From an optimization exercise on the open Yosys and OpenROAD flow, aimed at small area and a short achievable clock period; shortcuts taken in it are not production practice.
Where RTL was checked, it was by simulation tests only, not by an equivalence proof against the original.
The series may have gaps, and a smaller design here may also do less where the tests do not look.
No functional check of the RTL was part of runs 2 to 4.

<file path="constraint.sdc">
create_clock -name core_clock -period 12.0 [get_ports {clk}]
set_input_delay 2.4000 -clock core_clock [delete_from_list [all_inputs] [get_ports {clk}]]
set_output_delay 2.4000 -clock core_clock [all_outputs]
set_load 0.01 [all_outputs]
</file>
<file path="design.v">
module fir ( clk, in, y );
input  wire clk;
input  wire [15:0] in;
output reg  [33:0] y;
reg [15:0] r0;
reg [15:0] r1;
reg [15:0] r2;
reg [15:0] r3;
reg [15:0] r4;
reg [15:0] r5;
reg [15:0] r6;
reg [15:0] r7;
reg [15:0] r8;
reg [15:0] r9;
reg [15:0] r10;
reg [15:0] r11;
reg [15:0] r12;
reg [15:0] r13;
reg [15:0] r14;
reg [15:0] r15;
reg [15:0] r16;
reg [15:0] r17;
reg [15:0] r18;
reg [15:0] r19;
reg [15:0] r20;
reg [15:0] r21;
reg [15:0] r22;
reg [15:0] r23;
reg [15:0] r24;
always @(posedge clk) r0 <= in;
always @(posedge clk) r1 <= r0;
always @(posedge clk) r2 <= r1;
always @(posedge clk) r3 <= r2;
always @(posedge clk) r4 <= r3;
always @(posedge clk) r5 <= r4;
always @(posedge clk) r6 <= r5;
always @(posedge clk) r7 <= r6;
always @(posedge clk) r8 <= r7;
always @(posedge clk) r9 <= r8;
always @(posedge clk) r10 <= r9;
always @(posedge clk) r11 <= r10;
always @(posedge clk) r12 <= r11;
always @(posedge clk) r13 <= r12;
always @(posedge clk) r14 <= r13;
always @(posedge clk) r15 <= r14;
always @(posedge clk) r16 <= r15;
always @(posedge clk) r17 <= r16;
always @(posedge clk) r18 <= r17;
always @(posedge clk) r19 <= r18;
always @(posedge clk) r20 <= r19;
always @(posedge clk) r21 <= r20;
always @(posedge clk) r22 <= r21;
always @(posedge clk) r23 <= r22;
always @(posedge clk) r24 <= r23;
reg [16:0] ur1; always @(posedge clk) ur1 <= {r0[15],r0} + {r20[15],r20};
reg [16:0] ur2; always @(posedge clk) ur2 <= {r2[15],r2} + {r18[15],r18};
reg [16:0] ur3; always @(posedge clk) ur3 <= {r4[15],r4} + {r16[15],r16};
reg [16:0] ur4; always @(posedge clk) ur4 <= {r6[15],r6} + {r14[15],r14};
reg [16:0] ur5; always @(posedge clk) ur5 <= {r7[15],r7} + {r13[15],r13};
reg [16:0] ur6; always @(posedge clk) ur6 <= {r8[15],r8} + {r12[15],r12};
reg [16:0] ur7; always @(posedge clk) ur7 <= {r9[15],r9} + {r11[15],r11};
wire s8, c9; fir_fa fa_s8 (.a(r24[0]), .b(ur2[0]), .c(ur7[0]), .s(s8), .co(c9));
wire s10, c11; fir_fa fa_s10 (.a(ur4[0]), .b(ur1[0]), .c(ur3[0]), .s(s10), .co(c11));
wire s12, c13; fir_fa fa_s12 (.a(ur5[0]), .b(ur6[0]), .c(s10), .s(s12), .co(c13));
wire s14, c15; fir_fa fa_s14 (.a(r24[1]), .b(ur2[1]), .c(ur7[1]), .s(s14), .co(c15));
wire s16, c17; fir_fa fa_s16 (.a(ur4[1]), .b(ur1[1]), .c(ur3[1]), .s(s16), .co(c17));
wire n18 = ~r11[0];
wire s19, c20; fir_fa fa_s19 (.a(ur5[1]), .b(ur6[1]), .c(n18), .s(s19), .co(c20));
wire n21 = ~c11;
wire s22, c23; fir_fa fa_s22 (.a(c9), .b(n21), .c(s14), .s(s22), .co(c23));
wire s24, c25; fir_fa fa_s24 (.a(s16), .b(s19), .c(c13), .s(s24), .co(c25));
wire s26, c27; fir_fa fa_s26 (.a(r24[2]), .b(ur2[2]), .c(ur4[0]), .s(s26), .co(c27));
wire s28, c29; fir_fa fa_s28 (.a(ur4[2]), .b(ur1[0]), .c(ur1[2]), .s(s28), .co(c29));
wire s30, c31; fir_fa fa_s30 (.a(r16[0]), .b(ur7[0]), .c(ur3[0]), .s(s30), .co(c31));
wire s32, c33; fir_fa fa_s32 (.a(ur3[2]), .b(ur5[0]), .c(ur5[2]), .s(s32), .co(c33));
wire s34, c35; fir_fa fa_s34 (.a(ur7[2]), .b(ur6[0]), .c(r11[1]), .s(s34), .co(c35));
wire s36, c37; fir_fa fa_s36 (.a(ur6[2]), .b(c17), .c(s28), .s(s36), .co(c37));
wire s38, c39; fir_fa fa_s38 (.a(c20), .b(s30), .c(s32), .s(s38), .co(c39));
wire s40, c41; fir_fa fa_s40 (.a(c15), .b(s26), .c(s34), .s(s40), .co(c41));
wire n42 = ~c23;
wire s43, c44; fir_fa fa_s43 (.a(n42), .b(s36), .c(s38), .s(s43), .co(c44));
wire n45 = ~s40;
wire s46, c47; fir_fa fa_s46 (.a(n45), .b(c25), .c(s43), .s(s46), .co(c47));
wire s48, c49; fir_fa fa_s48 (.a(r24[3]), .b(ur2[3]), .c(ur4[1]), .s(s48), .co(c49));
wire s50, c51; fir_fa fa_s50 (.a(r24[0]), .b(ur2[0]), .c(ur4[3]), .s(s50), .co(c51));
wire s52, c53; fir_fa fa_s52 (.a(ur1[1]), .b(ur1[3]), .c(r16[1]), .s(s52), .co(c53));
wire s54, c55; fir_fa fa_s54 (.a(ur7[1]), .b(ur3[1]), .c(ur3[3]), .s(s54), .co(c55));
wire s56, c57; fir_fa fa_s56 (.a(ur5[1]), .b(ur5[3]), .c(ur6[3]), .s(s56), .co(c57));
wire s58, c59; fir_fa fa_s58 (.a(ur7[3]), .b(ur6[1]), .c(r11[2]), .s(s58), .co(c59));
wire s60, c61; fir_fa fa_s60 (.a(r11[0]), .b(c29), .c(s50), .s(s60), .co(c61));
wire s62, c63; fir_fa fa_s62 (.a(c27), .b(s48), .c(c35), .s(s62), .co(c63));
wire s64, c65; fir_fa fa_s64 (.a(c31), .b(c33), .c(s52), .s(s64), .co(c65));
wire n66 = ~s58;
wire s67, c68; fir_fa fa_s67 (.a(s54), .b(s56), .c(n66), .s(s67), .co(c68));
wire s69, c70; fir_fa fa_s69 (.a(c37), .b(s60), .c(c39), .s(s69), .co(c70));
wire n71 = ~s64;
wire s72, c73; fir_fa fa_s72 (.a(c41), .b(s62), .c(n71), .s(s72), .co(c73));
wire s74, c75; fir_fa fa_s74 (.a(s67), .b(c44), .c(s69), .s(s74), .co(c75));
wire n76 = ~s72;
wire s77, c78; fir_fa fa_s77 (.a(n76), .b(s74), .c(c47), .s(s77), .co(c78));
wire s79, c80; fir_fa fa_s79 (.a(r24[4]), .b(ur2[4]), .c(ur4[0]), .s(s79), .co(c80));
wire s81, c82; fir_fa fa_s81 (.a(r24[1]), .b(ur2[1]), .c(ur4[4]), .s(s81), .co(c82));
wire s83, c84; fir_fa fa_s83 (.a(ur1[2]), .b(ur1[4]), .c(r16[2]), .s(s83), .co(c84));
wire s85, c86; fir_fa fa_s85 (.a(ur4[2]), .b(ur7[0]), .c(ur7[4]), .s(s85), .co(c86));
wire s87, c88; fir_fa fa_s87 (.a(ur7[2]), .b(ur3[2]), .c(ur3[4]), .s(s87), .co(c88));
wire s89, c90; fir_fa fa_s89 (.a(ur5[0]), .b(ur5[2]), .c(ur5[4]), .s(s89), .co(c90));
wire s91, c92; fir_fa fa_s91 (.a(ur6[0]), .b(ur6[4]), .c(r11[1]), .s(s91), .co(c92));
wire s93, c94; fir_fa fa_s93 (.a(ur6[2]), .b(r11[3]), .c(c49), .s(s93), .co(c94));
wire s95, c96; fir_fa fa_s95 (.a(c51), .b(c53), .c(s81), .s(s95), .co(c96));
wire s97, c98; fir_fa fa_s97 (.a(c55), .b(c57), .c(s83), .s(s97), .co(c98));
wire s99, c100; fir_fa fa_s99 (.a(s79), .b(c59), .c(s85), .s(s99), .co(c100));
wire s101, c102; fir_fa fa_s101 (.a(s87), .b(s89), .c(s91), .s(s101), .co(c102));
wire s103, c104; fir_fa fa_s103 (.a(c61), .b(c65), .c(s95), .s(s103), .co(c104));
wire s105, c106; fir_fa fa_s105 (.a(s93), .b(c63), .c(s99), .s(s105), .co(c106));
wire s107, c108; fir_fa fa_s107 (.a(s97), .b(c68), .c(s101), .s(s107), .co(c108));
wire s109, c110; fir_fa fa_s109 (.a(c70), .b(s103), .c(s107), .s(s109), .co(c110));
wire n111 = ~c75;
wire s112, c113; fir_fa fa_s112 (.a(c73), .b(s105), .c(n111), .s(s112), .co(c113));
wire n114 = ~s112;
wire s115, c116; fir_fa fa_s115 (.a(s109), .b(c78), .c(n114), .s(s115), .co(c116));
wire s117, c118; fir_fa fa_s117 (.a(r24[5]), .b(ur2[5]), .c(ur4[1]), .s(s117), .co(c118));
wire s119, c120; fir_fa fa_s119 (.a(r24[2]), .b(ur2[2]), .c(ur4[5]), .s(s119), .co(c120));
wire s121, c122; fir_fa fa_s121 (.a(ur1[3]), .b(ur1[5]), .c(r16[3]), .s(s121), .co(c122));
wire s123, c124; fir_fa fa_s123 (.a(ur4[3]), .b(ur7[1]), .c(ur7[5]), .s(s123), .co(c124));
wire s125, c126; fir_fa fa_s125 (.a(ur7[3]), .b(ur3[3]), .c(ur3[5]), .s(s125), .co(c126));
wire s127, c128; fir_fa fa_s127 (.a(ur5[1]), .b(ur5[3]), .c(ur5[5]), .s(s127), .co(c128));
wire s129, c130; fir_fa fa_s129 (.a(ur6[1]), .b(ur6[5]), .c(r11[0]), .s(s129), .co(c130));
wire n131 = ~r11[2];
wire s132, c133; fir_fa fa_s132 (.a(ur6[3]), .b(n131), .c(r11[4]), .s(s132), .co(c133));
wire s134, c135; fir_fa fa_s134 (.a(c80), .b(c86), .c(s117), .s(s134), .co(c135));
wire s136, c137; fir_fa fa_s136 (.a(c82), .b(c84), .c(s119), .s(s136), .co(c137));
wire s138, c139; fir_fa fa_s138 (.a(c88), .b(c90), .c(c92), .s(s138), .co(c139));
wire s140, c141; fir_fa fa_s140 (.a(s121), .b(s125), .c(s127), .s(s140), .co(c141));
wire s142, c143; fir_fa fa_s142 (.a(s123), .b(s132), .c(c94), .s(s142), .co(c143));
wire s144, c145; fir_fa fa_s144 (.a(s129), .b(c96), .c(c98), .s(s144), .co(c145));
wire s146, c147; fir_fa fa_s146 (.a(s136), .b(c102), .c(s138), .s(s146), .co(c147));
wire n148 = ~s140;
wire s149, c150; fir_fa fa_s149 (.a(c100), .b(s134), .c(n148), .s(s149), .co(c150));
wire s151, c152; fir_fa fa_s151 (.a(c104), .b(s144), .c(c108), .s(s151), .co(c152));
wire n153 = ~s146;
wire s154, c155; fir_fa fa_s154 (.a(s142), .b(c106), .c(n153), .s(s154), .co(c155));
wire n156 = ~s149;
wire s157, c158; fir_fa fa_s157 (.a(n156), .b(s151), .c(c110), .s(s157), .co(c158));
wire n159 = ~s157;
wire s160, c161; fir_fa fa_s160 (.a(s154), .b(c113), .c(n159), .s(s160), .co(c161));
wire s162, c163; fir_fa fa_s162 (.a(r24[0]), .b(r24[3]), .c(ur2[3]), .s(s162), .co(c163));
wire s164, c165; fir_fa fa_s164 (.a(r24[6]), .b(ur2[6]), .c(ur4[2]), .s(s164), .co(c165));
wire s166, c167; fir_fa fa_s166 (.a(ur4[6]), .b(ur1[4]), .c(ur1[6]), .s(s166), .co(c167));
wire s168, c169; fir_fa fa_s168 (.a(ur4[4]), .b(r16[0]), .c(ur7[2]), .s(s168), .co(c169));
wire s170, c171; fir_fa fa_s170 (.a(r16[4]), .b(ur7[4]), .c(ur3[4]), .s(s170), .co(c171));
wire s172, c173; fir_fa fa_s172 (.a(ur3[6]), .b(ur5[2]), .c(ur5[4]), .s(s172), .co(c173));
wire s174, c175; fir_fa fa_s174 (.a(ur5[6]), .b(ur6[2]), .c(ur6[6]), .s(s174), .co(c175));
wire s176, c177; fir_fa fa_s176 (.a(ur7[6]), .b(ur6[4]), .c(r11[5]), .s(s176), .co(c177));
wire s178, c179; fir_fa fa_s178 (.a(r11[1]), .b(r11[3]), .c(c120), .s(s178), .co(c179));
wire s180, c181; fir_fa fa_s180 (.a(c118), .b(c124), .c(s164), .s(s180), .co(c181));
wire s182, c183; fir_fa fa_s182 (.a(c122), .b(s162), .c(c126), .s(s182), .co(c183));
wire s184, c185; fir_fa fa_s184 (.a(c128), .b(c130), .c(s166), .s(s184), .co(c185));
wire s186, c187; fir_fa fa_s186 (.a(s170), .b(s172), .c(s174), .s(s186), .co(c187));
wire s188, c189; fir_fa fa_s188 (.a(s168), .b(c133), .c(s176), .s(s188), .co(c189));
wire s190, c191; fir_fa fa_s190 (.a(c137), .b(s178), .c(c139), .s(s190), .co(c191));
wire s192, c193; fir_fa fa_s192 (.a(c141), .b(s182), .c(s184), .s(s192), .co(c193));
wire s194, c195; fir_fa fa_s194 (.a(c135), .b(s180), .c(s188), .s(s194), .co(c195));
wire s196, c197; fir_fa fa_s196 (.a(s186), .b(c145), .c(c147), .s(s196), .co(c197));
wire s198, c199; fir_fa fa_s198 (.a(c143), .b(c150), .c(s194), .s(s198), .co(c199));
wire s200, c201; fir_fa fa_s200 (.a(s190), .b(s192), .c(c152), .s(s200), .co(c201));
wire n202 = ~s196;
wire s203, c204; fir_fa fa_s203 (.a(n202), .b(c155), .c(s198), .s(s203), .co(c204));
wire n205 = ~s203;
wire s206, c207; fir_fa fa_s206 (.a(s200), .b(c158), .c(n205), .s(s206), .co(c207));
wire s208, c209; fir_fa fa_s208 (.a(r24[1]), .b(r24[4]), .c(ur2[4]), .s(s208), .co(c209));
wire s210, c211; fir_fa fa_s210 (.a(r24[7]), .b(ur2[7]), .c(ur4[3]), .s(s210), .co(c211));
wire s212, c213; fir_fa fa_s212 (.a(ur4[7]), .b(ur1[5]), .c(ur1[7]), .s(s212), .co(c213));
wire s214, c215; fir_fa fa_s214 (.a(ur4[5]), .b(ur1[0]), .c(r16[1]), .s(s214), .co(c215));
wire s216, c217; fir_fa fa_s216 (.a(ur7[3]), .b(ur7[7]), .c(ur3[0]), .s(s216), .co(c217));
wire s218, c219; fir_fa fa_s218 (.a(r16[5]), .b(ur7[5]), .c(ur3[5]), .s(s218), .co(c219));
wire s220, c221; fir_fa fa_s220 (.a(ur3[7]), .b(ur5[3]), .c(ur5[5]), .s(s220), .co(c221));
wire s222, c223; fir_fa fa_s222 (.a(ur5[7]), .b(ur6[3]), .c(ur6[7]), .s(s222), .co(c223));
wire s224, c225; fir_fa fa_s224 (.a(r11[0]), .b(r11[2]), .c(r11[4]), .s(s224), .co(c225));
wire s226, c227; fir_fa fa_s226 (.a(ur5[0]), .b(ur6[5]), .c(r11[6]), .s(s226), .co(c227));
wire s228, c229; fir_fa fa_s228 (.a(c163), .b(c167), .c(s208), .s(s228), .co(c229));
wire s230, c231; fir_fa fa_s230 (.a(c165), .b(c169), .c(s210), .s(s230), .co(c231));
wire s232, c233; fir_fa fa_s232 (.a(c171), .b(c173), .c(c175), .s(s232), .co(c233));
wire s234, c235; fir_fa fa_s234 (.a(c177), .b(s214), .c(s216), .s(s234), .co(c235));
wire s236, c237; fir_fa fa_s236 (.a(s212), .b(s218), .c(s220), .s(s236), .co(c237));
wire n238 = ~s226;
wire s239, c240; fir_fa fa_s239 (.a(s222), .b(s224), .c(n238), .s(s239), .co(c240));
wire s241, c242; fir_fa fa_s241 (.a(c179), .b(c183), .c(c185), .s(s241), .co(c242));
wire s243, c244; fir_fa fa_s243 (.a(c181), .b(s230), .c(c189), .s(s243), .co(c244));
wire s245, c246; fir_fa fa_s245 (.a(s228), .b(c187), .c(s232), .s(s245), .co(c246));
wire n247 = ~s234;
wire s248, c249; fir_fa fa_s248 (.a(n247), .b(s236), .c(s239), .s(s248), .co(c249));
wire s250, c251; fir_fa fa_s250 (.a(c191), .b(s241), .c(c193), .s(s250), .co(c251));
wire n252 = ~s245;
wire s253, c254; fir_fa fa_s253 (.a(c195), .b(s243), .c(n252), .s(s253), .co(c254));
wire s255, c256; fir_fa fa_s255 (.a(s248), .b(c197), .c(s250), .s(s255), .co(c256));
wire n257 = ~c201;
wire s258, c259; fir_fa fa_s258 (.a(c199), .b(s253), .c(n257), .s(s258), .co(c259));
wire n260 = ~s255;
wire s261, c262; fir_fa fa_s261 (.a(r24[2]), .b(r24[5]), .c(ur2[5]), .s(s261), .co(c262));
wire s263, c264; fir_fa fa_s263 (.a(r24[8]), .b(ur2[8]), .c(ur4[4]), .s(s263), .co(c264));
wire s265, c266; fir_fa fa_s265 (.a(ur4[0]), .b(ur4[8]), .c(ur1[6]), .s(s265), .co(c266));
wire s267, c268; fir_fa fa_s267 (.a(ur4[6]), .b(ur1[1]), .c(r16[2]), .s(s267), .co(c268));
wire s269, c270; fir_fa fa_s269 (.a(ur1[8]), .b(r16[6]), .c(ur7[0]), .s(s269), .co(c270));
wire s271, c272; fir_fa fa_s271 (.a(ur7[4]), .b(ur7[8]), .c(ur3[1]), .s(s271), .co(c272));
wire s273, c274; fir_fa fa_s273 (.a(ur7[6]), .b(ur3[6]), .c(ur3[8]), .s(s273), .co(c274));
wire s275, c276; fir_fa fa_s275 (.a(ur5[4]), .b(ur5[6]), .c(ur5[8]), .s(s275), .co(c276));
wire s277, c278; fir_fa fa_s277 (.a(ur5[1]), .b(ur6[0]), .c(ur6[6]), .s(s277), .co(c278));
wire s279, c280; fir_fa fa_s279 (.a(ur6[4]), .b(ur6[8]), .c(r11[1]), .s(s279), .co(c280));
wire n281 = ~r11[7];
wire s282, c283; fir_fa fa_s282 (.a(r11[3]), .b(r11[5]), .c(n281), .s(s282), .co(c283));
wire s284, c285; fir_fa fa_s284 (.a(c209), .b(c213), .c(s261), .s(s284), .co(c285));
wire s286, c287; fir_fa fa_s286 (.a(c211), .b(c215), .c(s263), .s(s286), .co(c287));
wire s288, c289; fir_fa fa_s288 (.a(c219), .b(c221), .c(c223), .s(s288), .co(c289));
wire s290, c291; fir_fa fa_s290 (.a(c217), .b(c227), .c(s267), .s(s290), .co(c291));
wire s292, c293; fir_fa fa_s292 (.a(c225), .b(s265), .c(s269), .s(s292), .co(c293));
wire s294, c295; fir_fa fa_s294 (.a(s273), .b(s275), .c(s279), .s(s294), .co(c295));
wire n296 = ~s282;
wire s297, c298; fir_fa fa_s297 (.a(s271), .b(s277), .c(n296), .s(s297), .co(c298));
wire s299, c300; fir_fa fa_s299 (.a(c229), .b(c233), .c(s284), .s(s299), .co(c300));
wire s301, c302; fir_fa fa_s301 (.a(c231), .b(s286), .c(c235), .s(s301), .co(c302));
wire s303, c304; fir_fa fa_s303 (.a(c237), .b(s288), .c(s292), .s(s303), .co(c304));
wire n305 = ~s290;
wire s306, c307; fir_fa fa_s306 (.a(n305), .b(c240), .c(s294), .s(s306), .co(c307));
wire s308, c309; fir_fa fa_s308 (.a(c242), .b(c246), .c(s299), .s(s308), .co(c309));
wire s310, c311; fir_fa fa_s310 (.a(s297), .b(c244), .c(s301), .s(s310), .co(c311));
wire s312, c313; fir_fa fa_s312 (.a(s303), .b(c249), .c(s306), .s(s312), .co(c313));
wire n314 = ~s310;
wire s315, c316; fir_fa fa_s315 (.a(c251), .b(s308), .c(n314), .s(s315), .co(c316));
wire n317 = ~c254;
wire s318, c319; fir_fa fa_s318 (.a(n317), .b(s312), .c(c256), .s(s318), .co(c319));
wire n320 = ~c259;
wire s321, c322; fir_fa fa_s321 (.a(r24[3]), .b(r24[6]), .c(ur2[6]), .s(s321), .co(c322));
wire s323, c324; fir_fa fa_s323 (.a(r24[0]), .b(r24[9]), .c(ur2[9]), .s(s323), .co(c324));
wire s325, c326; fir_fa fa_s325 (.a(ur4[5]), .b(ur4[7]), .c(ur1[2]), .s(s325), .co(c326));
wire s327, c328; fir_fa fa_s327 (.a(ur4[1]), .b(ur4[9]), .c(ur1[7]), .s(s327), .co(c328));
wire s329, c330; fir_fa fa_s329 (.a(ur1[9]), .b(r16[0]), .c(r16[7]), .s(s329), .co(c330));
wire s331, c332; fir_fa fa_s331 (.a(r16[3]), .b(ur7[5]), .c(ur7[9]), .s(s331), .co(c332));
wire s333, c334; fir_fa fa_s333 (.a(ur7[1]), .b(ur7[7]), .c(ur3[0]), .s(s333), .co(c334));
wire s335, c336; fir_fa fa_s335 (.a(ur3[7]), .b(ur3[9]), .c(ur5[5]), .s(s335), .co(c336));
wire s337, c338; fir_fa fa_s337 (.a(ur3[2]), .b(ur5[2]), .c(ur6[1]), .s(s337), .co(c338));
wire s339, c340; fir_fa fa_s339 (.a(ur5[7]), .b(ur5[9]), .c(ur6[5]), .s(s339), .co(c340));
wire s341, c342; fir_fa fa_s341 (.a(ur6[9]), .b(r11[0]), .c(r11[2]), .s(s341), .co(c342));
wire n343 = ~ur6[7];
wire s344, c345; fir_fa fa_s344 (.a(n343), .b(r11[4]), .c(r11[6]), .s(s344), .co(c345));
wire s346, c347; fir_fa fa_s346 (.a(r11[8]), .b(c264), .c(c268), .s(s346), .co(c347));
wire s348, c349; fir_fa fa_s348 (.a(c262), .b(c266), .c(c270), .s(s348), .co(c349));
wire s350, c351; fir_fa fa_s350 (.a(s321), .b(c274), .c(c276), .s(s350), .co(c351));
wire s352, c353; fir_fa fa_s352 (.a(s323), .b(c272), .c(c278), .s(s352), .co(c353));
wire s354, c355; fir_fa fa_s354 (.a(c280), .b(s327), .c(s329), .s(s354), .co(c355));
wire s356, c357; fir_fa fa_s356 (.a(c283), .b(s333), .c(s335), .s(s356), .co(c357));
wire s358, c359; fir_fa fa_s358 (.a(s325), .b(s331), .c(s337), .s(s358), .co(c359));
wire s360, c361; fir_fa fa_s360 (.a(s339), .b(s341), .c(s344), .s(s360), .co(c361));
wire s362, c363; fir_fa fa_s362 (.a(c285), .b(c289), .c(c293), .s(s362), .co(c363));
wire s364, c365; fir_fa fa_s364 (.a(c287), .b(c291), .c(s346), .s(s364), .co(c365));
wire s366, c367; fir_fa fa_s366 (.a(s348), .b(c295), .c(s350), .s(s366), .co(c367));
wire s368, c369; fir_fa fa_s368 (.a(s352), .b(s358), .c(c298), .s(s368), .co(c369));
wire s370, c371; fir_fa fa_s370 (.a(s354), .b(s356), .c(s360), .s(s370), .co(c371));
wire s372, c373; fir_fa fa_s372 (.a(c300), .b(s362), .c(c304), .s(s372), .co(c373));
wire n374 = ~s366;
wire s375, c376; fir_fa fa_s375 (.a(c302), .b(s364), .c(n374), .s(s375), .co(c376));
wire n377 = ~s368;
wire s378, c379; fir_fa fa_s378 (.a(c307), .b(n377), .c(s370), .s(s378), .co(c379));
wire s380, c381; fir_fa fa_s380 (.a(c309), .b(s372), .c(c313), .s(s380), .co(c381));
wire n382 = ~s378;
wire s383, c384; fir_fa fa_s383 (.a(c311), .b(s375), .c(n382), .s(s383), .co(c384));
wire s385, c386; fir_fa fa_s385 (.a(c316), .b(s380), .c(c319), .s(s385), .co(c386));
wire s387, c388; fir_fa fa_s387 (.a(r24[4]), .b(r24[7]), .c(ur2[0]), .s(s387), .co(c388));
wire s389, c390; fir_fa fa_s389 (.a(r24[1]), .b(r24[10]), .c(ur2[10]), .s(s389), .co(c390));
wire s391, c392; fir_fa fa_s391 (.a(ur2[7]), .b(ur4[2]), .c(ur4[10]), .s(s391), .co(c392));
wire s393, c394; fir_fa fa_s393 (.a(ur4[6]), .b(ur4[8]), .c(ur1[3]), .s(s393), .co(c394));
wire s395, c396; fir_fa fa_s395 (.a(ur1[0]), .b(ur1[8]), .c(ur1[10]), .s(s395), .co(c396));
wire s397, c398; fir_fa fa_s397 (.a(r16[1]), .b(r16[8]), .c(ur7[2]), .s(s397), .co(c398));
wire s399, c400; fir_fa fa_s399 (.a(r16[4]), .b(ur7[6]), .c(ur7[10]), .s(s399), .co(c400));
wire s401, c402; fir_fa fa_s401 (.a(ur7[8]), .b(ur3[1]), .c(ur3[8]), .s(s401), .co(c402));
wire s403, c404; fir_fa fa_s403 (.a(ur3[3]), .b(ur5[0]), .c(ur5[3]), .s(s403), .co(c404));
wire s405, c406; fir_fa fa_s405 (.a(ur3[10]), .b(ur5[6]), .c(ur5[8]), .s(s405), .co(c406));
wire s407, c408; fir_fa fa_s407 (.a(ur6[0]), .b(ur6[2]), .c(ur6[8]), .s(s407), .co(c408));
wire s409, c410; fir_fa fa_s409 (.a(ur5[10]), .b(ur6[6]), .c(ur6[10]), .s(s409), .co(c410));
wire s411, c412; fir_fa fa_s411 (.a(r11[1]), .b(r11[3]), .c(r11[5]), .s(s411), .co(c412));
wire s413, c414; fir_fa fa_s413 (.a(r11[9]), .b(c324), .c(c326), .s(s413), .co(c414));
wire s415, c416; fir_fa fa_s415 (.a(r11[7]), .b(c322), .c(c328), .s(s415), .co(c416));
wire s417, c418; fir_fa fa_s417 (.a(c330), .b(s387), .c(s391), .s(s417), .co(c418));
wire s419, c420; fir_fa fa_s419 (.a(c332), .b(s389), .c(c338), .s(s419), .co(c420));
wire s421, c422; fir_fa fa_s421 (.a(c334), .b(c336), .c(c340), .s(s421), .co(c422));
wire s423, c424; fir_fa fa_s423 (.a(c342), .b(s395), .c(s397), .s(s423), .co(c424));
wire s425, c426; fir_fa fa_s425 (.a(s393), .b(s399), .c(s403), .s(s425), .co(c426));
wire s427, c428; fir_fa fa_s427 (.a(c345), .b(s401), .c(s405), .s(s427), .co(c428));
wire n429 = ~s407;
wire s430, c431; fir_fa fa_s430 (.a(n429), .b(s409), .c(s411), .s(s430), .co(c431));
wire s432, c433; fir_fa fa_s432 (.a(c349), .b(c351), .c(c355), .s(s432), .co(c433));
wire s434, c435; fir_fa fa_s434 (.a(c347), .b(c353), .c(s413), .s(s434), .co(c435));
wire s436, c437; fir_fa fa_s436 (.a(s415), .b(s417), .c(c357), .s(s436), .co(c437));
wire s438, c439; fir_fa fa_s438 (.a(s421), .b(s423), .c(c361), .s(s438), .co(c439));
wire s440, c441; fir_fa fa_s440 (.a(c359), .b(s419), .c(s425), .s(s440), .co(c441));
wire s442, c443; fir_fa fa_s442 (.a(s427), .b(s430), .c(c363), .s(s442), .co(c443));
wire s444, c445; fir_fa fa_s444 (.a(c367), .b(s432), .c(s436), .s(s444), .co(c445));
wire s446, c447; fir_fa fa_s446 (.a(c365), .b(s434), .c(s440), .s(s446), .co(c447));
wire n448 = ~c369;
wire s449, c450; fir_fa fa_s449 (.a(s438), .b(n448), .c(c371), .s(s449), .co(c450));
wire s451, c452; fir_fa fa_s451 (.a(s442), .b(c373), .c(s444), .s(s451), .co(c452));
wire n453 = ~c379;
wire s454, c455; fir_fa fa_s454 (.a(c376), .b(s446), .c(n453), .s(s454), .co(c455));
wire s456, c457; fir_fa fa_s456 (.a(s449), .b(c381), .c(s451), .s(s456), .co(c457));
wire n458 = ~s456;
wire s459, c460; fir_fa fa_s459 (.a(r24[5]), .b(r24[8]), .c(ur2[1]), .s(s459), .co(c460));
wire s461, c462; fir_fa fa_s461 (.a(r24[2]), .b(r24[11]), .c(ur2[11]), .s(s461), .co(c462));
wire s463, c464; fir_fa fa_s463 (.a(ur2[8]), .b(ur4[3]), .c(ur4[11]), .s(s463), .co(c464));
wire s465, c466; fir_fa fa_s465 (.a(ur4[7]), .b(ur4[9]), .c(ur1[4]), .s(s465), .co(c466));
wire s467, c468; fir_fa fa_s467 (.a(ur1[1]), .b(ur1[9]), .c(ur1[11]), .s(s467), .co(c468));
wire s469, c470; fir_fa fa_s469 (.a(r16[2]), .b(r16[9]), .c(ur7[3]), .s(s469), .co(c470));
wire s471, c472; fir_fa fa_s471 (.a(r16[5]), .b(ur7[7]), .c(ur7[11]), .s(s471), .co(c472));
wire s473, c474; fir_fa fa_s473 (.a(ur7[9]), .b(ur3[0]), .c(ur3[2]), .s(s473), .co(c474));
wire s475, c476; fir_fa fa_s475 (.a(ur3[4]), .b(ur5[1]), .c(ur5[4]), .s(s475), .co(c476));
wire s477, c478; fir_fa fa_s477 (.a(ur3[9]), .b(ur3[11]), .c(ur5[7]), .s(s477), .co(c478));
wire s479, c480; fir_fa fa_s479 (.a(ur5[9]), .b(ur5[11]), .c(ur6[7]), .s(s479), .co(c480));
wire s481, c482; fir_fa fa_s481 (.a(ur6[1]), .b(ur6[3]), .c(ur6[9]), .s(s481), .co(c482));
wire s483, c484; fir_fa fa_s483 (.a(ur6[11]), .b(r11[2]), .c(r11[4]), .s(s483), .co(c484));
wire n485 = ~r11[10];
wire s486, c487; fir_fa fa_s486 (.a(r11[6]), .b(r11[8]), .c(n485), .s(s486), .co(c487));
wire s488, c489; fir_fa fa_s488 (.a(c388), .b(c392), .c(c396), .s(s488), .co(c489));
wire s490, c491; fir_fa fa_s490 (.a(c390), .b(c394), .c(c400), .s(s490), .co(c491));
wire s492, c493; fir_fa fa_s492 (.a(c398), .b(s459), .c(s463), .s(s492), .co(c493));
wire s494, c495; fir_fa fa_s494 (.a(s461), .b(c404), .c(c408), .s(s494), .co(c495));
wire s496, c497; fir_fa fa_s496 (.a(c402), .b(c406), .c(c410), .s(s496), .co(c497));
wire s498, c499; fir_fa fa_s498 (.a(c412), .b(s467), .c(s469), .s(s498), .co(c499));
wire s500, c501; fir_fa fa_s500 (.a(s465), .b(s471), .c(s475), .s(s500), .co(c501));
wire s502, c503; fir_fa fa_s502 (.a(s473), .b(s477), .c(s479), .s(s502), .co(c503));
wire n504 = ~s481;
wire s505, c506; fir_fa fa_s505 (.a(n504), .b(s483), .c(s486), .s(s505), .co(c506));
wire s507, c508; fir_fa fa_s507 (.a(c416), .b(c418), .c(c422), .s(s507), .co(c508));
wire s509, c510; fir_fa fa_s509 (.a(c414), .b(c420), .c(s490), .s(s509), .co(c510));
wire s511, c512; fir_fa fa_s511 (.a(c424), .b(s488), .c(s492), .s(s511), .co(c512));
wire s513, c514; fir_fa fa_s513 (.a(c428), .b(s496), .c(s498), .s(s513), .co(c514));
wire s515, c516; fir_fa fa_s515 (.a(c426), .b(s494), .c(s500), .s(s515), .co(c516));
wire s517, c518; fir_fa fa_s517 (.a(c431), .b(s502), .c(s505), .s(s517), .co(c518));
wire s519, c520; fir_fa fa_s519 (.a(c433), .b(c437), .c(s507), .s(s519), .co(c520));
wire s521, c522; fir_fa fa_s521 (.a(c435), .b(s509), .c(c441), .s(s521), .co(c522));
wire s523, c524; fir_fa fa_s523 (.a(s511), .b(c439), .c(s513), .s(s523), .co(c524));
wire n525 = ~s515;
wire s526, c527; fir_fa fa_s526 (.a(n525), .b(s517), .c(c443), .s(s526), .co(c527));
wire s528, c529; fir_fa fa_s528 (.a(c445), .b(s519), .c(s523), .s(s528), .co(c529));
wire n530 = ~c450;
wire s531, c532; fir_fa fa_s531 (.a(s521), .b(c447), .c(n530), .s(s531), .co(c532));
wire s533, c534; fir_fa fa_s533 (.a(s526), .b(c452), .c(s528), .s(s533), .co(c534));
wire n535 = ~c457;
wire s536, c537; fir_fa fa_s536 (.a(r24[6]), .b(r24[9]), .c(ur2[2]), .s(s536), .co(c537));
wire s538, c539; fir_fa fa_s538 (.a(r24[3]), .b(r24[12]), .c(ur2[12]), .s(s538), .co(c539));
wire s540, c541; fir_fa fa_s540 (.a(ur2[9]), .b(ur4[4]), .c(ur4[12]), .s(s540), .co(c541));
wire s542, c543; fir_fa fa_s542 (.a(ur4[8]), .b(ur4[10]), .c(ur1[5]), .s(s542), .co(c543));
wire s544, c545; fir_fa fa_s544 (.a(ur1[2]), .b(ur1[10]), .c(ur1[12]), .s(s544), .co(c545));
wire s546, c547; fir_fa fa_s546 (.a(r16[3]), .b(r16[10]), .c(ur7[4]), .s(s546), .co(c547));
wire s548, c549; fir_fa fa_s548 (.a(r16[0]), .b(r16[6]), .c(ur7[8]), .s(s548), .co(c549));
wire s550, c551; fir_fa fa_s550 (.a(ur7[10]), .b(ur3[1]), .c(ur3[3]), .s(s550), .co(c551));
wire s552, c553; fir_fa fa_s552 (.a(ur7[12]), .b(ur3[5]), .c(ur5[2]), .s(s552), .co(c553));
wire s554, c555; fir_fa fa_s554 (.a(ur3[10]), .b(ur3[12]), .c(ur5[8]), .s(s554), .co(c555));
wire s556, c557; fir_fa fa_s556 (.a(ur5[10]), .b(ur5[12]), .c(ur6[0]), .s(s556), .co(c557));
wire s558, c559; fir_fa fa_s558 (.a(ur5[5]), .b(ur6[2]), .c(ur6[4]), .s(s558), .co(c559));
wire s560, c561; fir_fa fa_s560 (.a(ur6[8]), .b(ur6[12]), .c(r11[3]), .s(s560), .co(c561));
wire s562, c563; fir_fa fa_s562 (.a(r11[5]), .b(r11[7]), .c(r11[9]), .s(s562), .co(c563));
wire s564, c565; fir_fa fa_s564 (.a(ur6[10]), .b(r11[0]), .c(r11[11]), .s(s564), .co(c565));
wire s566, c567; fir_fa fa_s566 (.a(c460), .b(c464), .c(c468), .s(s566), .co(c567));
wire s568, c569; fir_fa fa_s568 (.a(c462), .b(c466), .c(c472), .s(s568), .co(c569));
wire s570, c571; fir_fa fa_s570 (.a(c470), .b(s536), .c(s540), .s(s570), .co(c571));
wire s572, c573; fir_fa fa_s572 (.a(c474), .b(c478), .c(c480), .s(s572), .co(c573));
wire s574, c575; fir_fa fa_s574 (.a(s538), .b(c476), .c(c482), .s(s574), .co(c575));
wire s576, c577; fir_fa fa_s576 (.a(c484), .b(s544), .c(s546), .s(s576), .co(c577));
wire s578, c579; fir_fa fa_s578 (.a(s542), .b(s548), .c(s552), .s(s578), .co(c579));
wire s580, c581; fir_fa fa_s580 (.a(c487), .b(s550), .c(s554), .s(s580), .co(c581));
wire s582, c583; fir_fa fa_s582 (.a(s556), .b(s560), .c(s562), .s(s582), .co(c583));
wire s584, c585; fir_fa fa_s584 (.a(s558), .b(s564), .c(c491), .s(s584), .co(c585));
wire s586, c587; fir_fa fa_s586 (.a(c489), .b(c493), .c(c497), .s(s586), .co(c587));
wire s588, c589; fir_fa fa_s588 (.a(c499), .b(s566), .c(s570), .s(s588), .co(c589));
wire s590, c591; fir_fa fa_s590 (.a(c495), .b(s568), .c(c501), .s(s590), .co(c591));
wire s592, c593; fir_fa fa_s592 (.a(c503), .b(s572), .c(s576), .s(s592), .co(c593));
wire s594, c595; fir_fa fa_s594 (.a(c506), .b(s580), .c(s582), .s(s594), .co(c595));
wire s596, c597; fir_fa fa_s596 (.a(s574), .b(s578), .c(c510), .s(s596), .co(c597));
wire s598, c599; fir_fa fa_s598 (.a(c508), .b(c512), .c(s586), .s(s598), .co(c599));
wire s600, c601; fir_fa fa_s600 (.a(s584), .b(c516), .c(s590), .s(s600), .co(c601));
wire s602, c603; fir_fa fa_s602 (.a(c514), .b(s588), .c(s592), .s(s602), .co(c603));
wire s604, c605; fir_fa fa_s604 (.a(s594), .b(c518), .c(c520), .s(s604), .co(c605));
wire s606, c607; fir_fa fa_s606 (.a(s596), .b(c522), .c(s600), .s(s606), .co(c607));
wire s608, c609; fir_fa fa_s608 (.a(s598), .b(c524), .c(s602), .s(s608), .co(c609));
wire s610, c611; fir_fa fa_s610 (.a(c527), .b(s604), .c(c529), .s(s610), .co(c611));
wire n612 = ~s608;
wire s613, c614; fir_fa fa_s613 (.a(s606), .b(n612), .c(c532), .s(s613), .co(c614));
wire n615 = ~s613;
wire s616, c617; fir_fa fa_s616 (.a(r24[7]), .b(r24[10]), .c(ur2[0]), .s(s616), .co(c617));
wire s618, c619; fir_fa fa_s618 (.a(r24[4]), .b(r24[13]), .c(ur2[13]), .s(s618), .co(c619));
wire s620, c621; fir_fa fa_s620 (.a(ur2[3]), .b(ur2[10]), .c(ur4[5]), .s(s620), .co(c621));
wire s622, c623; fir_fa fa_s622 (.a(ur4[9]), .b(ur4[11]), .c(ur1[0]), .s(s622), .co(c623));
wire s624, c625; fir_fa fa_s624 (.a(ur4[13]), .b(ur1[3]), .c(ur1[11]), .s(s624), .co(c625));
wire s626, c627; fir_fa fa_s626 (.a(ur1[6]), .b(r16[1]), .c(r16[7]), .s(s626), .co(c627));
wire s628, c629; fir_fa fa_s628 (.a(ur1[13]), .b(r16[4]), .c(r16[11]), .s(s628), .co(c629));
wire s630, c631; fir_fa fa_s630 (.a(ur7[0]), .b(ur7[5]), .c(ur7[11]), .s(s630), .co(c631));
wire s632, c633; fir_fa fa_s632 (.a(ur7[9]), .b(ur7[13]), .c(ur3[0]), .s(s632), .co(c633));
wire s634, c635; fir_fa fa_s634 (.a(ur3[2]), .b(ur3[4]), .c(ur3[11]), .s(s634), .co(c635));
wire s636, c637; fir_fa fa_s636 (.a(ur3[6]), .b(ur5[3]), .c(ur5[6]), .s(s636), .co(c637));
wire s638, c639; fir_fa fa_s638 (.a(ur3[13]), .b(ur5[9]), .c(ur5[11]), .s(s638), .co(c639));
wire s640, c641; fir_fa fa_s640 (.a(ur5[13]), .b(ur6[1]), .c(ur6[9]), .s(s640), .co(c641));
wire s642, c643; fir_fa fa_s642 (.a(ur6[3]), .b(ur6[5]), .c(ur6[11]), .s(s642), .co(c643));
wire s644, c645; fir_fa fa_s644 (.a(ur6[13]), .b(r11[4]), .c(r11[6]), .s(s644), .co(c645));
wire n646 = ~r11[1];
wire s647, c648; fir_fa fa_s647 (.a(n646), .b(r11[8]), .c(r11[10]), .s(s647), .co(c648));
wire s649, c650; fir_fa fa_s649 (.a(r11[12]), .b(c539), .c(c543), .s(s649), .co(c650));
wire s651, c652; fir_fa fa_s651 (.a(c537), .b(c541), .c(c545), .s(s651), .co(c652));
wire s653, c654; fir_fa fa_s653 (.a(c547), .b(s616), .c(s620), .s(s653), .co(c654));
wire s655, c656; fir_fa fa_s655 (.a(c549), .b(s618), .c(c553), .s(s655), .co(c656));
wire s657, c658; fir_fa fa_s657 (.a(c551), .b(c555), .c(c557), .s(s657), .co(c658));
wire s659, c660; fir_fa fa_s659 (.a(c559), .b(c565), .c(s622), .s(s659), .co(c660));
wire s661, c662; fir_fa fa_s661 (.a(c561), .b(c563), .c(s624), .s(s661), .co(c662));
wire s663, c664; fir_fa fa_s663 (.a(s628), .b(s630), .c(s634), .s(s663), .co(c664));
wire s665, c666; fir_fa fa_s665 (.a(s626), .b(s632), .c(s636), .s(s665), .co(c666));
wire s667, c668; fir_fa fa_s667 (.a(s638), .b(s640), .c(s644), .s(s667), .co(c668));
wire s669, c670; fir_fa fa_s669 (.a(s647), .b(c567), .c(c571), .s(s669), .co(c670));
wire s671, c672; fir_fa fa_s671 (.a(s642), .b(c569), .c(c575), .s(s671), .co(c672));
wire s673, c674; fir_fa fa_s673 (.a(c573), .b(c577), .c(s651), .s(s673), .co(c674));
wire s675, c676; fir_fa fa_s675 (.a(s653), .b(c581), .c(c583), .s(s675), .co(c676));
wire s677, c678; fir_fa fa_s677 (.a(s649), .b(c579), .c(s655), .s(s677), .co(c678));
wire s679, c680; fir_fa fa_s679 (.a(s657), .b(s661), .c(s663), .s(s679), .co(c680));
wire n681 = ~s667;
wire s682, c683; fir_fa fa_s682 (.a(s659), .b(s665), .c(n681), .s(s682), .co(c683));
wire s684, c685; fir_fa fa_s684 (.a(c587), .b(c589), .c(s669), .s(s684), .co(c685));
wire s686, c687; fir_fa fa_s686 (.a(c585), .b(c591), .c(s671), .s(s686), .co(c687));
wire s688, c689; fir_fa fa_s688 (.a(s673), .b(c593), .c(c595), .s(s688), .co(c689));
wire n690 = ~s677;
wire s691, c692; fir_fa fa_s691 (.a(s675), .b(n690), .c(s679), .s(s691), .co(c692));
wire s693, c694; fir_fa fa_s693 (.a(s682), .b(c597), .c(c601), .s(s693), .co(c694));
wire s695, c696; fir_fa fa_s695 (.a(c599), .b(s684), .c(c603), .s(s695), .co(c696));
wire n697 = ~s686;
wire s698, c699; fir_fa fa_s698 (.a(n697), .b(s688), .c(s691), .s(s698), .co(c699));
wire s700, c701; fir_fa fa_s700 (.a(c605), .b(c609), .c(s695), .s(s700), .co(c701));
wire n702 = ~s698;
wire s703, c704; fir_fa fa_s703 (.a(c607), .b(s693), .c(n702), .s(s703), .co(c704));
wire n705 = ~c614;
wire s706, c707; fir_fa fa_s706 (.a(r24[8]), .b(r24[11]), .c(ur2[1]), .s(s706), .co(c707));
wire s708, c709; fir_fa fa_s708 (.a(r24[5]), .b(r24[14]), .c(ur2[14]), .s(s708), .co(c709));
wire s710, c711; fir_fa fa_s710 (.a(ur2[4]), .b(ur2[11]), .c(ur4[6]), .s(s710), .co(c711));
wire s712, c713; fir_fa fa_s712 (.a(ur4[10]), .b(ur4[12]), .c(ur1[1]), .s(s712), .co(c713));
wire s714, c715; fir_fa fa_s714 (.a(ur4[14]), .b(ur1[4]), .c(ur1[12]), .s(s714), .co(c715));
wire s716, c717; fir_fa fa_s716 (.a(ur1[14]), .b(r16[0]), .c(r16[5]), .s(s716), .co(c717));
wire s718, c719; fir_fa fa_s718 (.a(ur1[7]), .b(r16[2]), .c(r16[8]), .s(s718), .co(c719));
wire s720, c721; fir_fa fa_s720 (.a(r16[12]), .b(ur7[1]), .c(ur7[6]), .s(s720), .co(c721));
wire s722, c723; fir_fa fa_s722 (.a(ur7[10]), .b(ur7[14]), .c(ur3[1]), .s(s722), .co(c723));
wire s724, c725; fir_fa fa_s724 (.a(ur7[12]), .b(ur3[3]), .c(ur3[5]), .s(s724), .co(c725));
wire s726, c727; fir_fa fa_s726 (.a(ur3[7]), .b(ur5[0]), .c(ur5[4]), .s(s726), .co(c727));
wire s728, c729; fir_fa fa_s728 (.a(ur3[12]), .b(ur3[14]), .c(ur5[10]), .s(s728), .co(c729));
wire s730, c731; fir_fa fa_s730 (.a(ur5[12]), .b(ur5[14]), .c(ur6[2]), .s(s730), .co(c731));
wire s732, c733; fir_fa fa_s732 (.a(ur5[7]), .b(ur6[4]), .c(ur6[6]), .s(s732), .co(c733));
wire s734, c735; fir_fa fa_s734 (.a(ur6[10]), .b(ur6[14]), .c(r11[5]), .s(s734), .co(c735));
wire s736, c737; fir_fa fa_s736 (.a(r11[7]), .b(r11[9]), .c(r11[11]), .s(s736), .co(c737));
wire s738, c739; fir_fa fa_s738 (.a(ur6[12]), .b(r11[2]), .c(r11[13]), .s(s738), .co(c739));
wire s740, c741; fir_fa fa_s740 (.a(c617), .b(c621), .c(c625), .s(s740), .co(c741));
wire s742, c743; fir_fa fa_s742 (.a(c619), .b(c623), .c(c627), .s(s742), .co(c743));
wire s744, c745; fir_fa fa_s744 (.a(c629), .b(c631), .c(s706), .s(s744), .co(c745));
wire s746, c747; fir_fa fa_s746 (.a(s708), .b(c633), .c(c637), .s(s746), .co(c747));
wire s748, c749; fir_fa fa_s748 (.a(s710), .b(c635), .c(c639), .s(s748), .co(c749));
wire s750, c751; fir_fa fa_s750 (.a(c641), .b(c645), .c(s714), .s(s750), .co(c751));
wire s752, c753; fir_fa fa_s752 (.a(c643), .b(s712), .c(s718), .s(s752), .co(c753));
wire s754, c755; fir_fa fa_s754 (.a(s716), .b(s720), .c(c648), .s(s754), .co(c755));
wire s756, c757; fir_fa fa_s756 (.a(s724), .b(s728), .c(s730), .s(s756), .co(c757));
wire s758, c759; fir_fa fa_s758 (.a(s722), .b(s726), .c(s732), .s(s758), .co(c759));
wire n760 = ~s738;
wire s761, c762; fir_fa fa_s761 (.a(s734), .b(s736), .c(n760), .s(s761), .co(c762));
wire s763, c764; fir_fa fa_s763 (.a(c652), .b(c654), .c(c658), .s(s763), .co(c764));
wire s765, c766; fir_fa fa_s765 (.a(c650), .b(c656), .c(c660), .s(s765), .co(c766));
wire s767, c768; fir_fa fa_s767 (.a(c662), .b(s740), .c(s744), .s(s767), .co(c768));
wire s769, c770; fir_fa fa_s769 (.a(s742), .b(c666), .c(s746), .s(s769), .co(c770));
wire s771, c772; fir_fa fa_s771 (.a(c664), .b(c668), .c(s748), .s(s771), .co(c772));
wire s773, c774; fir_fa fa_s773 (.a(s750), .b(s754), .c(s756), .s(s773), .co(c774));
wire n775 = ~s761;
wire s776, c777; fir_fa fa_s776 (.a(s752), .b(s758), .c(n775), .s(s776), .co(c777));
wire s778, c779; fir_fa fa_s778 (.a(c670), .b(c674), .c(c676), .s(s778), .co(c779));
wire s780, c781; fir_fa fa_s780 (.a(c672), .b(c678), .c(s765), .s(s780), .co(c781));
wire s782, c783; fir_fa fa_s782 (.a(s763), .b(s767), .c(c680), .s(s782), .co(c783));
wire n784 = ~s771;
wire s785, c786; fir_fa fa_s785 (.a(s769), .b(n784), .c(c683), .s(s785), .co(c786));
wire n787 = ~s776;
wire s788, c789; fir_fa fa_s788 (.a(s773), .b(n787), .c(c685), .s(s788), .co(c789));
wire s790, c791; fir_fa fa_s790 (.a(c689), .b(s778), .c(s782), .s(s790), .co(c791));
wire s792, c793; fir_fa fa_s792 (.a(c687), .b(s780), .c(s785), .s(s792), .co(c793));
wire s794, c795; fir_fa fa_s794 (.a(c692), .b(c696), .c(s788), .s(s794), .co(c795));
wire n796 = ~c694;
wire s797, c798; fir_fa fa_s797 (.a(n796), .b(s790), .c(c699), .s(s797), .co(c798));
wire n799 = ~s792;
wire s800, c801; fir_fa fa_s800 (.a(n799), .b(c701), .c(s794), .s(s800), .co(c801));
wire n802 = ~c704;
wire s803, c804; fir_fa fa_s803 (.a(r24[9]), .b(r24[12]), .c(r24[15]), .s(s803), .co(c804));
wire s805, c806; fir_fa fa_s805 (.a(ur2[2]), .b(ur2[5]), .c(ur2[12]), .s(s805), .co(c806));
wire s807, c808; fir_fa fa_s807 (.a(r24[6]), .b(ur2[15]), .c(ur4[11]), .s(s807), .co(c808));
wire s809, c810; fir_fa fa_s809 (.a(ur4[7]), .b(ur4[15]), .c(ur1[5]), .s(s809), .co(c810));
wire s811, c812; fir_fa fa_s811 (.a(ur4[13]), .b(ur1[2]), .c(ur1[8]), .s(s811), .co(c812));
wire s813, c814; fir_fa fa_s813 (.a(ur1[13]), .b(ur1[15]), .c(r16[1]), .s(s813), .co(c814));
wire s815, c816; fir_fa fa_s815 (.a(r16[6]), .b(r16[13]), .c(ur7[2]), .s(s815), .co(c816));
wire s817, c818; fir_fa fa_s817 (.a(r16[3]), .b(r16[9]), .c(ur7[11]), .s(s817), .co(c818));
wire s819, c820; fir_fa fa_s819 (.a(ur7[7]), .b(ur7[13]), .c(ur3[4]), .s(s819), .co(c820));
wire s821, c822; fir_fa fa_s821 (.a(ur7[15]), .b(ur3[2]), .c(ur3[8]), .s(s821), .co(c822));
wire s823, c824; fir_fa fa_s823 (.a(ur3[6]), .b(ur3[13]), .c(ur3[15]), .s(s823), .co(c824));
wire s825, c826; fir_fa fa_s825 (.a(ur5[1]), .b(ur5[5]), .c(ur5[8]), .s(s825), .co(c826));
wire s827, c828; fir_fa fa_s827 (.a(ur5[11]), .b(ur5[13]), .c(ur5[15]), .s(s827), .co(c828));
wire s829, c830; fir_fa fa_s829 (.a(ur6[5]), .b(ur6[7]), .c(ur6[13]), .s(s829), .co(c830));
wire s831, c832; fir_fa fa_s831 (.a(ur6[3]), .b(ur6[11]), .c(ur6[15]), .s(s831), .co(c832));
wire s833, c834; fir_fa fa_s833 (.a(r11[6]), .b(r11[8]), .c(r11[10]), .s(s833), .co(c834));
wire n835 = ~r11[12];
wire s836, c837; fir_fa fa_s836 (.a(r11[3]), .b(n835), .c(r11[14]), .s(s836), .co(c837));
wire s838, c839; fir_fa fa_s838 (.a(c707), .b(c711), .c(c715), .s(s838), .co(c839));
wire s840, c841; fir_fa fa_s840 (.a(c709), .b(c713), .c(c719), .s(s840), .co(c841));
wire s842, c843; fir_fa fa_s842 (.a(c717), .b(c721), .c(s803), .s(s842), .co(c843));
wire s844, c845; fir_fa fa_s844 (.a(s807), .b(c723), .c(c727), .s(s844), .co(c845));
wire s846, c847; fir_fa fa_s846 (.a(s805), .b(c725), .c(c729), .s(s846), .co(c847));
wire s848, c849; fir_fa fa_s848 (.a(c731), .b(c735), .c(c737), .s(s848), .co(c849));
wire s850, c851; fir_fa fa_s850 (.a(c733), .b(c739), .c(s811), .s(s850), .co(c851));
wire s852, c853; fir_fa fa_s852 (.a(s809), .b(s813), .c(s815), .s(s852), .co(c853));
wire s854, c855; fir_fa fa_s854 (.a(s817), .b(s821), .c(s825), .s(s854), .co(c855));
wire s856, c857; fir_fa fa_s856 (.a(s819), .b(s823), .c(s827), .s(s856), .co(c857));
wire n858 = ~s829;
wire s859, c860; fir_fa fa_s859 (.a(n858), .b(s831), .c(s833), .s(s859), .co(c860));
wire s861, c862; fir_fa fa_s861 (.a(s836), .b(c743), .c(c747), .s(s861), .co(c862));
wire s863, c864; fir_fa fa_s863 (.a(c741), .b(c745), .c(c749), .s(s863), .co(c864));
wire s865, c866; fir_fa fa_s865 (.a(c751), .b(s838), .c(s842), .s(s865), .co(c866));
wire s867, c868; fir_fa fa_s867 (.a(c753), .b(s840), .c(c759), .s(s867), .co(c868));
wire s869, c870; fir_fa fa_s869 (.a(c755), .b(c757), .c(s846), .s(s869), .co(c870));
wire s871, c872; fir_fa fa_s871 (.a(s848), .b(s852), .c(c762), .s(s871), .co(c872));
wire s873, c874; fir_fa fa_s873 (.a(s844), .b(s850), .c(s854), .s(s873), .co(c874));
wire s875, c876; fir_fa fa_s875 (.a(s856), .b(s859), .c(c764), .s(s875), .co(c876));
wire s877, c878; fir_fa fa_s877 (.a(c766), .b(c770), .c(s861), .s(s877), .co(c878));
wire s879, c880; fir_fa fa_s879 (.a(c768), .b(c772), .c(s863), .s(s879), .co(c880));
wire s881, c882; fir_fa fa_s881 (.a(s865), .b(c774), .c(s869), .s(s881), .co(c882));
wire s883, c884; fir_fa fa_s883 (.a(s867), .b(s873), .c(c777), .s(s883), .co(c884));
wire s885, c886; fir_fa fa_s885 (.a(s871), .b(s875), .c(c779), .s(s885), .co(c886));
wire s887, c888; fir_fa fa_s887 (.a(c783), .b(s879), .c(s881), .s(s887), .co(c888));
wire s889, c890; fir_fa fa_s889 (.a(c781), .b(s877), .c(c786), .s(s889), .co(c890));
wire s891, c892; fir_fa fa_s891 (.a(c789), .b(s885), .c(c791), .s(s891), .co(c892));
wire s893, c894; fir_fa fa_s893 (.a(s883), .b(c793), .c(s889), .s(s893), .co(c894));
wire s895, c896; fir_fa fa_s895 (.a(r24[10]), .b(r24[13]), .c(ur2[3]), .s(s895), .co(c896));
wire s897, c898; fir_fa fa_s897 (.a(ur2[6]), .b(ur2[13]), .c(ur2[16]), .s(s897), .co(c898));
wire s899, c900; fir_fa fa_s899 (.a(r24[7]), .b(ur4[12]), .c(ur4[14]), .s(s899), .co(c900));
wire s901, c902; fir_fa fa_s901 (.a(ur4[16]), .b(ur1[3]), .c(ur1[9]), .s(s901), .co(c902));
wire s903, c904; fir_fa fa_s903 (.a(ur4[8]), .b(ur1[6]), .c(ur1[14]), .s(s903), .co(c904));
wire s905, c906; fir_fa fa_s905 (.a(ur1[16]), .b(r16[4]), .c(r16[10]), .s(s905), .co(c906));
wire s907, c908; fir_fa fa_s907 (.a(r16[2]), .b(r16[7]), .c(r16[14]), .s(s907), .co(c908));
wire s909, c910; fir_fa fa_s909 (.a(ur7[3]), .b(ur7[8]), .c(ur7[14]), .s(s909), .co(c910));
wire s911, c912; fir_fa fa_s911 (.a(ur7[16]), .b(ur3[5]), .c(ur3[7]), .s(s911), .co(c912));
wire s913, c914; fir_fa fa_s913 (.a(ur7[12]), .b(ur3[3]), .c(ur3[9]), .s(s913), .co(c914));
wire s915, c916; fir_fa fa_s915 (.a(ur3[16]), .b(ur5[2]), .c(ur5[6]), .s(s915), .co(c916));
wire s917, c918; fir_fa fa_s917 (.a(ur3[14]), .b(ur5[12]), .c(ur5[14]), .s(s917), .co(c918));
wire s919, c920; fir_fa fa_s919 (.a(ur5[9]), .b(ur5[16]), .c(ur6[6]), .s(s919), .co(c920));
wire s921, c922; fir_fa fa_s921 (.a(ur6[8]), .b(ur6[14]), .c(ur6[16]), .s(s921), .co(c922));
wire s923, c924; fir_fa fa_s923 (.a(ur6[4]), .b(ur6[12]), .c(r11[7]), .s(s923), .co(c924));
wire s925, c926; fir_fa fa_s925 (.a(r11[9]), .b(r11[11]), .c(r11[13]), .s(s925), .co(c926));
wire s927, c928; fir_fa fa_s927 (.a(r11[15]), .b(c804), .c(c806), .s(s927), .co(c928));
wire s929, c930; fir_fa fa_s929 (.a(r11[4]), .b(c808), .c(c812), .s(s929), .co(c930));
wire s931, c932; fir_fa fa_s931 (.a(c810), .b(c814), .c(c816), .s(s931), .co(c932));
wire s933, c934; fir_fa fa_s933 (.a(s895), .b(s897), .c(c820), .s(s933), .co(c934));
wire s935, c936; fir_fa fa_s935 (.a(c818), .b(s899), .c(c822), .s(s935), .co(c936));
wire s937, c938; fir_fa fa_s937 (.a(c824), .b(c828), .c(c832), .s(s937), .co(c938));
wire s939, c940; fir_fa fa_s939 (.a(c826), .b(c830), .c(s901), .s(s939), .co(c940));
wire s941, c942; fir_fa fa_s941 (.a(c834), .b(s903), .c(s907), .s(s941), .co(c942));
wire s943, c944; fir_fa fa_s943 (.a(s905), .b(c837), .c(s913), .s(s943), .co(c944));
wire s945, c946; fir_fa fa_s945 (.a(s909), .b(s911), .c(s917), .s(s945), .co(c946));
wire s947, c948; fir_fa fa_s947 (.a(s915), .b(s919), .c(s921), .s(s947), .co(c948));
wire s949, c950; fir_fa fa_s949 (.a(s923), .b(s925), .c(c839), .s(s949), .co(c950));
wire s951, c952; fir_fa fa_s951 (.a(c843), .b(s927), .c(c847), .s(s951), .co(c952));
wire s953, c954; fir_fa fa_s953 (.a(c841), .b(c845), .c(c851), .s(s953), .co(c954));
wire s955, c956; fir_fa fa_s955 (.a(c849), .b(c853), .c(s931), .s(s955), .co(c956));
wire s957, c958; fir_fa fa_s957 (.a(s929), .b(c855), .c(s935), .s(s957), .co(c958));
wire s959, c960; fir_fa fa_s959 (.a(c857), .b(s933), .c(s937), .s(s959), .co(c960));
wire s961, c962; fir_fa fa_s961 (.a(s941), .b(c860), .c(s945), .s(s961), .co(c962));
wire s963, c964; fir_fa fa_s963 (.a(s939), .b(s943), .c(s947), .s(s963), .co(c964));
wire s965, c966; fir_fa fa_s965 (.a(c864), .b(s949), .c(c866), .s(s965), .co(c966));
wire s967, c968; fir_fa fa_s967 (.a(c862), .b(c868), .c(s953), .s(s967), .co(c968));
wire s969, c970; fir_fa fa_s969 (.a(c870), .b(s951), .c(s955), .s(s969), .co(c970));
wire s971, c972; fir_fa fa_s971 (.a(c872), .b(s959), .c(s961), .s(s971), .co(c972));
wire s973, c974; fir_fa fa_s973 (.a(c874), .b(s957), .c(s963), .s(s973), .co(c974));
wire s975, c976; fir_fa fa_s975 (.a(c876), .b(c880), .c(s965), .s(s975), .co(c976));
wire n977 = ~c882;
wire s978, c979; fir_fa fa_s978 (.a(c878), .b(n977), .c(s967), .s(s978), .co(c979));
wire n980 = ~s973;
wire s981, c982; fir_fa fa_s981 (.a(s969), .b(s971), .c(n980), .s(s981), .co(c982));
wire s983, c984; fir_fa fa_s983 (.a(c886), .b(s975), .c(c888), .s(s983), .co(c984));
wire s985, c986; fir_fa fa_s985 (.a(c884), .b(c890), .c(s978), .s(s985), .co(c986));
wire s987, c988; fir_fa fa_s987 (.a(r24[11]), .b(r24[14]), .c(ur2[4]), .s(s987), .co(c988));
wire s989, c990; fir_fa fa_s989 (.a(ur2[7]), .b(ur2[14]), .c(ur4[9]), .s(s989), .co(c990));
wire s991, c992; fir_fa fa_s991 (.a(r24[8]), .b(ur4[13]), .c(ur4[15]), .s(s991), .co(c992));
wire s993, c994; fir_fa fa_s993 (.a(ur1[7]), .b(ur1[15]), .c(r16[3]), .s(s993), .co(c994));
wire s995, c996; fir_fa fa_s995 (.a(ur1[4]), .b(ur1[10]), .c(r16[5]), .s(s995), .co(c996));
wire s997, c998; fir_fa fa_s997 (.a(r16[8]), .b(ur7[4]), .c(ur7[9]), .s(s997), .co(c998));
wire s999, c1000; fir_fa fa_s999 (.a(r16[11]), .b(r16[15]), .c(ur7[13]), .s(s999), .co(c1000));
wire s1001, c1002; fir_fa fa_s1001 (.a(ur7[15]), .b(ur3[6]), .c(ur3[8]), .s(s1001), .co(c1002));
wire s1003, c1004; fir_fa fa_s1003 (.a(ur3[4]), .b(ur3[10]), .c(ur5[3]), .s(s1003), .co(c1004));
wire s1005, c1006; fir_fa fa_s1005 (.a(ur3[15]), .b(ur5[13]), .c(ur5[15]), .s(s1005), .co(c1006));
wire s1007, c1008; fir_fa fa_s1007 (.a(ur5[7]), .b(ur5[10]), .c(ur6[7]), .s(s1007), .co(c1008));
wire s1009, c1010; fir_fa fa_s1009 (.a(ur6[9]), .b(ur6[15]), .c(r11[5]), .s(s1009), .co(c1010));
wire s1011, c1012; fir_fa fa_s1011 (.a(ur6[5]), .b(ur6[13]), .c(r11[8]), .s(s1011), .co(c1012));
wire s1013, c1014; fir_fa fa_s1013 (.a(r11[10]), .b(r11[12]), .c(r11[14]), .s(s1013), .co(c1014));
wire s1015, c1016; fir_fa fa_s1015 (.a(c896), .b(c898), .c(c904), .s(s1015), .co(c1016));
wire s1017, c1018; fir_fa fa_s1017 (.a(c900), .b(c902), .c(c906), .s(s1017), .co(c1018));
wire s1019, c1020; fir_fa fa_s1019 (.a(c908), .b(c910), .c(s987), .s(s1019), .co(c1020));
wire s1021, c1022; fir_fa fa_s1021 (.a(s991), .b(c914), .c(c916), .s(s1021), .co(c1022));
wire s1023, c1024; fir_fa fa_s1023 (.a(s989), .b(c912), .c(c918), .s(s1023), .co(c1024));
wire s1025, c1026; fir_fa fa_s1025 (.a(c924), .b(c926), .c(s993), .s(s1025), .co(c1026));
wire s1027, c1028; fir_fa fa_s1027 (.a(c920), .b(c922), .c(s995), .s(s1027), .co(c1028));
wire s1029, c1030; fir_fa fa_s1029 (.a(s997), .b(s1001), .c(s1005), .s(s1029), .co(c1030));
wire s1031, c1032; fir_fa fa_s1031 (.a(s999), .b(s1003), .c(s1007), .s(s1031), .co(c1032));
wire n1033 = ~s1009;
wire s1034, c1035; fir_fa fa_s1034 (.a(n1033), .b(s1011), .c(s1013), .s(s1034), .co(c1035));
wire s1036, c1037; fir_fa fa_s1036 (.a(c928), .b(c932), .c(c934), .s(s1036), .co(c1037));
wire s1038, c1039; fir_fa fa_s1038 (.a(c930), .b(c936), .c(c940), .s(s1038), .co(c1039));
wire s1040, c1041; fir_fa fa_s1040 (.a(c938), .b(c942), .c(s1015), .s(s1040), .co(c1041));
wire s1042, c1043; fir_fa fa_s1042 (.a(s1017), .b(c944), .c(c948), .s(s1042), .co(c1043));
wire s1044, c1045; fir_fa fa_s1044 (.a(s1019), .b(c946), .c(s1023), .s(s1044), .co(c1045));
wire s1046, c1047; fir_fa fa_s1046 (.a(s1021), .b(s1027), .c(s1031), .s(s1046), .co(c1047));
wire s1048, c1049; fir_fa fa_s1048 (.a(s1025), .b(s1029), .c(s1034), .s(s1048), .co(c1049));
wire s1050, c1051; fir_fa fa_s1050 (.a(c950), .b(c952), .c(c956), .s(s1050), .co(c1051));
wire s1052, c1053; fir_fa fa_s1052 (.a(c954), .b(c958), .c(s1038), .s(s1052), .co(c1053));
wire s1054, c1055; fir_fa fa_s1054 (.a(c960), .b(s1036), .c(s1040), .s(s1054), .co(c1055));
wire s1056, c1057; fir_fa fa_s1056 (.a(c964), .b(s1042), .c(s1046), .s(s1056), .co(c1057));
wire s1058, c1059; fir_fa fa_s1058 (.a(c962), .b(s1044), .c(s1048), .s(s1058), .co(c1059));
wire s1060, c1061; fir_fa fa_s1060 (.a(c966), .b(c970), .c(s1050), .s(s1060), .co(c1061));
wire s1062, c1063; fir_fa fa_s1062 (.a(c968), .b(s1052), .c(c974), .s(s1062), .co(c1063));
wire s1064, c1065; fir_fa fa_s1064 (.a(s1054), .b(c972), .c(s1058), .s(s1064), .co(c1065));
wire n1066 = ~s1056;
wire s1067, c1068; fir_fa fa_s1067 (.a(n1066), .b(c976), .c(s1060), .s(s1067), .co(c1068));
wire n1069 = ~c982;
wire s1070, c1071; fir_fa fa_s1070 (.a(c979), .b(s1062), .c(n1069), .s(s1070), .co(c1071));
wire s1072, c1073; fir_fa fa_s1072 (.a(s1064), .b(c984), .c(s1067), .s(s1072), .co(c1073));
wire n1074 = ~s1072;
wire s1075, c1076; fir_fa fa_s1075 (.a(r24[12]), .b(ur2[5]), .c(ur2[8]), .s(s1075), .co(c1076));
wire s1077, c1078; fir_fa fa_s1077 (.a(r24[9]), .b(r24[15]), .c(ur4[14]), .s(s1077), .co(c1078));
wire s1079, c1080; fir_fa fa_s1079 (.a(ur2[15]), .b(ur4[10]), .c(ur4[16]), .s(s1079), .co(c1080));
wire s1081, c1082; fir_fa fa_s1081 (.a(ur1[5]), .b(ur1[11]), .c(ur1[16]), .s(s1081), .co(c1082));
wire s1083, c1084; fir_fa fa_s1083 (.a(ur1[8]), .b(r16[4]), .c(r16[9]), .s(s1083), .co(c1084));
wire s1085, c1086; fir_fa fa_s1085 (.a(r16[6]), .b(r16[12]), .c(ur7[14]), .s(s1085), .co(c1086));
wire s1087, c1088; fir_fa fa_s1087 (.a(ur7[5]), .b(ur7[10]), .c(ur3[7]), .s(s1087), .co(c1088));
wire s1089, c1090; fir_fa fa_s1089 (.a(ur7[16]), .b(ur3[5]), .c(ur3[11]), .s(s1089), .co(c1090));
wire s1091, c1092; fir_fa fa_s1091 (.a(ur3[16]), .b(ur5[4]), .c(ur5[8]), .s(s1091), .co(c1092));
wire s1093, c1094; fir_fa fa_s1093 (.a(ur3[9]), .b(ur5[14]), .c(ur6[6]), .s(s1093), .co(c1094));
wire s1095, c1096; fir_fa fa_s1095 (.a(ur5[11]), .b(ur5[16]), .c(ur6[8]), .s(s1095), .co(c1096));
wire s1097, c1098; fir_fa fa_s1097 (.a(ur6[14]), .b(ur6[16]), .c(r11[9]), .s(s1097), .co(c1098));
wire s1099, c1100; fir_fa fa_s1099 (.a(ur6[10]), .b(r11[6]), .c(r11[15]), .s(s1099), .co(c1100));
wire s1101, c1102; fir_fa fa_s1101 (.a(r11[11]), .b(r11[13]), .c(c988), .s(s1101), .co(c1102));
wire s1103, c1104; fir_fa fa_s1103 (.a(c990), .b(c994), .c(c998), .s(s1103), .co(c1104));
wire s1105, c1106; fir_fa fa_s1105 (.a(c992), .b(c996), .c(c1000), .s(s1105), .co(c1106));
wire s1107, c1108; fir_fa fa_s1107 (.a(s1075), .b(s1079), .c(c1002), .s(s1107), .co(c1108));
wire s1109, c1110; fir_fa fa_s1109 (.a(s1077), .b(c1004), .c(c1008), .s(s1109), .co(c1110));
wire s1111, c1112; fir_fa fa_s1111 (.a(c1006), .b(c1012), .c(c1014), .s(s1111), .co(c1112));
wire s1113, c1114; fir_fa fa_s1113 (.a(c1010), .b(s1081), .c(s1085), .s(s1113), .co(c1114));
wire s1115, c1116; fir_fa fa_s1115 (.a(s1083), .b(s1087), .c(s1093), .s(s1115), .co(c1116));
wire s1117, c1118; fir_fa fa_s1117 (.a(s1089), .b(s1091), .c(s1095), .s(s1117), .co(c1118));
wire s1119, c1120; fir_fa fa_s1119 (.a(s1097), .b(c1016), .c(c1020), .s(s1119), .co(c1120));
wire s1121, c1122; fir_fa fa_s1121 (.a(s1099), .b(c1018), .c(c1022), .s(s1121), .co(c1122));
wire s1123, c1124; fir_fa fa_s1123 (.a(s1101), .b(c1024), .c(c1026), .s(s1123), .co(c1124));
wire s1125, c1126; fir_fa fa_s1125 (.a(c1028), .b(s1105), .c(c1032), .s(s1125), .co(c1126));
wire s1127, c1128; fir_fa fa_s1127 (.a(s1103), .b(c1030), .c(s1107), .s(s1127), .co(c1128));
wire s1129, c1130; fir_fa fa_s1129 (.a(s1111), .b(c1035), .c(s1115), .s(s1129), .co(c1130));
wire s1131, c1132; fir_fa fa_s1131 (.a(s1109), .b(s1113), .c(s1117), .s(s1131), .co(c1132));
wire s1133, c1134; fir_fa fa_s1133 (.a(c1037), .b(c1041), .c(s1119), .s(s1133), .co(c1134));
wire s1135, c1136; fir_fa fa_s1135 (.a(c1039), .b(c1043), .c(s1121), .s(s1135), .co(c1136));
wire s1137, c1138; fir_fa fa_s1137 (.a(c1045), .b(s1123), .c(s1127), .s(s1137), .co(c1138));
wire s1139, c1140; fir_fa fa_s1139 (.a(c1047), .b(s1125), .c(s1131), .s(s1139), .co(c1140));
wire s1141, c1142; fir_fa fa_s1141 (.a(s1129), .b(c1049), .c(c1051), .s(s1141), .co(c1142));
wire n1143 = ~c1053;
wire s1144, c1145; fir_fa fa_s1144 (.a(n1143), .b(c1055), .c(s1133), .s(s1144), .co(c1145));
wire s1146, c1147; fir_fa fa_s1146 (.a(s1135), .b(c1057), .c(s1139), .s(s1146), .co(c1147));
wire s1148, c1149; fir_fa fa_s1148 (.a(s1137), .b(c1059), .c(c1061), .s(s1148), .co(c1149));
wire n1150 = ~c1063;
wire s1151, c1152; fir_fa fa_s1151 (.a(s1141), .b(n1150), .c(s1144), .s(s1151), .co(c1152));
wire s1153, c1154; fir_fa fa_s1153 (.a(c1065), .b(c1068), .c(s1148), .s(s1153), .co(c1154));
wire n1155 = ~s1151;
wire s1156, c1157; fir_fa fa_s1156 (.a(r24[13]), .b(ur2[6]), .c(ur2[9]), .s(s1156), .co(c1157));
wire s1158, c1159; fir_fa fa_s1158 (.a(r24[10]), .b(ur2[16]), .c(ur4[15]), .s(s1158), .co(c1159));
wire s1160, c1161; fir_fa fa_s1160 (.a(ur4[11]), .b(ur1[9]), .c(r16[5]), .s(s1160), .co(c1161));
wire s1162, c1163; fir_fa fa_s1162 (.a(ur1[6]), .b(ur1[12]), .c(r16[7]), .s(s1162), .co(c1163));
wire s1164, c1165; fir_fa fa_s1164 (.a(r16[10]), .b(ur7[6]), .c(ur7[11]), .s(s1164), .co(c1165));
wire s1166, c1167; fir_fa fa_s1166 (.a(r16[13]), .b(ur7[15]), .c(ur3[6]), .s(s1166), .co(c1167));
wire s1168, c1169; fir_fa fa_s1168 (.a(ur3[12]), .b(ur5[5]), .c(ur5[9]), .s(s1168), .co(c1169));
wire s1170, c1171; fir_fa fa_s1170 (.a(ur3[8]), .b(ur3[10]), .c(ur5[15]), .s(s1170), .co(c1171));
wire s1172, c1173; fir_fa fa_s1172 (.a(ur5[12]), .b(ur6[9]), .c(ur6[11]), .s(s1172), .co(c1173));
wire s1174, c1175; fir_fa fa_s1174 (.a(ur6[7]), .b(ur6[15]), .c(r11[10]), .s(s1174), .co(c1175));
wire s1176, c1177; fir_fa fa_s1176 (.a(n281), .b(r11[12]), .c(r11[14]), .s(s1176), .co(c1177));
wire s1178, c1179; fir_fa fa_s1178 (.a(c1076), .b(c1080), .c(c1084), .s(s1178), .co(c1179));
wire s1180, c1181; fir_fa fa_s1180 (.a(c1078), .b(c1082), .c(c1086), .s(s1180), .co(c1181));
wire s1182, c1183; fir_fa fa_s1182 (.a(s1158), .b(c1090), .c(c1092), .s(s1182), .co(c1183));
wire s1184, c1185; fir_fa fa_s1184 (.a(s1156), .b(c1088), .c(c1094), .s(s1184), .co(c1185));
wire s1186, c1187; fir_fa fa_s1186 (.a(c1096), .b(c1100), .c(s1162), .s(s1186), .co(c1187));
wire s1188, c1189; fir_fa fa_s1188 (.a(c1098), .b(s1160), .c(s1164), .s(s1188), .co(c1189));
wire s1190, c1191; fir_fa fa_s1190 (.a(s1166), .b(s1168), .c(s1172), .s(s1190), .co(c1191));
wire s1192, c1193; fir_fa fa_s1192 (.a(s1170), .b(s1174), .c(s1176), .s(s1192), .co(c1193));
wire s1194, c1195; fir_fa fa_s1194 (.a(c1102), .b(c1104), .c(c1108), .s(s1194), .co(c1195));
wire s1196, c1197; fir_fa fa_s1196 (.a(c1106), .b(c1110), .c(c1114), .s(s1196), .co(c1197));
wire s1198, c1199; fir_fa fa_s1198 (.a(c1112), .b(s1178), .c(c1116), .s(s1198), .co(c1199));
wire s1200, c1201; fir_fa fa_s1200 (.a(s1180), .b(c1118), .c(s1182), .s(s1200), .co(c1201));
wire n1202 = ~s1186;
wire s1203, c1204; fir_fa fa_s1203 (.a(s1184), .b(n1202), .c(s1188), .s(s1203), .co(c1204));
wire s1205, c1206; fir_fa fa_s1205 (.a(s1192), .b(c1120), .c(c1124), .s(s1205), .co(c1206));
wire s1207, c1208; fir_fa fa_s1207 (.a(s1190), .b(c1122), .c(c1126), .s(s1207), .co(c1208));
wire s1209, c1210; fir_fa fa_s1209 (.a(c1128), .b(s1194), .c(c1130), .s(s1209), .co(c1210));
wire s1211, c1212; fir_fa fa_s1211 (.a(s1196), .b(c1132), .c(s1200), .s(s1211), .co(c1212));
wire s1213, c1214; fir_fa fa_s1213 (.a(s1198), .b(s1203), .c(c1134), .s(s1213), .co(c1214));
wire s1215, c1216; fir_fa fa_s1215 (.a(s1205), .b(c1138), .c(s1209), .s(s1215), .co(c1216));
wire s1217, c1218; fir_fa fa_s1217 (.a(c1136), .b(s1207), .c(s1211), .s(s1217), .co(c1218));
wire s1219, c1220; fir_fa fa_s1219 (.a(c1142), .b(s1213), .c(c1145), .s(s1219), .co(c1220));
wire s1221, c1222; fir_fa fa_s1221 (.a(c1140), .b(s1217), .c(c1147), .s(s1221), .co(c1222));
wire s1223, c1224; fir_fa fa_s1223 (.a(s1215), .b(c1149), .c(s1219), .s(s1223), .co(c1224));
wire n1225 = ~s1221;
wire s1226, c1227; fir_fa fa_s1226 (.a(r24[14]), .b(ur2[7]), .c(ur2[10]), .s(s1226), .co(c1227));
wire s1228, c1229; fir_fa fa_s1228 (.a(ur4[12]), .b(ur4[16]), .c(ur1[10]), .s(s1228), .co(c1229));
wire s1230, c1231; fir_fa fa_s1230 (.a(r24[11]), .b(ur1[7]), .c(ur1[13]), .s(s1230), .co(c1231));
wire s1232, c1233; fir_fa fa_s1232 (.a(r16[6]), .b(r16[11]), .c(ur7[7]), .s(s1232), .co(c1233));
wire s1234, c1235; fir_fa fa_s1234 (.a(r16[8]), .b(r16[14]), .c(ur3[7]), .s(s1234), .co(c1235));
wire s1236, c1237; fir_fa fa_s1236 (.a(ur7[12]), .b(ur7[16]), .c(ur3[9]), .s(s1236), .co(c1237));
wire s1238, c1239; fir_fa fa_s1238 (.a(ur3[13]), .b(ur5[6]), .c(ur5[10]), .s(s1238), .co(c1239));
wire s1240, c1241; fir_fa fa_s1240 (.a(ur5[13]), .b(ur5[16]), .c(ur6[10]), .s(s1240), .co(c1241));
wire s1242, c1243; fir_fa fa_s1242 (.a(ur6[12]), .b(ur6[16]), .c(r11[8]), .s(s1242), .co(c1243));
wire s1244, c1245; fir_fa fa_s1244 (.a(ur3[11]), .b(ur6[8]), .c(r11[11]), .s(s1244), .co(c1245));
wire s1246, c1247; fir_fa fa_s1246 (.a(r11[13]), .b(c1157), .c(c1161), .s(s1246), .co(c1247));
wire s1248, c1249; fir_fa fa_s1248 (.a(r11[15]), .b(c1159), .c(c1163), .s(s1248), .co(c1249));
wire s1250, c1251; fir_fa fa_s1250 (.a(c1165), .b(s1226), .c(c1171), .s(s1250), .co(c1251));
wire s1252, c1253; fir_fa fa_s1252 (.a(c1167), .b(c1169), .c(c1173), .s(s1252), .co(c1253));
wire s1254, c1255; fir_fa fa_s1254 (.a(c1175), .b(s1228), .c(s1232), .s(s1254), .co(c1255));
wire s1256, c1257; fir_fa fa_s1256 (.a(s1230), .b(s1234), .c(s1238), .s(s1256), .co(c1257));
wire s1258, c1259; fir_fa fa_s1258 (.a(c1177), .b(s1236), .c(s1244), .s(s1258), .co(c1259));
wire s1260, c1261; fir_fa fa_s1260 (.a(s1240), .b(s1242), .c(c1181), .s(s1260), .co(c1261));
wire s1262, c1263; fir_fa fa_s1262 (.a(c1179), .b(c1185), .c(c1189), .s(s1262), .co(c1263));
wire s1264, c1265; fir_fa fa_s1264 (.a(c1183), .b(c1187), .c(s1248), .s(s1264), .co(c1265));
wire s1266, c1267; fir_fa fa_s1266 (.a(s1246), .b(s1250), .c(s1254), .s(s1266), .co(c1267));
wire s1268, c1269; fir_fa fa_s1268 (.a(c1191), .b(s1252), .c(s1256), .s(s1268), .co(c1269));
wire s1270, c1271; fir_fa fa_s1270 (.a(c1193), .b(s1258), .c(c1195), .s(s1270), .co(c1271));
wire s1272, c1273; fir_fa fa_s1272 (.a(c1197), .b(s1260), .c(c1201), .s(s1272), .co(c1273));
wire s1274, c1275; fir_fa fa_s1274 (.a(c1199), .b(s1262), .c(c1204), .s(s1274), .co(c1275));
wire n1276 = ~s1266;
wire s1277, c1278; fir_fa fa_s1277 (.a(s1264), .b(n1276), .c(s1268), .s(s1277), .co(c1278));
wire s1279, c1280; fir_fa fa_s1279 (.a(c1206), .b(s1270), .c(c1210), .s(s1279), .co(c1280));
wire s1281, c1282; fir_fa fa_s1281 (.a(c1208), .b(c1212), .c(s1272), .s(s1281), .co(c1282));
wire n1283 = ~s1277;
wire s1284, c1285; fir_fa fa_s1284 (.a(s1274), .b(n1283), .c(c1214), .s(s1284), .co(c1285));
wire n1286 = ~c1218;
wire s1287, c1288; fir_fa fa_s1287 (.a(c1216), .b(n1286), .c(s1279), .s(s1287), .co(c1288));
wire n1289 = ~s1281;
wire s1290, c1291; fir_fa fa_s1290 (.a(n1289), .b(s1284), .c(c1220), .s(s1290), .co(c1291));
wire s1292, c1293; fir_fa fa_s1292 (.a(ur2[8]), .b(ur2[11]), .c(ur4[13]), .s(s1292), .co(c1293));
wire s1294, c1295; fir_fa fa_s1294 (.a(r24[12]), .b(r24[15]), .c(ur1[8]), .s(s1294), .co(c1295));
wire s1296, c1297; fir_fa fa_s1296 (.a(ur1[11]), .b(r16[7]), .c(r16[12]), .s(s1296), .co(c1297));
wire s1298, c1299; fir_fa fa_s1298 (.a(r16[15]), .b(ur7[8]), .c(ur7[13]), .s(s1298), .co(c1299));
wire s1300, c1301; fir_fa fa_s1300 (.a(ur1[14]), .b(r16[9]), .c(ur3[8]), .s(s1300), .co(c1301));
wire s1302, c1303; fir_fa fa_s1302 (.a(ur3[14]), .b(ur5[7]), .c(ur5[11]), .s(s1302), .co(c1303));
wire s1304, c1305; fir_fa fa_s1304 (.a(ur3[10]), .b(ur3[12]), .c(ur6[9]), .s(s1304), .co(c1305));
wire s1306, c1307; fir_fa fa_s1306 (.a(ur5[14]), .b(ur6[11]), .c(ur6[13]), .s(s1306), .co(c1307));
wire n1308 = ~r11[9];
wire s1309, c1310; fir_fa fa_s1309 (.a(n1308), .b(r11[12]), .c(r11[14]), .s(s1309), .co(c1310));
wire s1311, c1312; fir_fa fa_s1311 (.a(c1227), .b(c1229), .c(c1233), .s(s1311), .co(c1312));
wire s1313, c1314; fir_fa fa_s1313 (.a(c1231), .b(c1235), .c(c1239), .s(s1313), .co(c1314));
wire s1315, c1316; fir_fa fa_s1315 (.a(s1292), .b(c1237), .c(c1245), .s(s1315), .co(c1316));
wire s1317, c1318; fir_fa fa_s1317 (.a(c1241), .b(c1243), .c(s1294), .s(s1317), .co(c1318));
wire s1319, c1320; fir_fa fa_s1319 (.a(s1296), .b(s1298), .c(s1304), .s(s1319), .co(c1320));
wire s1321, c1322; fir_fa fa_s1321 (.a(s1300), .b(s1302), .c(s1306), .s(s1321), .co(c1322));
wire s1323, c1324; fir_fa fa_s1323 (.a(s1309), .b(c1247), .c(c1251), .s(s1323), .co(c1324));
wire s1325, c1326; fir_fa fa_s1325 (.a(c1249), .b(c1253), .c(c1257), .s(s1325), .co(c1326));
wire s1327, c1328; fir_fa fa_s1327 (.a(c1255), .b(s1311), .c(c1259), .s(s1327), .co(c1328));
wire s1329, c1330; fir_fa fa_s1329 (.a(s1313), .b(s1317), .c(s1321), .s(s1329), .co(c1330));
wire s1331, c1332; fir_fa fa_s1331 (.a(s1315), .b(s1319), .c(c1263), .s(s1331), .co(c1332));
wire s1333, c1334; fir_fa fa_s1333 (.a(c1261), .b(c1265), .c(c1269), .s(s1333), .co(c1334));
wire s1335, c1336; fir_fa fa_s1335 (.a(s1323), .b(c1267), .c(s1327), .s(s1335), .co(c1336));
wire s1337, c1338; fir_fa fa_s1337 (.a(s1325), .b(s1329), .c(c1273), .s(s1337), .co(c1338));
wire s1339, c1340; fir_fa fa_s1339 (.a(c1271), .b(s1331), .c(c1275), .s(s1339), .co(c1340));
wire n1341 = ~s1335;
wire s1342, c1343; fir_fa fa_s1342 (.a(s1333), .b(n1341), .c(c1278), .s(s1342), .co(c1343));
wire n1344 = ~c1280;
wire s1345, c1346; fir_fa fa_s1345 (.a(n1344), .b(c1282), .c(s1337), .s(s1345), .co(c1346));
wire n1347 = ~s1342;
wire s1348, c1349; fir_fa fa_s1348 (.a(s1339), .b(n1347), .c(c1285), .s(s1348), .co(c1349));
wire s1350, c1351; fir_fa fa_s1350 (.a(ur2[9]), .b(ur2[12]), .c(ur4[14]), .s(s1350), .co(c1351));
wire s1352, c1353; fir_fa fa_s1352 (.a(r24[13]), .b(ur1[9]), .c(ur1[15]), .s(s1352), .co(c1353));
wire s1354, c1355; fir_fa fa_s1354 (.a(ur1[12]), .b(r16[8]), .c(r16[13]), .s(s1354), .co(c1355));
wire s1356, c1357; fir_fa fa_s1356 (.a(ur7[9]), .b(ur7[14]), .c(ur3[11]), .s(s1356), .co(c1357));
wire s1358, c1359; fir_fa fa_s1358 (.a(r16[10]), .b(ur3[9]), .c(ur3[15]), .s(s1358), .co(c1359));
wire s1360, c1361; fir_fa fa_s1360 (.a(ur5[8]), .b(ur5[12]), .c(ur5[15]), .s(s1360), .co(c1361));
wire s1362, c1363; fir_fa fa_s1362 (.a(ur6[12]), .b(ur6[14]), .c(r11[10]), .s(s1362), .co(c1363));
wire s1364, c1365; fir_fa fa_s1364 (.a(ur3[13]), .b(ur6[10]), .c(r11[13]), .s(s1364), .co(c1365));
wire s1366, c1367; fir_fa fa_s1366 (.a(c1293), .b(c1297), .c(c1299), .s(s1366), .co(c1367));
wire s1368, c1369; fir_fa fa_s1368 (.a(r11[15]), .b(c1295), .c(c1301), .s(s1368), .co(c1369));
wire s1370, c1371; fir_fa fa_s1370 (.a(c1303), .b(c1307), .c(s1352), .s(s1370), .co(c1371));
wire s1372, c1373; fir_fa fa_s1372 (.a(s1350), .b(c1305), .c(s1354), .s(s1372), .co(c1373));
wire s1374, c1375; fir_fa fa_s1374 (.a(s1358), .b(s1360), .c(s1362), .s(s1374), .co(c1375));
wire s1376, c1377; fir_fa fa_s1376 (.a(c1310), .b(s1356), .c(s1364), .s(s1376), .co(c1377));
wire s1378, c1379; fir_fa fa_s1378 (.a(c1312), .b(c1316), .c(s1366), .s(s1378), .co(c1379));
wire s1380, c1381; fir_fa fa_s1380 (.a(c1314), .b(c1318), .c(c1322), .s(s1380), .co(c1381));
wire s1382, c1383; fir_fa fa_s1382 (.a(s1368), .b(s1370), .c(s1374), .s(s1382), .co(c1383));
wire s1384, c1385; fir_fa fa_s1384 (.a(c1320), .b(s1372), .c(s1376), .s(s1384), .co(c1385));
wire s1386, c1387; fir_fa fa_s1386 (.a(c1324), .b(c1328), .c(s1378), .s(s1386), .co(c1387));
wire s1388, c1389; fir_fa fa_s1388 (.a(c1326), .b(c1330), .c(s1380), .s(s1388), .co(c1389));
wire n1390 = ~s1382;
wire s1391, c1392; fir_fa fa_s1391 (.a(n1390), .b(s1384), .c(c1332), .s(s1391), .co(c1392));
wire n1393 = ~c1334;
wire s1394, c1395; fir_fa fa_s1394 (.a(n1393), .b(c1336), .c(s1386), .s(s1394), .co(c1395));
wire n1396 = ~s1391;
wire s1397, c1398; fir_fa fa_s1397 (.a(s1388), .b(c1338), .c(n1396), .s(s1397), .co(c1398));
wire n1399 = ~c1343;
wire s1400, c1401; fir_fa fa_s1400 (.a(c1340), .b(n1399), .c(s1394), .s(s1400), .co(c1401));
wire n1402 = ~c1349;
wire s1403, c1404; fir_fa fa_s1403 (.a(ur2[10]), .b(ur2[13]), .c(ur4[15]), .s(s1403), .co(c1404));
wire s1405, c1406; fir_fa fa_s1405 (.a(ur1[13]), .b(ur1[16]), .c(r16[9]), .s(s1405), .co(c1406));
wire s1407, c1408; fir_fa fa_s1407 (.a(r24[14]), .b(ur1[10]), .c(r16[11]), .s(s1407), .co(c1408));
wire s1409, c1410; fir_fa fa_s1409 (.a(r16[14]), .b(ur7[10]), .c(ur7[15]), .s(s1409), .co(c1410));
wire s1411, c1412; fir_fa fa_s1411 (.a(ur3[12]), .b(ur3[14]), .c(ur3[16]), .s(s1411), .co(c1412));
wire s1413, c1414; fir_fa fa_s1413 (.a(ur3[10]), .b(ur5[9]), .c(ur5[13]), .s(s1413), .co(c1414));
wire s1415, c1416; fir_fa fa_s1415 (.a(ur6[13]), .b(ur6[15]), .c(r11[11]), .s(s1415), .co(c1416));
wire s1417, c1418; fir_fa fa_s1417 (.a(ur5[16]), .b(ur6[11]), .c(r11[14]), .s(s1417), .co(c1418));
wire s1419, c1420; fir_fa fa_s1419 (.a(c1351), .b(c1355), .c(s1403), .s(s1419), .co(c1420));
wire s1421, c1422; fir_fa fa_s1421 (.a(c1353), .b(c1359), .c(c1361), .s(s1421), .co(c1422));
wire s1423, c1424; fir_fa fa_s1423 (.a(c1357), .b(c1365), .c(s1405), .s(s1423), .co(c1424));
wire s1425, c1426; fir_fa fa_s1425 (.a(c1363), .b(s1407), .c(s1413), .s(s1425), .co(c1426));
wire s1427, c1428; fir_fa fa_s1427 (.a(s1409), .b(s1411), .c(s1417), .s(s1427), .co(c1428));
wire s1429, c1430; fir_fa fa_s1429 (.a(s1415), .b(c1369), .c(c1371), .s(s1429), .co(c1430));
wire s1431, c1432; fir_fa fa_s1431 (.a(c1367), .b(c1373), .c(s1419), .s(s1431), .co(c1432));
wire s1433, c1434; fir_fa fa_s1433 (.a(c1375), .b(s1421), .c(s1425), .s(s1433), .co(c1434));
wire s1435, c1436; fir_fa fa_s1435 (.a(c1377), .b(s1423), .c(s1427), .s(s1435), .co(c1436));
wire s1437, c1438; fir_fa fa_s1437 (.a(c1381), .b(s1429), .c(c1383), .s(s1437), .co(c1438));
wire s1439, c1440; fir_fa fa_s1439 (.a(c1379), .b(s1431), .c(c1385), .s(s1439), .co(c1440));
wire n1441 = ~s1433;
wire s1442, c1443; fir_fa fa_s1442 (.a(n1441), .b(s1435), .c(c1387), .s(s1442), .co(c1443));
wire n1444 = ~s1439;
wire s1445, c1446; fir_fa fa_s1445 (.a(c1389), .b(s1437), .c(n1444), .s(s1445), .co(c1446));
wire s1447, c1448; fir_fa fa_s1447 (.a(c1392), .b(s1442), .c(c1395), .s(s1447), .co(c1448));
wire n1449 = ~s1447;
wire s1450, c1451; fir_fa fa_s1450 (.a(r24[15]), .b(ur2[11]), .c(ur2[14]), .s(s1450), .co(c1451));
wire s1452, c1453; fir_fa fa_s1452 (.a(ur4[16]), .b(ur1[11]), .c(r16[12]), .s(s1452), .co(c1453));
wire s1454, c1455; fir_fa fa_s1454 (.a(ur1[14]), .b(r16[10]), .c(ur7[11]), .s(s1454), .co(c1455));
wire s1456, c1457; fir_fa fa_s1456 (.a(r16[15]), .b(ur7[16]), .c(ur3[11]), .s(s1456), .co(c1457));
wire s1458, c1459; fir_fa fa_s1458 (.a(ur3[13]), .b(ur3[15]), .c(ur6[12]), .s(s1458), .co(c1459));
wire s1460, c1461; fir_fa fa_s1460 (.a(ur5[10]), .b(ur5[14]), .c(ur6[14]), .s(s1460), .co(c1461));
wire n1462 = ~ur6[16];
wire s1463, c1464; fir_fa fa_s1463 (.a(n1462), .b(r11[12]), .c(r11[15]), .s(s1463), .co(c1464));
wire s1465, c1466; fir_fa fa_s1465 (.a(c1404), .b(c1406), .c(c1410), .s(s1465), .co(c1466));
wire s1467, c1468; fir_fa fa_s1467 (.a(c1408), .b(c1414), .c(c1416), .s(s1467), .co(c1468));
wire s1469, c1470; fir_fa fa_s1469 (.a(s1450), .b(c1412), .c(c1418), .s(s1469), .co(c1470));
wire s1471, c1472; fir_fa fa_s1471 (.a(s1452), .b(s1456), .c(s1460), .s(s1471), .co(c1472));
wire n1473 = ~s1463;
wire s1474, c1475; fir_fa fa_s1474 (.a(s1454), .b(s1458), .c(n1473), .s(s1474), .co(c1475));
wire s1476, c1477; fir_fa fa_s1476 (.a(c1420), .b(c1424), .c(s1465), .s(s1476), .co(c1477));
wire s1478, c1479; fir_fa fa_s1478 (.a(c1422), .b(c1426), .c(s1467), .s(s1478), .co(c1479));
wire n1480 = ~s1471;
wire s1481, c1482; fir_fa fa_s1481 (.a(c1428), .b(s1469), .c(n1480), .s(s1481), .co(c1482));
wire s1483, c1484; fir_fa fa_s1483 (.a(s1474), .b(c1432), .c(s1476), .s(s1483), .co(c1484));
wire s1485, c1486; fir_fa fa_s1485 (.a(c1430), .b(c1434), .c(s1478), .s(s1485), .co(c1486));
wire s1487, c1488; fir_fa fa_s1487 (.a(c1436), .b(s1481), .c(c1440), .s(s1487), .co(c1488));
wire n1489 = ~s1483;
wire s1490, c1491; fir_fa fa_s1490 (.a(c1438), .b(n1489), .c(s1485), .s(s1490), .co(c1491));
wire n1492 = ~c1446;
wire s1493, c1494; fir_fa fa_s1493 (.a(c1443), .b(s1487), .c(n1492), .s(s1493), .co(c1494));
wire n1495 = ~s1490;
wire s1496, c1497; fir_fa fa_s1496 (.a(ur2[12]), .b(ur2[15]), .c(ur1[15]), .s(s1496), .co(c1497));
wire s1498, c1499; fir_fa fa_s1498 (.a(ur1[12]), .b(r16[13]), .c(ur3[12]), .s(s1498), .co(c1499));
wire s1500, c1501; fir_fa fa_s1500 (.a(r16[11]), .b(ur7[12]), .c(ur3[14]), .s(s1500), .co(c1501));
wire s1502, c1503; fir_fa fa_s1502 (.a(ur3[16]), .b(ur5[11]), .c(ur5[15]), .s(s1502), .co(c1503));
wire n1504 = ~ur6[13];
wire s1505, c1506; fir_fa fa_s1505 (.a(n1504), .b(ur6[15]), .c(r11[13]), .s(s1505), .co(c1506));
wire s1507, c1508; fir_fa fa_s1507 (.a(c1451), .b(c1455), .c(c1459), .s(s1507), .co(c1508));
wire s1509, c1510; fir_fa fa_s1509 (.a(c1453), .b(c1457), .c(c1461), .s(s1509), .co(c1510));
wire s1511, c1512; fir_fa fa_s1511 (.a(c1464), .b(s1498), .c(s1502), .s(s1511), .co(c1512));
wire n1513 = ~s1505;
wire s1514, c1515; fir_fa fa_s1514 (.a(s1496), .b(s1500), .c(n1513), .s(s1514), .co(c1515));
wire s1516, c1517; fir_fa fa_s1516 (.a(c1466), .b(c1470), .c(s1507), .s(s1516), .co(c1517));
wire s1518, c1519; fir_fa fa_s1518 (.a(c1468), .b(c1472), .c(s1509), .s(s1518), .co(c1519));
wire s1520, c1521; fir_fa fa_s1520 (.a(c1475), .b(s1514), .c(c1477), .s(s1520), .co(c1521));
wire s1522, c1523; fir_fa fa_s1522 (.a(s1511), .b(c1479), .c(s1518), .s(s1522), .co(c1523));
wire s1524, c1525; fir_fa fa_s1524 (.a(s1516), .b(c1482), .c(c1484), .s(s1524), .co(c1525));
wire n1526 = ~s1520;
wire s1527, c1528; fir_fa fa_s1527 (.a(n1526), .b(c1486), .c(s1522), .s(s1527), .co(c1528));
wire n1529 = ~c1491;
wire s1530, c1531; fir_fa fa_s1530 (.a(c1488), .b(s1524), .c(n1529), .s(s1530), .co(c1531));
wire n1532 = ~s1527;
wire s1533, c1534; fir_fa fa_s1533 (.a(ur2[16]), .b(ur1[13]), .c(ur1[16]), .s(s1533), .co(c1534));
wire s1535, c1536; fir_fa fa_s1535 (.a(ur2[13]), .b(r16[12]), .c(ur7[13]), .s(s1535), .co(c1536));
wire s1537, c1538; fir_fa fa_s1537 (.a(r16[14]), .b(ur3[13]), .c(ur5[12]), .s(s1537), .co(c1538));
wire s1539, c1540; fir_fa fa_s1539 (.a(ur3[15]), .b(ur5[16]), .c(ur6[14]), .s(s1539), .co(c1540));
wire s1541, c1542; fir_fa fa_s1541 (.a(ur6[16]), .b(c1497), .c(c1501), .s(s1541), .co(c1542));
wire s1543, c1544; fir_fa fa_s1543 (.a(r11[14]), .b(c1499), .c(c1503), .s(s1543), .co(c1544));
wire s1545, c1546; fir_fa fa_s1545 (.a(s1533), .b(c1506), .c(s1537), .s(s1545), .co(c1546));
wire s1547, c1548; fir_fa fa_s1547 (.a(s1535), .b(s1539), .c(c1508), .s(s1547), .co(c1548));
wire s1549, c1550; fir_fa fa_s1549 (.a(c1510), .b(c1512), .c(s1543), .s(s1549), .co(c1550));
wire n1551 = ~s1545;
wire s1552, c1553; fir_fa fa_s1552 (.a(s1541), .b(n1551), .c(c1515), .s(s1552), .co(c1553));
wire n1554 = ~c1519;
wire s1555, c1556; fir_fa fa_s1555 (.a(c1517), .b(n1554), .c(s1547), .s(s1555), .co(c1556));
wire n1557 = ~s1549;
wire s1558, c1559; fir_fa fa_s1558 (.a(n1557), .b(s1552), .c(c1521), .s(s1558), .co(c1559));
wire s1560, c1561; fir_fa fa_s1560 (.a(s1555), .b(c1525), .c(s1558), .s(s1560), .co(c1561));
wire n1562 = ~s1560;
wire s1563, c1564; fir_fa fa_s1563 (.a(c1523), .b(c1528), .c(n1562), .s(s1563), .co(c1564));
wire s1565, c1566; fir_fa fa_s1565 (.a(ur2[14]), .b(r16[13]), .c(r16[15]), .s(s1565), .co(c1566));
wire s1567, c1568; fir_fa fa_s1567 (.a(ur1[14]), .b(ur3[14]), .c(ur3[16]), .s(s1567), .co(c1568));
wire s1569, c1570; fir_fa fa_s1569 (.a(ur7[14]), .b(ur6[15]), .c(r11[15]), .s(s1569), .co(c1570));
wire s1571, c1572; fir_fa fa_s1571 (.a(ur5[13]), .b(c1534), .c(c1538), .s(s1571), .co(c1572));
wire s1573, c1574; fir_fa fa_s1573 (.a(c1536), .b(c1540), .c(s1565), .s(s1573), .co(c1574));
wire s1575, c1576; fir_fa fa_s1575 (.a(s1567), .b(c1544), .c(c1546), .s(s1575), .co(c1576));
wire s1577, c1578; fir_fa fa_s1577 (.a(s1569), .b(c1542), .c(s1573), .s(s1577), .co(c1578));
wire s1579, c1580; fir_fa fa_s1579 (.a(s1571), .b(c1550), .c(s1575), .s(s1579), .co(c1580));
wire s1581, c1582; fir_fa fa_s1581 (.a(c1548), .b(s1577), .c(c1553), .s(s1581), .co(c1582));
wire s1583, c1584; fir_fa fa_s1583 (.a(c1556), .b(s1581), .c(c1559), .s(s1583), .co(c1584));
wire n1585 = ~s1579;
wire s1586, c1587; fir_fa fa_s1586 (.a(n1585), .b(c1561), .c(s1583), .s(s1586), .co(c1587));
wire s1588, c1589; fir_fa fa_s1588 (.a(ur2[15]), .b(r16[14]), .c(ur7[15]), .s(s1588), .co(c1589));
wire s1590, c1591; fir_fa fa_s1590 (.a(ur1[15]), .b(ur3[15]), .c(ur5[14]), .s(s1590), .co(c1591));
wire s1592, c1593; fir_fa fa_s1592 (.a(c1566), .b(c1570), .c(s1588), .s(s1592), .co(c1593));
wire s1594, c1595; fir_fa fa_s1594 (.a(ur6[16]), .b(c1568), .c(s1590), .s(s1594), .co(c1595));
wire n1596 = ~c1572;
wire s1597, c1598; fir_fa fa_s1597 (.a(n1596), .b(c1574), .c(s1592), .s(s1597), .co(c1598));
wire n1599 = ~c1578;
wire s1600, c1601; fir_fa fa_s1600 (.a(s1594), .b(c1576), .c(n1599), .s(s1600), .co(c1601));
wire n1602 = ~c1580;
wire s1603, c1604; fir_fa fa_s1603 (.a(s1597), .b(n1602), .c(c1582), .s(s1603), .co(c1604));
wire n1605 = ~s1600;
wire s1606, c1607; fir_fa fa_s1606 (.a(n1605), .b(s1603), .c(c1584), .s(s1606), .co(c1607));
wire s1608, c1609; fir_fa fa_s1608 (.a(ur2[16]), .b(r16[15]), .c(ur7[16]), .s(s1608), .co(c1609));
wire n1610 = ~ur5[15];
wire s1611, c1612; fir_fa fa_s1611 (.a(ur1[16]), .b(ur3[16]), .c(n1610), .s(s1611), .co(c1612));
wire n1613 = ~c1589;
wire s1614, c1615; fir_fa fa_s1614 (.a(n1613), .b(c1591), .c(s1608), .s(s1614), .co(c1615));
wire n1616 = ~c1595;
wire s1617, c1618; fir_fa fa_s1617 (.a(s1611), .b(c1593), .c(n1616), .s(s1617), .co(c1618));
wire n1619 = ~s1614;
wire s1620, c1621; fir_fa fa_s1620 (.a(n1619), .b(c1598), .c(s1617), .s(s1620), .co(c1621));
wire n1622 = ~c1601;
wire s1623, c1624; fir_fa fa_s1623 (.a(n1622), .b(s1620), .c(c1604), .s(s1623), .co(c1624));
wire n1625 = ~c1609;
wire s1626, c1627; fir_fa fa_s1626 (.a(ur5[16]), .b(n1625), .c(c1612), .s(s1626), .co(c1627));
wire n1628 = ~c1615;
wire s1629, c1630; fir_fa fa_s1629 (.a(n1628), .b(s1626), .c(c1618), .s(s1629), .co(c1630));
wire s1631, c1632; fir_fa fa_s1631 (.a(s1629), .b(c1621), .c(c1624), .s(s1631), .co(c1632));
reg q2_1633; always @(posedge clk) q2_1633 <= s8;
reg q2_1634; always @(posedge clk) q2_1634 <= s12;
reg q2_1635; always @(posedge clk) q2_1635 <= s22;
reg q2_1636; always @(posedge clk) q2_1636 <= s24;
reg q2_1637; always @(posedge clk) q2_1637 <= s46;
reg q2_1638; always @(posedge clk) q2_1638 <= s77;
reg q2_1639; always @(posedge clk) q2_1639 <= s115;
reg q2_1640; always @(posedge clk) q2_1640 <= c116;
reg q2_1641; always @(posedge clk) q2_1641 <= s160;
reg q2_1642; always @(posedge clk) q2_1642 <= c161;
reg q2_1643; always @(posedge clk) q2_1643 <= s206;
reg q2_1644; always @(posedge clk) q2_1644 <= s255;
reg q2_1645; always @(posedge clk) q2_1645 <= c204;
reg q2_1646; always @(posedge clk) q2_1646 <= s258;
reg q2_1647; always @(posedge clk) q2_1647 <= c207;
reg q2_1648; always @(posedge clk) q2_1648 <= s315;
reg q2_1649; always @(posedge clk) q2_1649 <= c259;
reg q2_1650; always @(posedge clk) q2_1650 <= s318;
reg q2_1651; always @(posedge clk) q2_1651 <= s383;
reg q2_1652; always @(posedge clk) q2_1652 <= s385;
reg q2_1653; always @(posedge clk) q2_1653 <= s454;
reg q2_1654; always @(posedge clk) q2_1654 <= c384;
reg q2_1655; always @(posedge clk) q2_1655 <= s456;
reg q2_1656; always @(posedge clk) q2_1656 <= c386;
reg q2_1657; always @(posedge clk) q2_1657 <= c455;
reg q2_1658; always @(posedge clk) q2_1658 <= s531;
reg q2_1659; always @(posedge clk) q2_1659 <= c457;
reg q2_1660; always @(posedge clk) q2_1660 <= s533;
reg q2_1661; always @(posedge clk) q2_1661 <= c534;
reg q2_1662; always @(posedge clk) q2_1662 <= s610;
reg q2_1663; always @(posedge clk) q2_1663 <= s613;
reg q2_1664; always @(posedge clk) q2_1664 <= c611;
reg q2_1665; always @(posedge clk) q2_1665 <= s700;
reg q2_1666; always @(posedge clk) q2_1666 <= c614;
reg q2_1667; always @(posedge clk) q2_1667 <= s703;
reg q2_1668; always @(posedge clk) q2_1668 <= s797;
reg q2_1669; always @(posedge clk) q2_1669 <= c704;
reg q2_1670; always @(posedge clk) q2_1670 <= s800;
reg q2_1671; always @(posedge clk) q2_1671 <= s887;
reg q2_1672; always @(posedge clk) q2_1672 <= c795;
reg q2_1673; always @(posedge clk) q2_1673 <= s891;
reg q2_1674; always @(posedge clk) q2_1674 <= c798;
reg q2_1675; always @(posedge clk) q2_1675 <= s893;
reg q2_1676; always @(posedge clk) q2_1676 <= c801;
reg q2_1677; always @(posedge clk) q2_1677 <= s981;
reg q2_1678; always @(posedge clk) q2_1678 <= c892;
reg q2_1679; always @(posedge clk) q2_1679 <= s983;
reg q2_1680; always @(posedge clk) q2_1680 <= c894;
reg q2_1681; always @(posedge clk) q2_1681 <= s985;
reg q2_1682; always @(posedge clk) q2_1682 <= c986;
reg q2_1683; always @(posedge clk) q2_1683 <= s1070;
reg q2_1684; always @(posedge clk) q2_1684 <= s1072;
reg q2_1685; always @(posedge clk) q2_1685 <= s1146;
reg q2_1686; always @(posedge clk) q2_1686 <= s1151;
reg q2_1687; always @(posedge clk) q2_1687 <= c1071;
reg q2_1688; always @(posedge clk) q2_1688 <= c1073;
reg q2_1689; always @(posedge clk) q2_1689 <= s1153;
reg q2_1690; always @(posedge clk) q2_1690 <= c1152;
reg q2_1691; always @(posedge clk) q2_1691 <= s1221;
reg q2_1692; always @(posedge clk) q2_1692 <= c1154;
reg q2_1693; always @(posedge clk) q2_1693 <= s1223;
reg q2_1694; always @(posedge clk) q2_1694 <= c1222;
reg q2_1695; always @(posedge clk) q2_1695 <= s1287;
reg q2_1696; always @(posedge clk) q2_1696 <= c1224;
reg q2_1697; always @(posedge clk) q2_1697 <= s1290;
reg q2_1698; always @(posedge clk) q2_1698 <= c1288;
reg q2_1699; always @(posedge clk) q2_1699 <= s1345;
reg q2_1700; always @(posedge clk) q2_1700 <= c1291;
reg q2_1701; always @(posedge clk) q2_1701 <= s1348;
reg q2_1702; always @(posedge clk) q2_1702 <= c1346;
reg q2_1703; always @(posedge clk) q2_1703 <= s1397;
reg q2_1704; always @(posedge clk) q2_1704 <= c1349;
reg q2_1705; always @(posedge clk) q2_1705 <= s1400;
reg q2_1706; always @(posedge clk) q2_1706 <= s1445;
reg q2_1707; always @(posedge clk) q2_1707 <= c1398;
reg q2_1708; always @(posedge clk) q2_1708 <= s1447;
reg q2_1709; always @(posedge clk) q2_1709 <= c1401;
reg q2_1710; always @(posedge clk) q2_1710 <= s1490;
reg q2_1711; always @(posedge clk) q2_1711 <= c1448;
reg q2_1712; always @(posedge clk) q2_1712 <= s1493;
reg q2_1713; always @(posedge clk) q2_1713 <= s1527;
reg q2_1714; always @(posedge clk) q2_1714 <= c1494;
reg q2_1715; always @(posedge clk) q2_1715 <= s1530;
reg q2_1716; always @(posedge clk) q2_1716 <= c1531;
reg q2_1717; always @(posedge clk) q2_1717 <= s1563;
reg q2_1718; always @(posedge clk) q2_1718 <= s1586;
reg q2_1719; always @(posedge clk) q2_1719 <= c1564;
reg q2_1720; always @(posedge clk) q2_1720 <= c1587;
reg q2_1721; always @(posedge clk) q2_1721 <= s1606;
reg q2_1722; always @(posedge clk) q2_1722 <= s1623;
reg q2_1723; always @(posedge clk) q2_1723 <= c1607;
reg q2_1724; always @(posedge clk) q2_1724 <= s1631;
reg q2_1725; always @(posedge clk) q2_1725 <= c1627;
reg q2_1726; always @(posedge clk) q2_1726 <= c1630;
reg q2_1727; always @(posedge clk) q2_1727 <= c1632;
reg [16:0] ur1728; always @(posedge clk) ur1728 <= {r0[15],r0} + {r22[15],r22};
reg [16:0] ur1729; always @(posedge clk) ur1729 <= {r2[15],r2} + {r20[15],r20};
reg [16:0] ur1730; always @(posedge clk) ur1730 <= {r4[15],r4} + {r18[15],r18};
wire n1731 = ~q2_1634;
wire s1732, c1733; fir_fa fa_s1732 (.a(q2_1633), .b(n1731), .c(ur1729[0]), .s(s1732), .co(c1733));
wire s1734, c1735; fir_fa fa_s1734 (.a(q2_1635), .b(ur1729[1]), .c(ur1728[0]), .s(s1734), .co(c1735));
wire n1736 = ~q2_1636;
wire s1737, c1738; fir_fa fa_s1737 (.a(n1736), .b(c1733), .c(s1734), .s(s1737), .co(c1738));
wire n1739 = ~q2_1637;
wire s1740, c1741; fir_fa fa_s1740 (.a(n1739), .b(ur1729[2]), .c(ur1728[1]), .s(s1740), .co(c1741));
wire s1742, c1743; fir_fa fa_s1742 (.a(c1735), .b(s1740), .c(c1738), .s(s1742), .co(c1743));
wire s1744, c1745; fir_fa fa_s1744 (.a(ur1729[3]), .b(ur1728[0]), .c(ur1728[2]), .s(s1744), .co(c1745));
wire s1746, c1747; fir_fa fa_s1746 (.a(ur1730[0]), .b(c1741), .c(s1744), .s(s1746), .co(c1747));
wire n1748 = ~q2_1638;
wire s1749, c1750; fir_fa fa_s1749 (.a(n1748), .b(s1746), .c(c1743), .s(s1749), .co(c1750));
wire s1751, c1752; fir_fa fa_s1751 (.a(ur1729[4]), .b(ur1728[1]), .c(ur1728[3]), .s(s1751), .co(c1752));
wire s1753, c1754; fir_fa fa_s1753 (.a(ur1730[1]), .b(c1745), .c(s1751), .s(s1753), .co(c1754));
wire n1755 = ~q2_1639;
wire s1756, c1757; fir_fa fa_s1756 (.a(n1755), .b(c1747), .c(s1753), .s(s1756), .co(c1757));
wire s1758, c1759; fir_fa fa_s1758 (.a(q2_1640), .b(ur1729[0]), .c(ur1728[0]), .s(s1758), .co(c1759));
wire s1760, c1761; fir_fa fa_s1760 (.a(q2_1641), .b(ur1729[5]), .c(ur1728[2]), .s(s1760), .co(c1761));
wire s1762, c1763; fir_fa fa_s1762 (.a(ur1728[4]), .b(ur1730[2]), .c(c1752), .s(s1762), .co(c1763));
wire s1764, c1765; fir_fa fa_s1764 (.a(s1760), .b(c1754), .c(s1762), .s(s1764), .co(c1765));
wire n1766 = ~s1758;
wire s1767, c1768; fir_fa fa_s1767 (.a(n1766), .b(s1764), .c(c1757), .s(s1767), .co(c1768));
wire s1769, c1770; fir_fa fa_s1769 (.a(q2_1643), .b(ur1729[1]), .c(ur1728[1]), .s(s1769), .co(c1770));
wire s1771, c1772; fir_fa fa_s1771 (.a(q2_1642), .b(ur1729[6]), .c(ur1728[3]), .s(s1771), .co(c1772));
wire s1773, c1774; fir_fa fa_s1773 (.a(ur1728[5]), .b(ur1730[0]), .c(ur1730[3]), .s(s1773), .co(c1774));
wire s1775, c1776; fir_fa fa_s1775 (.a(c1761), .b(s1771), .c(s1773), .s(s1775), .co(c1776));
wire n1777 = ~c1763;
wire s1778, c1779; fir_fa fa_s1778 (.a(c1759), .b(s1769), .c(n1777), .s(s1778), .co(c1779));
wire n1780 = ~s1778;
wire s1781, c1782; fir_fa fa_s1781 (.a(s1775), .b(c1765), .c(n1780), .s(s1781), .co(c1782));
wire n1783 = ~q2_1644;
wire s1784, c1785; fir_fa fa_s1784 (.a(n1783), .b(q2_1645), .c(q2_1646), .s(s1784), .co(c1785));
wire s1786, c1787; fir_fa fa_s1786 (.a(q2_1647), .b(ur1729[2]), .c(ur1728[2]), .s(s1786), .co(c1787));
wire s1788, c1789; fir_fa fa_s1788 (.a(ur1729[0]), .b(ur1729[7]), .c(ur1728[4]), .s(s1788), .co(c1789));
wire s1790, c1791; fir_fa fa_s1790 (.a(ur1728[6]), .b(ur1730[1]), .c(ur1730[4]), .s(s1790), .co(c1791));
wire s1792, c1793; fir_fa fa_s1792 (.a(s1784), .b(c1772), .c(c1774), .s(s1792), .co(c1793));
wire n1794 = ~s1788;
wire s1795, c1796; fir_fa fa_s1795 (.a(c1770), .b(s1786), .c(n1794), .s(s1795), .co(c1796));
wire s1797, c1798; fir_fa fa_s1797 (.a(s1790), .b(c1776), .c(s1792), .s(s1797), .co(c1798));
wire n1799 = ~s1797;
wire s1800, c1801; fir_fa fa_s1800 (.a(s1795), .b(c1779), .c(n1799), .s(s1800), .co(c1801));
wire n1802 = ~q2_1649;
wire s1803, c1804; fir_fa fa_s1803 (.a(q2_1648), .b(n1802), .c(q2_1650), .s(s1803), .co(c1804));
wire s1805, c1806; fir_fa fa_s1805 (.a(ur1729[1]), .b(ur1729[8]), .c(ur1728[0]), .s(s1805), .co(c1806));
wire s1807, c1808; fir_fa fa_s1807 (.a(ur1729[3]), .b(ur1728[3]), .c(ur1730[0]), .s(s1807), .co(c1808));
wire s1809, c1810; fir_fa fa_s1809 (.a(ur1728[5]), .b(ur1728[7]), .c(ur1730[2]), .s(s1809), .co(c1810));
wire n1811 = ~s1803;
wire s1812, c1813; fir_fa fa_s1812 (.a(ur1730[5]), .b(c1785), .c(n1811), .s(s1812), .co(c1813));
wire s1814, c1815; fir_fa fa_s1814 (.a(c1789), .b(c1791), .c(s1805), .s(s1814), .co(c1815));
wire n1816 = ~s1809;
wire s1817, c1818; fir_fa fa_s1817 (.a(c1787), .b(s1807), .c(n1816), .s(s1817), .co(c1818));
wire s1819, c1820; fir_fa fa_s1819 (.a(c1793), .b(s1812), .c(s1814), .s(s1819), .co(c1820));
wire n1821 = ~c1798;
wire s1822, c1823; fir_fa fa_s1822 (.a(c1796), .b(s1817), .c(n1821), .s(s1822), .co(c1823));
wire n1824 = ~s1819;
wire s1825, c1826; fir_fa fa_s1825 (.a(n1824), .b(c1801), .c(s1822), .s(s1825), .co(c1826));
wire s1827, c1828; fir_fa fa_s1827 (.a(q2_1651), .b(ur1729[2]), .c(ur1729[9]), .s(s1827), .co(c1828));
wire s1829, c1830; fir_fa fa_s1829 (.a(q2_1652), .b(ur1729[4]), .c(ur1728[4]), .s(s1829), .co(c1830));
wire s1831, c1832; fir_fa fa_s1831 (.a(ur1728[1]), .b(ur1728[6]), .c(ur1728[8]), .s(s1831), .co(c1832));
wire n1833 = ~ur1730[1];
wire s1834, c1835; fir_fa fa_s1834 (.a(n1833), .b(ur1730[3]), .c(ur1730[6]), .s(s1834), .co(c1835));
wire s1836, c1837; fir_fa fa_s1836 (.a(c1806), .b(c1810), .c(s1827), .s(s1836), .co(c1837));
wire s1838, c1839; fir_fa fa_s1838 (.a(c1804), .b(c1808), .c(s1829), .s(s1838), .co(c1839));
wire s1840, c1841; fir_fa fa_s1840 (.a(s1831), .b(s1834), .c(c1813), .s(s1840), .co(c1841));
wire n1842 = ~c1818;
wire s1843, c1844; fir_fa fa_s1843 (.a(c1815), .b(s1836), .c(n1842), .s(s1843), .co(c1844));
wire n1845 = ~s1838;
wire s1846, c1847; fir_fa fa_s1846 (.a(n1845), .b(s1840), .c(c1820), .s(s1846), .co(c1847));
wire n1848 = ~c1823;
wire s1849, c1850; fir_fa fa_s1849 (.a(s1843), .b(n1848), .c(s1846), .s(s1849), .co(c1850));
wire n1851 = ~q2_1655;
wire s1852, c1853; fir_fa fa_s1852 (.a(q2_1653), .b(q2_1654), .c(n1851), .s(s1852), .co(c1853));
wire s1854, c1855; fir_fa fa_s1854 (.a(ur1729[3]), .b(ur1729[10]), .c(ur1728[2]), .s(s1854), .co(c1855));
wire s1856, c1857; fir_fa fa_s1856 (.a(q2_1656), .b(ur1729[5]), .c(ur1728[5]), .s(s1856), .co(c1857));
wire s1858, c1859; fir_fa fa_s1858 (.a(ur1728[7]), .b(ur1728[9]), .c(ur1730[4]), .s(s1858), .co(c1859));
wire n1860 = ~ur1730[7];
wire s1861, c1862; fir_fa fa_s1861 (.a(ur1730[0]), .b(ur1730[2]), .c(n1860), .s(s1861), .co(c1862));
wire s1863, c1864; fir_fa fa_s1863 (.a(s1852), .b(c1828), .c(c1832), .s(s1863), .co(c1864));
wire s1865, c1866; fir_fa fa_s1865 (.a(c1835), .b(s1854), .c(s1858), .s(s1865), .co(c1866));
wire s1867, c1868; fir_fa fa_s1867 (.a(c1830), .b(s1856), .c(s1861), .s(s1867), .co(c1868));
wire s1869, c1870; fir_fa fa_s1869 (.a(c1837), .b(s1863), .c(s1865), .s(s1869), .co(c1870));
wire n1871 = ~c1841;
wire s1872, c1873; fir_fa fa_s1872 (.a(c1839), .b(s1867), .c(n1871), .s(s1872), .co(c1873));
wire s1874, c1875; fir_fa fa_s1874 (.a(c1844), .b(s1869), .c(c1847), .s(s1874), .co(c1875));
wire n1876 = ~s1872;
wire s1877, c1878; fir_fa fa_s1877 (.a(n1876), .b(c1850), .c(s1874), .s(s1877), .co(c1878));
wire n1879 = ~q2_1659;
wire s1880, c1881; fir_fa fa_s1880 (.a(q2_1657), .b(q2_1658), .c(n1879), .s(s1880), .co(c1881));
wire s1882, c1883; fir_fa fa_s1882 (.a(ur1729[0]), .b(ur1729[4]), .c(ur1729[11]), .s(s1882), .co(c1883));
wire s1884, c1885; fir_fa fa_s1884 (.a(q2_1660), .b(ur1729[6]), .c(ur1728[0]), .s(s1884), .co(c1885));
wire s1886, c1887; fir_fa fa_s1886 (.a(ur1728[3]), .b(ur1728[8]), .c(ur1728[10]), .s(s1886), .co(c1887));
wire s1888, c1889; fir_fa fa_s1888 (.a(ur1728[6]), .b(ur1730[1]), .c(ur1730[3]), .s(s1888), .co(c1889));
wire s1890, c1891; fir_fa fa_s1890 (.a(ur1730[5]), .b(ur1730[8]), .c(c1853), .s(s1890), .co(c1891));
wire s1892, c1893; fir_fa fa_s1892 (.a(s1880), .b(c1855), .c(c1859), .s(s1892), .co(c1893));
wire s1894, c1895; fir_fa fa_s1894 (.a(c1857), .b(c1862), .c(s1884), .s(s1894), .co(c1895));
wire n1896 = ~s1888;
wire s1897, c1898; fir_fa fa_s1897 (.a(s1882), .b(s1886), .c(n1896), .s(s1897), .co(c1898));
wire s1899, c1900; fir_fa fa_s1899 (.a(s1890), .b(c1864), .c(c1866), .s(s1899), .co(c1900));
wire n1901 = ~s1892;
wire s1902, c1903; fir_fa fa_s1902 (.a(n1901), .b(c1868), .c(s1894), .s(s1902), .co(c1903));
wire s1904, c1905; fir_fa fa_s1904 (.a(s1897), .b(s1899), .c(c1870), .s(s1904), .co(c1905));
wire n1906 = ~s1904;
wire s1907, c1908; fir_fa fa_s1907 (.a(s1902), .b(c1873), .c(n1906), .s(s1907), .co(c1908));
wire n1909 = ~s1907;
wire s1910, c1911; fir_fa fa_s1910 (.a(c1875), .b(n1909), .c(c1878), .s(s1910), .co(c1911));
wire n1912 = ~q2_1663;
wire s1913, c1914; fir_fa fa_s1913 (.a(q2_1661), .b(q2_1662), .c(n1912), .s(s1913), .co(c1914));
wire s1915, c1916; fir_fa fa_s1915 (.a(ur1729[1]), .b(ur1729[5]), .c(ur1729[12]), .s(s1915), .co(c1916));
wire s1917, c1918; fir_fa fa_s1917 (.a(ur1729[7]), .b(ur1728[1]), .c(ur1728[7]), .s(s1917), .co(c1918));
wire s1919, c1920; fir_fa fa_s1919 (.a(ur1728[4]), .b(ur1728[9]), .c(ur1728[11]), .s(s1919), .co(c1920));
wire s1921, c1922; fir_fa fa_s1921 (.a(ur1730[0]), .b(ur1730[6]), .c(ur1730[9]), .s(s1921), .co(c1922));
wire s1923, c1924; fir_fa fa_s1923 (.a(ur1730[2]), .b(ur1730[4]), .c(s1913), .s(s1923), .co(c1924));
wire s1925, c1926; fir_fa fa_s1925 (.a(c1881), .b(c1883), .c(c1887), .s(s1925), .co(c1926));
wire s1927, c1928; fir_fa fa_s1927 (.a(c1885), .b(c1889), .c(s1917), .s(s1927), .co(c1928));
wire s1929, c1930; fir_fa fa_s1929 (.a(s1915), .b(s1919), .c(s1921), .s(s1929), .co(c1930));
wire s1931, c1932; fir_fa fa_s1931 (.a(c1891), .b(c1893), .c(s1925), .s(s1931), .co(c1932));
wire s1933, c1934; fir_fa fa_s1933 (.a(s1923), .b(c1895), .c(s1927), .s(s1933), .co(c1934));
wire s1935, c1936; fir_fa fa_s1935 (.a(c1898), .b(s1929), .c(c1900), .s(s1935), .co(c1936));
wire n1937 = ~s1931;
wire s1938, c1939; fir_fa fa_s1938 (.a(n1937), .b(c1903), .c(s1933), .s(s1938), .co(c1939));
wire n1940 = ~s1938;
wire s1941, c1942; fir_fa fa_s1941 (.a(s1935), .b(c1905), .c(n1940), .s(s1941), .co(c1942));
wire n1943 = ~c1908;
wire n1944 = ~q2_1666;
wire s1945, c1946; fir_fa fa_s1945 (.a(q2_1664), .b(q2_1665), .c(n1944), .s(s1945), .co(c1946));
wire s1947, c1948; fir_fa fa_s1947 (.a(q2_1667), .b(ur1729[2]), .c(ur1729[6]), .s(s1947), .co(c1948));
wire s1949, c1950; fir_fa fa_s1949 (.a(ur1729[8]), .b(ur1728[2]), .c(ur1728[8]), .s(s1949), .co(c1950));
wire s1951, c1952; fir_fa fa_s1951 (.a(ur1729[13]), .b(ur1728[5]), .c(ur1728[10]), .s(s1951), .co(c1952));
wire s1953, c1954; fir_fa fa_s1953 (.a(ur1728[12]), .b(ur1730[1]), .c(ur1730[7]), .s(s1953), .co(c1954));
wire n1955 = ~ur1730[10];
wire s1956, c1957; fir_fa fa_s1956 (.a(ur1730[3]), .b(ur1730[5]), .c(n1955), .s(s1956), .co(c1957));
wire s1958, c1959; fir_fa fa_s1958 (.a(c1914), .b(s1945), .c(c1918), .s(s1958), .co(c1959));
wire s1960, c1961; fir_fa fa_s1960 (.a(c1916), .b(c1920), .c(c1922), .s(s1960), .co(c1961));
wire s1962, c1963; fir_fa fa_s1962 (.a(s1947), .b(s1951), .c(s1953), .s(s1962), .co(c1963));
wire s1964, c1965; fir_fa fa_s1964 (.a(s1949), .b(s1956), .c(c1924), .s(s1964), .co(c1965));
wire s1966, c1967; fir_fa fa_s1966 (.a(c1926), .b(c1930), .c(s1960), .s(s1966), .co(c1967));
wire n1968 = ~s1962;
wire s1969, c1970; fir_fa fa_s1969 (.a(c1928), .b(s1958), .c(n1968), .s(s1969), .co(c1970));
wire n1971 = ~s1964;
wire s1972, c1973; fir_fa fa_s1972 (.a(n1971), .b(c1932), .c(s1966), .s(s1972), .co(c1973));
wire n1974 = ~c1936;
wire s1975, c1976; fir_fa fa_s1975 (.a(c1934), .b(s1969), .c(n1974), .s(s1975), .co(c1976));
wire n1977 = ~s1972;
wire s1978, c1979; fir_fa fa_s1978 (.a(n1977), .b(c1939), .c(s1975), .s(s1978), .co(c1979));
wire n1980 = ~q2_1669;
wire s1981, c1982; fir_fa fa_s1981 (.a(q2_1668), .b(n1980), .c(q2_1670), .s(s1981), .co(c1982));
wire s1983, c1984; fir_fa fa_s1983 (.a(ur1729[3]), .b(ur1729[7]), .c(ur1729[14]), .s(s1983), .co(c1984));
wire s1985, c1986; fir_fa fa_s1985 (.a(ur1729[9]), .b(ur1728[3]), .c(ur1728[9]), .s(s1985), .co(c1986));
wire s1987, c1988; fir_fa fa_s1987 (.a(ur1728[6]), .b(ur1728[11]), .c(ur1728[13]), .s(s1987), .co(c1988));
wire s1989, c1990; fir_fa fa_s1989 (.a(ur1730[2]), .b(ur1730[8]), .c(ur1730[11]), .s(s1989), .co(c1990));
wire s1991, c1992; fir_fa fa_s1991 (.a(ur1730[4]), .b(ur1730[6]), .c(c1946), .s(s1991), .co(c1992));
wire s1993, c1994; fir_fa fa_s1993 (.a(c1948), .b(c1952), .c(c1954), .s(s1993), .co(c1994));
wire s1995, c1996; fir_fa fa_s1995 (.a(s1981), .b(c1950), .c(c1957), .s(s1995), .co(c1996));
wire s1997, c1998; fir_fa fa_s1997 (.a(s1983), .b(s1987), .c(s1989), .s(s1997), .co(c1998));
wire s1999, c2000; fir_fa fa_s1999 (.a(s1985), .b(s1991), .c(c1959), .s(s1999), .co(c2000));
wire s2001, c2002; fir_fa fa_s2001 (.a(c1961), .b(c1963), .c(s1993), .s(s2001), .co(c2002));
wire n2003 = ~s1997;
wire s2004, c2005; fir_fa fa_s2004 (.a(s1995), .b(n2003), .c(c1965), .s(s2004), .co(c2005));
wire n2006 = ~s1999;
wire s2007, c2008; fir_fa fa_s2007 (.a(c1967), .b(n2006), .c(s2001), .s(s2007), .co(c2008));
wire n2009 = ~c1973;
wire s2010, c2011; fir_fa fa_s2010 (.a(c1970), .b(s2004), .c(n2009), .s(s2010), .co(c2011));
wire n2012 = ~s2007;
wire s2013, c2014; fir_fa fa_s2013 (.a(n2012), .b(c1976), .c(s2010), .s(s2013), .co(c2014));
wire s2015, c2016; fir_fa fa_s2015 (.a(q2_1671), .b(q2_1672), .c(q2_1673), .s(s2015), .co(c2016));
wire n2017 = ~q2_1675;
wire s2018, c2019; fir_fa fa_s2018 (.a(q2_1674), .b(n2017), .c(q2_1676), .s(s2018), .co(c2019));
wire s2020, c2021; fir_fa fa_s2020 (.a(ur1729[4]), .b(ur1729[8]), .c(ur1729[15]), .s(s2020), .co(c2021));
wire s2022, c2023; fir_fa fa_s2022 (.a(ur1729[10]), .b(ur1728[4]), .c(ur1728[10]), .s(s2022), .co(c2023));
wire s2024, c2025; fir_fa fa_s2024 (.a(ur1728[7]), .b(ur1728[12]), .c(ur1728[14]), .s(s2024), .co(c2025));
wire s2026, c2027; fir_fa fa_s2026 (.a(ur1730[3]), .b(ur1730[9]), .c(ur1730[12]), .s(s2026), .co(c2027));
wire s2028, c2029; fir_fa fa_s2028 (.a(ur1730[5]), .b(ur1730[7]), .c(c1982), .s(s2028), .co(c2029));
wire s2030, c2031; fir_fa fa_s2030 (.a(s2015), .b(s2018), .c(c1986), .s(s2030), .co(c2031));
wire s2032, c2033; fir_fa fa_s2032 (.a(c1984), .b(c1988), .c(c1990), .s(s2032), .co(c2033));
wire s2034, c2035; fir_fa fa_s2034 (.a(s2020), .b(s2024), .c(s2026), .s(s2034), .co(c2035));
wire s2036, c2037; fir_fa fa_s2036 (.a(s2022), .b(c1992), .c(s2028), .s(s2036), .co(c2037));
wire s2038, c2039; fir_fa fa_s2038 (.a(c1994), .b(c1998), .c(s2032), .s(s2038), .co(c2039));
wire n2040 = ~s2034;
wire s2041, c2042; fir_fa fa_s2041 (.a(c1996), .b(s2030), .c(n2040), .s(s2041), .co(c2042));
wire n2043 = ~c2002;
wire s2044, c2045; fir_fa fa_s2044 (.a(s2036), .b(c2000), .c(n2043), .s(s2044), .co(c2045));
wire n2046 = ~s2038;
wire s2047, c2048; fir_fa fa_s2047 (.a(n2046), .b(c2005), .c(s2041), .s(s2047), .co(c2048));
wire n2049 = ~c2008;
wire s2050, c2051; fir_fa fa_s2050 (.a(n2049), .b(s2044), .c(s2047), .s(s2050), .co(c2051));
wire s2052, c2053; fir_fa fa_s2052 (.a(c2011), .b(s2050), .c(c2014), .s(s2052), .co(c2053));
wire s2054, c2055; fir_fa fa_s2054 (.a(q2_1677), .b(q2_1678), .c(q2_1679), .s(s2054), .co(c2055));
wire s2056, c2057; fir_fa fa_s2056 (.a(q2_1680), .b(q2_1681), .c(ur1729[5]), .s(s2056), .co(c2057));
wire s2058, c2059; fir_fa fa_s2058 (.a(ur1729[11]), .b(ur1729[16]), .c(ur1728[5]), .s(s2058), .co(c2059));
wire s2060, c2061; fir_fa fa_s2060 (.a(ur1729[9]), .b(ur1728[8]), .c(ur1728[13]), .s(s2060), .co(c2061));
wire s2062, c2063; fir_fa fa_s2062 (.a(ur1728[11]), .b(ur1730[6]), .c(ur1730[8]), .s(s2062), .co(c2063));
wire s2064, c2065; fir_fa fa_s2064 (.a(ur1728[15]), .b(ur1730[4]), .c(ur1730[10]), .s(s2064), .co(c2065));
wire s2066, c2067; fir_fa fa_s2066 (.a(c2016), .b(c2019), .c(s2054), .s(s2066), .co(c2067));
wire s2068, c2069; fir_fa fa_s2068 (.a(ur1730[13]), .b(c2021), .c(c2025), .s(s2068), .co(c2069));
wire s2070, c2071; fir_fa fa_s2070 (.a(c2027), .b(s2056), .c(s2060), .s(s2070), .co(c2071));
wire s2072, c2073; fir_fa fa_s2072 (.a(c2023), .b(s2058), .c(s2062), .s(s2072), .co(c2073));
wire n2074 = ~s2064;
wire s2075, c2076; fir_fa fa_s2075 (.a(n2074), .b(c2029), .c(s2066), .s(s2075), .co(c2076));
wire s2077, c2078; fir_fa fa_s2077 (.a(c2033), .b(c2035), .c(s2068), .s(s2077), .co(c2078));
wire s2079, c2080; fir_fa fa_s2079 (.a(c2031), .b(s2072), .c(c2037), .s(s2079), .co(c2080));
wire s2081, c2082; fir_fa fa_s2081 (.a(s2070), .b(c2039), .c(s2077), .s(s2081), .co(c2082));
wire s2083, c2084; fir_fa fa_s2083 (.a(s2075), .b(c2042), .c(s2079), .s(s2083), .co(c2084));
wire s2085, c2086; fir_fa fa_s2085 (.a(c2045), .b(c2048), .c(s2083), .s(s2085), .co(c2086));
wire n2087 = ~s2081;
wire s2088, c2089; fir_fa fa_s2088 (.a(n2087), .b(c2051), .c(s2085), .s(s2088), .co(c2089));
wire n2090 = ~q2_1684;
wire s2091, c2092; fir_fa fa_s2091 (.a(q2_1682), .b(q2_1683), .c(n2090), .s(s2091), .co(c2092));
wire s2093, c2094; fir_fa fa_s2093 (.a(ur1729[6]), .b(ur1729[10]), .c(ur1728[9]), .s(s2093), .co(c2094));
wire s2095, c2096; fir_fa fa_s2095 (.a(ur1729[12]), .b(ur1728[6]), .c(ur1728[12]), .s(s2095), .co(c2096));
wire s2097, c2098; fir_fa fa_s2097 (.a(ur1728[16]), .b(ur1730[7]), .c(ur1730[9]), .s(s2097), .co(c2098));
wire s2099, c2100; fir_fa fa_s2099 (.a(ur1728[14]), .b(ur1730[5]), .c(ur1730[11]), .s(s2099), .co(c2100));
wire s2101, c2102; fir_fa fa_s2101 (.a(ur1730[14]), .b(s2091), .c(c2057), .s(s2101), .co(c2102));
wire s2103, c2104; fir_fa fa_s2103 (.a(c2055), .b(c2059), .c(c2063), .s(s2103), .co(c2104));
wire s2105, c2106; fir_fa fa_s2105 (.a(c2061), .b(c2065), .c(s2093), .s(s2105), .co(c2106));
wire s2107, c2108; fir_fa fa_s2107 (.a(s2095), .b(s2097), .c(c2067), .s(s2107), .co(c2108));
wire s2109, c2110; fir_fa fa_s2109 (.a(s2099), .b(c2069), .c(s2101), .s(s2109), .co(c2110));
wire n2111 = ~c2071;
wire s2112, c2113; fir_fa fa_s2112 (.a(n2111), .b(c2073), .c(s2103), .s(s2112), .co(c2113));
wire n2114 = ~s2105;
wire s2115, c2116; fir_fa fa_s2115 (.a(n2114), .b(c2076), .c(s2107), .s(s2115), .co(c2116));
wire s2117, c2118; fir_fa fa_s2117 (.a(c2080), .b(s2112), .c(s2115), .s(s2117), .co(c2118));
wire s2119, c2120; fir_fa fa_s2119 (.a(c2078), .b(s2109), .c(c2082), .s(s2119), .co(c2120));
wire n2121 = ~s2119;
wire s2122, c2123; fir_fa fa_s2122 (.a(c2084), .b(s2117), .c(n2121), .s(s2122), .co(c2123));
wire s2124, c2125; fir_fa fa_s2124 (.a(q2_1686), .b(q2_1688), .c(q2_1689), .s(s2124), .co(c2125));
wire s2126, c2127; fir_fa fa_s2126 (.a(q2_1685), .b(q2_1687), .c(ur1729[7]), .s(s2126), .co(c2127));
wire s2128, c2129; fir_fa fa_s2128 (.a(ur1729[13]), .b(ur1728[7]), .c(ur1728[13]), .s(s2128), .co(c2129));
wire s2130, c2131; fir_fa fa_s2130 (.a(ur1729[11]), .b(ur1728[10]), .c(ur1728[15]), .s(s2130), .co(c2131));
wire s2132, c2133; fir_fa fa_s2132 (.a(ur1730[6]), .b(ur1730[12]), .c(ur1730[15]), .s(s2132), .co(c2133));
wire s2134, c2135; fir_fa fa_s2134 (.a(ur1730[8]), .b(ur1730[10]), .c(s2124), .s(s2134), .co(c2135));
wire s2136, c2137; fir_fa fa_s2136 (.a(c2092), .b(c2094), .c(c2100), .s(s2136), .co(c2137));
wire s2138, c2139; fir_fa fa_s2138 (.a(c2096), .b(c2098), .c(s2128), .s(s2138), .co(c2139));
wire s2140, c2141; fir_fa fa_s2140 (.a(s2126), .b(s2130), .c(s2132), .s(s2140), .co(c2141));
wire s2142, c2143; fir_fa fa_s2142 (.a(c2102), .b(c2106), .c(s2136), .s(s2142), .co(c2143));
wire s2144, c2145; fir_fa fa_s2144 (.a(s2134), .b(c2104), .c(c2108), .s(s2144), .co(c2145));
wire n2146 = ~s2138;
wire s2147, c2148; fir_fa fa_s2147 (.a(n2146), .b(s2140), .c(c2110), .s(s2147), .co(c2148));
wire s2149, c2150; fir_fa fa_s2149 (.a(c2113), .b(c2116), .c(s2144), .s(s2149), .co(c2150));
wire n2151 = ~c2118;
wire s2152, c2153; fir_fa fa_s2152 (.a(s2142), .b(s2147), .c(n2151), .s(s2152), .co(c2153));
wire n2154 = ~s2149;
wire s2155, c2156; fir_fa fa_s2155 (.a(n2154), .b(c2120), .c(s2152), .s(s2155), .co(c2156));
wire s2157, c2158; fir_fa fa_s2157 (.a(q2_1690), .b(q2_1692), .c(q2_1693), .s(s2157), .co(c2158));
wire s2159, c2160; fir_fa fa_s2159 (.a(q2_1691), .b(ur1729[8]), .c(ur1729[12]), .s(s2159), .co(c2160));
wire s2161, c2162; fir_fa fa_s2161 (.a(ur1729[14]), .b(ur1728[8]), .c(ur1728[14]), .s(s2161), .co(c2162));
wire s2163, c2164; fir_fa fa_s2163 (.a(ur1728[16]), .b(ur1730[9]), .c(ur1730[11]), .s(s2163), .co(c2164));
wire s2165, c2166; fir_fa fa_s2165 (.a(ur1728[11]), .b(ur1730[7]), .c(ur1730[13]), .s(s2165), .co(c2166));
wire s2167, c2168; fir_fa fa_s2167 (.a(ur1730[16]), .b(c2125), .c(s2157), .s(s2167), .co(c2168));
wire s2169, c2170; fir_fa fa_s2169 (.a(c2127), .b(c2131), .c(c2133), .s(s2169), .co(c2170));
wire s2171, c2172; fir_fa fa_s2171 (.a(c2129), .b(s2161), .c(s2163), .s(s2171), .co(c2172));
wire n2173 = ~c2135;
wire s2174, c2175; fir_fa fa_s2174 (.a(s2159), .b(s2165), .c(n2173), .s(s2174), .co(c2175));
wire s2176, c2177; fir_fa fa_s2176 (.a(c2137), .b(c2141), .c(s2169), .s(s2176), .co(c2177));
wire s2178, c2179; fir_fa fa_s2178 (.a(s2167), .b(c2139), .c(s2171), .s(s2178), .co(c2179));
wire s2180, c2181; fir_fa fa_s2180 (.a(s2174), .b(c2143), .c(s2176), .s(s2180), .co(c2181));
wire n2182 = ~c2148;
wire s2183, c2184; fir_fa fa_s2183 (.a(c2145), .b(s2178), .c(n2182), .s(s2183), .co(c2184));
wire n2185 = ~s2180;
wire s2186, c2187; fir_fa fa_s2186 (.a(n2185), .b(c2150), .c(s2183), .s(s2186), .co(c2187));
wire n2188 = ~s2186;
wire s2189, c2190; fir_fa fa_s2189 (.a(q2_1695), .b(q2_1696), .c(q2_1697), .s(s2189), .co(c2190));
wire s2191, c2192; fir_fa fa_s2191 (.a(q2_1694), .b(ur1729[9]), .c(ur1729[13]), .s(s2191), .co(c2192));
wire s2193, c2194; fir_fa fa_s2193 (.a(ur1729[15]), .b(ur1728[9]), .c(ur1728[15]), .s(s2193), .co(c2194));
wire s2195, c2196; fir_fa fa_s2195 (.a(ur1728[12]), .b(ur1730[8]), .c(ur1730[14]), .s(s2195), .co(c2196));
wire s2197, c2198; fir_fa fa_s2197 (.a(ur1730[10]), .b(ur1730[12]), .c(c2158), .s(s2197), .co(c2198));
wire s2199, c2200; fir_fa fa_s2199 (.a(s2189), .b(c2162), .c(c2164), .s(s2199), .co(c2200));
wire s2201, c2202; fir_fa fa_s2201 (.a(c2160), .b(c2166), .c(s2191), .s(s2201), .co(c2202));
wire s2203, c2204; fir_fa fa_s2203 (.a(s2193), .b(c2168), .c(s2197), .s(s2203), .co(c2204));
wire s2205, c2206; fir_fa fa_s2205 (.a(s2195), .b(c2170), .c(s2201), .s(s2205), .co(c2206));
wire s2207, c2208; fir_fa fa_s2207 (.a(c2172), .b(s2199), .c(s2203), .s(s2207), .co(c2208));
wire s2209, c2210; fir_fa fa_s2209 (.a(c2175), .b(c2177), .c(s2205), .s(s2209), .co(c2210));
wire n2211 = ~c2181;
wire s2212, c2213; fir_fa fa_s2212 (.a(c2179), .b(s2207), .c(n2211), .s(s2212), .co(c2213));
wire n2214 = ~s2209;
wire s2215, c2216; fir_fa fa_s2215 (.a(n2214), .b(c2184), .c(s2212), .s(s2215), .co(c2216));
wire s2217, c2218; fir_fa fa_s2217 (.a(q2_1698), .b(q2_1700), .c(q2_1701), .s(s2217), .co(c2218));
wire s2219, c2220; fir_fa fa_s2219 (.a(q2_1699), .b(ur1729[10]), .c(ur1729[14]), .s(s2219), .co(c2220));
wire s2221, c2222; fir_fa fa_s2221 (.a(ur1729[16]), .b(ur1728[13]), .c(ur1728[16]), .s(s2221), .co(c2222));
wire s2223, c2224; fir_fa fa_s2223 (.a(ur1728[10]), .b(ur1730[11]), .c(ur1730[13]), .s(s2223), .co(c2224));
wire n2225 = ~c2190;
wire s2226, c2227; fir_fa fa_s2226 (.a(ur1730[9]), .b(ur1730[15]), .c(n2225), .s(s2226), .co(c2227));
wire s2228, c2229; fir_fa fa_s2228 (.a(c2192), .b(c2196), .c(s2219), .s(s2228), .co(c2229));
wire s2230, c2231; fir_fa fa_s2230 (.a(s2217), .b(c2194), .c(c2198), .s(s2230), .co(c2231));
wire n2232 = ~s2223;
wire s2233, c2234; fir_fa fa_s2233 (.a(s2221), .b(n2232), .c(s2226), .s(s2233), .co(c2234));
wire s2235, c2236; fir_fa fa_s2235 (.a(c2200), .b(c2204), .c(s2230), .s(s2235), .co(c2236));
wire s2237, c2238; fir_fa fa_s2237 (.a(c2202), .b(s2228), .c(s2233), .s(s2237), .co(c2238));
wire n2239 = ~c2206;
wire s2240, c2241; fir_fa fa_s2240 (.a(n2239), .b(c2208), .c(s2235), .s(s2240), .co(c2241));
wire n2242 = ~s2240;
wire s2243, c2244; fir_fa fa_s2243 (.a(s2237), .b(c2210), .c(n2242), .s(s2243), .co(c2244));
wire n2245 = ~s2243;
wire s2246, c2247; fir_fa fa_s2246 (.a(c2213), .b(n2245), .c(c2216), .s(s2246), .co(c2247));
wire n2248 = ~q2_1704;
wire s2249, c2250; fir_fa fa_s2249 (.a(q2_1702), .b(q2_1703), .c(n2248), .s(s2249), .co(c2250));
wire s2251, c2252; fir_fa fa_s2251 (.a(ur1729[11]), .b(ur1729[15]), .c(ur1728[14]), .s(s2251), .co(c2252));
wire s2253, c2254; fir_fa fa_s2253 (.a(q2_1705), .b(ur1728[11]), .c(ur1730[12]), .s(s2253), .co(c2254));
wire s2255, c2256; fir_fa fa_s2255 (.a(ur1730[14]), .b(ur1730[16]), .c(c2218), .s(s2255), .co(c2256));
wire s2257, c2258; fir_fa fa_s2257 (.a(ur1730[10]), .b(s2249), .c(c2220), .s(s2257), .co(c2258));
wire s2259, c2260; fir_fa fa_s2259 (.a(c2222), .b(s2251), .c(c2227), .s(s2259), .co(c2260));
wire s2261, c2262; fir_fa fa_s2261 (.a(c2224), .b(s2253), .c(s2255), .s(s2261), .co(c2262));
wire n2263 = ~c2231;
wire s2264, c2265; fir_fa fa_s2264 (.a(c2229), .b(s2257), .c(n2263), .s(s2264), .co(c2265));
wire n2266 = ~s2261;
wire s2267, c2268; fir_fa fa_s2267 (.a(c2234), .b(s2259), .c(n2266), .s(s2267), .co(c2268));
wire s2269, c2270; fir_fa fa_s2269 (.a(s2264), .b(c2238), .c(s2267), .s(s2269), .co(c2270));
wire n2271 = ~s2269;
wire s2272, c2273; fir_fa fa_s2272 (.a(c2236), .b(c2241), .c(n2271), .s(s2272), .co(c2273));
wire n2274 = ~c2244;
wire n2275 = ~q2_1708;
wire s2276, c2277; fir_fa fa_s2276 (.a(q2_1706), .b(q2_1707), .c(n2275), .s(s2276), .co(c2277));
wire s2278, c2279; fir_fa fa_s2278 (.a(q2_1709), .b(ur1729[16]), .c(ur1728[12]), .s(s2278), .co(c2279));
wire s2280, c2281; fir_fa fa_s2280 (.a(ur1729[12]), .b(ur1728[15]), .c(ur1730[11]), .s(s2280), .co(c2281));
wire n2282 = ~c2250;
wire s2283, c2284; fir_fa fa_s2283 (.a(ur1730[13]), .b(ur1730[15]), .c(n2282), .s(s2283), .co(c2284));
wire s2285, c2286; fir_fa fa_s2285 (.a(c2254), .b(c2256), .c(s2278), .s(s2285), .co(c2286));
wire s2287, c2288; fir_fa fa_s2287 (.a(s2276), .b(c2252), .c(s2280), .s(s2287), .co(c2288));
wire s2289, c2290; fir_fa fa_s2289 (.a(s2283), .b(c2262), .c(s2285), .s(s2289), .co(c2290));
wire s2291, c2292; fir_fa fa_s2291 (.a(c2258), .b(c2260), .c(s2287), .s(s2291), .co(c2292));
wire s2293, c2294; fir_fa fa_s2293 (.a(c2265), .b(s2291), .c(c2268), .s(s2293), .co(c2294));
wire n2295 = ~s2289;
wire s2296, c2297; fir_fa fa_s2296 (.a(n2295), .b(c2270), .c(s2293), .s(s2296), .co(c2297));
wire n2298 = ~q2_1710;
wire s2299, c2300; fir_fa fa_s2299 (.a(n2298), .b(q2_1711), .c(q2_1712), .s(s2299), .co(c2300));
wire s2301, c2302; fir_fa fa_s2301 (.a(ur1728[13]), .b(ur1728[16]), .c(ur1730[14]), .s(s2301), .co(c2302));
wire s2303, c2304; fir_fa fa_s2303 (.a(ur1729[13]), .b(ur1730[12]), .c(ur1730[16]), .s(s2303), .co(c2304));
wire s2305, c2306; fir_fa fa_s2305 (.a(s2299), .b(c2279), .c(s2301), .s(s2305), .co(c2306));
wire s2307, c2308; fir_fa fa_s2307 (.a(c2277), .b(c2281), .c(s2303), .s(s2307), .co(c2308));
wire s2309, c2310; fir_fa fa_s2309 (.a(c2284), .b(c2286), .c(s2305), .s(s2309), .co(c2310));
wire s2311, c2312; fir_fa fa_s2311 (.a(c2288), .b(s2307), .c(c2292), .s(s2311), .co(c2312));
wire n2313 = ~s2311;
wire s2314, c2315; fir_fa fa_s2314 (.a(c2290), .b(s2309), .c(n2313), .s(s2314), .co(c2315));
wire n2316 = ~s2314;
wire s2317, c2318; fir_fa fa_s2317 (.a(c2294), .b(c2297), .c(n2316), .s(s2317), .co(c2318));
wire n2319 = ~q2_1713;
wire s2320, c2321; fir_fa fa_s2320 (.a(n2319), .b(q2_1714), .c(q2_1715), .s(s2320), .co(c2321));
wire n2322 = ~ur1728[14];
wire s2323, c2324; fir_fa fa_s2323 (.a(ur1729[14]), .b(n2322), .c(ur1730[13]), .s(s2323), .co(c2324));
wire s2325, c2326; fir_fa fa_s2325 (.a(ur1730[15]), .b(c2300), .c(s2320), .s(s2325), .co(c2326));
wire n2327 = ~c2302;
wire s2328, c2329; fir_fa fa_s2328 (.a(n2327), .b(c2304), .c(s2323), .s(s2328), .co(c2329));
wire n2330 = ~c2308;
wire s2331, c2332; fir_fa fa_s2331 (.a(s2325), .b(c2306), .c(n2330), .s(s2331), .co(c2332));
wire n2333 = ~s2328;
wire s2334, c2335; fir_fa fa_s2334 (.a(n2333), .b(c2310), .c(s2331), .s(s2334), .co(c2335));
wire n2336 = ~c2312;
wire s2337, c2338; fir_fa fa_s2337 (.a(n2336), .b(s2334), .c(c2315), .s(s2337), .co(c2338));
wire s2339, c2340; fir_fa fa_s2339 (.a(q2_1717), .b(ur1729[15]), .c(ur1730[14]), .s(s2339), .co(c2340));
wire n2341 = ~ur1730[16];
wire s2342, c2343; fir_fa fa_s2342 (.a(q2_1716), .b(ur1728[15]), .c(n2341), .s(s2342), .co(c2343));
wire n2344 = ~c2321;
wire s2345, c2346; fir_fa fa_s2345 (.a(n2344), .b(c2324), .c(s2339), .s(s2345), .co(c2346));
wire n2347 = ~c2329;
wire s2348, c2349; fir_fa fa_s2348 (.a(s2342), .b(c2326), .c(n2347), .s(s2348), .co(c2349));
wire n2350 = ~s2345;
wire s2351, c2352; fir_fa fa_s2351 (.a(n2350), .b(c2332), .c(s2348), .s(s2351), .co(c2352));
wire s2353, c2354; fir_fa fa_s2353 (.a(c2335), .b(s2351), .c(c2338), .s(s2353), .co(c2354));
wire s2355, c2356; fir_fa fa_s2355 (.a(q2_1719), .b(ur1728[16]), .c(ur1730[15]), .s(s2355), .co(c2356));
wire s2357, c2358; fir_fa fa_s2357 (.a(q2_1718), .b(ur1729[16]), .c(c2343), .s(s2357), .co(c2358));
wire s2359, c2360; fir_fa fa_s2359 (.a(c2340), .b(s2355), .c(c2346), .s(s2359), .co(c2360));
wire n2361 = ~s2359;
wire s2362, c2363; fir_fa fa_s2362 (.a(s2357), .b(n2361), .c(c2349), .s(s2362), .co(c2363));
wire s2364, c2365; fir_fa fa_s2364 (.a(q2_1720), .b(q2_1721), .c(ur1730[16]), .s(s2364), .co(c2365));
wire n2366 = ~c2356;
wire s2367, c2368; fir_fa fa_s2367 (.a(n2366), .b(s2364), .c(c2358), .s(s2367), .co(c2368));
wire n2369 = ~c2360;
wire s2370, c2371; fir_fa fa_s2370 (.a(n2369), .b(s2367), .c(c2363), .s(s2370), .co(c2371));
wire s2372, c2373; fir_fa fa_s2372 (.a(q2_1722), .b(q2_1723), .c(c2365), .s(s2372), .co(c2373));
wire s2374, c2375; fir_fa fa_s2374 (.a(s2372), .b(c2368), .c(c2371), .s(s2374), .co(c2375));
wire s2376, c2377; fir_fa fa_s2376 (.a(q2_1724), .b(c2373), .c(c2375), .s(s2376), .co(c2377));
wire s2378, c2379; fir_fa fa_s2378 (.a(q2_1725), .b(q2_1726), .c(q2_1727), .s(s2378), .co(c2379));
reg q1_2380; always @(posedge clk) q1_2380 <= s1732;
reg q1_2381; always @(posedge clk) q1_2381 <= s1737;
reg q1_2382; always @(posedge clk) q1_2382 <= s1742;
reg q1_2383; always @(posedge clk) q1_2383 <= s1749;
reg q1_2384; always @(posedge clk) q1_2384 <= s1756;
reg q1_2385; always @(posedge clk) q1_2385 <= c1750;
reg q1_2386; always @(posedge clk) q1_2386 <= s1767;
reg q1_2387; always @(posedge clk) q1_2387 <= c1768;
reg q1_2388; always @(posedge clk) q1_2388 <= s1781;
reg q1_2389; always @(posedge clk) q1_2389 <= c1782;
reg q1_2390; always @(posedge clk) q1_2390 <= s1800;
reg q1_2391; always @(posedge clk) q1_2391 <= s1825;
reg q1_2392; always @(posedge clk) q1_2392 <= c1826;
reg q1_2393; always @(posedge clk) q1_2393 <= s1849;
reg q1_2394; always @(posedge clk) q1_2394 <= s1877;
reg q1_2395; always @(posedge clk) q1_2395 <= s1910;
reg q1_2396; always @(posedge clk) q1_2396 <= c1908;
reg q1_2397; always @(posedge clk) q1_2397 <= s1941;
reg q1_2398; always @(posedge clk) q1_2398 <= c1911;
reg q1_2399; always @(posedge clk) q1_2399 <= c1942;
reg q1_2400; always @(posedge clk) q1_2400 <= s1978;
reg q1_2401; always @(posedge clk) q1_2401 <= c1979;
reg q1_2402; always @(posedge clk) q1_2402 <= s2013;
reg q1_2403; always @(posedge clk) q1_2403 <= s2052;
reg q1_2404; always @(posedge clk) q1_2404 <= s2088;
reg q1_2405; always @(posedge clk) q1_2405 <= c2053;
reg q1_2406; always @(posedge clk) q1_2406 <= c2086;
reg q1_2407; always @(posedge clk) q1_2407 <= s2122;
reg q1_2408; always @(posedge clk) q1_2408 <= c2089;
reg q1_2409; always @(posedge clk) q1_2409 <= c2123;
reg q1_2410; always @(posedge clk) q1_2410 <= s2155;
reg q1_2411; always @(posedge clk) q1_2411 <= c2153;
reg q1_2412; always @(posedge clk) q1_2412 <= s2186;
reg q1_2413; always @(posedge clk) q1_2413 <= c2156;
reg q1_2414; always @(posedge clk) q1_2414 <= c2187;
reg q1_2415; always @(posedge clk) q1_2415 <= s2215;
reg q1_2416; always @(posedge clk) q1_2416 <= s2246;
reg q1_2417; always @(posedge clk) q1_2417 <= c2244;
reg q1_2418; always @(posedge clk) q1_2418 <= s2272;
reg q1_2419; always @(posedge clk) q1_2419 <= c2247;
reg q1_2420; always @(posedge clk) q1_2420 <= s2296;
reg q1_2421; always @(posedge clk) q1_2421 <= c2273;
reg q1_2422; always @(posedge clk) q1_2422 <= s2317;
reg q1_2423; always @(posedge clk) q1_2423 <= s2337;
reg q1_2424; always @(posedge clk) q1_2424 <= c2318;
reg q1_2425; always @(posedge clk) q1_2425 <= s2353;
reg q1_2426; always @(posedge clk) q1_2426 <= c2352;
reg q1_2427; always @(posedge clk) q1_2427 <= s2362;
reg q1_2428; always @(posedge clk) q1_2428 <= c2354;
reg q1_2429; always @(posedge clk) q1_2429 <= s2370;
reg q1_2430; always @(posedge clk) q1_2430 <= s2374;
reg q1_2431; always @(posedge clk) q1_2431 <= s2376;
reg q1_2432; always @(posedge clk) q1_2432 <= s2378;
reg q1_2433; always @(posedge clk) q1_2433 <= c2377;
reg q1_2434; always @(posedge clk) q1_2434 <= c2379;
reg [16:0] ur2435; always @(posedge clk) ur2435 <= {r0[15],r0} + {r24[15],r24};
wire n2436 = ~ur2435[0];
wire s2437, c2438; fir_fa fa_s2437 (.a(q1_2380), .b(r0[0]), .c(n2436), .s(s2437), .co(c2438));
wire n2439 = ~ur2435[1];
wire s2440, c2441; fir_fa fa_s2440 (.a(q1_2381), .b(r0[1]), .c(n2439), .s(s2440), .co(c2441));
wire n2442 = ~r8[0];
wire s2443, c2444; fir_fa fa_s2443 (.a(q1_2382), .b(r0[2]), .c(n2442), .s(s2443), .co(c2444));
wire s2445, c2446; fir_fa fa_s2445 (.a(ur2435[0]), .b(s2443), .c(c2441), .s(s2445), .co(c2446));
wire n2447 = ~r0[0];
wire s2448, c2449; fir_fa fa_s2448 (.a(q1_2383), .b(n2447), .c(r0[3]), .s(s2448), .co(c2449));
wire s2450, c2451; fir_fa fa_s2450 (.a(r8[1]), .b(n2439), .c(ur2435[3]), .s(s2450), .co(c2451));
wire n2452 = ~s2450;
wire s2453, c2454; fir_fa fa_s2453 (.a(c2444), .b(s2448), .c(n2452), .s(s2453), .co(c2454));
wire s2455, c2456; fir_fa fa_s2455 (.a(q1_2384), .b(q1_2385), .c(r0[4]), .s(s2455), .co(c2456));
wire s2457, c2458; fir_fa fa_s2457 (.a(r0[1]), .b(r8[2]), .c(ur2435[0]), .s(s2457), .co(c2458));
wire s2459, c2460; fir_fa fa_s2459 (.a(ur2435[2]), .b(c2449), .c(s2455), .s(s2459), .co(c2460));
wire s2461, c2462; fir_fa fa_s2461 (.a(ur2435[4]), .b(c2451), .c(s2457), .s(s2461), .co(c2462));
wire n2463 = ~s2461;
wire s2464, c2465; fir_fa fa_s2464 (.a(s2459), .b(n2463), .c(c2454), .s(s2464), .co(c2465));
wire n2466 = ~r0[2];
wire s2467, c2468; fir_fa fa_s2467 (.a(q1_2386), .b(n2466), .c(r0[5]), .s(s2467), .co(c2468));
wire s2469, c2470; fir_fa fa_s2469 (.a(r8[3]), .b(ur2435[1]), .c(ur2435[5]), .s(s2469), .co(c2470));
wire s2471, c2472; fir_fa fa_s2471 (.a(ur2435[3]), .b(c2456), .c(s2467), .s(s2471), .co(c2472));
wire n2473 = ~c2460;
wire s2474, c2475; fir_fa fa_s2474 (.a(c2458), .b(s2469), .c(n2473), .s(s2474), .co(c2475));
wire n2476 = ~s2471;
wire s2477, c2478; fir_fa fa_s2477 (.a(n2476), .b(c2462), .c(s2474), .s(s2477), .co(c2478));
wire s2479, c2480; fir_fa fa_s2479 (.a(q1_2387), .b(q1_2388), .c(r0[6]), .s(s2479), .co(c2480));
wire s2481, c2482; fir_fa fa_s2481 (.a(r0[0]), .b(r0[3]), .c(r8[4]), .s(s2481), .co(c2482));
wire s2483, c2484; fir_fa fa_s2483 (.a(r8[0]), .b(ur2435[0]), .c(ur2435[4]), .s(s2483), .co(c2484));
wire s2485, c2486; fir_fa fa_s2485 (.a(ur2435[2]), .b(ur2435[6]), .c(s2481), .s(s2485), .co(c2486));
wire s2487, c2488; fir_fa fa_s2487 (.a(c2468), .b(s2479), .c(s2483), .s(s2487), .co(c2488));
wire n2489 = ~c2472;
wire s2490, c2491; fir_fa fa_s2490 (.a(c2470), .b(n2489), .c(s2485), .s(s2490), .co(c2491));
wire n2492 = ~s2487;
wire s2493, c2494; fir_fa fa_s2493 (.a(n2492), .b(c2475), .c(s2490), .s(s2493), .co(c2494));
wire s2495, c2496; fir_fa fa_s2495 (.a(q1_2390), .b(r0[1]), .c(r0[4]), .s(s2495), .co(c2496));
wire s2497, c2498; fir_fa fa_s2497 (.a(q1_2389), .b(r0[7]), .c(r8[1]), .s(s2497), .co(c2498));
wire s2499, c2500; fir_fa fa_s2499 (.a(r8[5]), .b(ur2435[3]), .c(ur2435[7]), .s(s2499), .co(c2500));
wire s2501, c2502; fir_fa fa_s2501 (.a(ur2435[1]), .b(ur2435[5]), .c(c2480), .s(s2501), .co(c2502));
wire n2503 = ~s2497;
wire s2504, c2505; fir_fa fa_s2504 (.a(c2482), .b(s2495), .c(n2503), .s(s2504), .co(c2505));
wire n2506 = ~s2499;
wire s2507, c2508; fir_fa fa_s2507 (.a(c2484), .b(n2506), .c(s2501), .s(s2507), .co(c2508));
wire n2509 = ~c2488;
wire s2510, c2511; fir_fa fa_s2510 (.a(c2486), .b(n2509), .c(s2504), .s(s2510), .co(c2511));
wire n2512 = ~s2507;
wire s2513, c2514; fir_fa fa_s2513 (.a(n2512), .b(c2491), .c(s2510), .s(s2513), .co(c2514));
wire s2515, c2516; fir_fa fa_s2515 (.a(q1_2391), .b(r0[2]), .c(r0[5]), .s(s2515), .co(c2516));
wire n2517 = ~r8[6];
wire s2518, c2519; fir_fa fa_s2518 (.a(r0[8]), .b(r8[2]), .c(n2517), .s(s2518), .co(c2519));
wire s2520, c2521; fir_fa fa_s2520 (.a(ur2435[0]), .b(ur2435[2]), .c(ur2435[6]), .s(s2520), .co(c2521));
wire s2522, c2523; fir_fa fa_s2522 (.a(ur2435[4]), .b(ur2435[8]), .c(c2496), .s(s2522), .co(c2523));
wire s2524, c2525; fir_fa fa_s2524 (.a(c2498), .b(s2518), .c(s2520), .s(s2524), .co(c2525));
wire s2526, c2527; fir_fa fa_s2526 (.a(s2515), .b(c2500), .c(s2522), .s(s2526), .co(c2527));
wire n2528 = ~c2505;
wire s2529, c2530; fir_fa fa_s2529 (.a(c2502), .b(n2528), .c(s2524), .s(s2529), .co(c2530));
wire n2531 = ~c2508;
wire s2532, c2533; fir_fa fa_s2532 (.a(n2531), .b(s2526), .c(c2511), .s(s2532), .co(c2533));
wire n2534 = ~s2529;
wire s2535, c2536; fir_fa fa_s2535 (.a(n2534), .b(c2514), .c(s2532), .s(s2535), .co(c2536));
wire s2537, c2538; fir_fa fa_s2537 (.a(q1_2392), .b(r0[3]), .c(r0[6]), .s(s2537), .co(c2538));
wire s2539, c2540; fir_fa fa_s2539 (.a(q1_2393), .b(r0[0]), .c(r0[9]), .s(s2539), .co(c2540));
wire n2541 = ~r8[3];
wire s2542, c2543; fir_fa fa_s2542 (.a(r8[0]), .b(n2541), .c(r8[7]), .s(s2542), .co(c2543));
wire s2544, c2545; fir_fa fa_s2544 (.a(ur2435[1]), .b(ur2435[3]), .c(ur2435[7]), .s(s2544), .co(c2545));
wire s2546, c2547; fir_fa fa_s2546 (.a(ur2435[5]), .b(ur2435[9]), .c(c2516), .s(s2546), .co(c2547));
wire s2548, c2549; fir_fa fa_s2548 (.a(s2539), .b(c2519), .c(c2521), .s(s2548), .co(c2549));
wire n2550 = ~s2544;
wire s2551, c2552; fir_fa fa_s2551 (.a(s2537), .b(s2542), .c(n2550), .s(s2551), .co(c2552));
wire n2553 = ~c2525;
wire s2554, c2555; fir_fa fa_s2554 (.a(c2523), .b(s2546), .c(n2553), .s(s2554), .co(c2555));
wire n2556 = ~s2548;
wire s2557, c2558; fir_fa fa_s2557 (.a(n2556), .b(s2551), .c(c2527), .s(s2557), .co(c2558));
wire n2559 = ~c2530;
wire s2560, c2561; fir_fa fa_s2560 (.a(n2559), .b(s2554), .c(s2557), .s(s2560), .co(c2561));
wire s2562, c2563; fir_fa fa_s2562 (.a(c2533), .b(s2560), .c(c2536), .s(s2562), .co(c2563));
wire s2564, c2565; fir_fa fa_s2564 (.a(q1_2394), .b(r0[1]), .c(r0[10]), .s(s2564), .co(c2565));
wire s2566, c2567; fir_fa fa_s2566 (.a(r0[4]), .b(r0[7]), .c(r8[1]), .s(s2566), .co(c2567));
wire s2568, c2569; fir_fa fa_s2568 (.a(r8[4]), .b(ur2435[0]), .c(ur2435[2]), .s(s2568), .co(c2569));
wire s2570, c2571; fir_fa fa_s2570 (.a(r8[8]), .b(ur2435[6]), .c(ur2435[10]), .s(s2570), .co(c2571));
wire s2572, c2573; fir_fa fa_s2572 (.a(ur2435[4]), .b(ur2435[8]), .c(c2540), .s(s2572), .co(c2573));
wire s2574, c2575; fir_fa fa_s2574 (.a(c2538), .b(c2543), .c(s2566), .s(s2574), .co(c2575));
wire s2576, c2577; fir_fa fa_s2576 (.a(s2564), .b(c2545), .c(s2568), .s(s2576), .co(c2577));
wire n2578 = ~s2572;
wire s2579, c2580; fir_fa fa_s2579 (.a(s2570), .b(c2547), .c(n2578), .s(s2579), .co(c2580));
wire n2581 = ~c2549;
wire s2582, c2583; fir_fa fa_s2582 (.a(n2581), .b(s2574), .c(c2552), .s(s2582), .co(c2583));
wire s2584, c2585; fir_fa fa_s2584 (.a(s2579), .b(c2555), .c(s2582), .s(s2584), .co(c2585));
wire s2586, c2587; fir_fa fa_s2586 (.a(c2558), .b(s2584), .c(c2561), .s(s2586), .co(c2587));
wire n2588 = ~s2576;
wire s2589, c2590; fir_fa fa_s2589 (.a(n2588), .b(s2586), .c(c2563), .s(s2589), .co(c2590));
wire s2591, c2592; fir_fa fa_s2591 (.a(q1_2395), .b(r0[2]), .c(r0[11]), .s(s2591), .co(c2592));
wire s2593, c2594; fir_fa fa_s2593 (.a(r0[5]), .b(r0[8]), .c(r8[2]), .s(s2593), .co(c2594));
wire s2595, c2596; fir_fa fa_s2595 (.a(r8[5]), .b(ur2435[1]), .c(ur2435[3]), .s(s2595), .co(c2596));
wire s2597, c2598; fir_fa fa_s2597 (.a(r8[9]), .b(ur2435[7]), .c(ur2435[11]), .s(s2597), .co(c2598));
wire s2599, c2600; fir_fa fa_s2599 (.a(ur2435[5]), .b(ur2435[9]), .c(c2565), .s(s2599), .co(c2600));
wire s2601, c2602; fir_fa fa_s2601 (.a(c2567), .b(s2593), .c(c2571), .s(s2601), .co(c2602));
wire s2603, c2604; fir_fa fa_s2603 (.a(s2591), .b(c2569), .c(s2595), .s(s2603), .co(c2604));
wire n2605 = ~s2597;
wire s2606, c2607; fir_fa fa_s2606 (.a(n2605), .b(c2573), .c(s2599), .s(s2606), .co(c2607));
wire n2608 = ~c2577;
wire s2609, c2610; fir_fa fa_s2609 (.a(c2575), .b(n2608), .c(s2601), .s(s2609), .co(c2610));
wire n2611 = ~c2580;
wire s2612, c2613; fir_fa fa_s2612 (.a(s2603), .b(n2611), .c(s2606), .s(s2612), .co(c2613));
wire s2614, c2615; fir_fa fa_s2614 (.a(c2583), .b(s2609), .c(c2585), .s(s2614), .co(c2615));
wire n2616 = ~s2612;
wire s2617, c2618; fir_fa fa_s2617 (.a(n2616), .b(s2614), .c(c2587), .s(s2617), .co(c2618));
wire n2619 = ~q1_2396;
wire s2620, c2621; fir_fa fa_s2620 (.a(n2619), .b(q1_2397), .c(q1_2398), .s(s2620), .co(c2621));
wire s2622, c2623; fir_fa fa_s2622 (.a(r0[3]), .b(r0[12]), .c(r8[0]), .s(s2622), .co(c2623));
wire s2624, c2625; fir_fa fa_s2624 (.a(r0[6]), .b(r0[9]), .c(r8[3]), .s(s2624), .co(c2625));
wire s2626, c2627; fir_fa fa_s2626 (.a(r8[6]), .b(ur2435[2]), .c(ur2435[4]), .s(s2626), .co(c2627));
wire s2628, c2629; fir_fa fa_s2628 (.a(r8[10]), .b(ur2435[0]), .c(ur2435[8]), .s(s2628), .co(c2629));
wire n2630 = ~ur2435[12];
wire s2631, c2632; fir_fa fa_s2631 (.a(ur2435[6]), .b(ur2435[10]), .c(n2630), .s(s2631), .co(c2632));
wire s2633, c2634; fir_fa fa_s2633 (.a(s2620), .b(c2592), .c(s2622), .s(s2633), .co(c2634));
wire s2635, c2636; fir_fa fa_s2635 (.a(c2594), .b(s2624), .c(c2598), .s(s2635), .co(c2636));
wire s2637, c2638; fir_fa fa_s2637 (.a(c2596), .b(s2626), .c(s2631), .s(s2637), .co(c2638));
wire s2639, c2640; fir_fa fa_s2639 (.a(c2600), .b(s2633), .c(c2604), .s(s2639), .co(c2640));
wire s2641, c2642; fir_fa fa_s2641 (.a(s2628), .b(c2602), .c(s2635), .s(s2641), .co(c2642));
wire s2643, c2644; fir_fa fa_s2643 (.a(s2637), .b(c2607), .c(s2639), .s(s2643), .co(c2644));
wire n2645 = ~c2613;
wire s2646, c2647; fir_fa fa_s2646 (.a(c2610), .b(s2641), .c(n2645), .s(s2646), .co(c2647));
wire n2648 = ~s2643;
wire s2649, c2650; fir_fa fa_s2649 (.a(n2648), .b(s2646), .c(c2615), .s(s2649), .co(c2650));
wire s2651, c2652; fir_fa fa_s2651 (.a(q1_2400), .b(r0[7]), .c(r0[10]), .s(s2651), .co(c2652));
wire s2653, c2654; fir_fa fa_s2653 (.a(q1_2399), .b(r0[4]), .c(r0[13]), .s(s2653), .co(c2654));
wire n2655 = ~r8[4];
wire s2656, c2657; fir_fa fa_s2656 (.a(r8[1]), .b(n2655), .c(r8[7]), .s(s2656), .co(c2657));
wire s2658, c2659; fir_fa fa_s2658 (.a(ur2435[3]), .b(ur2435[5]), .c(ur2435[7]), .s(s2658), .co(c2659));
wire s2660, c2661; fir_fa fa_s2660 (.a(r8[11]), .b(ur2435[1]), .c(ur2435[9]), .s(s2660), .co(c2661));
wire n2662 = ~ur2435[13];
wire s2663, c2664; fir_fa fa_s2663 (.a(ur2435[11]), .b(n2662), .c(c2621), .s(s2663), .co(c2664));
wire s2665, c2666; fir_fa fa_s2665 (.a(c2623), .b(s2653), .c(c2627), .s(s2665), .co(c2666));
wire s2667, c2668; fir_fa fa_s2667 (.a(c2625), .b(s2651), .c(c2629), .s(s2667), .co(c2668));
wire s2669, c2670; fir_fa fa_s2669 (.a(s2656), .b(c2632), .c(s2658), .s(s2669), .co(c2670));
wire n2671 = ~s2660;
wire s2672, c2673; fir_fa fa_s2672 (.a(n2671), .b(s2663), .c(c2634), .s(s2672), .co(c2673));
wire s2674, c2675; fir_fa fa_s2674 (.a(s2665), .b(c2638), .c(s2669), .s(s2674), .co(c2675));
wire s2676, c2677; fir_fa fa_s2676 (.a(c2636), .b(s2667), .c(c2642), .s(s2676), .co(c2677));
wire s2678, c2679; fir_fa fa_s2678 (.a(s2672), .b(c2640), .c(s2674), .s(s2678), .co(c2679));
wire n2680 = ~s2676;
wire s2681, c2682; fir_fa fa_s2681 (.a(c2644), .b(n2680), .c(s2678), .s(s2681), .co(c2682));
wire n2683 = ~s2681;
wire s2684, c2685; fir_fa fa_s2684 (.a(c2647), .b(n2683), .c(c2650), .s(s2684), .co(c2685));
wire s2686, c2687; fir_fa fa_s2686 (.a(q1_2401), .b(q1_2402), .c(r0[8]), .s(s2686), .co(c2687));
wire s2688, c2689; fir_fa fa_s2688 (.a(r0[5]), .b(r0[14]), .c(r8[2]), .s(s2688), .co(c2689));
wire s2690, c2691; fir_fa fa_s2690 (.a(r0[11]), .b(r8[0]), .c(r8[5]), .s(s2690), .co(c2691));
wire s2692, c2693; fir_fa fa_s2692 (.a(r8[8]), .b(ur2435[4]), .c(ur2435[6]), .s(s2692), .co(c2693));
wire s2694, c2695; fir_fa fa_s2694 (.a(r8[12]), .b(ur2435[2]), .c(ur2435[10]), .s(s2694), .co(c2695));
wire n2696 = ~ur2435[14];
wire s2697, c2698; fir_fa fa_s2697 (.a(ur2435[8]), .b(ur2435[12]), .c(n2696), .s(s2697), .co(c2698));
wire s2699, c2700; fir_fa fa_s2699 (.a(c2654), .b(c2657), .c(s2688), .s(s2699), .co(c2700));
wire s2701, c2702; fir_fa fa_s2701 (.a(c2652), .b(s2686), .c(s2690), .s(s2701), .co(c2702));
wire s2703, c2704; fir_fa fa_s2703 (.a(c2659), .b(c2664), .c(s2692), .s(s2703), .co(c2704));
wire n2705 = ~s2697;
wire s2706, c2707; fir_fa fa_s2706 (.a(c2661), .b(s2694), .c(n2705), .s(s2706), .co(c2707));
wire s2708, c2709; fir_fa fa_s2708 (.a(c2666), .b(s2699), .c(c2670), .s(s2708), .co(c2709));
wire n2710 = ~s2703;
wire s2711, c2712; fir_fa fa_s2711 (.a(c2668), .b(s2701), .c(n2710), .s(s2711), .co(c2712));
wire s2713, c2714; fir_fa fa_s2713 (.a(c2673), .b(c2675), .c(s2708), .s(s2713), .co(c2714));
wire s2715, c2716; fir_fa fa_s2715 (.a(s2706), .b(s2711), .c(c2677), .s(s2715), .co(c2716));
wire n2717 = ~s2715;
wire s2718, c2719; fir_fa fa_s2718 (.a(c2679), .b(s2713), .c(n2717), .s(s2718), .co(c2719));
wire n2720 = ~c2685;
wire s2721, c2722; fir_fa fa_s2721 (.a(q1_2403), .b(r0[9]), .c(r0[12]), .s(s2721), .co(c2722));
wire s2723, c2724; fir_fa fa_s2723 (.a(r0[15]), .b(r8[1]), .c(r8[6]), .s(s2723), .co(c2724));
wire s2725, c2726; fir_fa fa_s2725 (.a(r0[6]), .b(r8[3]), .c(r8[9]), .s(s2725), .co(c2726));
wire s2727, c2728; fir_fa fa_s2727 (.a(ur2435[5]), .b(ur2435[7]), .c(ur2435[9]), .s(s2727), .co(c2728));
wire s2729, c2730; fir_fa fa_s2729 (.a(r8[13]), .b(ur2435[3]), .c(ur2435[11]), .s(s2729), .co(c2730));
wire s2731, c2732; fir_fa fa_s2731 (.a(ur2435[15]), .b(c2687), .c(c2691), .s(s2731), .co(c2732));
wire s2733, c2734; fir_fa fa_s2733 (.a(ur2435[13]), .b(c2689), .c(s2725), .s(s2733), .co(c2734));
wire s2735, c2736; fir_fa fa_s2735 (.a(s2721), .b(s2723), .c(c2695), .s(s2735), .co(c2736));
wire s2737, c2738; fir_fa fa_s2737 (.a(c2693), .b(c2698), .c(s2727), .s(s2737), .co(c2738));
wire s2739, c2740; fir_fa fa_s2739 (.a(s2729), .b(c2702), .c(s2731), .s(s2739), .co(c2740));
wire s2741, c2742; fir_fa fa_s2741 (.a(c2700), .b(s2733), .c(c2704), .s(s2741), .co(c2742));
wire n2743 = ~s2737;
wire s2744, c2745; fir_fa fa_s2744 (.a(s2735), .b(n2743), .c(c2707), .s(s2744), .co(c2745));
wire n2746 = ~s2739;
wire s2747, c2748; fir_fa fa_s2747 (.a(n2746), .b(c2709), .c(s2741), .s(s2747), .co(c2748));
wire n2749 = ~c2714;
wire s2750, c2751; fir_fa fa_s2750 (.a(c2712), .b(s2744), .c(n2749), .s(s2750), .co(c2751));
wire n2752 = ~s2747;
wire s2753, c2754; fir_fa fa_s2753 (.a(n2752), .b(c2716), .c(s2750), .s(s2753), .co(c2754));
wire s2755, c2756; fir_fa fa_s2755 (.a(q1_2404), .b(q1_2405), .c(r0[10]), .s(s2755), .co(c2756));
wire s2757, c2758; fir_fa fa_s2757 (.a(r0[13]), .b(r8[2]), .c(r8[7]), .s(s2757), .co(c2758));
wire s2759, c2760; fir_fa fa_s2759 (.a(r0[7]), .b(r8[4]), .c(r8[10]), .s(s2759), .co(c2760));
wire s2761, c2762; fir_fa fa_s2761 (.a(ur2435[6]), .b(ur2435[8]), .c(ur2435[10]), .s(s2761), .co(c2762));
wire s2763, c2764; fir_fa fa_s2763 (.a(r8[14]), .b(ur2435[4]), .c(ur2435[12]), .s(s2763), .co(c2764));
wire s2765, c2766; fir_fa fa_s2765 (.a(ur2435[14]), .b(ur2435[16]), .c(c2726), .s(s2765), .co(c2766));
wire s2767, c2768; fir_fa fa_s2767 (.a(c2722), .b(c2724), .c(s2755), .s(s2767), .co(c2768));
wire s2769, c2770; fir_fa fa_s2769 (.a(s2759), .b(c2728), .c(s2761), .s(s2769), .co(c2770));
wire s2771, c2772; fir_fa fa_s2771 (.a(s2757), .b(c2730), .c(s2763), .s(s2771), .co(c2772));
wire s2773, c2774; fir_fa fa_s2773 (.a(c2732), .b(s2767), .c(c2736), .s(s2773), .co(c2774));
wire s2775, c2776; fir_fa fa_s2775 (.a(c2734), .b(s2765), .c(c2738), .s(s2775), .co(c2776));
wire n2777 = ~s2769;
wire s2778, c2779; fir_fa fa_s2778 (.a(n2777), .b(s2771), .c(c2740), .s(s2778), .co(c2779));
wire n2780 = ~s2773;
wire s2781, c2782; fir_fa fa_s2781 (.a(n2780), .b(c2742), .c(s2775), .s(s2781), .co(c2782));
wire n2783 = ~c2748;
wire s2784, c2785; fir_fa fa_s2784 (.a(c2745), .b(s2778), .c(n2783), .s(s2784), .co(c2785));
wire n2786 = ~s2781;
wire s2787, c2788; fir_fa fa_s2787 (.a(n2786), .b(c2751), .c(s2784), .s(s2787), .co(c2788));
wire s2789, c2790; fir_fa fa_s2789 (.a(q1_2406), .b(q1_2407), .c(q1_2408), .s(s2789), .co(c2790));
wire s2791, c2792; fir_fa fa_s2791 (.a(r0[11]), .b(r0[14]), .c(r8[3]), .s(s2791), .co(c2792));
wire s2793, c2794; fir_fa fa_s2793 (.a(r0[8]), .b(r8[5]), .c(r8[11]), .s(s2793), .co(c2794));
wire s2795, c2796; fir_fa fa_s2795 (.a(r8[15]), .b(ur2435[7]), .c(ur2435[9]), .s(s2795), .co(c2796));
wire s2797, c2798; fir_fa fa_s2797 (.a(r8[8]), .b(ur2435[5]), .c(ur2435[13]), .s(s2797), .co(c2798));
wire n2799 = ~s2789;
wire s2800, c2801; fir_fa fa_s2800 (.a(ur2435[11]), .b(ur2435[15]), .c(n2799), .s(s2800), .co(c2801));
wire s2802, c2803; fir_fa fa_s2802 (.a(c2756), .b(c2758), .c(s2791), .s(s2802), .co(c2803));
wire s2804, c2805; fir_fa fa_s2804 (.a(c2760), .b(s2793), .c(c2762), .s(s2804), .co(c2805));
wire n2806 = ~s2795;
wire s2807, c2808; fir_fa fa_s2807 (.a(c2764), .b(n2806), .c(s2797), .s(s2807), .co(c2808));
wire n2809 = ~c2768;
wire s2810, c2811; fir_fa fa_s2810 (.a(s2800), .b(c2766), .c(n2809), .s(s2810), .co(c2811));
wire n2812 = ~c2770;
wire s2813, c2814; fir_fa fa_s2813 (.a(s2802), .b(n2812), .c(c2772), .s(s2813), .co(c2814));
wire s2815, c2816; fir_fa fa_s2815 (.a(s2804), .b(s2810), .c(c2776), .s(s2815), .co(c2816));
wire s2817, c2818; fir_fa fa_s2817 (.a(s2807), .b(c2774), .c(s2813), .s(s2817), .co(c2818));
wire n2819 = ~c2779;
wire s2820, c2821; fir_fa fa_s2820 (.a(n2819), .b(c2782), .c(s2815), .s(s2820), .co(c2821));
wire n2822 = ~s2820;
wire s2823, c2824; fir_fa fa_s2823 (.a(s2817), .b(n2822), .c(c2785), .s(s2823), .co(c2824));
wire s2825, c2826; fir_fa fa_s2825 (.a(q1_2410), .b(r0[9]), .c(r0[15]), .s(s2825), .co(c2826));
wire s2827, c2828; fir_fa fa_s2827 (.a(q1_2409), .b(r0[12]), .c(r8[4]), .s(s2827), .co(c2828));
wire n2829 = ~r8[9];
wire s2830, c2831; fir_fa fa_s2830 (.a(r8[6]), .b(n2829), .c(r8[12]), .s(s2830), .co(c2831));
wire s2832, c2833; fir_fa fa_s2832 (.a(ur2435[8]), .b(ur2435[10]), .c(ur2435[12]), .s(s2832), .co(c2833));
wire s2834, c2835; fir_fa fa_s2834 (.a(c2790), .b(ur2435[6]), .c(ur2435[14]), .s(s2834), .co(c2835));
wire s2836, c2837; fir_fa fa_s2836 (.a(ur2435[16]), .b(c2792), .c(s2827), .s(s2836), .co(c2837));
wire s2838, c2839; fir_fa fa_s2838 (.a(c2794), .b(s2825), .c(c2796), .s(s2838), .co(c2839));
wire s2840, c2841; fir_fa fa_s2840 (.a(s2830), .b(s2832), .c(c2801), .s(s2840), .co(c2841));
wire s2842, c2843; fir_fa fa_s2842 (.a(c2798), .b(s2834), .c(c2803), .s(s2842), .co(c2843));
wire n2844 = ~s2836;
wire s2845, c2846; fir_fa fa_s2845 (.a(c2805), .b(n2844), .c(s2838), .s(s2845), .co(c2846));
wire n2847 = ~c2808;
wire s2848, c2849; fir_fa fa_s2848 (.a(n2847), .b(s2840), .c(c2811), .s(s2848), .co(c2849));
wire n2850 = ~s2845;
wire s2851, c2852; fir_fa fa_s2851 (.a(s2842), .b(c2814), .c(n2850), .s(s2851), .co(c2852));
wire n2853 = ~c2818;
wire s2854, c2855; fir_fa fa_s2854 (.a(s2848), .b(c2816), .c(n2853), .s(s2854), .co(c2855));
wire n2856 = ~s2851;
wire s2857, c2858; fir_fa fa_s2857 (.a(n2856), .b(c2821), .c(s2854), .s(s2857), .co(c2858));
wire n2859 = ~q1_2412;
wire s2860, c2861; fir_fa fa_s2860 (.a(q1_2411), .b(n2859), .c(q1_2413), .s(s2860), .co(c2861));
wire s2862, c2863; fir_fa fa_s2862 (.a(r0[13]), .b(r8[5]), .c(r8[10]), .s(s2862), .co(c2863));
wire s2864, c2865; fir_fa fa_s2864 (.a(r0[10]), .b(r8[7]), .c(r8[13]), .s(s2864), .co(c2865));
wire s2866, c2867; fir_fa fa_s2866 (.a(ur2435[9]), .b(ur2435[11]), .c(ur2435[13]), .s(s2866), .co(c2867));
wire n2868 = ~s2860;
wire s2869, c2870; fir_fa fa_s2869 (.a(ur2435[7]), .b(ur2435[15]), .c(n2868), .s(s2869), .co(c2870));
wire s2871, c2872; fir_fa fa_s2871 (.a(c2826), .b(c2831), .c(s2864), .s(s2871), .co(c2872));
wire s2873, c2874; fir_fa fa_s2873 (.a(c2828), .b(s2862), .c(c2835), .s(s2873), .co(c2874));
wire s2875, c2876; fir_fa fa_s2875 (.a(c2833), .b(s2866), .c(c2839), .s(s2875), .co(c2876));
wire s2877, c2878; fir_fa fa_s2877 (.a(s2869), .b(c2837), .c(s2873), .s(s2877), .co(c2878));
wire n2879 = ~c2843;
wire s2880, c2881; fir_fa fa_s2880 (.a(s2871), .b(c2841), .c(n2879), .s(s2880), .co(c2881));
wire n2882 = ~s2877;
wire s2883, c2884; fir_fa fa_s2883 (.a(s2875), .b(c2846), .c(n2882), .s(s2883), .co(c2884));
wire s2885, c2886; fir_fa fa_s2885 (.a(c2849), .b(s2880), .c(s2883), .s(s2885), .co(c2886));
wire n2887 = ~c2852;
wire s2888, c2889; fir_fa fa_s2888 (.a(n2887), .b(c2855), .c(s2885), .s(s2888), .co(c2889));
wire s2890, c2891; fir_fa fa_s2890 (.a(q1_2414), .b(q1_2415), .c(r0[14]), .s(s2890), .co(c2891));
wire s2892, c2893; fir_fa fa_s2892 (.a(r0[11]), .b(r8[8]), .c(r8[14]), .s(s2892), .co(c2893));
wire s2894, c2895; fir_fa fa_s2894 (.a(r8[6]), .b(r8[11]), .c(ur2435[8]), .s(s2894), .co(c2895));
wire s2896, c2897; fir_fa fa_s2896 (.a(ur2435[10]), .b(ur2435[12]), .c(ur2435[14]), .s(s2896), .co(c2897));
wire s2898, c2899; fir_fa fa_s2898 (.a(ur2435[16]), .b(c2861), .c(c2865), .s(s2898), .co(c2899));
wire n2900 = ~s2892;
wire s2901, c2902; fir_fa fa_s2901 (.a(c2863), .b(s2890), .c(n2900), .s(s2901), .co(c2902));
wire n2903 = ~s2894;
wire s2904, c2905; fir_fa fa_s2904 (.a(c2867), .b(n2903), .c(s2896), .s(s2904), .co(c2905));
wire n2906 = ~c2870;
wire s2907, c2908; fir_fa fa_s2907 (.a(n2906), .b(c2872), .c(s2898), .s(s2907), .co(c2908));
wire n2909 = ~s2904;
wire s2910, c2911; fir_fa fa_s2910 (.a(c2874), .b(s2901), .c(n2909), .s(s2910), .co(c2911));
wire n2912 = ~c2878;
wire s2913, c2914; fir_fa fa_s2913 (.a(c2876), .b(s2907), .c(n2912), .s(s2913), .co(c2914));
wire s2915, c2916; fir_fa fa_s2915 (.a(c2881), .b(s2913), .c(c2884), .s(s2915), .co(c2916));
wire n2917 = ~s2910;
wire s2918, c2919; fir_fa fa_s2918 (.a(n2917), .b(c2886), .c(s2915), .s(s2918), .co(c2919));
wire s2920, c2921; fir_fa fa_s2920 (.a(r0[12]), .b(r0[15]), .c(r8[9]), .s(s2920), .co(c2921));
wire s2922, c2923; fir_fa fa_s2922 (.a(q1_2416), .b(r8[7]), .c(r8[12]), .s(s2922), .co(c2923));
wire s2924, c2925; fir_fa fa_s2924 (.a(ur2435[11]), .b(ur2435[13]), .c(ur2435[15]), .s(s2924), .co(c2925));
wire s2926, c2927; fir_fa fa_s2926 (.a(r8[15]), .b(ur2435[9]), .c(c2891), .s(s2926), .co(c2927));
wire s2928, c2929; fir_fa fa_s2928 (.a(c2893), .b(s2920), .c(c2897), .s(s2928), .co(c2929));
wire n2930 = ~s2924;
wire s2931, c2932; fir_fa fa_s2931 (.a(s2922), .b(c2895), .c(n2930), .s(s2931), .co(c2932));
wire n2933 = ~c2899;
wire s2934, c2935; fir_fa fa_s2934 (.a(n2933), .b(s2926), .c(c2902), .s(s2934), .co(c2935));
wire s2936, c2937; fir_fa fa_s2936 (.a(s2928), .b(c2905), .c(c2908), .s(s2936), .co(c2937));
wire s2938, c2939; fir_fa fa_s2938 (.a(s2931), .b(s2934), .c(c2911), .s(s2938), .co(c2939));
wire n2940 = ~s2938;
wire s2941, c2942; fir_fa fa_s2941 (.a(s2936), .b(c2914), .c(n2940), .s(s2941), .co(c2942));
wire n2943 = ~q1_2417;
wire s2944, c2945; fir_fa fa_s2944 (.a(n2943), .b(q1_2418), .c(q1_2419), .s(s2944), .co(c2945));
wire n2946 = ~r8[8];
wire s2947, c2948; fir_fa fa_s2947 (.a(r0[13]), .b(n2946), .c(r8[10]), .s(s2947), .co(c2948));
wire s2949, c2950; fir_fa fa_s2949 (.a(r8[13]), .b(ur2435[10]), .c(ur2435[16]), .s(s2949), .co(c2950));
wire n2951 = ~s2944;
wire s2952, c2953; fir_fa fa_s2952 (.a(ur2435[12]), .b(ur2435[14]), .c(n2951), .s(s2952), .co(c2953));
wire s2954, c2955; fir_fa fa_s2954 (.a(c2921), .b(c2925), .c(s2947), .s(s2954), .co(c2955));
wire s2956, c2957; fir_fa fa_s2956 (.a(c2923), .b(s2949), .c(c2927), .s(s2956), .co(c2957));
wire s2958, c2959; fir_fa fa_s2958 (.a(s2952), .b(c2929), .c(s2954), .s(s2958), .co(c2959));
wire s2960, c2961; fir_fa fa_s2960 (.a(c2932), .b(s2956), .c(c2935), .s(s2960), .co(c2961));
wire n2962 = ~s2960;
wire s2963, c2964; fir_fa fa_s2963 (.a(s2958), .b(c2937), .c(n2962), .s(s2963), .co(c2964));
wire n2965 = ~c2939;
wire s2966, c2967; fir_fa fa_s2966 (.a(n2965), .b(s2963), .c(c2942), .s(s2966), .co(c2967));
wire s2968, c2969; fir_fa fa_s2968 (.a(q1_2420), .b(r0[14]), .c(r8[11]), .s(s2968), .co(c2969));
wire s2970, c2971; fir_fa fa_s2970 (.a(q1_2421), .b(r8[9]), .c(r8[14]), .s(s2970), .co(c2971));
wire n2972 = ~ur2435[11];
wire s2973, c2974; fir_fa fa_s2973 (.a(n2972), .b(ur2435[13]), .c(ur2435[15]), .s(s2973), .co(c2974));
wire s2975, c2976; fir_fa fa_s2975 (.a(c2945), .b(s2970), .c(c2950), .s(s2975), .co(c2976));
wire s2977, c2978; fir_fa fa_s2977 (.a(c2948), .b(s2968), .c(s2973), .s(s2977), .co(c2978));
wire n2979 = ~s2975;
wire s2980, c2981; fir_fa fa_s2980 (.a(c2953), .b(c2955), .c(n2979), .s(s2980), .co(c2981));
wire n2982 = ~c2957;
wire s2983, c2984; fir_fa fa_s2983 (.a(n2982), .b(s2977), .c(c2959), .s(s2983), .co(c2984));
wire n2985 = ~c2961;
wire s2986, c2987; fir_fa fa_s2986 (.a(s2980), .b(n2985), .c(s2983), .s(s2986), .co(c2987));
wire s2988, c2989; fir_fa fa_s2988 (.a(q1_2422), .b(r8[12]), .c(r8[15]), .s(s2988), .co(c2989));
wire s2990, c2991; fir_fa fa_s2990 (.a(r0[15]), .b(r8[10]), .c(ur2435[12]), .s(s2990), .co(c2991));
wire s2992, c2993; fir_fa fa_s2992 (.a(ur2435[14]), .b(c2969), .c(s2988), .s(s2992), .co(c2993));
wire s2994, c2995; fir_fa fa_s2994 (.a(ur2435[16]), .b(c2971), .c(s2990), .s(s2994), .co(c2995));
wire n2996 = ~c2976;
wire s2997, c2998; fir_fa fa_s2997 (.a(c2974), .b(n2996), .c(s2992), .s(s2997), .co(c2998));
wire s2999, c3000; fir_fa fa_s2999 (.a(c2978), .b(c2981), .c(s2997), .s(s2999), .co(c3000));
wire n3001 = ~s2994;
wire s3002, c3003; fir_fa fa_s3002 (.a(n3001), .b(c2984), .c(s2999), .s(s3002), .co(c3003));
wire n3004 = ~q1_2424;
wire s3005, c3006; fir_fa fa_s3005 (.a(q1_2423), .b(n3004), .c(r8[11]), .s(s3005), .co(c3006));
wire s3007, c3008; fir_fa fa_s3007 (.a(r8[13]), .b(n2662), .c(ur2435[15]), .s(s3007), .co(c3008));
wire n3009 = ~c2989;
wire s3010, c3011; fir_fa fa_s3010 (.a(n3009), .b(s3005), .c(c2991), .s(s3010), .co(c3011));
wire n3012 = ~c2995;
wire s3013, c3014; fir_fa fa_s3013 (.a(s3007), .b(c2993), .c(n3012), .s(s3013), .co(c3014));
wire n3015 = ~s3010;
wire s3016, c3017; fir_fa fa_s3016 (.a(n3015), .b(c2998), .c(s3013), .s(s3016), .co(c3017));
wire s3018, c3019; fir_fa fa_s3018 (.a(c3000), .b(s3016), .c(c3003), .s(s3018), .co(c3019));
wire n3020 = ~r8[14];
wire s3021, c3022; fir_fa fa_s3021 (.a(q1_2425), .b(r8[12]), .c(n3020), .s(s3021), .co(c3022));
wire s3023, c3024; fir_fa fa_s3023 (.a(ur2435[14]), .b(ur2435[16]), .c(c3006), .s(s3023), .co(c3024));
wire s3025, c3026; fir_fa fa_s3025 (.a(s3021), .b(s3023), .c(c3011), .s(s3025), .co(c3026));
wire n3027 = ~s3025;
wire s3028, c3029; fir_fa fa_s3028 (.a(c3008), .b(n3027), .c(c3014), .s(s3028), .co(c3029));
wire s3030, c3031; fir_fa fa_s3030 (.a(c3017), .b(s3028), .c(c3019), .s(s3030), .co(c3031));
wire s3032, c3033; fir_fa fa_s3032 (.a(q1_2426), .b(q1_2427), .c(q1_2428), .s(s3032), .co(c3033));
wire s3034, c3035; fir_fa fa_s3034 (.a(r8[13]), .b(r8[15]), .c(ur2435[15]), .s(s3034), .co(c3035));
wire s3036, c3037; fir_fa fa_s3036 (.a(s3032), .b(c3022), .c(s3034), .s(s3036), .co(c3037));
wire s3038, c3039; fir_fa fa_s3038 (.a(c3024), .b(s3036), .c(c3026), .s(s3038), .co(c3039));
wire n3040 = ~s3038;
wire s3041, c3042; fir_fa fa_s3041 (.a(q1_2429), .b(r8[14]), .c(c3033), .s(s3041), .co(c3042));
wire n3043 = ~ur2435[16];
wire s3044, c3045; fir_fa fa_s3044 (.a(n3043), .b(c3035), .c(s3041), .s(s3044), .co(c3045));
wire s3046, c3047; fir_fa fa_s3046 (.a(c3037), .b(s3044), .c(c3039), .s(s3046), .co(c3047));
wire n3048 = ~r8[15];
wire s3049, c3050; fir_fa fa_s3049 (.a(q1_2430), .b(n3048), .c(c3042), .s(s3049), .co(c3050));
wire s3051, c3052; fir_fa fa_s3051 (.a(c3045), .b(s3049), .c(c3047), .s(s3051), .co(c3052));
wire s3053, c3054; fir_fa fa_s3053 (.a(q1_2431), .b(c3050), .c(c3052), .s(s3053), .co(c3054));
reg q0_3055; always @(posedge clk) q0_3055 <= s2437;
reg q0_3056; always @(posedge clk) q0_3056 <= c2438;
reg q0_3057; always @(posedge clk) q0_3057 <= s2440;
reg q0_3058; always @(posedge clk) q0_3058 <= ur2435[2];
reg q0_3059; always @(posedge clk) q0_3059 <= s2445;
reg q0_3060; always @(posedge clk) q0_3060 <= c2446;
reg q0_3061; always @(posedge clk) q0_3061 <= s2453;
reg q0_3062; always @(posedge clk) q0_3062 <= s2464;
reg q0_3063; always @(posedge clk) q0_3063 <= c2465;
reg q0_3064; always @(posedge clk) q0_3064 <= s2477;
reg q0_3065; always @(posedge clk) q0_3065 <= c2478;
reg q0_3066; always @(posedge clk) q0_3066 <= s2493;
reg q0_3067; always @(posedge clk) q0_3067 <= c2494;
reg q0_3068; always @(posedge clk) q0_3068 <= s2513;
reg q0_3069; always @(posedge clk) q0_3069 <= s2535;
reg q0_3070; always @(posedge clk) q0_3070 <= s2562;
reg q0_3071; always @(posedge clk) q0_3071 <= s2589;
reg q0_3072; always @(posedge clk) q0_3072 <= s2617;
reg q0_3073; always @(posedge clk) q0_3073 <= c2590;
reg q0_3074; always @(posedge clk) q0_3074 <= s2649;
reg q0_3075; always @(posedge clk) q0_3075 <= c2618;
reg q0_3076; always @(posedge clk) q0_3076 <= s2684;
reg q0_3077; always @(posedge clk) q0_3077 <= c2682;
reg q0_3078; always @(posedge clk) q0_3078 <= s2718;
reg q0_3079; always @(posedge clk) q0_3079 <= c2685;
reg q0_3080; always @(posedge clk) q0_3080 <= c2719;
reg q0_3081; always @(posedge clk) q0_3081 <= s2753;
reg q0_3082; always @(posedge clk) q0_3082 <= c2754;
reg q0_3083; always @(posedge clk) q0_3083 <= s2787;
reg q0_3084; always @(posedge clk) q0_3084 <= c2788;
reg q0_3085; always @(posedge clk) q0_3085 <= s2823;
reg q0_3086; always @(posedge clk) q0_3086 <= c2824;
reg q0_3087; always @(posedge clk) q0_3087 <= s2857;
reg q0_3088; always @(posedge clk) q0_3088 <= c2858;
reg q0_3089; always @(posedge clk) q0_3089 <= s2888;
reg q0_3090; always @(posedge clk) q0_3090 <= c2889;
reg q0_3091; always @(posedge clk) q0_3091 <= s2918;
reg q0_3092; always @(posedge clk) q0_3092 <= c2916;
reg q0_3093; always @(posedge clk) q0_3093 <= s2941;
reg q0_3094; always @(posedge clk) q0_3094 <= c2919;
reg q0_3095; always @(posedge clk) q0_3095 <= s2966;
reg q0_3096; always @(posedge clk) q0_3096 <= c2964;
reg q0_3097; always @(posedge clk) q0_3097 <= s2986;
reg q0_3098; always @(posedge clk) q0_3098 <= c2967;
reg q0_3099; always @(posedge clk) q0_3099 <= c2987;
reg q0_3100; always @(posedge clk) q0_3100 <= s3002;
reg q0_3101; always @(posedge clk) q0_3101 <= s3018;
reg q0_3102; always @(posedge clk) q0_3102 <= s3030;
reg q0_3103; always @(posedge clk) q0_3103 <= s3038;
reg q0_3104; always @(posedge clk) q0_3104 <= c3029;
reg q0_3105; always @(posedge clk) q0_3105 <= c3031;
reg q0_3106; always @(posedge clk) q0_3106 <= s3046;
reg q0_3107; always @(posedge clk) q0_3107 <= s3051;
reg q0_3108; always @(posedge clk) q0_3108 <= s3053;
reg q0_3109; always @(posedge clk) q0_3109 <= q1_2432;
reg q0_3110; always @(posedge clk) q0_3110 <= q1_2433;
reg q0_3111; always @(posedge clk) q0_3111 <= c3054;
reg q0_3112; always @(posedge clk) q0_3112 <= q1_2434;
wire n3113 = ~q0_3059;
wire s3114, c3115; fir_fa fa_s3114 (.a(1'b1), .b(q0_3058), .c(n3113), .s(s3114), .co(c3115));
wire n3116 = ~c3115;
wire s3117, c3118; fir_fa fa_s3117 (.a(q0_3060), .b(q0_3061), .c(n3116), .s(s3117), .co(c3118));
wire s3119, c3120; fir_fa fa_s3119 (.a(1'b1), .b(q0_3065), .c(q0_3066), .s(s3119), .co(c3120));
wire s3121, c3122; fir_fa fa_s3121 (.a(q0_3067), .b(q0_3068), .c(c3120), .s(s3121), .co(c3122));
wire s3123, c3124; fir_fa fa_s3123 (.a(1'b1), .b(q0_3072), .c(q0_3073), .s(s3123), .co(c3124));
wire s3125, c3126; fir_fa fa_s3125 (.a(1'b1), .b(q0_3074), .c(q0_3075), .s(s3125), .co(c3126));
wire s3127, c3128; fir_fa fa_s3127 (.a(1'b0), .b(q0_3077), .c(q0_3078), .s(s3127), .co(c3128));
wire n3129 = ~q0_3080;
wire s3130, c3131; fir_fa fa_s3130 (.a(1'b1), .b(n3129), .c(q0_3081), .s(s3130), .co(c3131));
wire s3132, c3133; fir_fa fa_s3132 (.a(1'b1), .b(q0_3082), .c(q0_3083), .s(s3132), .co(c3133));
wire s3134, c3135; fir_fa fa_s3134 (.a(1'b1), .b(q0_3084), .c(q0_3085), .s(s3134), .co(c3135));
wire n3136 = ~q0_3087;
wire s3137, c3138; fir_fa fa_s3137 (.a(1'b1), .b(q0_3086), .c(n3136), .s(s3137), .co(c3138));
wire s3139, c3140; fir_fa fa_s3139 (.a(1'b0), .b(q0_3088), .c(q0_3089), .s(s3139), .co(c3140));
wire s3141, c3142; fir_fa fa_s3141 (.a(q0_3090), .b(q0_3091), .c(c3140), .s(s3141), .co(c3142));
wire s3143, c3144; fir_fa fa_s3143 (.a(q0_3092), .b(q0_3093), .c(q0_3094), .s(s3143), .co(c3144));
wire s3145, c3146; fir_fa fa_s3145 (.a(1'b0), .b(q0_3095), .c(c3144), .s(s3145), .co(c3146));
wire s3147, c3148; fir_fa fa_s3147 (.a(1'b0), .b(q0_3096), .c(q0_3097), .s(s3147), .co(c3148));
wire s3149, c3150; fir_fa fa_s3149 (.a(q0_3098), .b(s3147), .c(c3146), .s(s3149), .co(c3150));
wire s3151, c3152; fir_fa fa_s3151 (.a(q0_3099), .b(q0_3100), .c(c3148), .s(s3151), .co(c3152));
wire s3153, c3154; fir_fa fa_s3153 (.a(1'b0), .b(q0_3101), .c(c3152), .s(s3153), .co(c3154));
wire s3155, c3156; fir_fa fa_s3155 (.a(1'b0), .b(q0_3102), .c(c3154), .s(s3155), .co(c3156));
wire n3157 = ~q0_3103;
wire s3158, c3159; fir_fa fa_s3158 (.a(n3157), .b(q0_3104), .c(q0_3105), .s(s3158), .co(c3159));
wire n3160 = ~c3159;
wire s3161, c3162; fir_fa fa_s3161 (.a(1'b1), .b(q0_3106), .c(n3160), .s(s3161), .co(c3162));
wire s3163, c3164; fir_fa fa_s3163 (.a(1'b1), .b(q0_3107), .c(c3162), .s(s3163), .co(c3164));
wire s3165, c3166; fir_fa fa_s3165 (.a(1'b1), .b(q0_3108), .c(c3164), .s(s3165), .co(c3166));
wire s3167, c3168; fir_fa fa_s3167 (.a(q0_3109), .b(q0_3110), .c(q0_3111), .s(s3167), .co(c3168));
wire [33:0] fx = {1'b1,q0_3112,s3167,s3165,s3163,s3161,~s3158,~s3155,~s3153,~s3151,~s3149,~s3145,~s3143,~s3141,c3138,c3135,c3133,c3131,~c3128,q0_3079,q0_3076,c3124,s3123,1'b1,1'b1,q0_3069,s3121,s3119,~q0_3063,~q0_3062,~s3117,s3114,~q0_3056,1'b1};
wire [33:0] fy = {1'b0,c3168,c3166,1'b0,1'b0,1'b0,~c3156,1'b0,1'b0,~c3150,1'b0,1'b0,~c3142,1'b0,~s3139,s3137,s3134,s3132,s3130,~s3127,c3126,s3125,1'b0,q0_3071,q0_3070,c3122,1'b0,1'b0,q0_3064,~c3118,1'b0,1'b0,~q0_3057,~q0_3055};
always @(posedge clk) y <= fx + fy;
endmodule
module fir_fa ( a, b, c, s, co );
input wire a, b, c;
output wire s, co;
assign s = a ^ b ^ c;
assign co = (a & b) | (a & c) | (b & c);
endmodule
module fir_ha ( a, b, s, co );
input wire a, b;
output wire s, co;
assign s = a ^ b;
assign co = a & b;
endmodule
module fir_bandstop ( clk, in, out );
input  wire clk;
input  wire [15:0]in;
output wire [57:0]out;
wire [33:0] y;
fir fir_bs_inst(
	.clk(clk),
	.in(in),
	.y(y)
	);
assign out = {{24{y[33]}}, y};
endmodule
</file>
<file path="config.mk">
export PLATFORM = sky130hd
export DESIGN_NAME = fir_bandstop
export DESIGN_NICKNAME = fir_bandstop
export VERILOG_FILES = /design/flow/design.v
export SDC_FILE = /design/flow/constraint.sdc
export NUM_CORES = 4
export LEC_CHECK = 0
export CAP_MARGIN = 20
export CORE_MARGIN = 2
export CORE_UTILIZATION = 50
export SLEW_MARGIN = 20
export SYNTH_HIERARCHICAL = 1
export SYNTH_MINIMUM_KEEP_SIZE = 0
</file>
<file path="run.sh">
#!/bin/bash
# synth_recipe.tcl (not shown) runs the flow's synth.tcl, then flattens the netlist and writes it again
# the make line also repeats each setting of config.mk as NAME=value (left out here)
make -C /OpenROAD-flow-scripts/flow DESIGN_CONFIG=/design/flow/config.mk WORK_HOME=/design/flow/orfs CLKGATE_MAP_FILE= SYNTH_SCRIPT=/design/flow/synth_recipe.tcl finish
</file>
Run 1, cell area per tile:
Scale bar: 100 um. 33 x 33 tiles, from dark blue (low) to red (high), 0 to 100% covered.
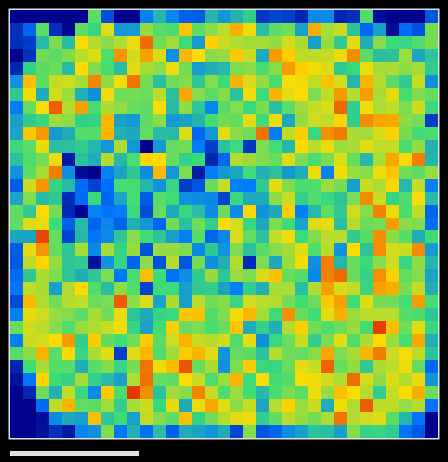
12% of the tiles are over 75% full. The mean over all tiles is 53%. 2.3% of the tiles are nearly empty.
initial core utilization: 50.2%
Final Util: 55.8%
Core ar.: 107000 um2

Run 1, wire density map:
33 x 33 tiles, from dark blue (low) to red (high), scaled to the fullest tile. Values are wire area over tile area, all layers added.
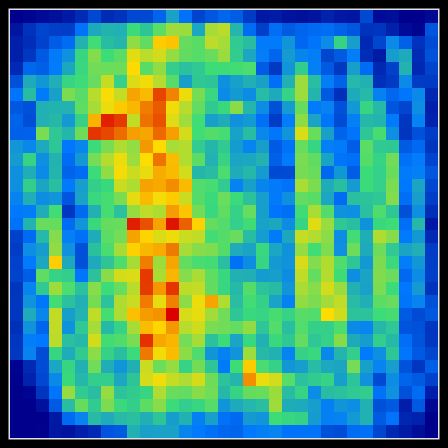
The emptiest ninth of the die: upper right. 34% of the tiles are over half the peak. 1.9% of the tiles are nearly empty.
via count: 30500
final wirelength: 181 mm

==> impl_metrics.yaml, run 1 <==
global_route:
  grt_start_max_net_pins: 26
  grt_antenna_before_repair: 17
timing:
  hold_viol_final: 0
  worst_pin_slew_ps: 1120
  fin_tns_setup_ps: 0
  setup_ws_ps: 7470
  period_minus_slack_ps: 4530
  grt_setup_unrepaired: "no"
finish:
  multi_input_cells: 2513
  inv_count: 367
  syn_to_final_growth_pct: 11.2
  largest_register_ffs: 34
  biggestCellCategory: "multi-input gates"
  fin_cells: 5388
  most-common-layout-cells: "fa_1 (1332), dfxtp_1 (829), inv_1 (367)"
  buffer_area_share_pct: 1.60
  seq_area_um2: 16600
yosys:
  netlist_area_um2: 53600
  yosys.area_share.adder_pct: 54.2
  synthXorXnorAreaFrac_pct: 2.42
  yosysWarnings: 7
  synth_top_family_by_area: "adder cells"
  synthTopCellsByCount: "fa_1 (1332), dfxtp_1 (829), inv_1 (367)"
  synth-compound-area-share_pct: 5.93
  synth_edf_count: 0
  async_reset_ff_share_pct: 0
  syn_inst: 3722
  synthMuxAreaShare_pct: 0.0560
  synth_area_leaders: "fa_1 (50%), dfxtp_1 (31%), ha_1 (4.5%)"
setup_path:
  crit_buf_inv: 1
  reg2reg_from: "fir_bs_inst.ur3[9]"
  cp-start-kind: "register"
  max_stage_delay_ps: 760
route:
  met2_wirelength_mm: 84.0
  drt-pass1-iter-count: 7
  dr_wl_met3_mm: 16.2
  wl_per_cell_um: 33.6
  routedLengthMet1_mm: 71.6
  drt_iter0_markers: 2704
die:
  ioPinCount: 75
  rows: 120
  fp.dieH_um: 332
  n_tap_cell: 1403
clock_network:
  post_cts_resized: 0
  cts.clk_slew.worst_paths_ps: 60
  cts_hold_buf: 0
  post_cts_buffers: 0
place:
  post-place-ws_ps: 7530
  dp.cells: 5214
worst_hold_path:
  min_to: "fir_bs_inst.r20[1]"
run_status:
  outcome: "finished clean"
Run 1, zoomed window:
Scale bar: 10 um. Region (151, 217) to (181, 247) um. Cells in grey, sequential cells in the stronger grey; small squares are vias.
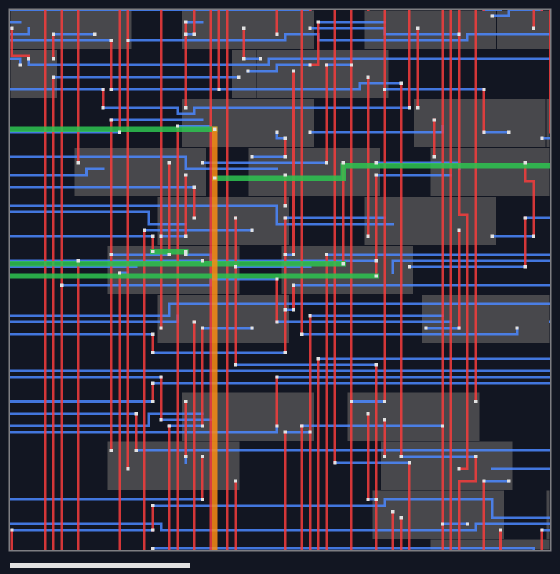
Green is M3. Blue is M1. Orange is M4. Red is M2.
Most frequent: fa_1 (20), inv_1 (1). 21 logic cells have their middle in the window. Sequential cells in the window: 0.

Run 1, wires after detailed routing:
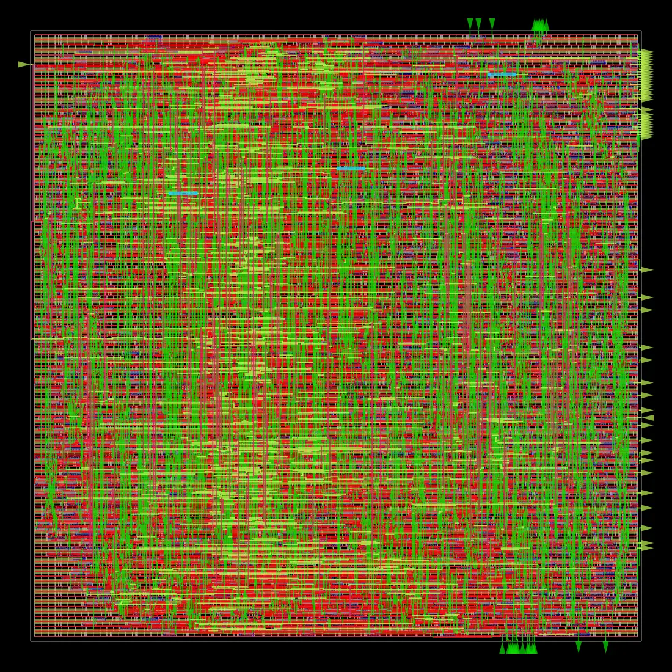

==> run 1 -> run 2 <==
--- a/design.v
+++ b/design.v
@@ -1,7 +1,8 @@
-module fir ( clk, in, y );
+module fir ( clk, in, y, ys );
 input  wire clk;
 input  wire [15:0] in;
 output reg  [33:0] y;
+output wire ys;   
 reg [15:0] r0;
 reg [15:0] r1;
 reg [15:0] r2;
@@ -1902,7 +1903,9 @@
 wire s3167, c3168; fir_fa fa_s3167 (.a(q0_3109), .b(q0_3110), .c(q0_3111), .s(s3167), .co(c3168));
 wire [33:0] fx = {1'b1,q0_3112,s3167,s3165,s3163,s3161,~s3158,~s3155,~s3153,~s3151,~s3149,~s3145,~s3143,~s3141,c3138,c3135,c3133,c3131,~c3128,q0_3079,q0_3076,c3124,s3123,1'b1,1'b1,q0_3069,s3121,s3119,~q0_3063,~q0_3062,~s3117,s3114,~q0_3056,1'b1};
 wire [33:0] fy = {1'b0,c3168,c3166,1'b0,1'b0,1'b0,~c3156,1'b0,1'b0,~c3150,1'b0,1'b0,~c3142,1'b0,~s3139,s3137,s3134,s3132,s3130,~s3127,c3126,s3125,1'b0,q0_3071,q0_3070,c3122,1'b0,1'b0,q0_3064,~c3118,1'b0,1'b0,~q0_3057,~q0_3055};
-always @(posedge clk) y <= fx + fy;
+wire [33:0] ysum = fx + fy;
+always @(posedge clk) y <= ysum;
+assign ys = ysum[33];
 endmodule
 module fir_fa ( a, b, c, s, co );
 input wire a, b, c;
@@ -1910,6 +1913,11 @@
 assign s = a ^ b ^ c;
 assign co = (a & b) | (a & c) | (b & c);
 endmodule
+module fir_sreg ( clk, d, q );
+input wire clk, d;
+output reg q;
+always @(posedge clk) q <= d;
+endmodule
 module fir_ha ( a, b, s, co );
 input wire a, b;
 output wire s, co;
@@ -1921,10 +1929,20 @@
 input  wire [15:0]in;
 output wire [57:0]out;
 wire [33:0] y;
+wire ys;
+wire [7:0] sg;
 fir fir_bs_inst(
 	.clk(clk),
 	.in(in),
-	.y(y)
+	.y(y),
+	.ys(ys)
 	);
-assign out = {{24{y[33]}}, y};
+genvar i;
+generate
+	for (i=0; i<8; i=i+1) begin: sign
+		fir_sreg r ( .clk(clk), .d(ys), .q(sg[i]) );
+	end
+endgenerate
+assign out = {sg[7],sg[7],sg[7],sg[6],sg[6],sg[6],sg[5],sg[5],sg[5],sg[4],sg[4],sg[4],
+              sg[3],sg[3],sg[3],sg[2],sg[2],sg[2],sg[1],sg[1],sg[1],sg[0],sg[0],sg[0], y};
 endmodule
Run 2, wires after detailed routing:
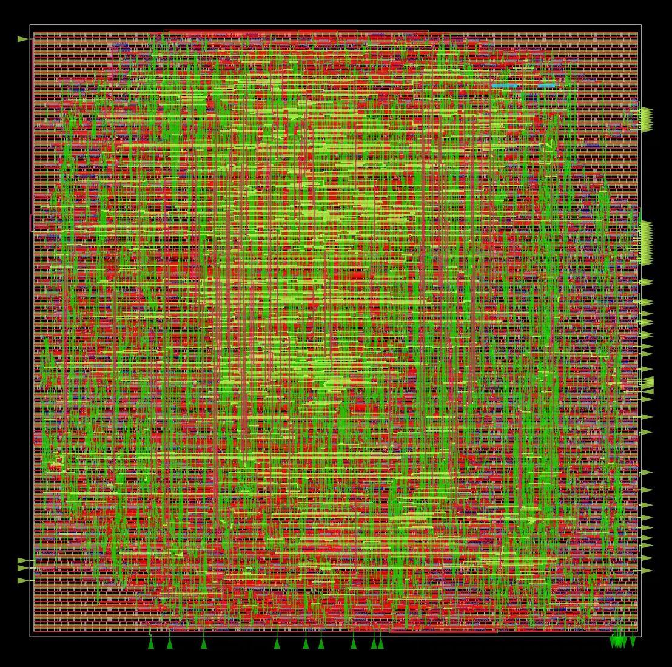
GRT Total Usage: 33.5%
final wirelength: 175 mm
via count: 29700
wire length on met3: 19.6 mm

Run 2, zoomed window:
Scale bar: 10 um. Region (150, 216) to (180, 246) um. Cells in grey, sequential cells in the stronger grey; small squares are vias.
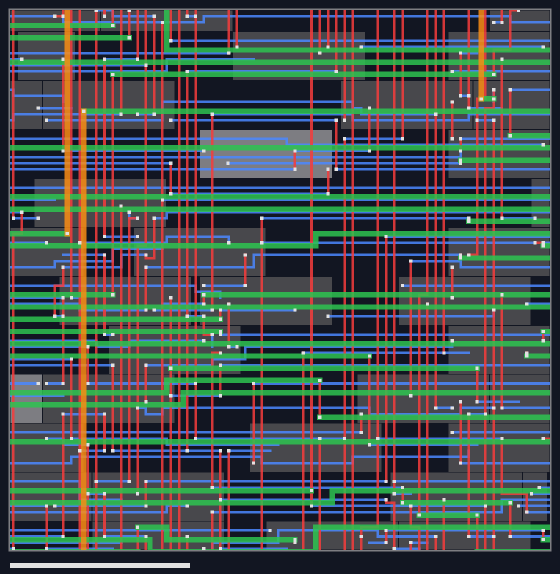
Blue is M1. Green is M3. Orange is M4. Red is M2.
Netlist names of flops here include fir_bs_inst.ur7 (1). Most frequent: fa_1 (26). Sequential cells in the window: 1. 29 logic cells have their middle in the window.

Run 2, wire density map:
33 x 33 tiles, from dark blue (low) to red (high), scaled to the fullest tile. Values are wire area over tile area, all layers added.
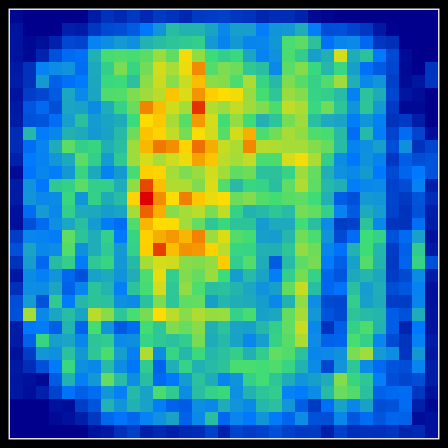
The densest ninth of the die: centre. The fullest tile reaches 0.76. The mean over all tiles is 0.27. 4.5% of the tiles are nearly empty. 25% of the tiles are over half the peak.
wire per inst: 32.9 um

Run 2, placement by cell class:
Scale bar: 100 um.
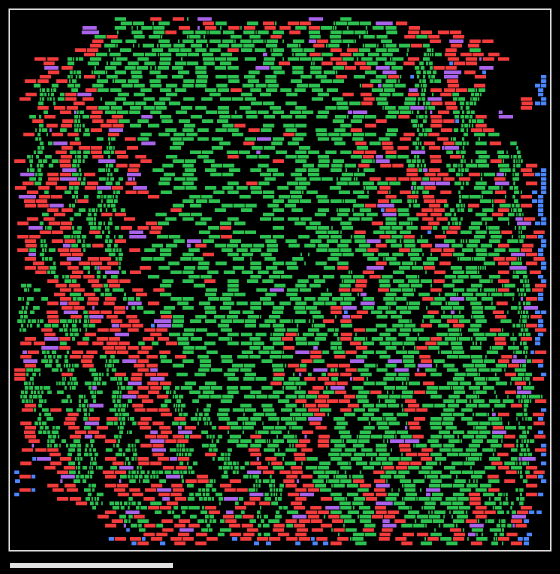
Red is registers, cells 837, share of their area 29%. Blue is remaining buffers and delay cells, cells 89, share of their area 1.5%. Green is remaining logic cells, cells 2818, share of their area 64%. Purple is clock drivers and dummy loads, cells 169, share of their area 5.7%.

==> run 2 against run 1 <==
Via count fell by 2.7%. Global-route usage is 0.78 points lower. First-iteration DRC count fell by 3.1%. Count of clock-buffer cells in the layout rose by 8. Still clean. Critical endpoint is now fir_bs_inst.q2_1693. Area after synthesis fell by 0.59%. Non-clock buffer count is 13 lower. Worst setup slack better by 41 ps. Maximum frequency rose by 0.91%.
==> impl_metrics.yaml, run 2 <==
global_route:
  grt_busiest_layer: "met2"
  grt_antenna_before_repair: 13
  grtUsageMet3_pct: 13.0
  grt_start_max_net_pins: 15
yosys:
  synthXorXnorAreaFrac_pct: 2.87
  synth_edf_count: 0
  syn_inst: 3664
  syn_area_per_cell_um2: 14.6
  netlist_area_um2: 53300
  synthMuxAreaShare_pct: 0.0188
  synth-compound-area-share_pct: 5.69
  async_reset_ff_share_pct: 0
  synth-main-ff-cell: "dfxtp_1"
  yosysSeqAreaShare_pct: 31.4
  synth_top_family_by_area: "adder cells"
  synth_area_leaders: "fa_1 (50%), dfxtp_1 (31%), ha_1 (4.5%)"
  yosys.area_share.adder_pct: 54.5
  synthTopCellsByCount: "fa_1 (1332), dfxtp_1 (837), inv_1 (356)"
  yosysWarnings: 8
finish:
  multi_input_cells: 2462
  utilization_pct: 56.0
  seq_area_um2: 16800
  biggestCellCategory: "multi-input gates"
  largest_register_ffs: 34
  inv_count: 356
  multi_input_area_share_pct: 59.4
  most-common-layout-cells: "fa_1 (1332), dfxtp_1 (837), inv_1 (356)"
  fin_cells: 5311
  multi_input_area_um2: 35100
  clock_area_share_pct: 5.55
  syn_to_final_growth_pct: 10.9
  buffer_area_share_pct: 1.44
  non_clock_buffer_count: 89
  fin_area_um2: 59100
  antenna_cells: 7
  final_common_cell: "fa_1"
timing:
  hold_viol_final: 0
  max_freq_ghz: 0.223
  grt_setup_unrepaired: "no"
  slew_violations: 0
  fin_tns_setup_ps: 0
  setup_ws_ps: 7510
  period_minus_slack_ps: 4490
  worst_pin_slew_ps: 1040
route:
  met2_wirelength_mm: 78.0
  drtAntennaViolNets: 0
  top_layer: "met5"
  drt-pass1-iter-count: 5
  routedLengthMet1_mm: 69.5
  vias_per_cell: 5.59
  remaining_drc_errors: 0
  drt_iter0_markers: 2619
die:
  n_tap_cell: 1391
  rows: 119
  ioPinCount: 75
  start_util_pct: 50.5
  core_region_area_um2: 106000
  fp.dieH_um: 331
setup_path:
  cp.depth: 7
  reg2reg_from: "fir_bs_inst.r16[13]"
  r2r_cells: 7
  max_stage_delay_ps: 920
  critPathCapture: "fir_bs_inst.q2_1693"
  crit_buf_inv: 0
  cp-start-kind: "register"
  crit_arrival_ps: 5030
  worst_r2r_endpoint: "fir_bs_inst.q2_1693"
place:
  placedInstanceArea_um2: 55800
  dp.cells: 5135
  post-place-ws_ps: 7600
worst_hold_path:
  min_to: "fir_bs_inst.r6[12]"
clock_network:
  post_cts_buffers: 0
  cts-root-buf: "clkbuf_16"
  cts.clk_slew.worst_paths_ps: 60
  cts_hold_buf: 0
  cts_sinks: 837
  htree_levels: 3
  post_cts_resized: 0
run_status:
  outcome: "finished clean"
Run 2, cell area per tile:
Scale bar: 100 um. 33 x 33 tiles, from dark blue (low) to red (high), 0 to 100% covered.
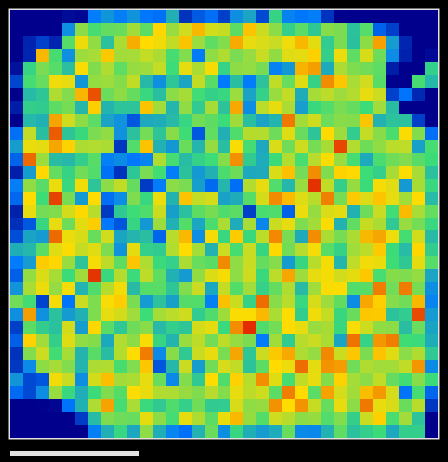

==> run 2 -> run 3 <==
--- a/design.v
+++ b/design.v
@@ -1930,7 +1930,7 @@
 output wire [57:0]out;
 wire [33:0] y;
 wire ys;
-wire [7:0] sg;
+wire [23:0] sg;
 fir fir_bs_inst(
 	.clk(clk),
 	.in(in),
@@ -1939,10 +1939,9 @@
 	);
 genvar i;
 generate
-	for (i=0; i<8; i=i+1) begin: sign
+	for (i=0; i<24; i=i+1) begin: sign
 		fir_sreg r ( .clk(clk), .d(ys), .q(sg[i]) );
 	end
 endgenerate
-assign out = {sg[7],sg[7],sg[7],sg[6],sg[6],sg[6],sg[5],sg[5],sg[5],sg[4],sg[4],sg[4],
-              sg[3],sg[3],sg[3],sg[2],sg[2],sg[2],sg[1],sg[1],sg[1],sg[0],sg[0],sg[0], y};
+assign out = {sg, y};
 endmodule
==> flow/run.sh (new file) <==
#!/bin/bash
set -euo pipefail
export BUFFER_PORTS_ARGS="-buffer_cell sky130_fd_sc_hd__buf_2"
export SETUP_SLACK_MARGIN=8.45
bash standard.sh > standard.log 2>&1
==> standard.sh (new file) <==
#!/bin/bash
# synth_recipe.tcl (not shown) runs the flow's synth.tcl, then flattens the netlist and writes it again
# the make line also repeats each setting of config.mk as NAME=value (left out here)
make -C /OpenROAD-flow-scripts/flow DESIGN_CONFIG=/design/flow/config.mk WORK_HOME=/design/flow/orfs CLKGATE_MAP_FILE= SYNTH_SCRIPT=/design/flow/synth_recipe.tcl "${@:-finish}"
--- a/config.mk
+++ b/config.mk
@@ -8,6 +8,8 @@
 export CAP_MARGIN = 20
 export CORE_MARGIN = 2
 export CORE_UTILIZATION = 50
+export CTS_CLUSTER_DIAMETER = 60
+export CTS_CLUSTER_SIZE = 30
 export SLEW_MARGIN = 20
 export SYNTH_HIERARCHICAL = 1
 export SYNTH_MINIMUM_KEEP_SIZE = 0
removed: run.sh
Run 3, cell area per tile:
Scale bar: 100 um. 33 x 33 tiles, from dark blue (low) to red (high), 0 to 100% covered.
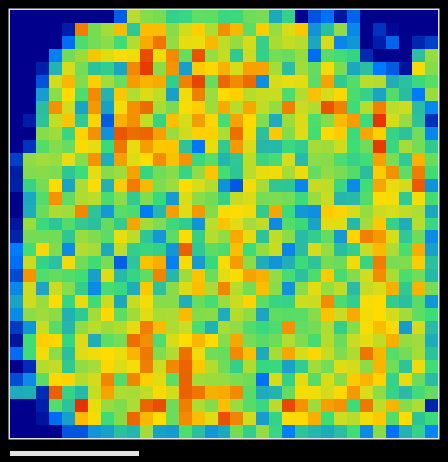
The mean over all tiles is 56%. 20% of the tiles are over 75% full. 5.4% of the tiles are nearly empty. The fullest tile reaches 94%.
Final Util: 59.1%
Core ar.: 107000 um2
initial core utilization: 50.2%

Run 3, zoomed window:
Scale bar: 10 um. Region (151, 217) to (181, 247) um. Cells in grey, sequential cells in the stronger grey; small squares are vias.
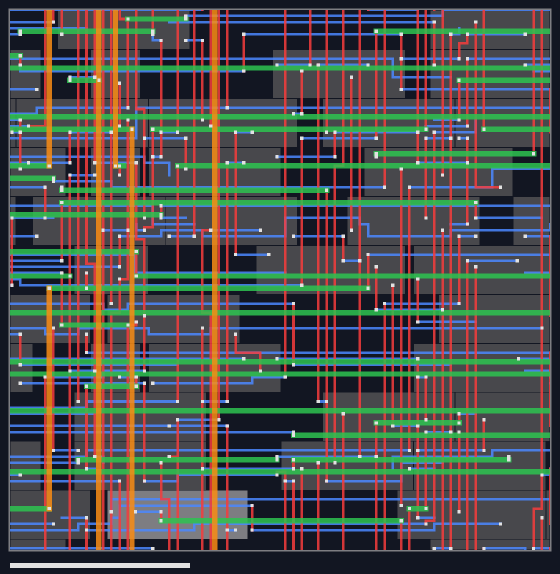
Red is M2. Green is M3. Blue is M1. Orange is M4.
Sequential cells in the window: 1. 34 logic cells have their middle in the window. Most frequent: fa_1 (21), fa_2 (7), buf_4 (4). Netlist names of flops here include fir_bs_inst.ur6 (1).

==> run 3 against run 2 <==
Sequential share of layout area is 0.13 points higher. Clock skew is 9.8 ps higher. Area after synthesis is 0.38% higher. Cell area is 6.6% higher. Wire length hardly changed. Via count is 3.6% higher.
==> impl_metrics.yaml, run 3 <==
finish:
  inv_count: 356
  seq_area_um2: 18000
  fin_area_um2: 63000
  multi_input_area_um2: 36100
  antenna_cells: 4
  fin_cells: 5547
  clock_area_share_pct: 4.72
  final_common_cell: "fa_1"
  buffer_area_share_pct: 4.59
  multi_input_cells: 2462
  non_clock_buffer_count: 323
  multi_input_area_share_pct: 57.3
  syn_to_final_growth_pct: 17.8
route:
  drtAntennaViolNets: 0
  remaining_drc_errors: 0
  met2_wirelength_mm: 77.5
  vias_per_cell: 5.55
  routedLengthMet1_mm: 67.1
  drt_iter0_markers: 2408
  drt-pass1-iter-count: 5
  top_layer: "met5"
timing:
  setup_ws_ps: 8150
  hold_viol_final: 0
  grt_setup_unrepaired: "yes"
  period_minus_slack_ps: 3850
global_route:
  grt_busiest_layer: "met2"
  grt_antenna_before_repair: 10
run_status:
  outcome: "finished clean"
yosys:
  syn_area_per_cell_um2: 14.6
  synthTopCellsByCount: "fa_1 (1332), dfxtp_1 (853), inv_1 (356)"
  synth_edf_count: 0
  synthMuxAreaShare_pct: 0.0187
  yosysWarnings: 8
  syn_inst: 3664
  async_reset_ff_share_pct: 0
setup_path:
  crit_arrival_ps: 4400
  worst_r2r_endpoint: "fir_bs_inst.q2_1684"
  cp-start-kind: "register"
  crit_buf_inv: 1
  cp.depth: 7
clock_network:
  post_cts_buffers: 175
  cts_sinks: 853
  cts-root-buf: "clkbuf_16"
  htree_levels: 3
  cts_hold_buf: 0
  cts.clk_slew.worst_paths_ps: 100
die:
  ioPinCount: 75
  fp.dieH_um: 331
  n_tap_cell: 1403
place:
  placedInstanceArea_um2: 56200
worst_hold_path:
  min_to: "fir_bs_inst.r11[14]"
Run 3, wire density map:
33 x 33 tiles, from dark blue (low) to red (high), scaled to the fullest tile. Values are wire area over tile area, all layers added.
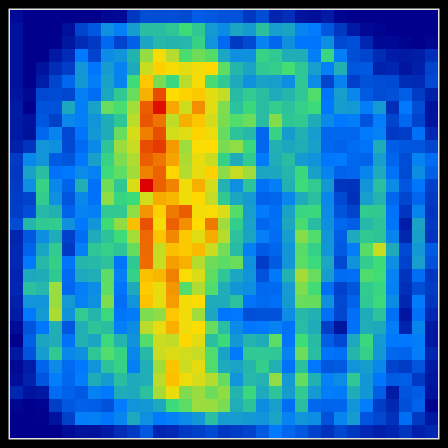
The mean over all tiles is 0.28. 22% of the tiles are over half the peak. The densest ninth of the die: centre.
via count: 30800
wire per inst: 31.6 um
GRT Total Usage: 33.2%
final wirelength: 175 mm

Run 3, placement by cell class:
Scale bar: 100 um.
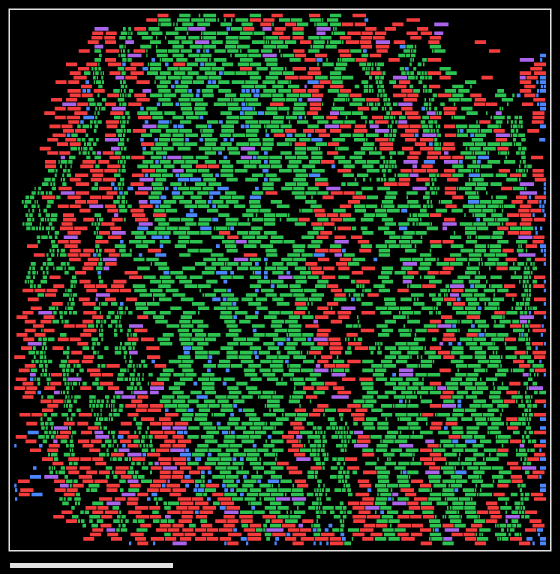
Blue is remaining buffers and delay cells, cells 323, share of their area 4.7%. Green is remaining logic cells, cells 2818, share of their area 61%. Purple is clock drivers and dummy loads, cells 146, share of their area 4.9%. Red is registers, cells 853, share of their area 29%.
fraction of area in registers: 28.5%
Core Rows: 120

Run 3, wires after detailed routing:
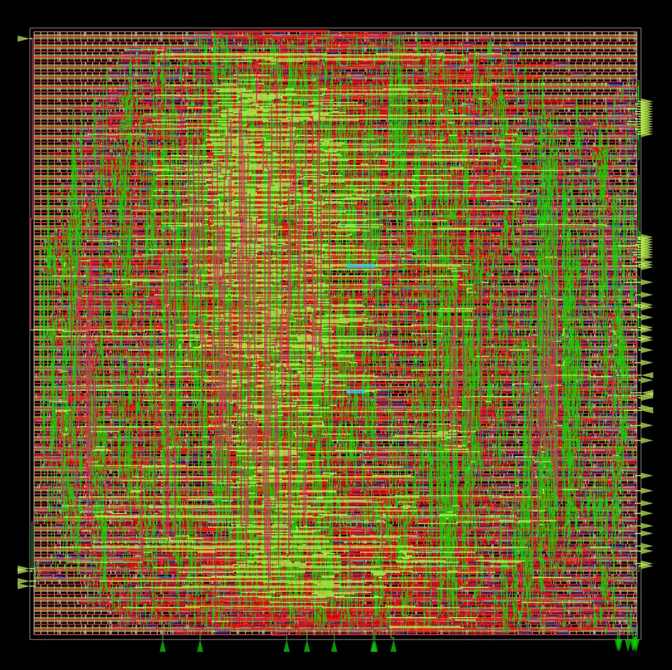

## Run 4: files that changed since run 3, shown whole
removed: flow/run.sh
removed: standard.sh
==> design.v <==
module fir ( clk, coefs, in, out );
parameter INPUT_SZ = 16;	
parameter COEF_SZ = 16;	
parameter REGS_NUM   = 2;	
localparam MULT_SZ = (INPUT_SZ+COEF_SZ); 
localparam RESULT_SZ = (MULT_SZ+REGS_NUM-1); 
input  wire clk;
input  wire [INPUT_SZ-1:0]in;
input  wire [REGS_NUM*32-1:0]coefs; 
output wire [RESULT_SZ-1:0]out; 
genvar i;
generate
	for( i=0; i<REGS_NUM; i=i+1 )
	begin:registers
		reg [INPUT_SZ-1:0]r;
		if(i==0) begin
			always @(posedge clk)
				r <= in;
		end
		else begin
			always @(posedge clk)
				registers[i].r <= registers[i-1].r;
		end
		wire [COEF_SZ-1:0]c;
		assign c = coefs[((REGS_NUM-1-i)*32+COEF_SZ-1):(REGS_NUM-1-i)*32];
		reg [MULT_SZ-1:0]m;
		always @(posedge clk)
			m <= $signed(r) * $signed( c );
		reg [MULT_SZ-1+i:0]a;
		if(i==0) begin
			always @*
				registers[i].a = $signed(registers[i].m);
		end
		else
		begin
			always @*
				registers[i].a = $signed(registers[i].m)+$signed(registers[i-1].a);
		end
	end
endgenerate
reg [RESULT_SZ-1:0]result;
always @(posedge clk)
	result <= registers[REGS_NUM-1].a;
assign out = result;
endmodule
module fir_bandstop ( clk, in, out );
input  wire clk;
input  wire [15:0]in;
output wire [57:0]out;
fir #( .REGS_NUM(27) ) fir_bs_inst(
	.clk(clk),
	.coefs( {
-32'd441,
32'd2765,
32'd1814,
-32'd7291,
-32'd2145,
32'd9223,
-32'd2888,
-32'd5755,
32'd12740,
32'd237,
-32'd17515,
32'd2829,
32'd8435,
-32'd3418,
32'd8435,
32'd2829,
-32'd17515,
32'd237,
32'd12740,
-32'd5755,
-32'd2888,
32'd9223,
-32'd2145,
-32'd7291,
32'd1814,
32'd2765,
-32'd441
		} ),
	.in(in),
	.out(out)
	);
endmodule
==> run.sh <==
#!/bin/bash
# synth_recipe.tcl (not shown) runs the flow's synth.tcl, then flattens the netlist and writes it again
# the make line also repeats each setting of config.mk as NAME=value (left out here)
make -C /OpenROAD-flow-scripts/flow DESIGN_CONFIG=/design/flow/config.mk WORK_HOME=/design/flow/orfs CLKGATE_MAP_FILE= SYNTH_SCRIPT=/design/flow/synth_recipe.tcl finish
==> config.mk <==
export PLATFORM = sky130hd
export DESIGN_NAME = fir_bandstop
export DESIGN_NICKNAME = fir_bandstop
export VERILOG_FILES = /design/flow/design.v
export SDC_FILE = /design/flow/constraint.sdc
export NUM_CORES = 4
export LEC_CHECK = 0
export CAP_MARGIN = 20
export CORE_MARGIN = 2
export CORE_UTILIZATION = 40
export SLEW_MARGIN = 20
Run 4, wires after detailed routing:
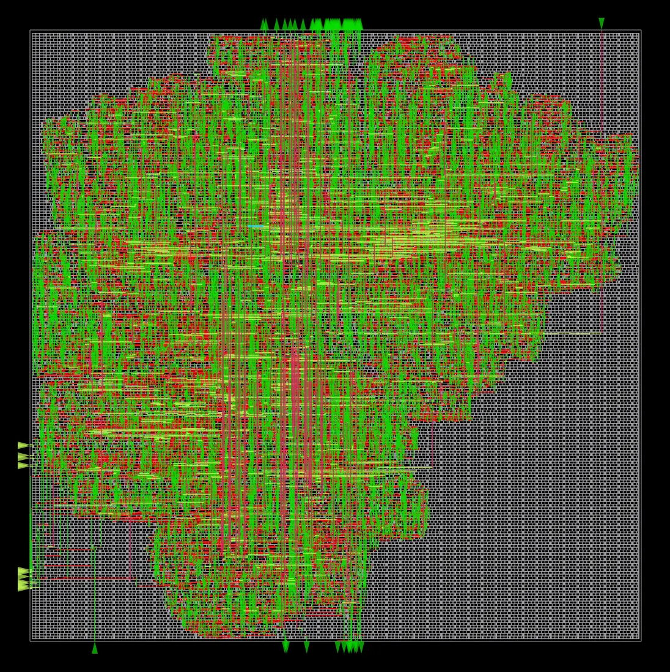
wire length on met3: 17.6 mm
highest layer used for signal routing: met5
via count: 95800

Run 4, where the registers sit:
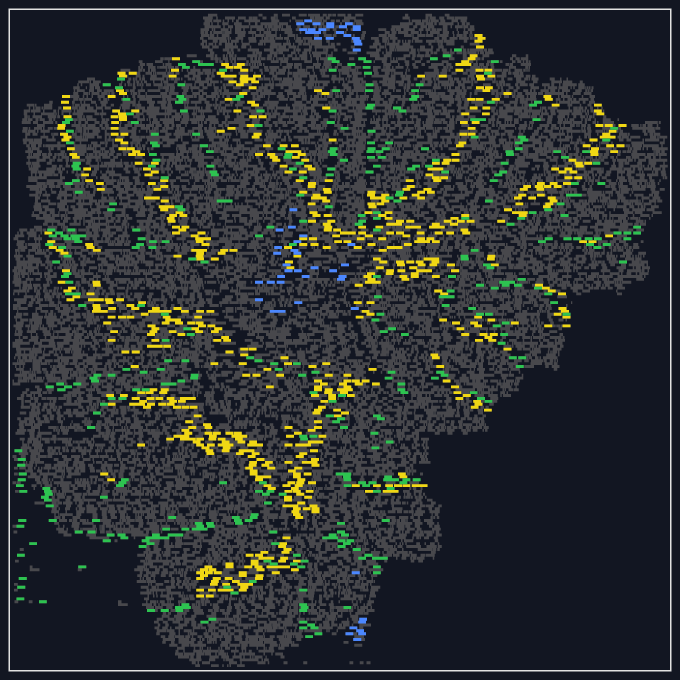
Green is fir_bs_inst.registers.r, sequential cells 432, where widely spread. Yellow is fir_bs_inst.registers.m, sequential cells 732. Blue is fir_bs_inst.result, sequential cells 58, where a column down the middle.

Run 4, zoomed window:
Scale bar: 10 um. Region (294, 418) to (324, 448) um. Cells in grey, sequential cells in the stronger grey; small squares are vias.
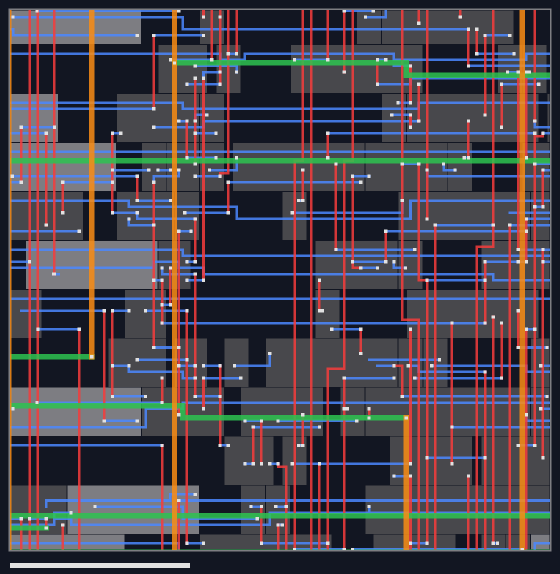
Orange is M4. Green is M3. Blue is M1. Red is M2.
Sequential cells in the window: 5. Netlist names of flops here include fir_bs_inst.registers.m (4), fir_bs_inst.registers.r (1). 54 logic cells have their middle in the window. Most frequent: inv_1 (21), fa_1 (8), ha_1 (8).

Run 4, wire density map:
31 x 31 tiles, from dark blue (low) to red (high), scaled to the fullest tile. Values are wire area over tile area, all layers added.
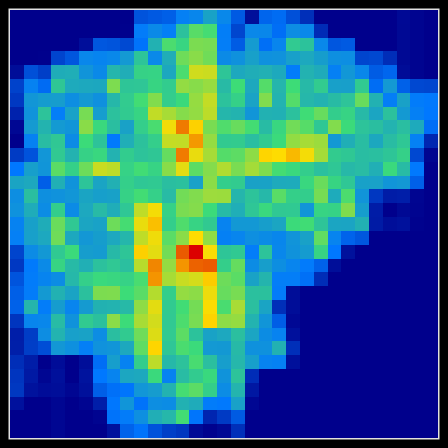
The mean over all tiles is 0.16. The emptiest ninth of the die: lower right. The densest ninth of the die: centre. The fullest tile reaches 0.55.

==> run 4 against run 3 <==
Highest routed layer unchanged. Utilization fell by 16 points. Still clean on timing, DRC and antenna. Synthesized cell count grew to 4.0 times the previous value. Clock skew is 24 ps higher. Non-clock buffer count is 221 lower. Register-to-register slack got worse by 4500 ps. Maximum frequency shrank 54%. First-iteration DRC count grew 98%. Sequential share of layout area fell by 14 points. Critical path type unchanged. Cell area increased to 2.6 times the previous value.
==> impl_metrics.yaml, run 4 <==
run_status:
  outcome: "finished clean"
timing:
  setup_ws_ps: 3630
  grt_setup_unrepaired: "no"
  max_freq_ghz: 0.120
  hold_viol_final: 0
  worst_pin_slew_ps: 1140
  slew_violations: 0
  period_minus_slack_ps: 8370
setup_path:
  reg2reg_from: "fir_bs_inst.registers[3].r[0]"
  cp-start-kind: "register"
  worst_r2r_endpoint: "fir_bs_inst.result[45]"
  max_stage_delay_ps: 630
  slowest_stage: "fa_1"
  cp.depth: 26
  r2r_cells: 26
  crit_buf_inv: 5
  critPathCapture: "fir_bs_inst.result[45]"
  crit_arrival_ps: 9190
route:
  wl_per_cell_um: 19.5
  routedLengthMet1_mm: 175
  met2_wirelength_mm: 179
  drtAntennaViolNets: 0
  vias_per_cell: 4.78
  wl_mm: 389
  remaining_drc_errors: 0
  drt-pass1-iter-count: 5
finish:
  reg_top3: "fir_bs_inst.registers.m x732, fir_bs_inst.registers.r x432, fir_bs_inst.result x58"
  clock_area_share_pct: 3.39
  multi_input_cells: 9271
  utilization_pct: 43.5
  sh_seq_area_pct: 15.0
  inv_count: 4116
  buffer_area_share_pct: 0.582
  syn_to_final_growth_pct: 8.31
  fin_area_um2: 163000
  largest_register_ffs: 732
  multi_input_area_share_pct: 67.8
  multi_input_area_um2: 111000
  final_common_cell: "inv_1"
  fin_cells: 20000
  biggestCellCategory: "multi-input gates"
  non_clock_buffer_count: 102
  seq_area_um2: 24500
clock_network:
  cts.clk_slew.worst_paths_ps: 60
  cts_tree: "built"
  cts_buffer_depth: 4
  htree_levels: 4
  cts-root-buf: "clkbuf_16"
  cts_sinks: 1222
  post_cts_resized: 0
  post_cts_buffers: 0
global_route:
  grt_antenna_before_repair: 24
  grt_usage_pct: 21.0
  grtUsageMet3_pct: 2.79
  grt_start_max_net_pins: 42
  grt_busiest_layer: "met2"
place:
  post-place-ws_ps: 3590
  dp.cells: 19700
  placedInstanceArea_um2: 158000
  io_buffers: 74
yosys:
  yosys.area_share.adder_pct: 56.5
  synth_edf_count: 0
  synthXorXnorAreaFrac_pct: 4.63
  synthMuxAreaShare_pct: 0.364
  synth_top_family_by_area: "adder cells"
  netlist_area_um2: 151000
  synth_area_leaders: "fa_1 (33%), ha_1 (23%), dfxtp_1 (16%)"
  synth_most_common_cell: "inv_1"
  syn_area_per_cell_um2: 10.3
  yosysSeqAreaShare_pct: 16.2
  synth-main-ff-cell: "dfxtp_1"
  yosysWarnings: 1
  synth-compound-area-share_pct: 7.68
  async_reset_ff_share_pct: 0
  synthTopCellsByCount: "inv_1 (4113), ha_1 (2804), fa_1 (2502)"
  syn_inst: 14700
die:
  start_util_pct: 40.2
  rows: 225
  n_tap_cell: 4994
  ioPinCount: 75
  core_region_area_um2: 376000
  fp.dieH_um: 618
Run 4, placement by cell class:
Scale bar: 200 um.
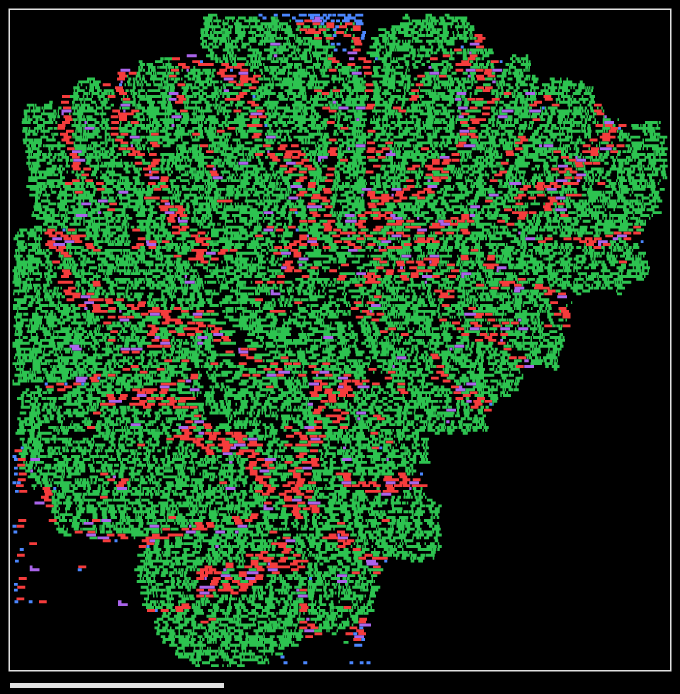

## Run 5: large edit since run 4, in outline
design.v: 84 -> 2080 lines; modules unchanged: 0
  fir: edited, 45 -> 2042 lines
  fir_fa: new, 6 lines
  fir_sreg: new, 5 lines
  fir_ha: new, 6 lines
  fir_bandstop: edited, 39 -> 21 lines
==> module fir_sreg as of run 5 <==
module fir_sreg ( clk, d, q );
input wire clk, d;
output reg q;
always @(posedge clk) q <= d;
endmodule
==> module fir_bandstop as of run 5 <==
module fir_bandstop ( clk, in, out );
input  wire clk;
input  wire [15:0]in;
output wire [57:0]out;
wire [33:0] y;
wire ys;
wire [23:0] sg;
fir fir_bs_inst(
	.clk(clk),
	.in(in),
	.y(y),
	.ys(ys)
	);
genvar i;
generate
	for (i=0; i<24; i=i+1) begin: sign
		fir_sreg r ( .clk(clk), .d(ys), .q(sg[i]) );
	end
endgenerate
assign out = {sg, y};
endmodule
==> module fir_fa as of run 5 <==
module fir_fa ( a, b, c, s, co );
input wire a, b, c;
output wire s, co;
assign s = a ^ b ^ c;
assign co = (a & b) | (a & c) | (b & c);
endmodule
==> module fir_ha as of run 5 <==
module fir_ha ( a, b, s, co );
input wire a, b;
output wire s, co;
assign s = a ^ b;
assign co = a & b;
endmodule
--- a/config.mk
+++ b/config.mk
@@ -8,4 +8,8 @@
 export CAP_MARGIN = 20
 export CORE_MARGIN = 2
-export CORE_UTILIZATION = 40
+export CORE_UTILIZATION = 50
+export CTS_CLUSTER_DIAMETER = 60
+export CTS_CLUSTER_SIZE = 30
 export SLEW_MARGIN = 20
+export SYNTH_HIERARCHICAL = 1
+export SYNTH_MINIMUM_KEEP_SIZE = 0
Run 5, placement by cell class:
Scale bar: 100 um.
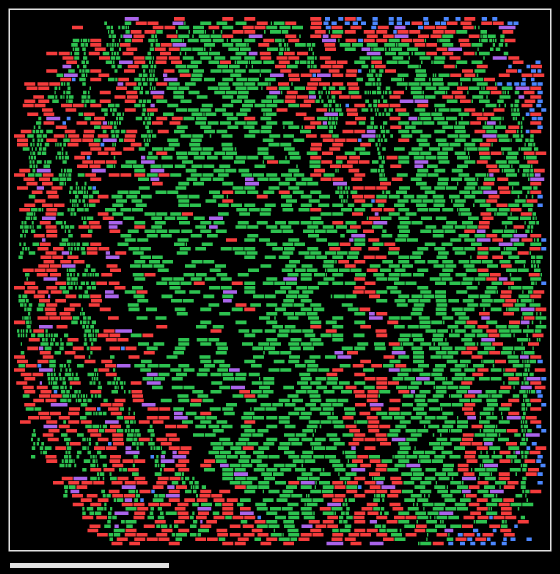
Red is registers, cells 930, share of their area 31%. Blue is remaining buffers and delay cells, cells 111, share of their area 1.7%. Purple is clock drivers and dummy loads, cells 159, share of their area 5.3%. Green is remaining logic cells, cells 2746, share of their area 62%.
Core Rows: 122
Final Util: 56.0%
fraction of area in registers: 30.0%
Design Area, Final: 62200 um2
Core ar.: 111000 um2

Run 5, wire density map:
34 x 34 tiles, from dark blue (low) to red (high), scaled to the fullest tile. Values are wire area over tile area, all layers added.
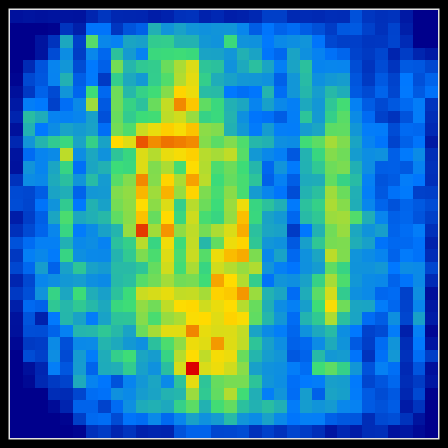
The mean over all tiles is 0.28. 22% of the tiles are over half the peak. The fullest tile reaches 0.81.
wire per inst: 34.2 um
GRT Total Usage: 33.5%

==> run 5 against run 4 <==
Area after synthesis is 63% lower. Cell area fell by 62%. Die area down 70%. Global-route usage is 13 points higher. Cell count shrank 73%. Worst setup slack better by 4400 ps. Sequential share of layout area is 15 points higher. Utilization up 13 points. Maximum frequency grew 110%.
==> impl_metrics.yaml, run 5 <==
setup_path:
  crit_buf_inv: 1
  cp-start-kind: "register"
  max_stage_delay_ps: 580
  crit_type: "register to primary output"
  rrSetupSlack_ps: 8100
  crit_arrival_ps: 1590
  reg2reg_from: "fir_bs_inst.r7[4]"
  worst_r2r_endpoint: "fir_bs_inst.q1_2962"
  r2r_cells: 6
  cp.depth: 1
  slowest_stage: "clkdlybuf4s50_1"
  critPathCapture: "out[30]"
  cp_top_family: "buffers and inverters"
  crit_chain: "clkdlybuf4s50_1"
  required_ps: 9600
finish:
  multi_input_cells: 2448
  fin_nets: 5506
  antenna_cells: 2
  final_common_cell: "fa_1"
  largest_register_ffs: 34
  biggestCellCategory: "multi-input gates"
  clock_area_share_pct: 5.17
  multi_input_area_share_pct: 58.4
  seq_area_um2: 18600
  non_clock_buffer_count: 111
  syn_to_final_growth_pct: 10.9
  inv_count: 298
  seq_cell_count: 930
  buffer_area_share_pct: 1.64
  fin_cells: 5436
  most-common-layout-cells: "fa_1 (1437), dfxtp_1 (930), inv_1 (298)"
  reg_top3: "fir_bs_inst.y x34, sign.r.q x24"
  multi_input_area_um2: 36300
route:
  wl_mm: 186
  vias_per_cell: 5.56
  remaining_drc_errors: 0
  dr_wl_met3_mm: 20.3
  routedLengthMet1_mm: 74.0
  drtAntennaViolNets: 0
  top_layer: "met4"
  drt_iter0_markers: 2702
  drt-pass1-iter-count: 5
timing:
  period_minus_slack_ps: 3990
  setup_ws_ps: 8010
  setup_violations: 0
  slew_violations: 0
  fin_hold_ws_ps: 328
  grt_setup_unrepaired: "no"
  max_freq_ghz: 0.250
  hold_viol_final: 0
  fin_tns_setup_ps: 0
  worst_pin_slew_ps: 1120
clock_network:
  cts-root-buf: "clkbuf_16"
  post_cts_buffers: 0
  cts_sinks: 930
  htree_levels: 3
  cts.clk_slew.worst_paths_ps: 80
  cts_tree: "built"
  cts_buffer_depth: 3
  cts_hold_buf: 0
  post_cts_resized: 0
place:
  hpwl_mm: 155
  place_congestion: 1.04
  dp.cells: 5275
  io_buffers: 74
  placedInstanceArea_um2: 58900
  post-place-ws_ps: 8150
yosys:
  syn_area_per_cell_um2: 15.3
  async_reset_ff_share_pct: 0
  netlist_area_um2: 56000
  yosysSeqAreaShare_pct: 33.2
  synthMuxAreaShare_pct: 0.0715
  yosysWarnings: 8
  syn_inst: 3670
  yosysTopAreaCell: "fa_1"
  synth-compound-area-share_pct: 4.58
  synth-main-ff-cell: "dfxtp_1"
  synth_edf_count: 0
  synthTopCellsByCount: "fa_1 (1437), dfxtp_1 (930), inv_1 (298)"
  yosys.area_share.adder_pct: 55.3
  synthXorXnorAreaFrac_pct: 2.34
  synth_most_common_cell: "fa_1"
  synth_area_leaders: "fa_1 (51%), dfxtp_1 (33%), ha_1 (4.0%)"
  synth_top_family_by_area: "adder cells"
global_route:
  grt_busiest_layer: "met2"
  grt_antenna_before_repair: 5
  grt_start_max_net_pins: 27
  grtUsageMet3_pct: 11.7
  grt_pass1_vias: 33800
worst_hold_path:
  min_from: "fir_bs_inst.r5[3]"
  min_to: "fir_bs_inst.r6[3]"
die:
  fp.dieH_um: 339
  n_tap_cell: 1488
  ioPinCount: 75
  start_util_pct: 50.5
run_status:
  outcome: "finished clean"
Run 5, wires after detailed routing:
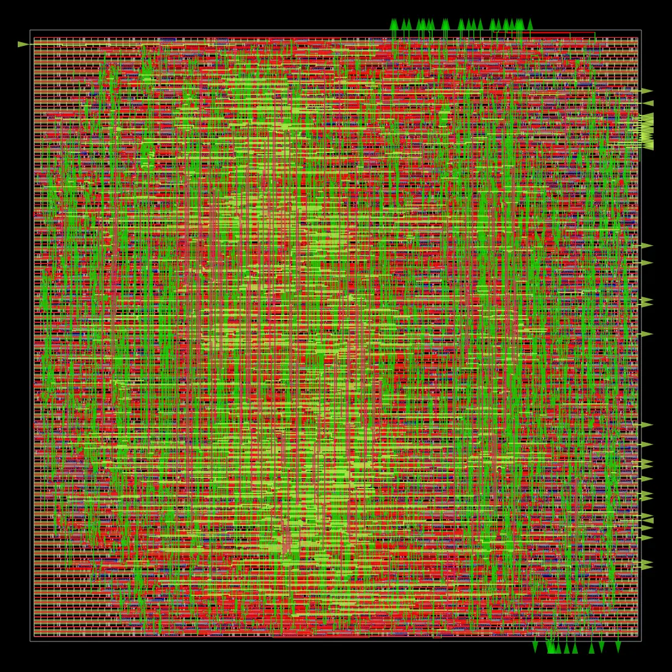
via count: 30200
metal2 WL: 81.9 mm

Run 5, zoomed window:
Scale bar: 10 um. Region (154, 222) to (184, 252) um. Cells in grey, sequential cells in the stronger grey; small squares are vias.
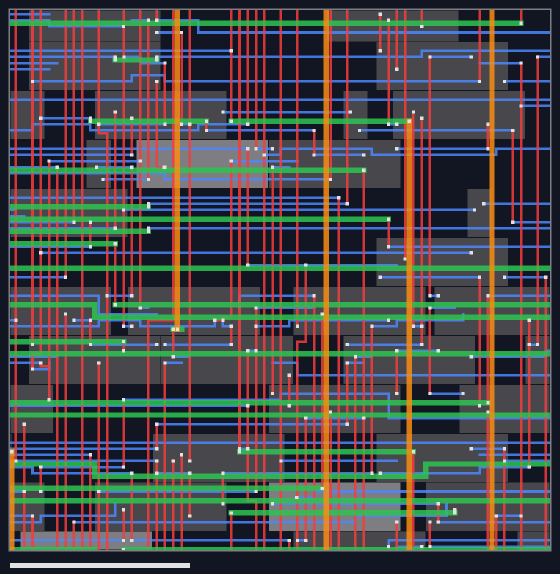
Green is M3. Red is M2. Orange is M4. Blue is M1.
Netlist names of flops here include fir_bs_inst.q2_1801 (1), fir_bs_inst.ur1 (1). Sequential cells in the window: 2. 27 logic cells have their middle in the window. Most frequent: fa_1 (22), inv_1 (3), dfxtp_1 (2).

Run 5, cell area per tile:
Scale bar: 100 um. 34 x 34 tiles, from dark blue (low) to red (high), 0 to 100% covered.
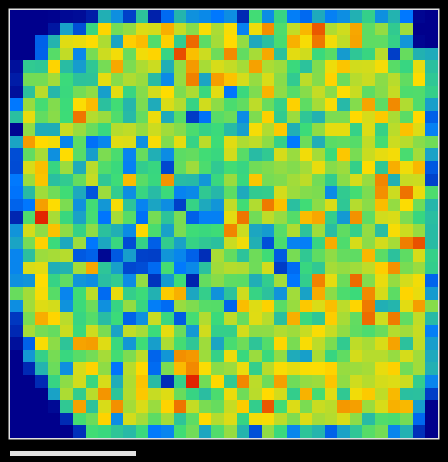

==> run 5 -> run 6 <==
==> flow/run.sh (new file) <==
#!/bin/bash
set -euo pipefail
export BUFFER_PORTS_ARGS="-buffer_cell sky130_fd_sc_hd__buf_2"
export SETUP_SLACK_MARGIN=8.7
bash standard.sh > standard.log 2>&1
==> standard.sh (new file) <==
#!/bin/bash
# synth_recipe.tcl (not shown) runs the flow's synth.tcl, then flattens the netlist and writes it again
# the make line also repeats each setting of config.mk as NAME=value (left out here)
make -C /OpenROAD-flow-scripts/flow DESIGN_CONFIG=/design/flow/config.mk WORK_HOME=/design/flow/orfs CLKGATE_MAP_FILE= SYNTH_SCRIPT=/design/flow/synth_recipe.tcl "${@:-finish}"
--- a/config.mk
+++ b/config.mk
@@ -7,7 +7,7 @@
 export LEC_CHECK = 0
 export CAP_MARGIN = 20
 export CORE_MARGIN = 2
-export CORE_UTILIZATION = 50
+export CORE_UTILIZATION = 60
 export CTS_CLUSTER_DIAMETER = 60
 export CTS_CLUSTER_SIZE = 30
 export SLEW_MARGIN = 20
removed: run.sh
Run 6, cell area per tile:
Scale bar: 100 um. 31 x 31 tiles, from dark blue (low) to red (high), 0 to 100% covered.
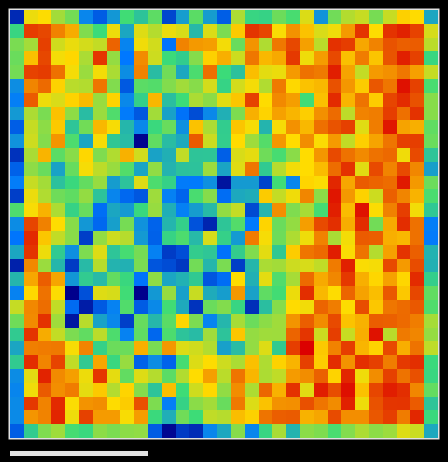
39% of the tiles are over 75% full. The fullest tile reaches 100%. 0.40% of the tiles are nearly empty. The mean over all tiles is 65%.
Core ar.: 92900 um2
initial core utilization: 60.3%
Final Util: 68.3%

Run 6, wire density map:
31 x 31 tiles, from dark blue (low) to red (high), scaled to the fullest tile. Values are wire area over tile area, all layers added.
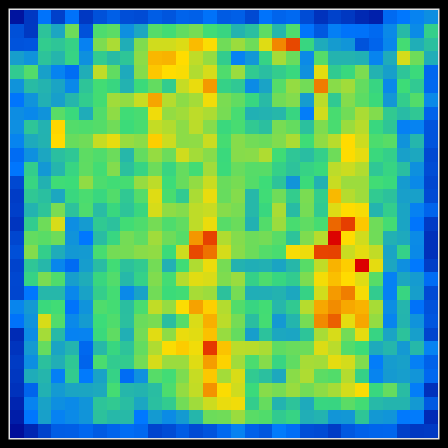
The mean over all tiles is 0.38. The emptiest ninth of the die: lower left. 46% of the tiles are over half the peak.

==> run 6 against run 5 <==
Sequential share of layout area up 0.65 points. Cell count down 3.6%. Maximum frequency up 11%. Cell area up 2.0%. Utilization up 12 points. Clock skew up 12 ps. Critical path depth unchanged. First-iteration DRC count up 33%. Global-route usage up 11 points. Wire length up 11%. Critical path type unchanged. Largest cell class unchanged.
==> impl_metrics.yaml, run 6 <==
die:
  n_tap_cell: 1254
yosys:
  synth-main-ff-cell: "dfxtp_1"
  yosysWarnings: 8
  synth_most_common_cell: "fa_1"
  synth_area_leaders: "fa_1 (51%), dfxtp_1 (33%), ha_1 (4.0%)"
  synthTopCellsByCount: "fa_1 (1437), dfxtp_1 (930), inv_1 (298)"
  yosysSeqAreaShare_pct: 33.2
  syn_inst: 3670
  yosysTopAreaCell: "fa_1"
  async_reset_ff_share_pct: 0
  netlist_area_um2: 56000
setup_path:
  crit_type: "register to primary output"
  max_stage_delay_ps: 380
  rrSetupSlack_ps: 8590
  cp-start-kind: "register"
  crit_arrival_ps: 1210
clock_network:
  cts_buffer_depth: 3
  post_cts_resized: 469
  cts_tree: "built"
route:
  drtAntennaViolNets: 0
  vias_per_cell: 6.24
  drt_iter0_markers: 3590
  via_count: 32700
finish:
  fin_area_um2: 63400
  syn_to_final_growth_pct: 13.2
  buffer_area_share_pct: 2.43
  final_common_cell: "fa_1"
  multi_input_cells: 2449
  multi_input_area_share_pct: 57.9
  most-common-layout-cells: "fa_1 (1327), dfxtp_1 (654), inv_1 (294)"
  reg_top3: "fir_bs_inst.y x34, sign.r.q x24"
place:
  io_buffers: 74
  dp.cells: 5038
  hpwl_mm: 160
  placedInstanceArea_um2: 58300
global_route:
  grt_start_max_net_pins: 31
  grt_pass1_vias: 37300
worst_hold_path:
  min_from: "fir_bs_inst.r15[3]"
run_status:
  outcome: "finished clean"
timing:
  slew_violations: 0
Run 6, placement by cell class:
Scale bar: 100 um.
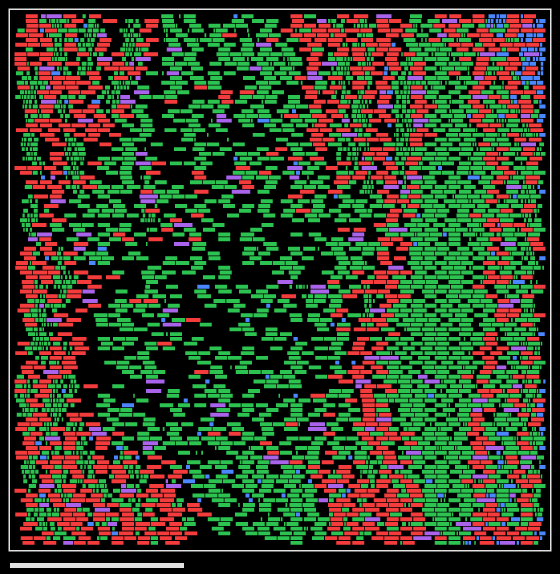
Purple is clock drivers and dummy loads, cells 139, share of their area 4.9%. Red is registers, cells 930, share of their area 31%. Green is remaining logic cells, cells 2747, share of their area 61%. Blue is remaining buffers and delay cells, cells 169, share of their area 2.5%.

Run 6, wires after detailed routing:
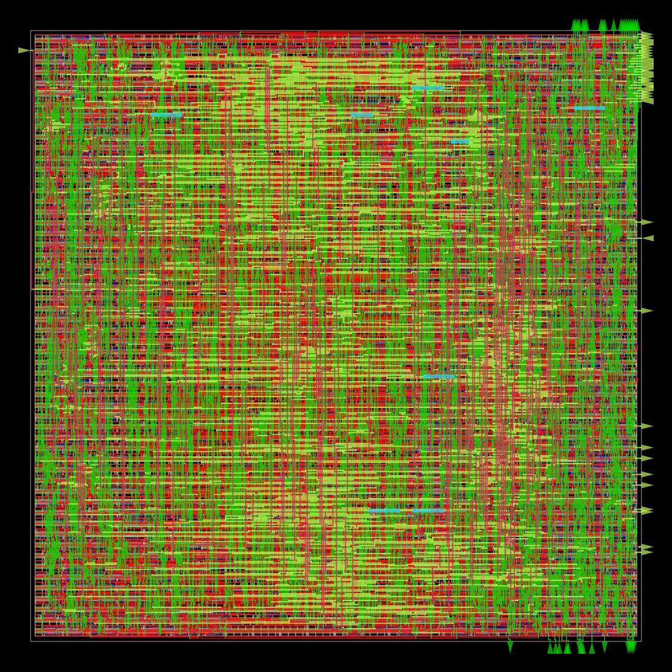
final wirelength: 207 mm
wire length on met3: 27.3 mm
wire per inst: 39.4 um

Run 6, zoomed window:
Scale bar: 10 um. Region (140, 202) to (170, 232) um. Cells in grey, sequential cells in the stronger grey; small squares are vias.
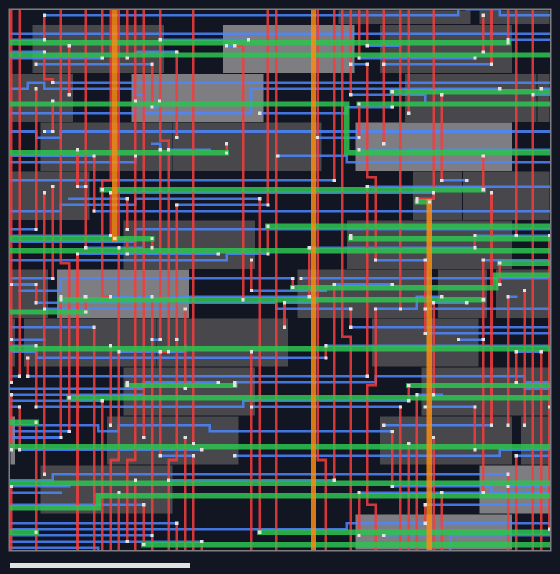

==> run 6 -> run 7 <==
==> flow/run.sh (replaced) <==
#!/bin/bash
set -euo pipefail
export BUFFER_PORTS_ARGS="-buffer_cell sky130_fd_sc_hd__buf_2"
export SETUP_SLACK_MARGIN=8.45
bash standard.sh > standard.log 2>&1
--- a/config.mk
+++ b/config.mk
@@ -7,7 +7,7 @@
 export LEC_CHECK = 0
 export CAP_MARGIN = 20
 export CORE_MARGIN = 2
-export CORE_UTILIZATION = 60
+export CORE_UTILIZATION = 50
 export CTS_CLUSTER_DIAMETER = 60
 export CTS_CLUSTER_SIZE = 30
 export SLEW_MARGIN = 20
Run 7, zoomed window:
Scale bar: 10 um. Region (154, 222) to (184, 252) um. Cells in grey, sequential cells in the stronger grey; small squares are vias.
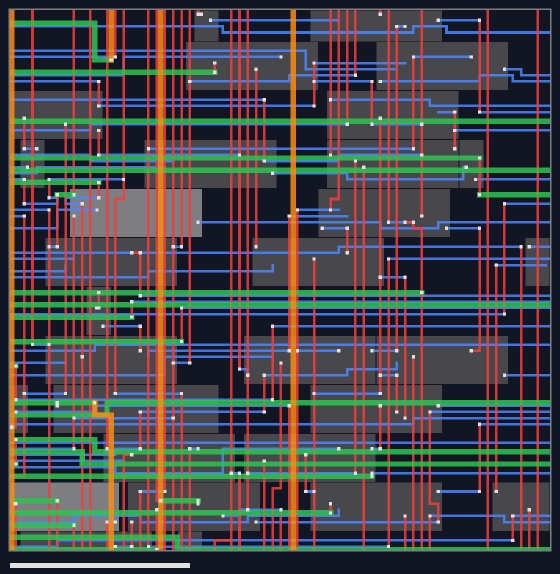
Orange is M4. Blue is M1. Green is M3. Red is M2.
Netlist names of flops here include fir_bs_inst.q2_1785 (1), fir_bs_inst.q2_1793 (1). Sequential cells in the window: 2. 25 logic cells have their middle in the window. Most frequent: fa_1 (18), inv_1 (4), dfxtp_1 (2).

Run 7, placement by cell class:
Scale bar: 100 um.
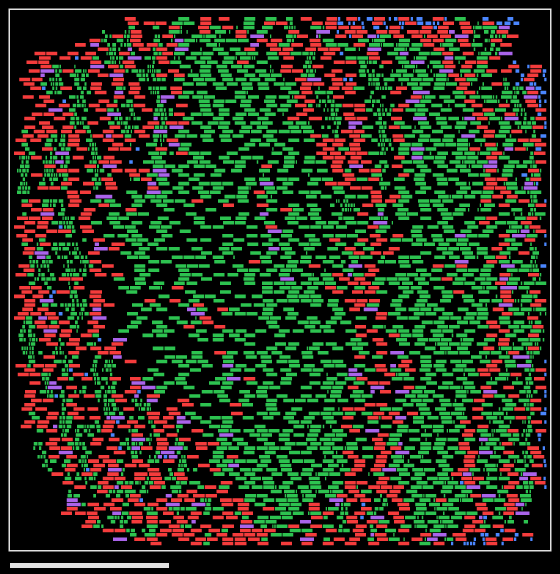
Red is registers, cells 930, share of their area 31%. Green is remaining logic cells, cells 2746, share of their area 62%. Blue is remaining buffers and delay cells, cells 117, share of their area 1.3%. Purple is clock drivers and dummy loads, cells 158, share of their area 5.4%.

Run 7, wire density map:
34 x 34 tiles, from dark blue (low) to red (high), scaled to the fullest tile. Values are wire area over tile area, all layers added.
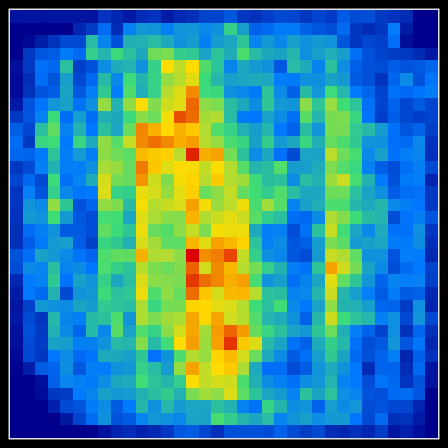
3.3% of the tiles are nearly empty. The mean over all tiles is 0.27. The densest ninth of the die: centre.
final wirelength: 185 mm
via count: 30200

Run 7, cell area per tile:
Scale bar: 100 um. 34 x 34 tiles, from dark blue (low) to red (high), 0 to 100% covered.
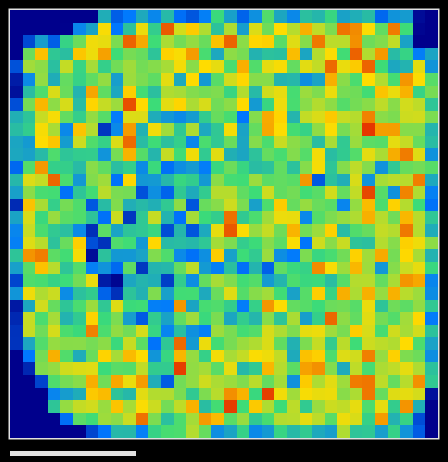
The fullest tile reaches 94%. 3.7% of the tiles are nearly empty. The mean over all tiles is 53%. 12% of the tiles are over 75% full.
Final Util: 56.1%
initial core utilization: 50.5%

==> run 7 against run 6 <==
Worst hold slack got worse by 9.0 ps. Cell count increased by 3.9%. Highest routed layer unchanged. Critical path depth did not move. Flip-flop and latch count unchanged.
==> impl_metrics.yaml, run 7 <==
yosys:
  synthTopCellsByCount: "fa_1 (1437), dfxtp_1 (930), inv_1 (298)"
  netlist_area_um2: 56000
  synth_top_family_by_area: "adder cells"
  syn_inst: 3670
  synth_most_common_cell: "fa_1"
  yosysWarnings: 8
  async_reset_ff_share_pct: 0
  synthMuxAreaShare_pct: 0.0715
  yosysSeqAreaShare_pct: 33.2
setup_path:
  crit_buf_inv: 1
  crit_chain: "buf_2"
  required_ps: 9600
  critPathCapture: "out[56]"
  max_stage_delay_ps: 320
  r2r_cells: 6
  crit_arrival_ps: 1140
finish:
  seq_area_um2: 18900
  clock_area_share_pct: 5.22
  buffer_area_share_pct: 1.29
  inv_count: 298
  multi_input_cells: 2448
  largest_register_ffs: 34
  multi_input_area_um2: 36400
die:
  n_tap_cell: 1488
  rows: 122
  fp.dieH_um: 339
  core_region_area_um2: 111000
route:
  wl_per_cell_um: 34.0
  routedLengthMet1_mm: 73.8
  dr_wl_met3_mm: 19.8
  remaining_drc_errors: 0
  drt_iter0_markers: 2694
  met2_wirelength_mm: 81.9
global_route:
  grt_pass1_vias: 33900
  grt_busiest_layer: "met2"
  grt_start_max_net_pins: 26
  grtUsageMet3_pct: 11.7
timing:
  setup_ws_ps: 8460
  slew_violations: 0
  setup_violations: 0
  hold_viol_final: 0
  grt_setup_unrepaired: "yes"
place:
  io_buffers: 74
  dp.cells: 5280
run_status:
  outcome: "finished clean"
clock_network:
  cts_buffer_depth: 3

==> re-timing with driven ports <==
The results above use ideal ports. As a check the final layouts listed here were re-extracted and re-timed, cells and wires unchanged. Step 1, drivers: a clkbuf_16 drives clk and a buf_2 each remaining input, both assumed. Step 2, shift: input delay + t, output delay - t, t = (earliest + latest rising clock arrival at the registers) / 2. This alone moves slack from input paths to output paths. a / b / c = ideal / step 1 / step 2; a / b = the first two.
| run | t, ns | setup WS [ns] | clock arrival spread, ns |
|---|---|---|---|
| run 1 | 0.773 | 7.473 / 7.403 / 7.545 | 0.051 / 0.050 |
| run 2 | 0.742 | 7.513 / 7.513 / 7.513 | 0.034 / 0.033 |
| run 3 | 0.738 | 8.152 / 8.152 / 8.152 | 0.042 / 0.042 |
| run 4 | 0.986 | 3.632 / 3.632 / 3.632 | 0.072 / 0.072 |
| run 5 | 0.772 | 8.007 / 7.928 / 8.102 | 0.045 / 0.044 |
| run 6 | 0.768 | 8.394 / 8.320 / 8.587 | 0.057 / 0.057 |
| run 7 | 0.764 | 8.459 / 8.381 / 8.465 | 0.039 / 0.040 |
After both steps setup and hold are still met in every run listed.
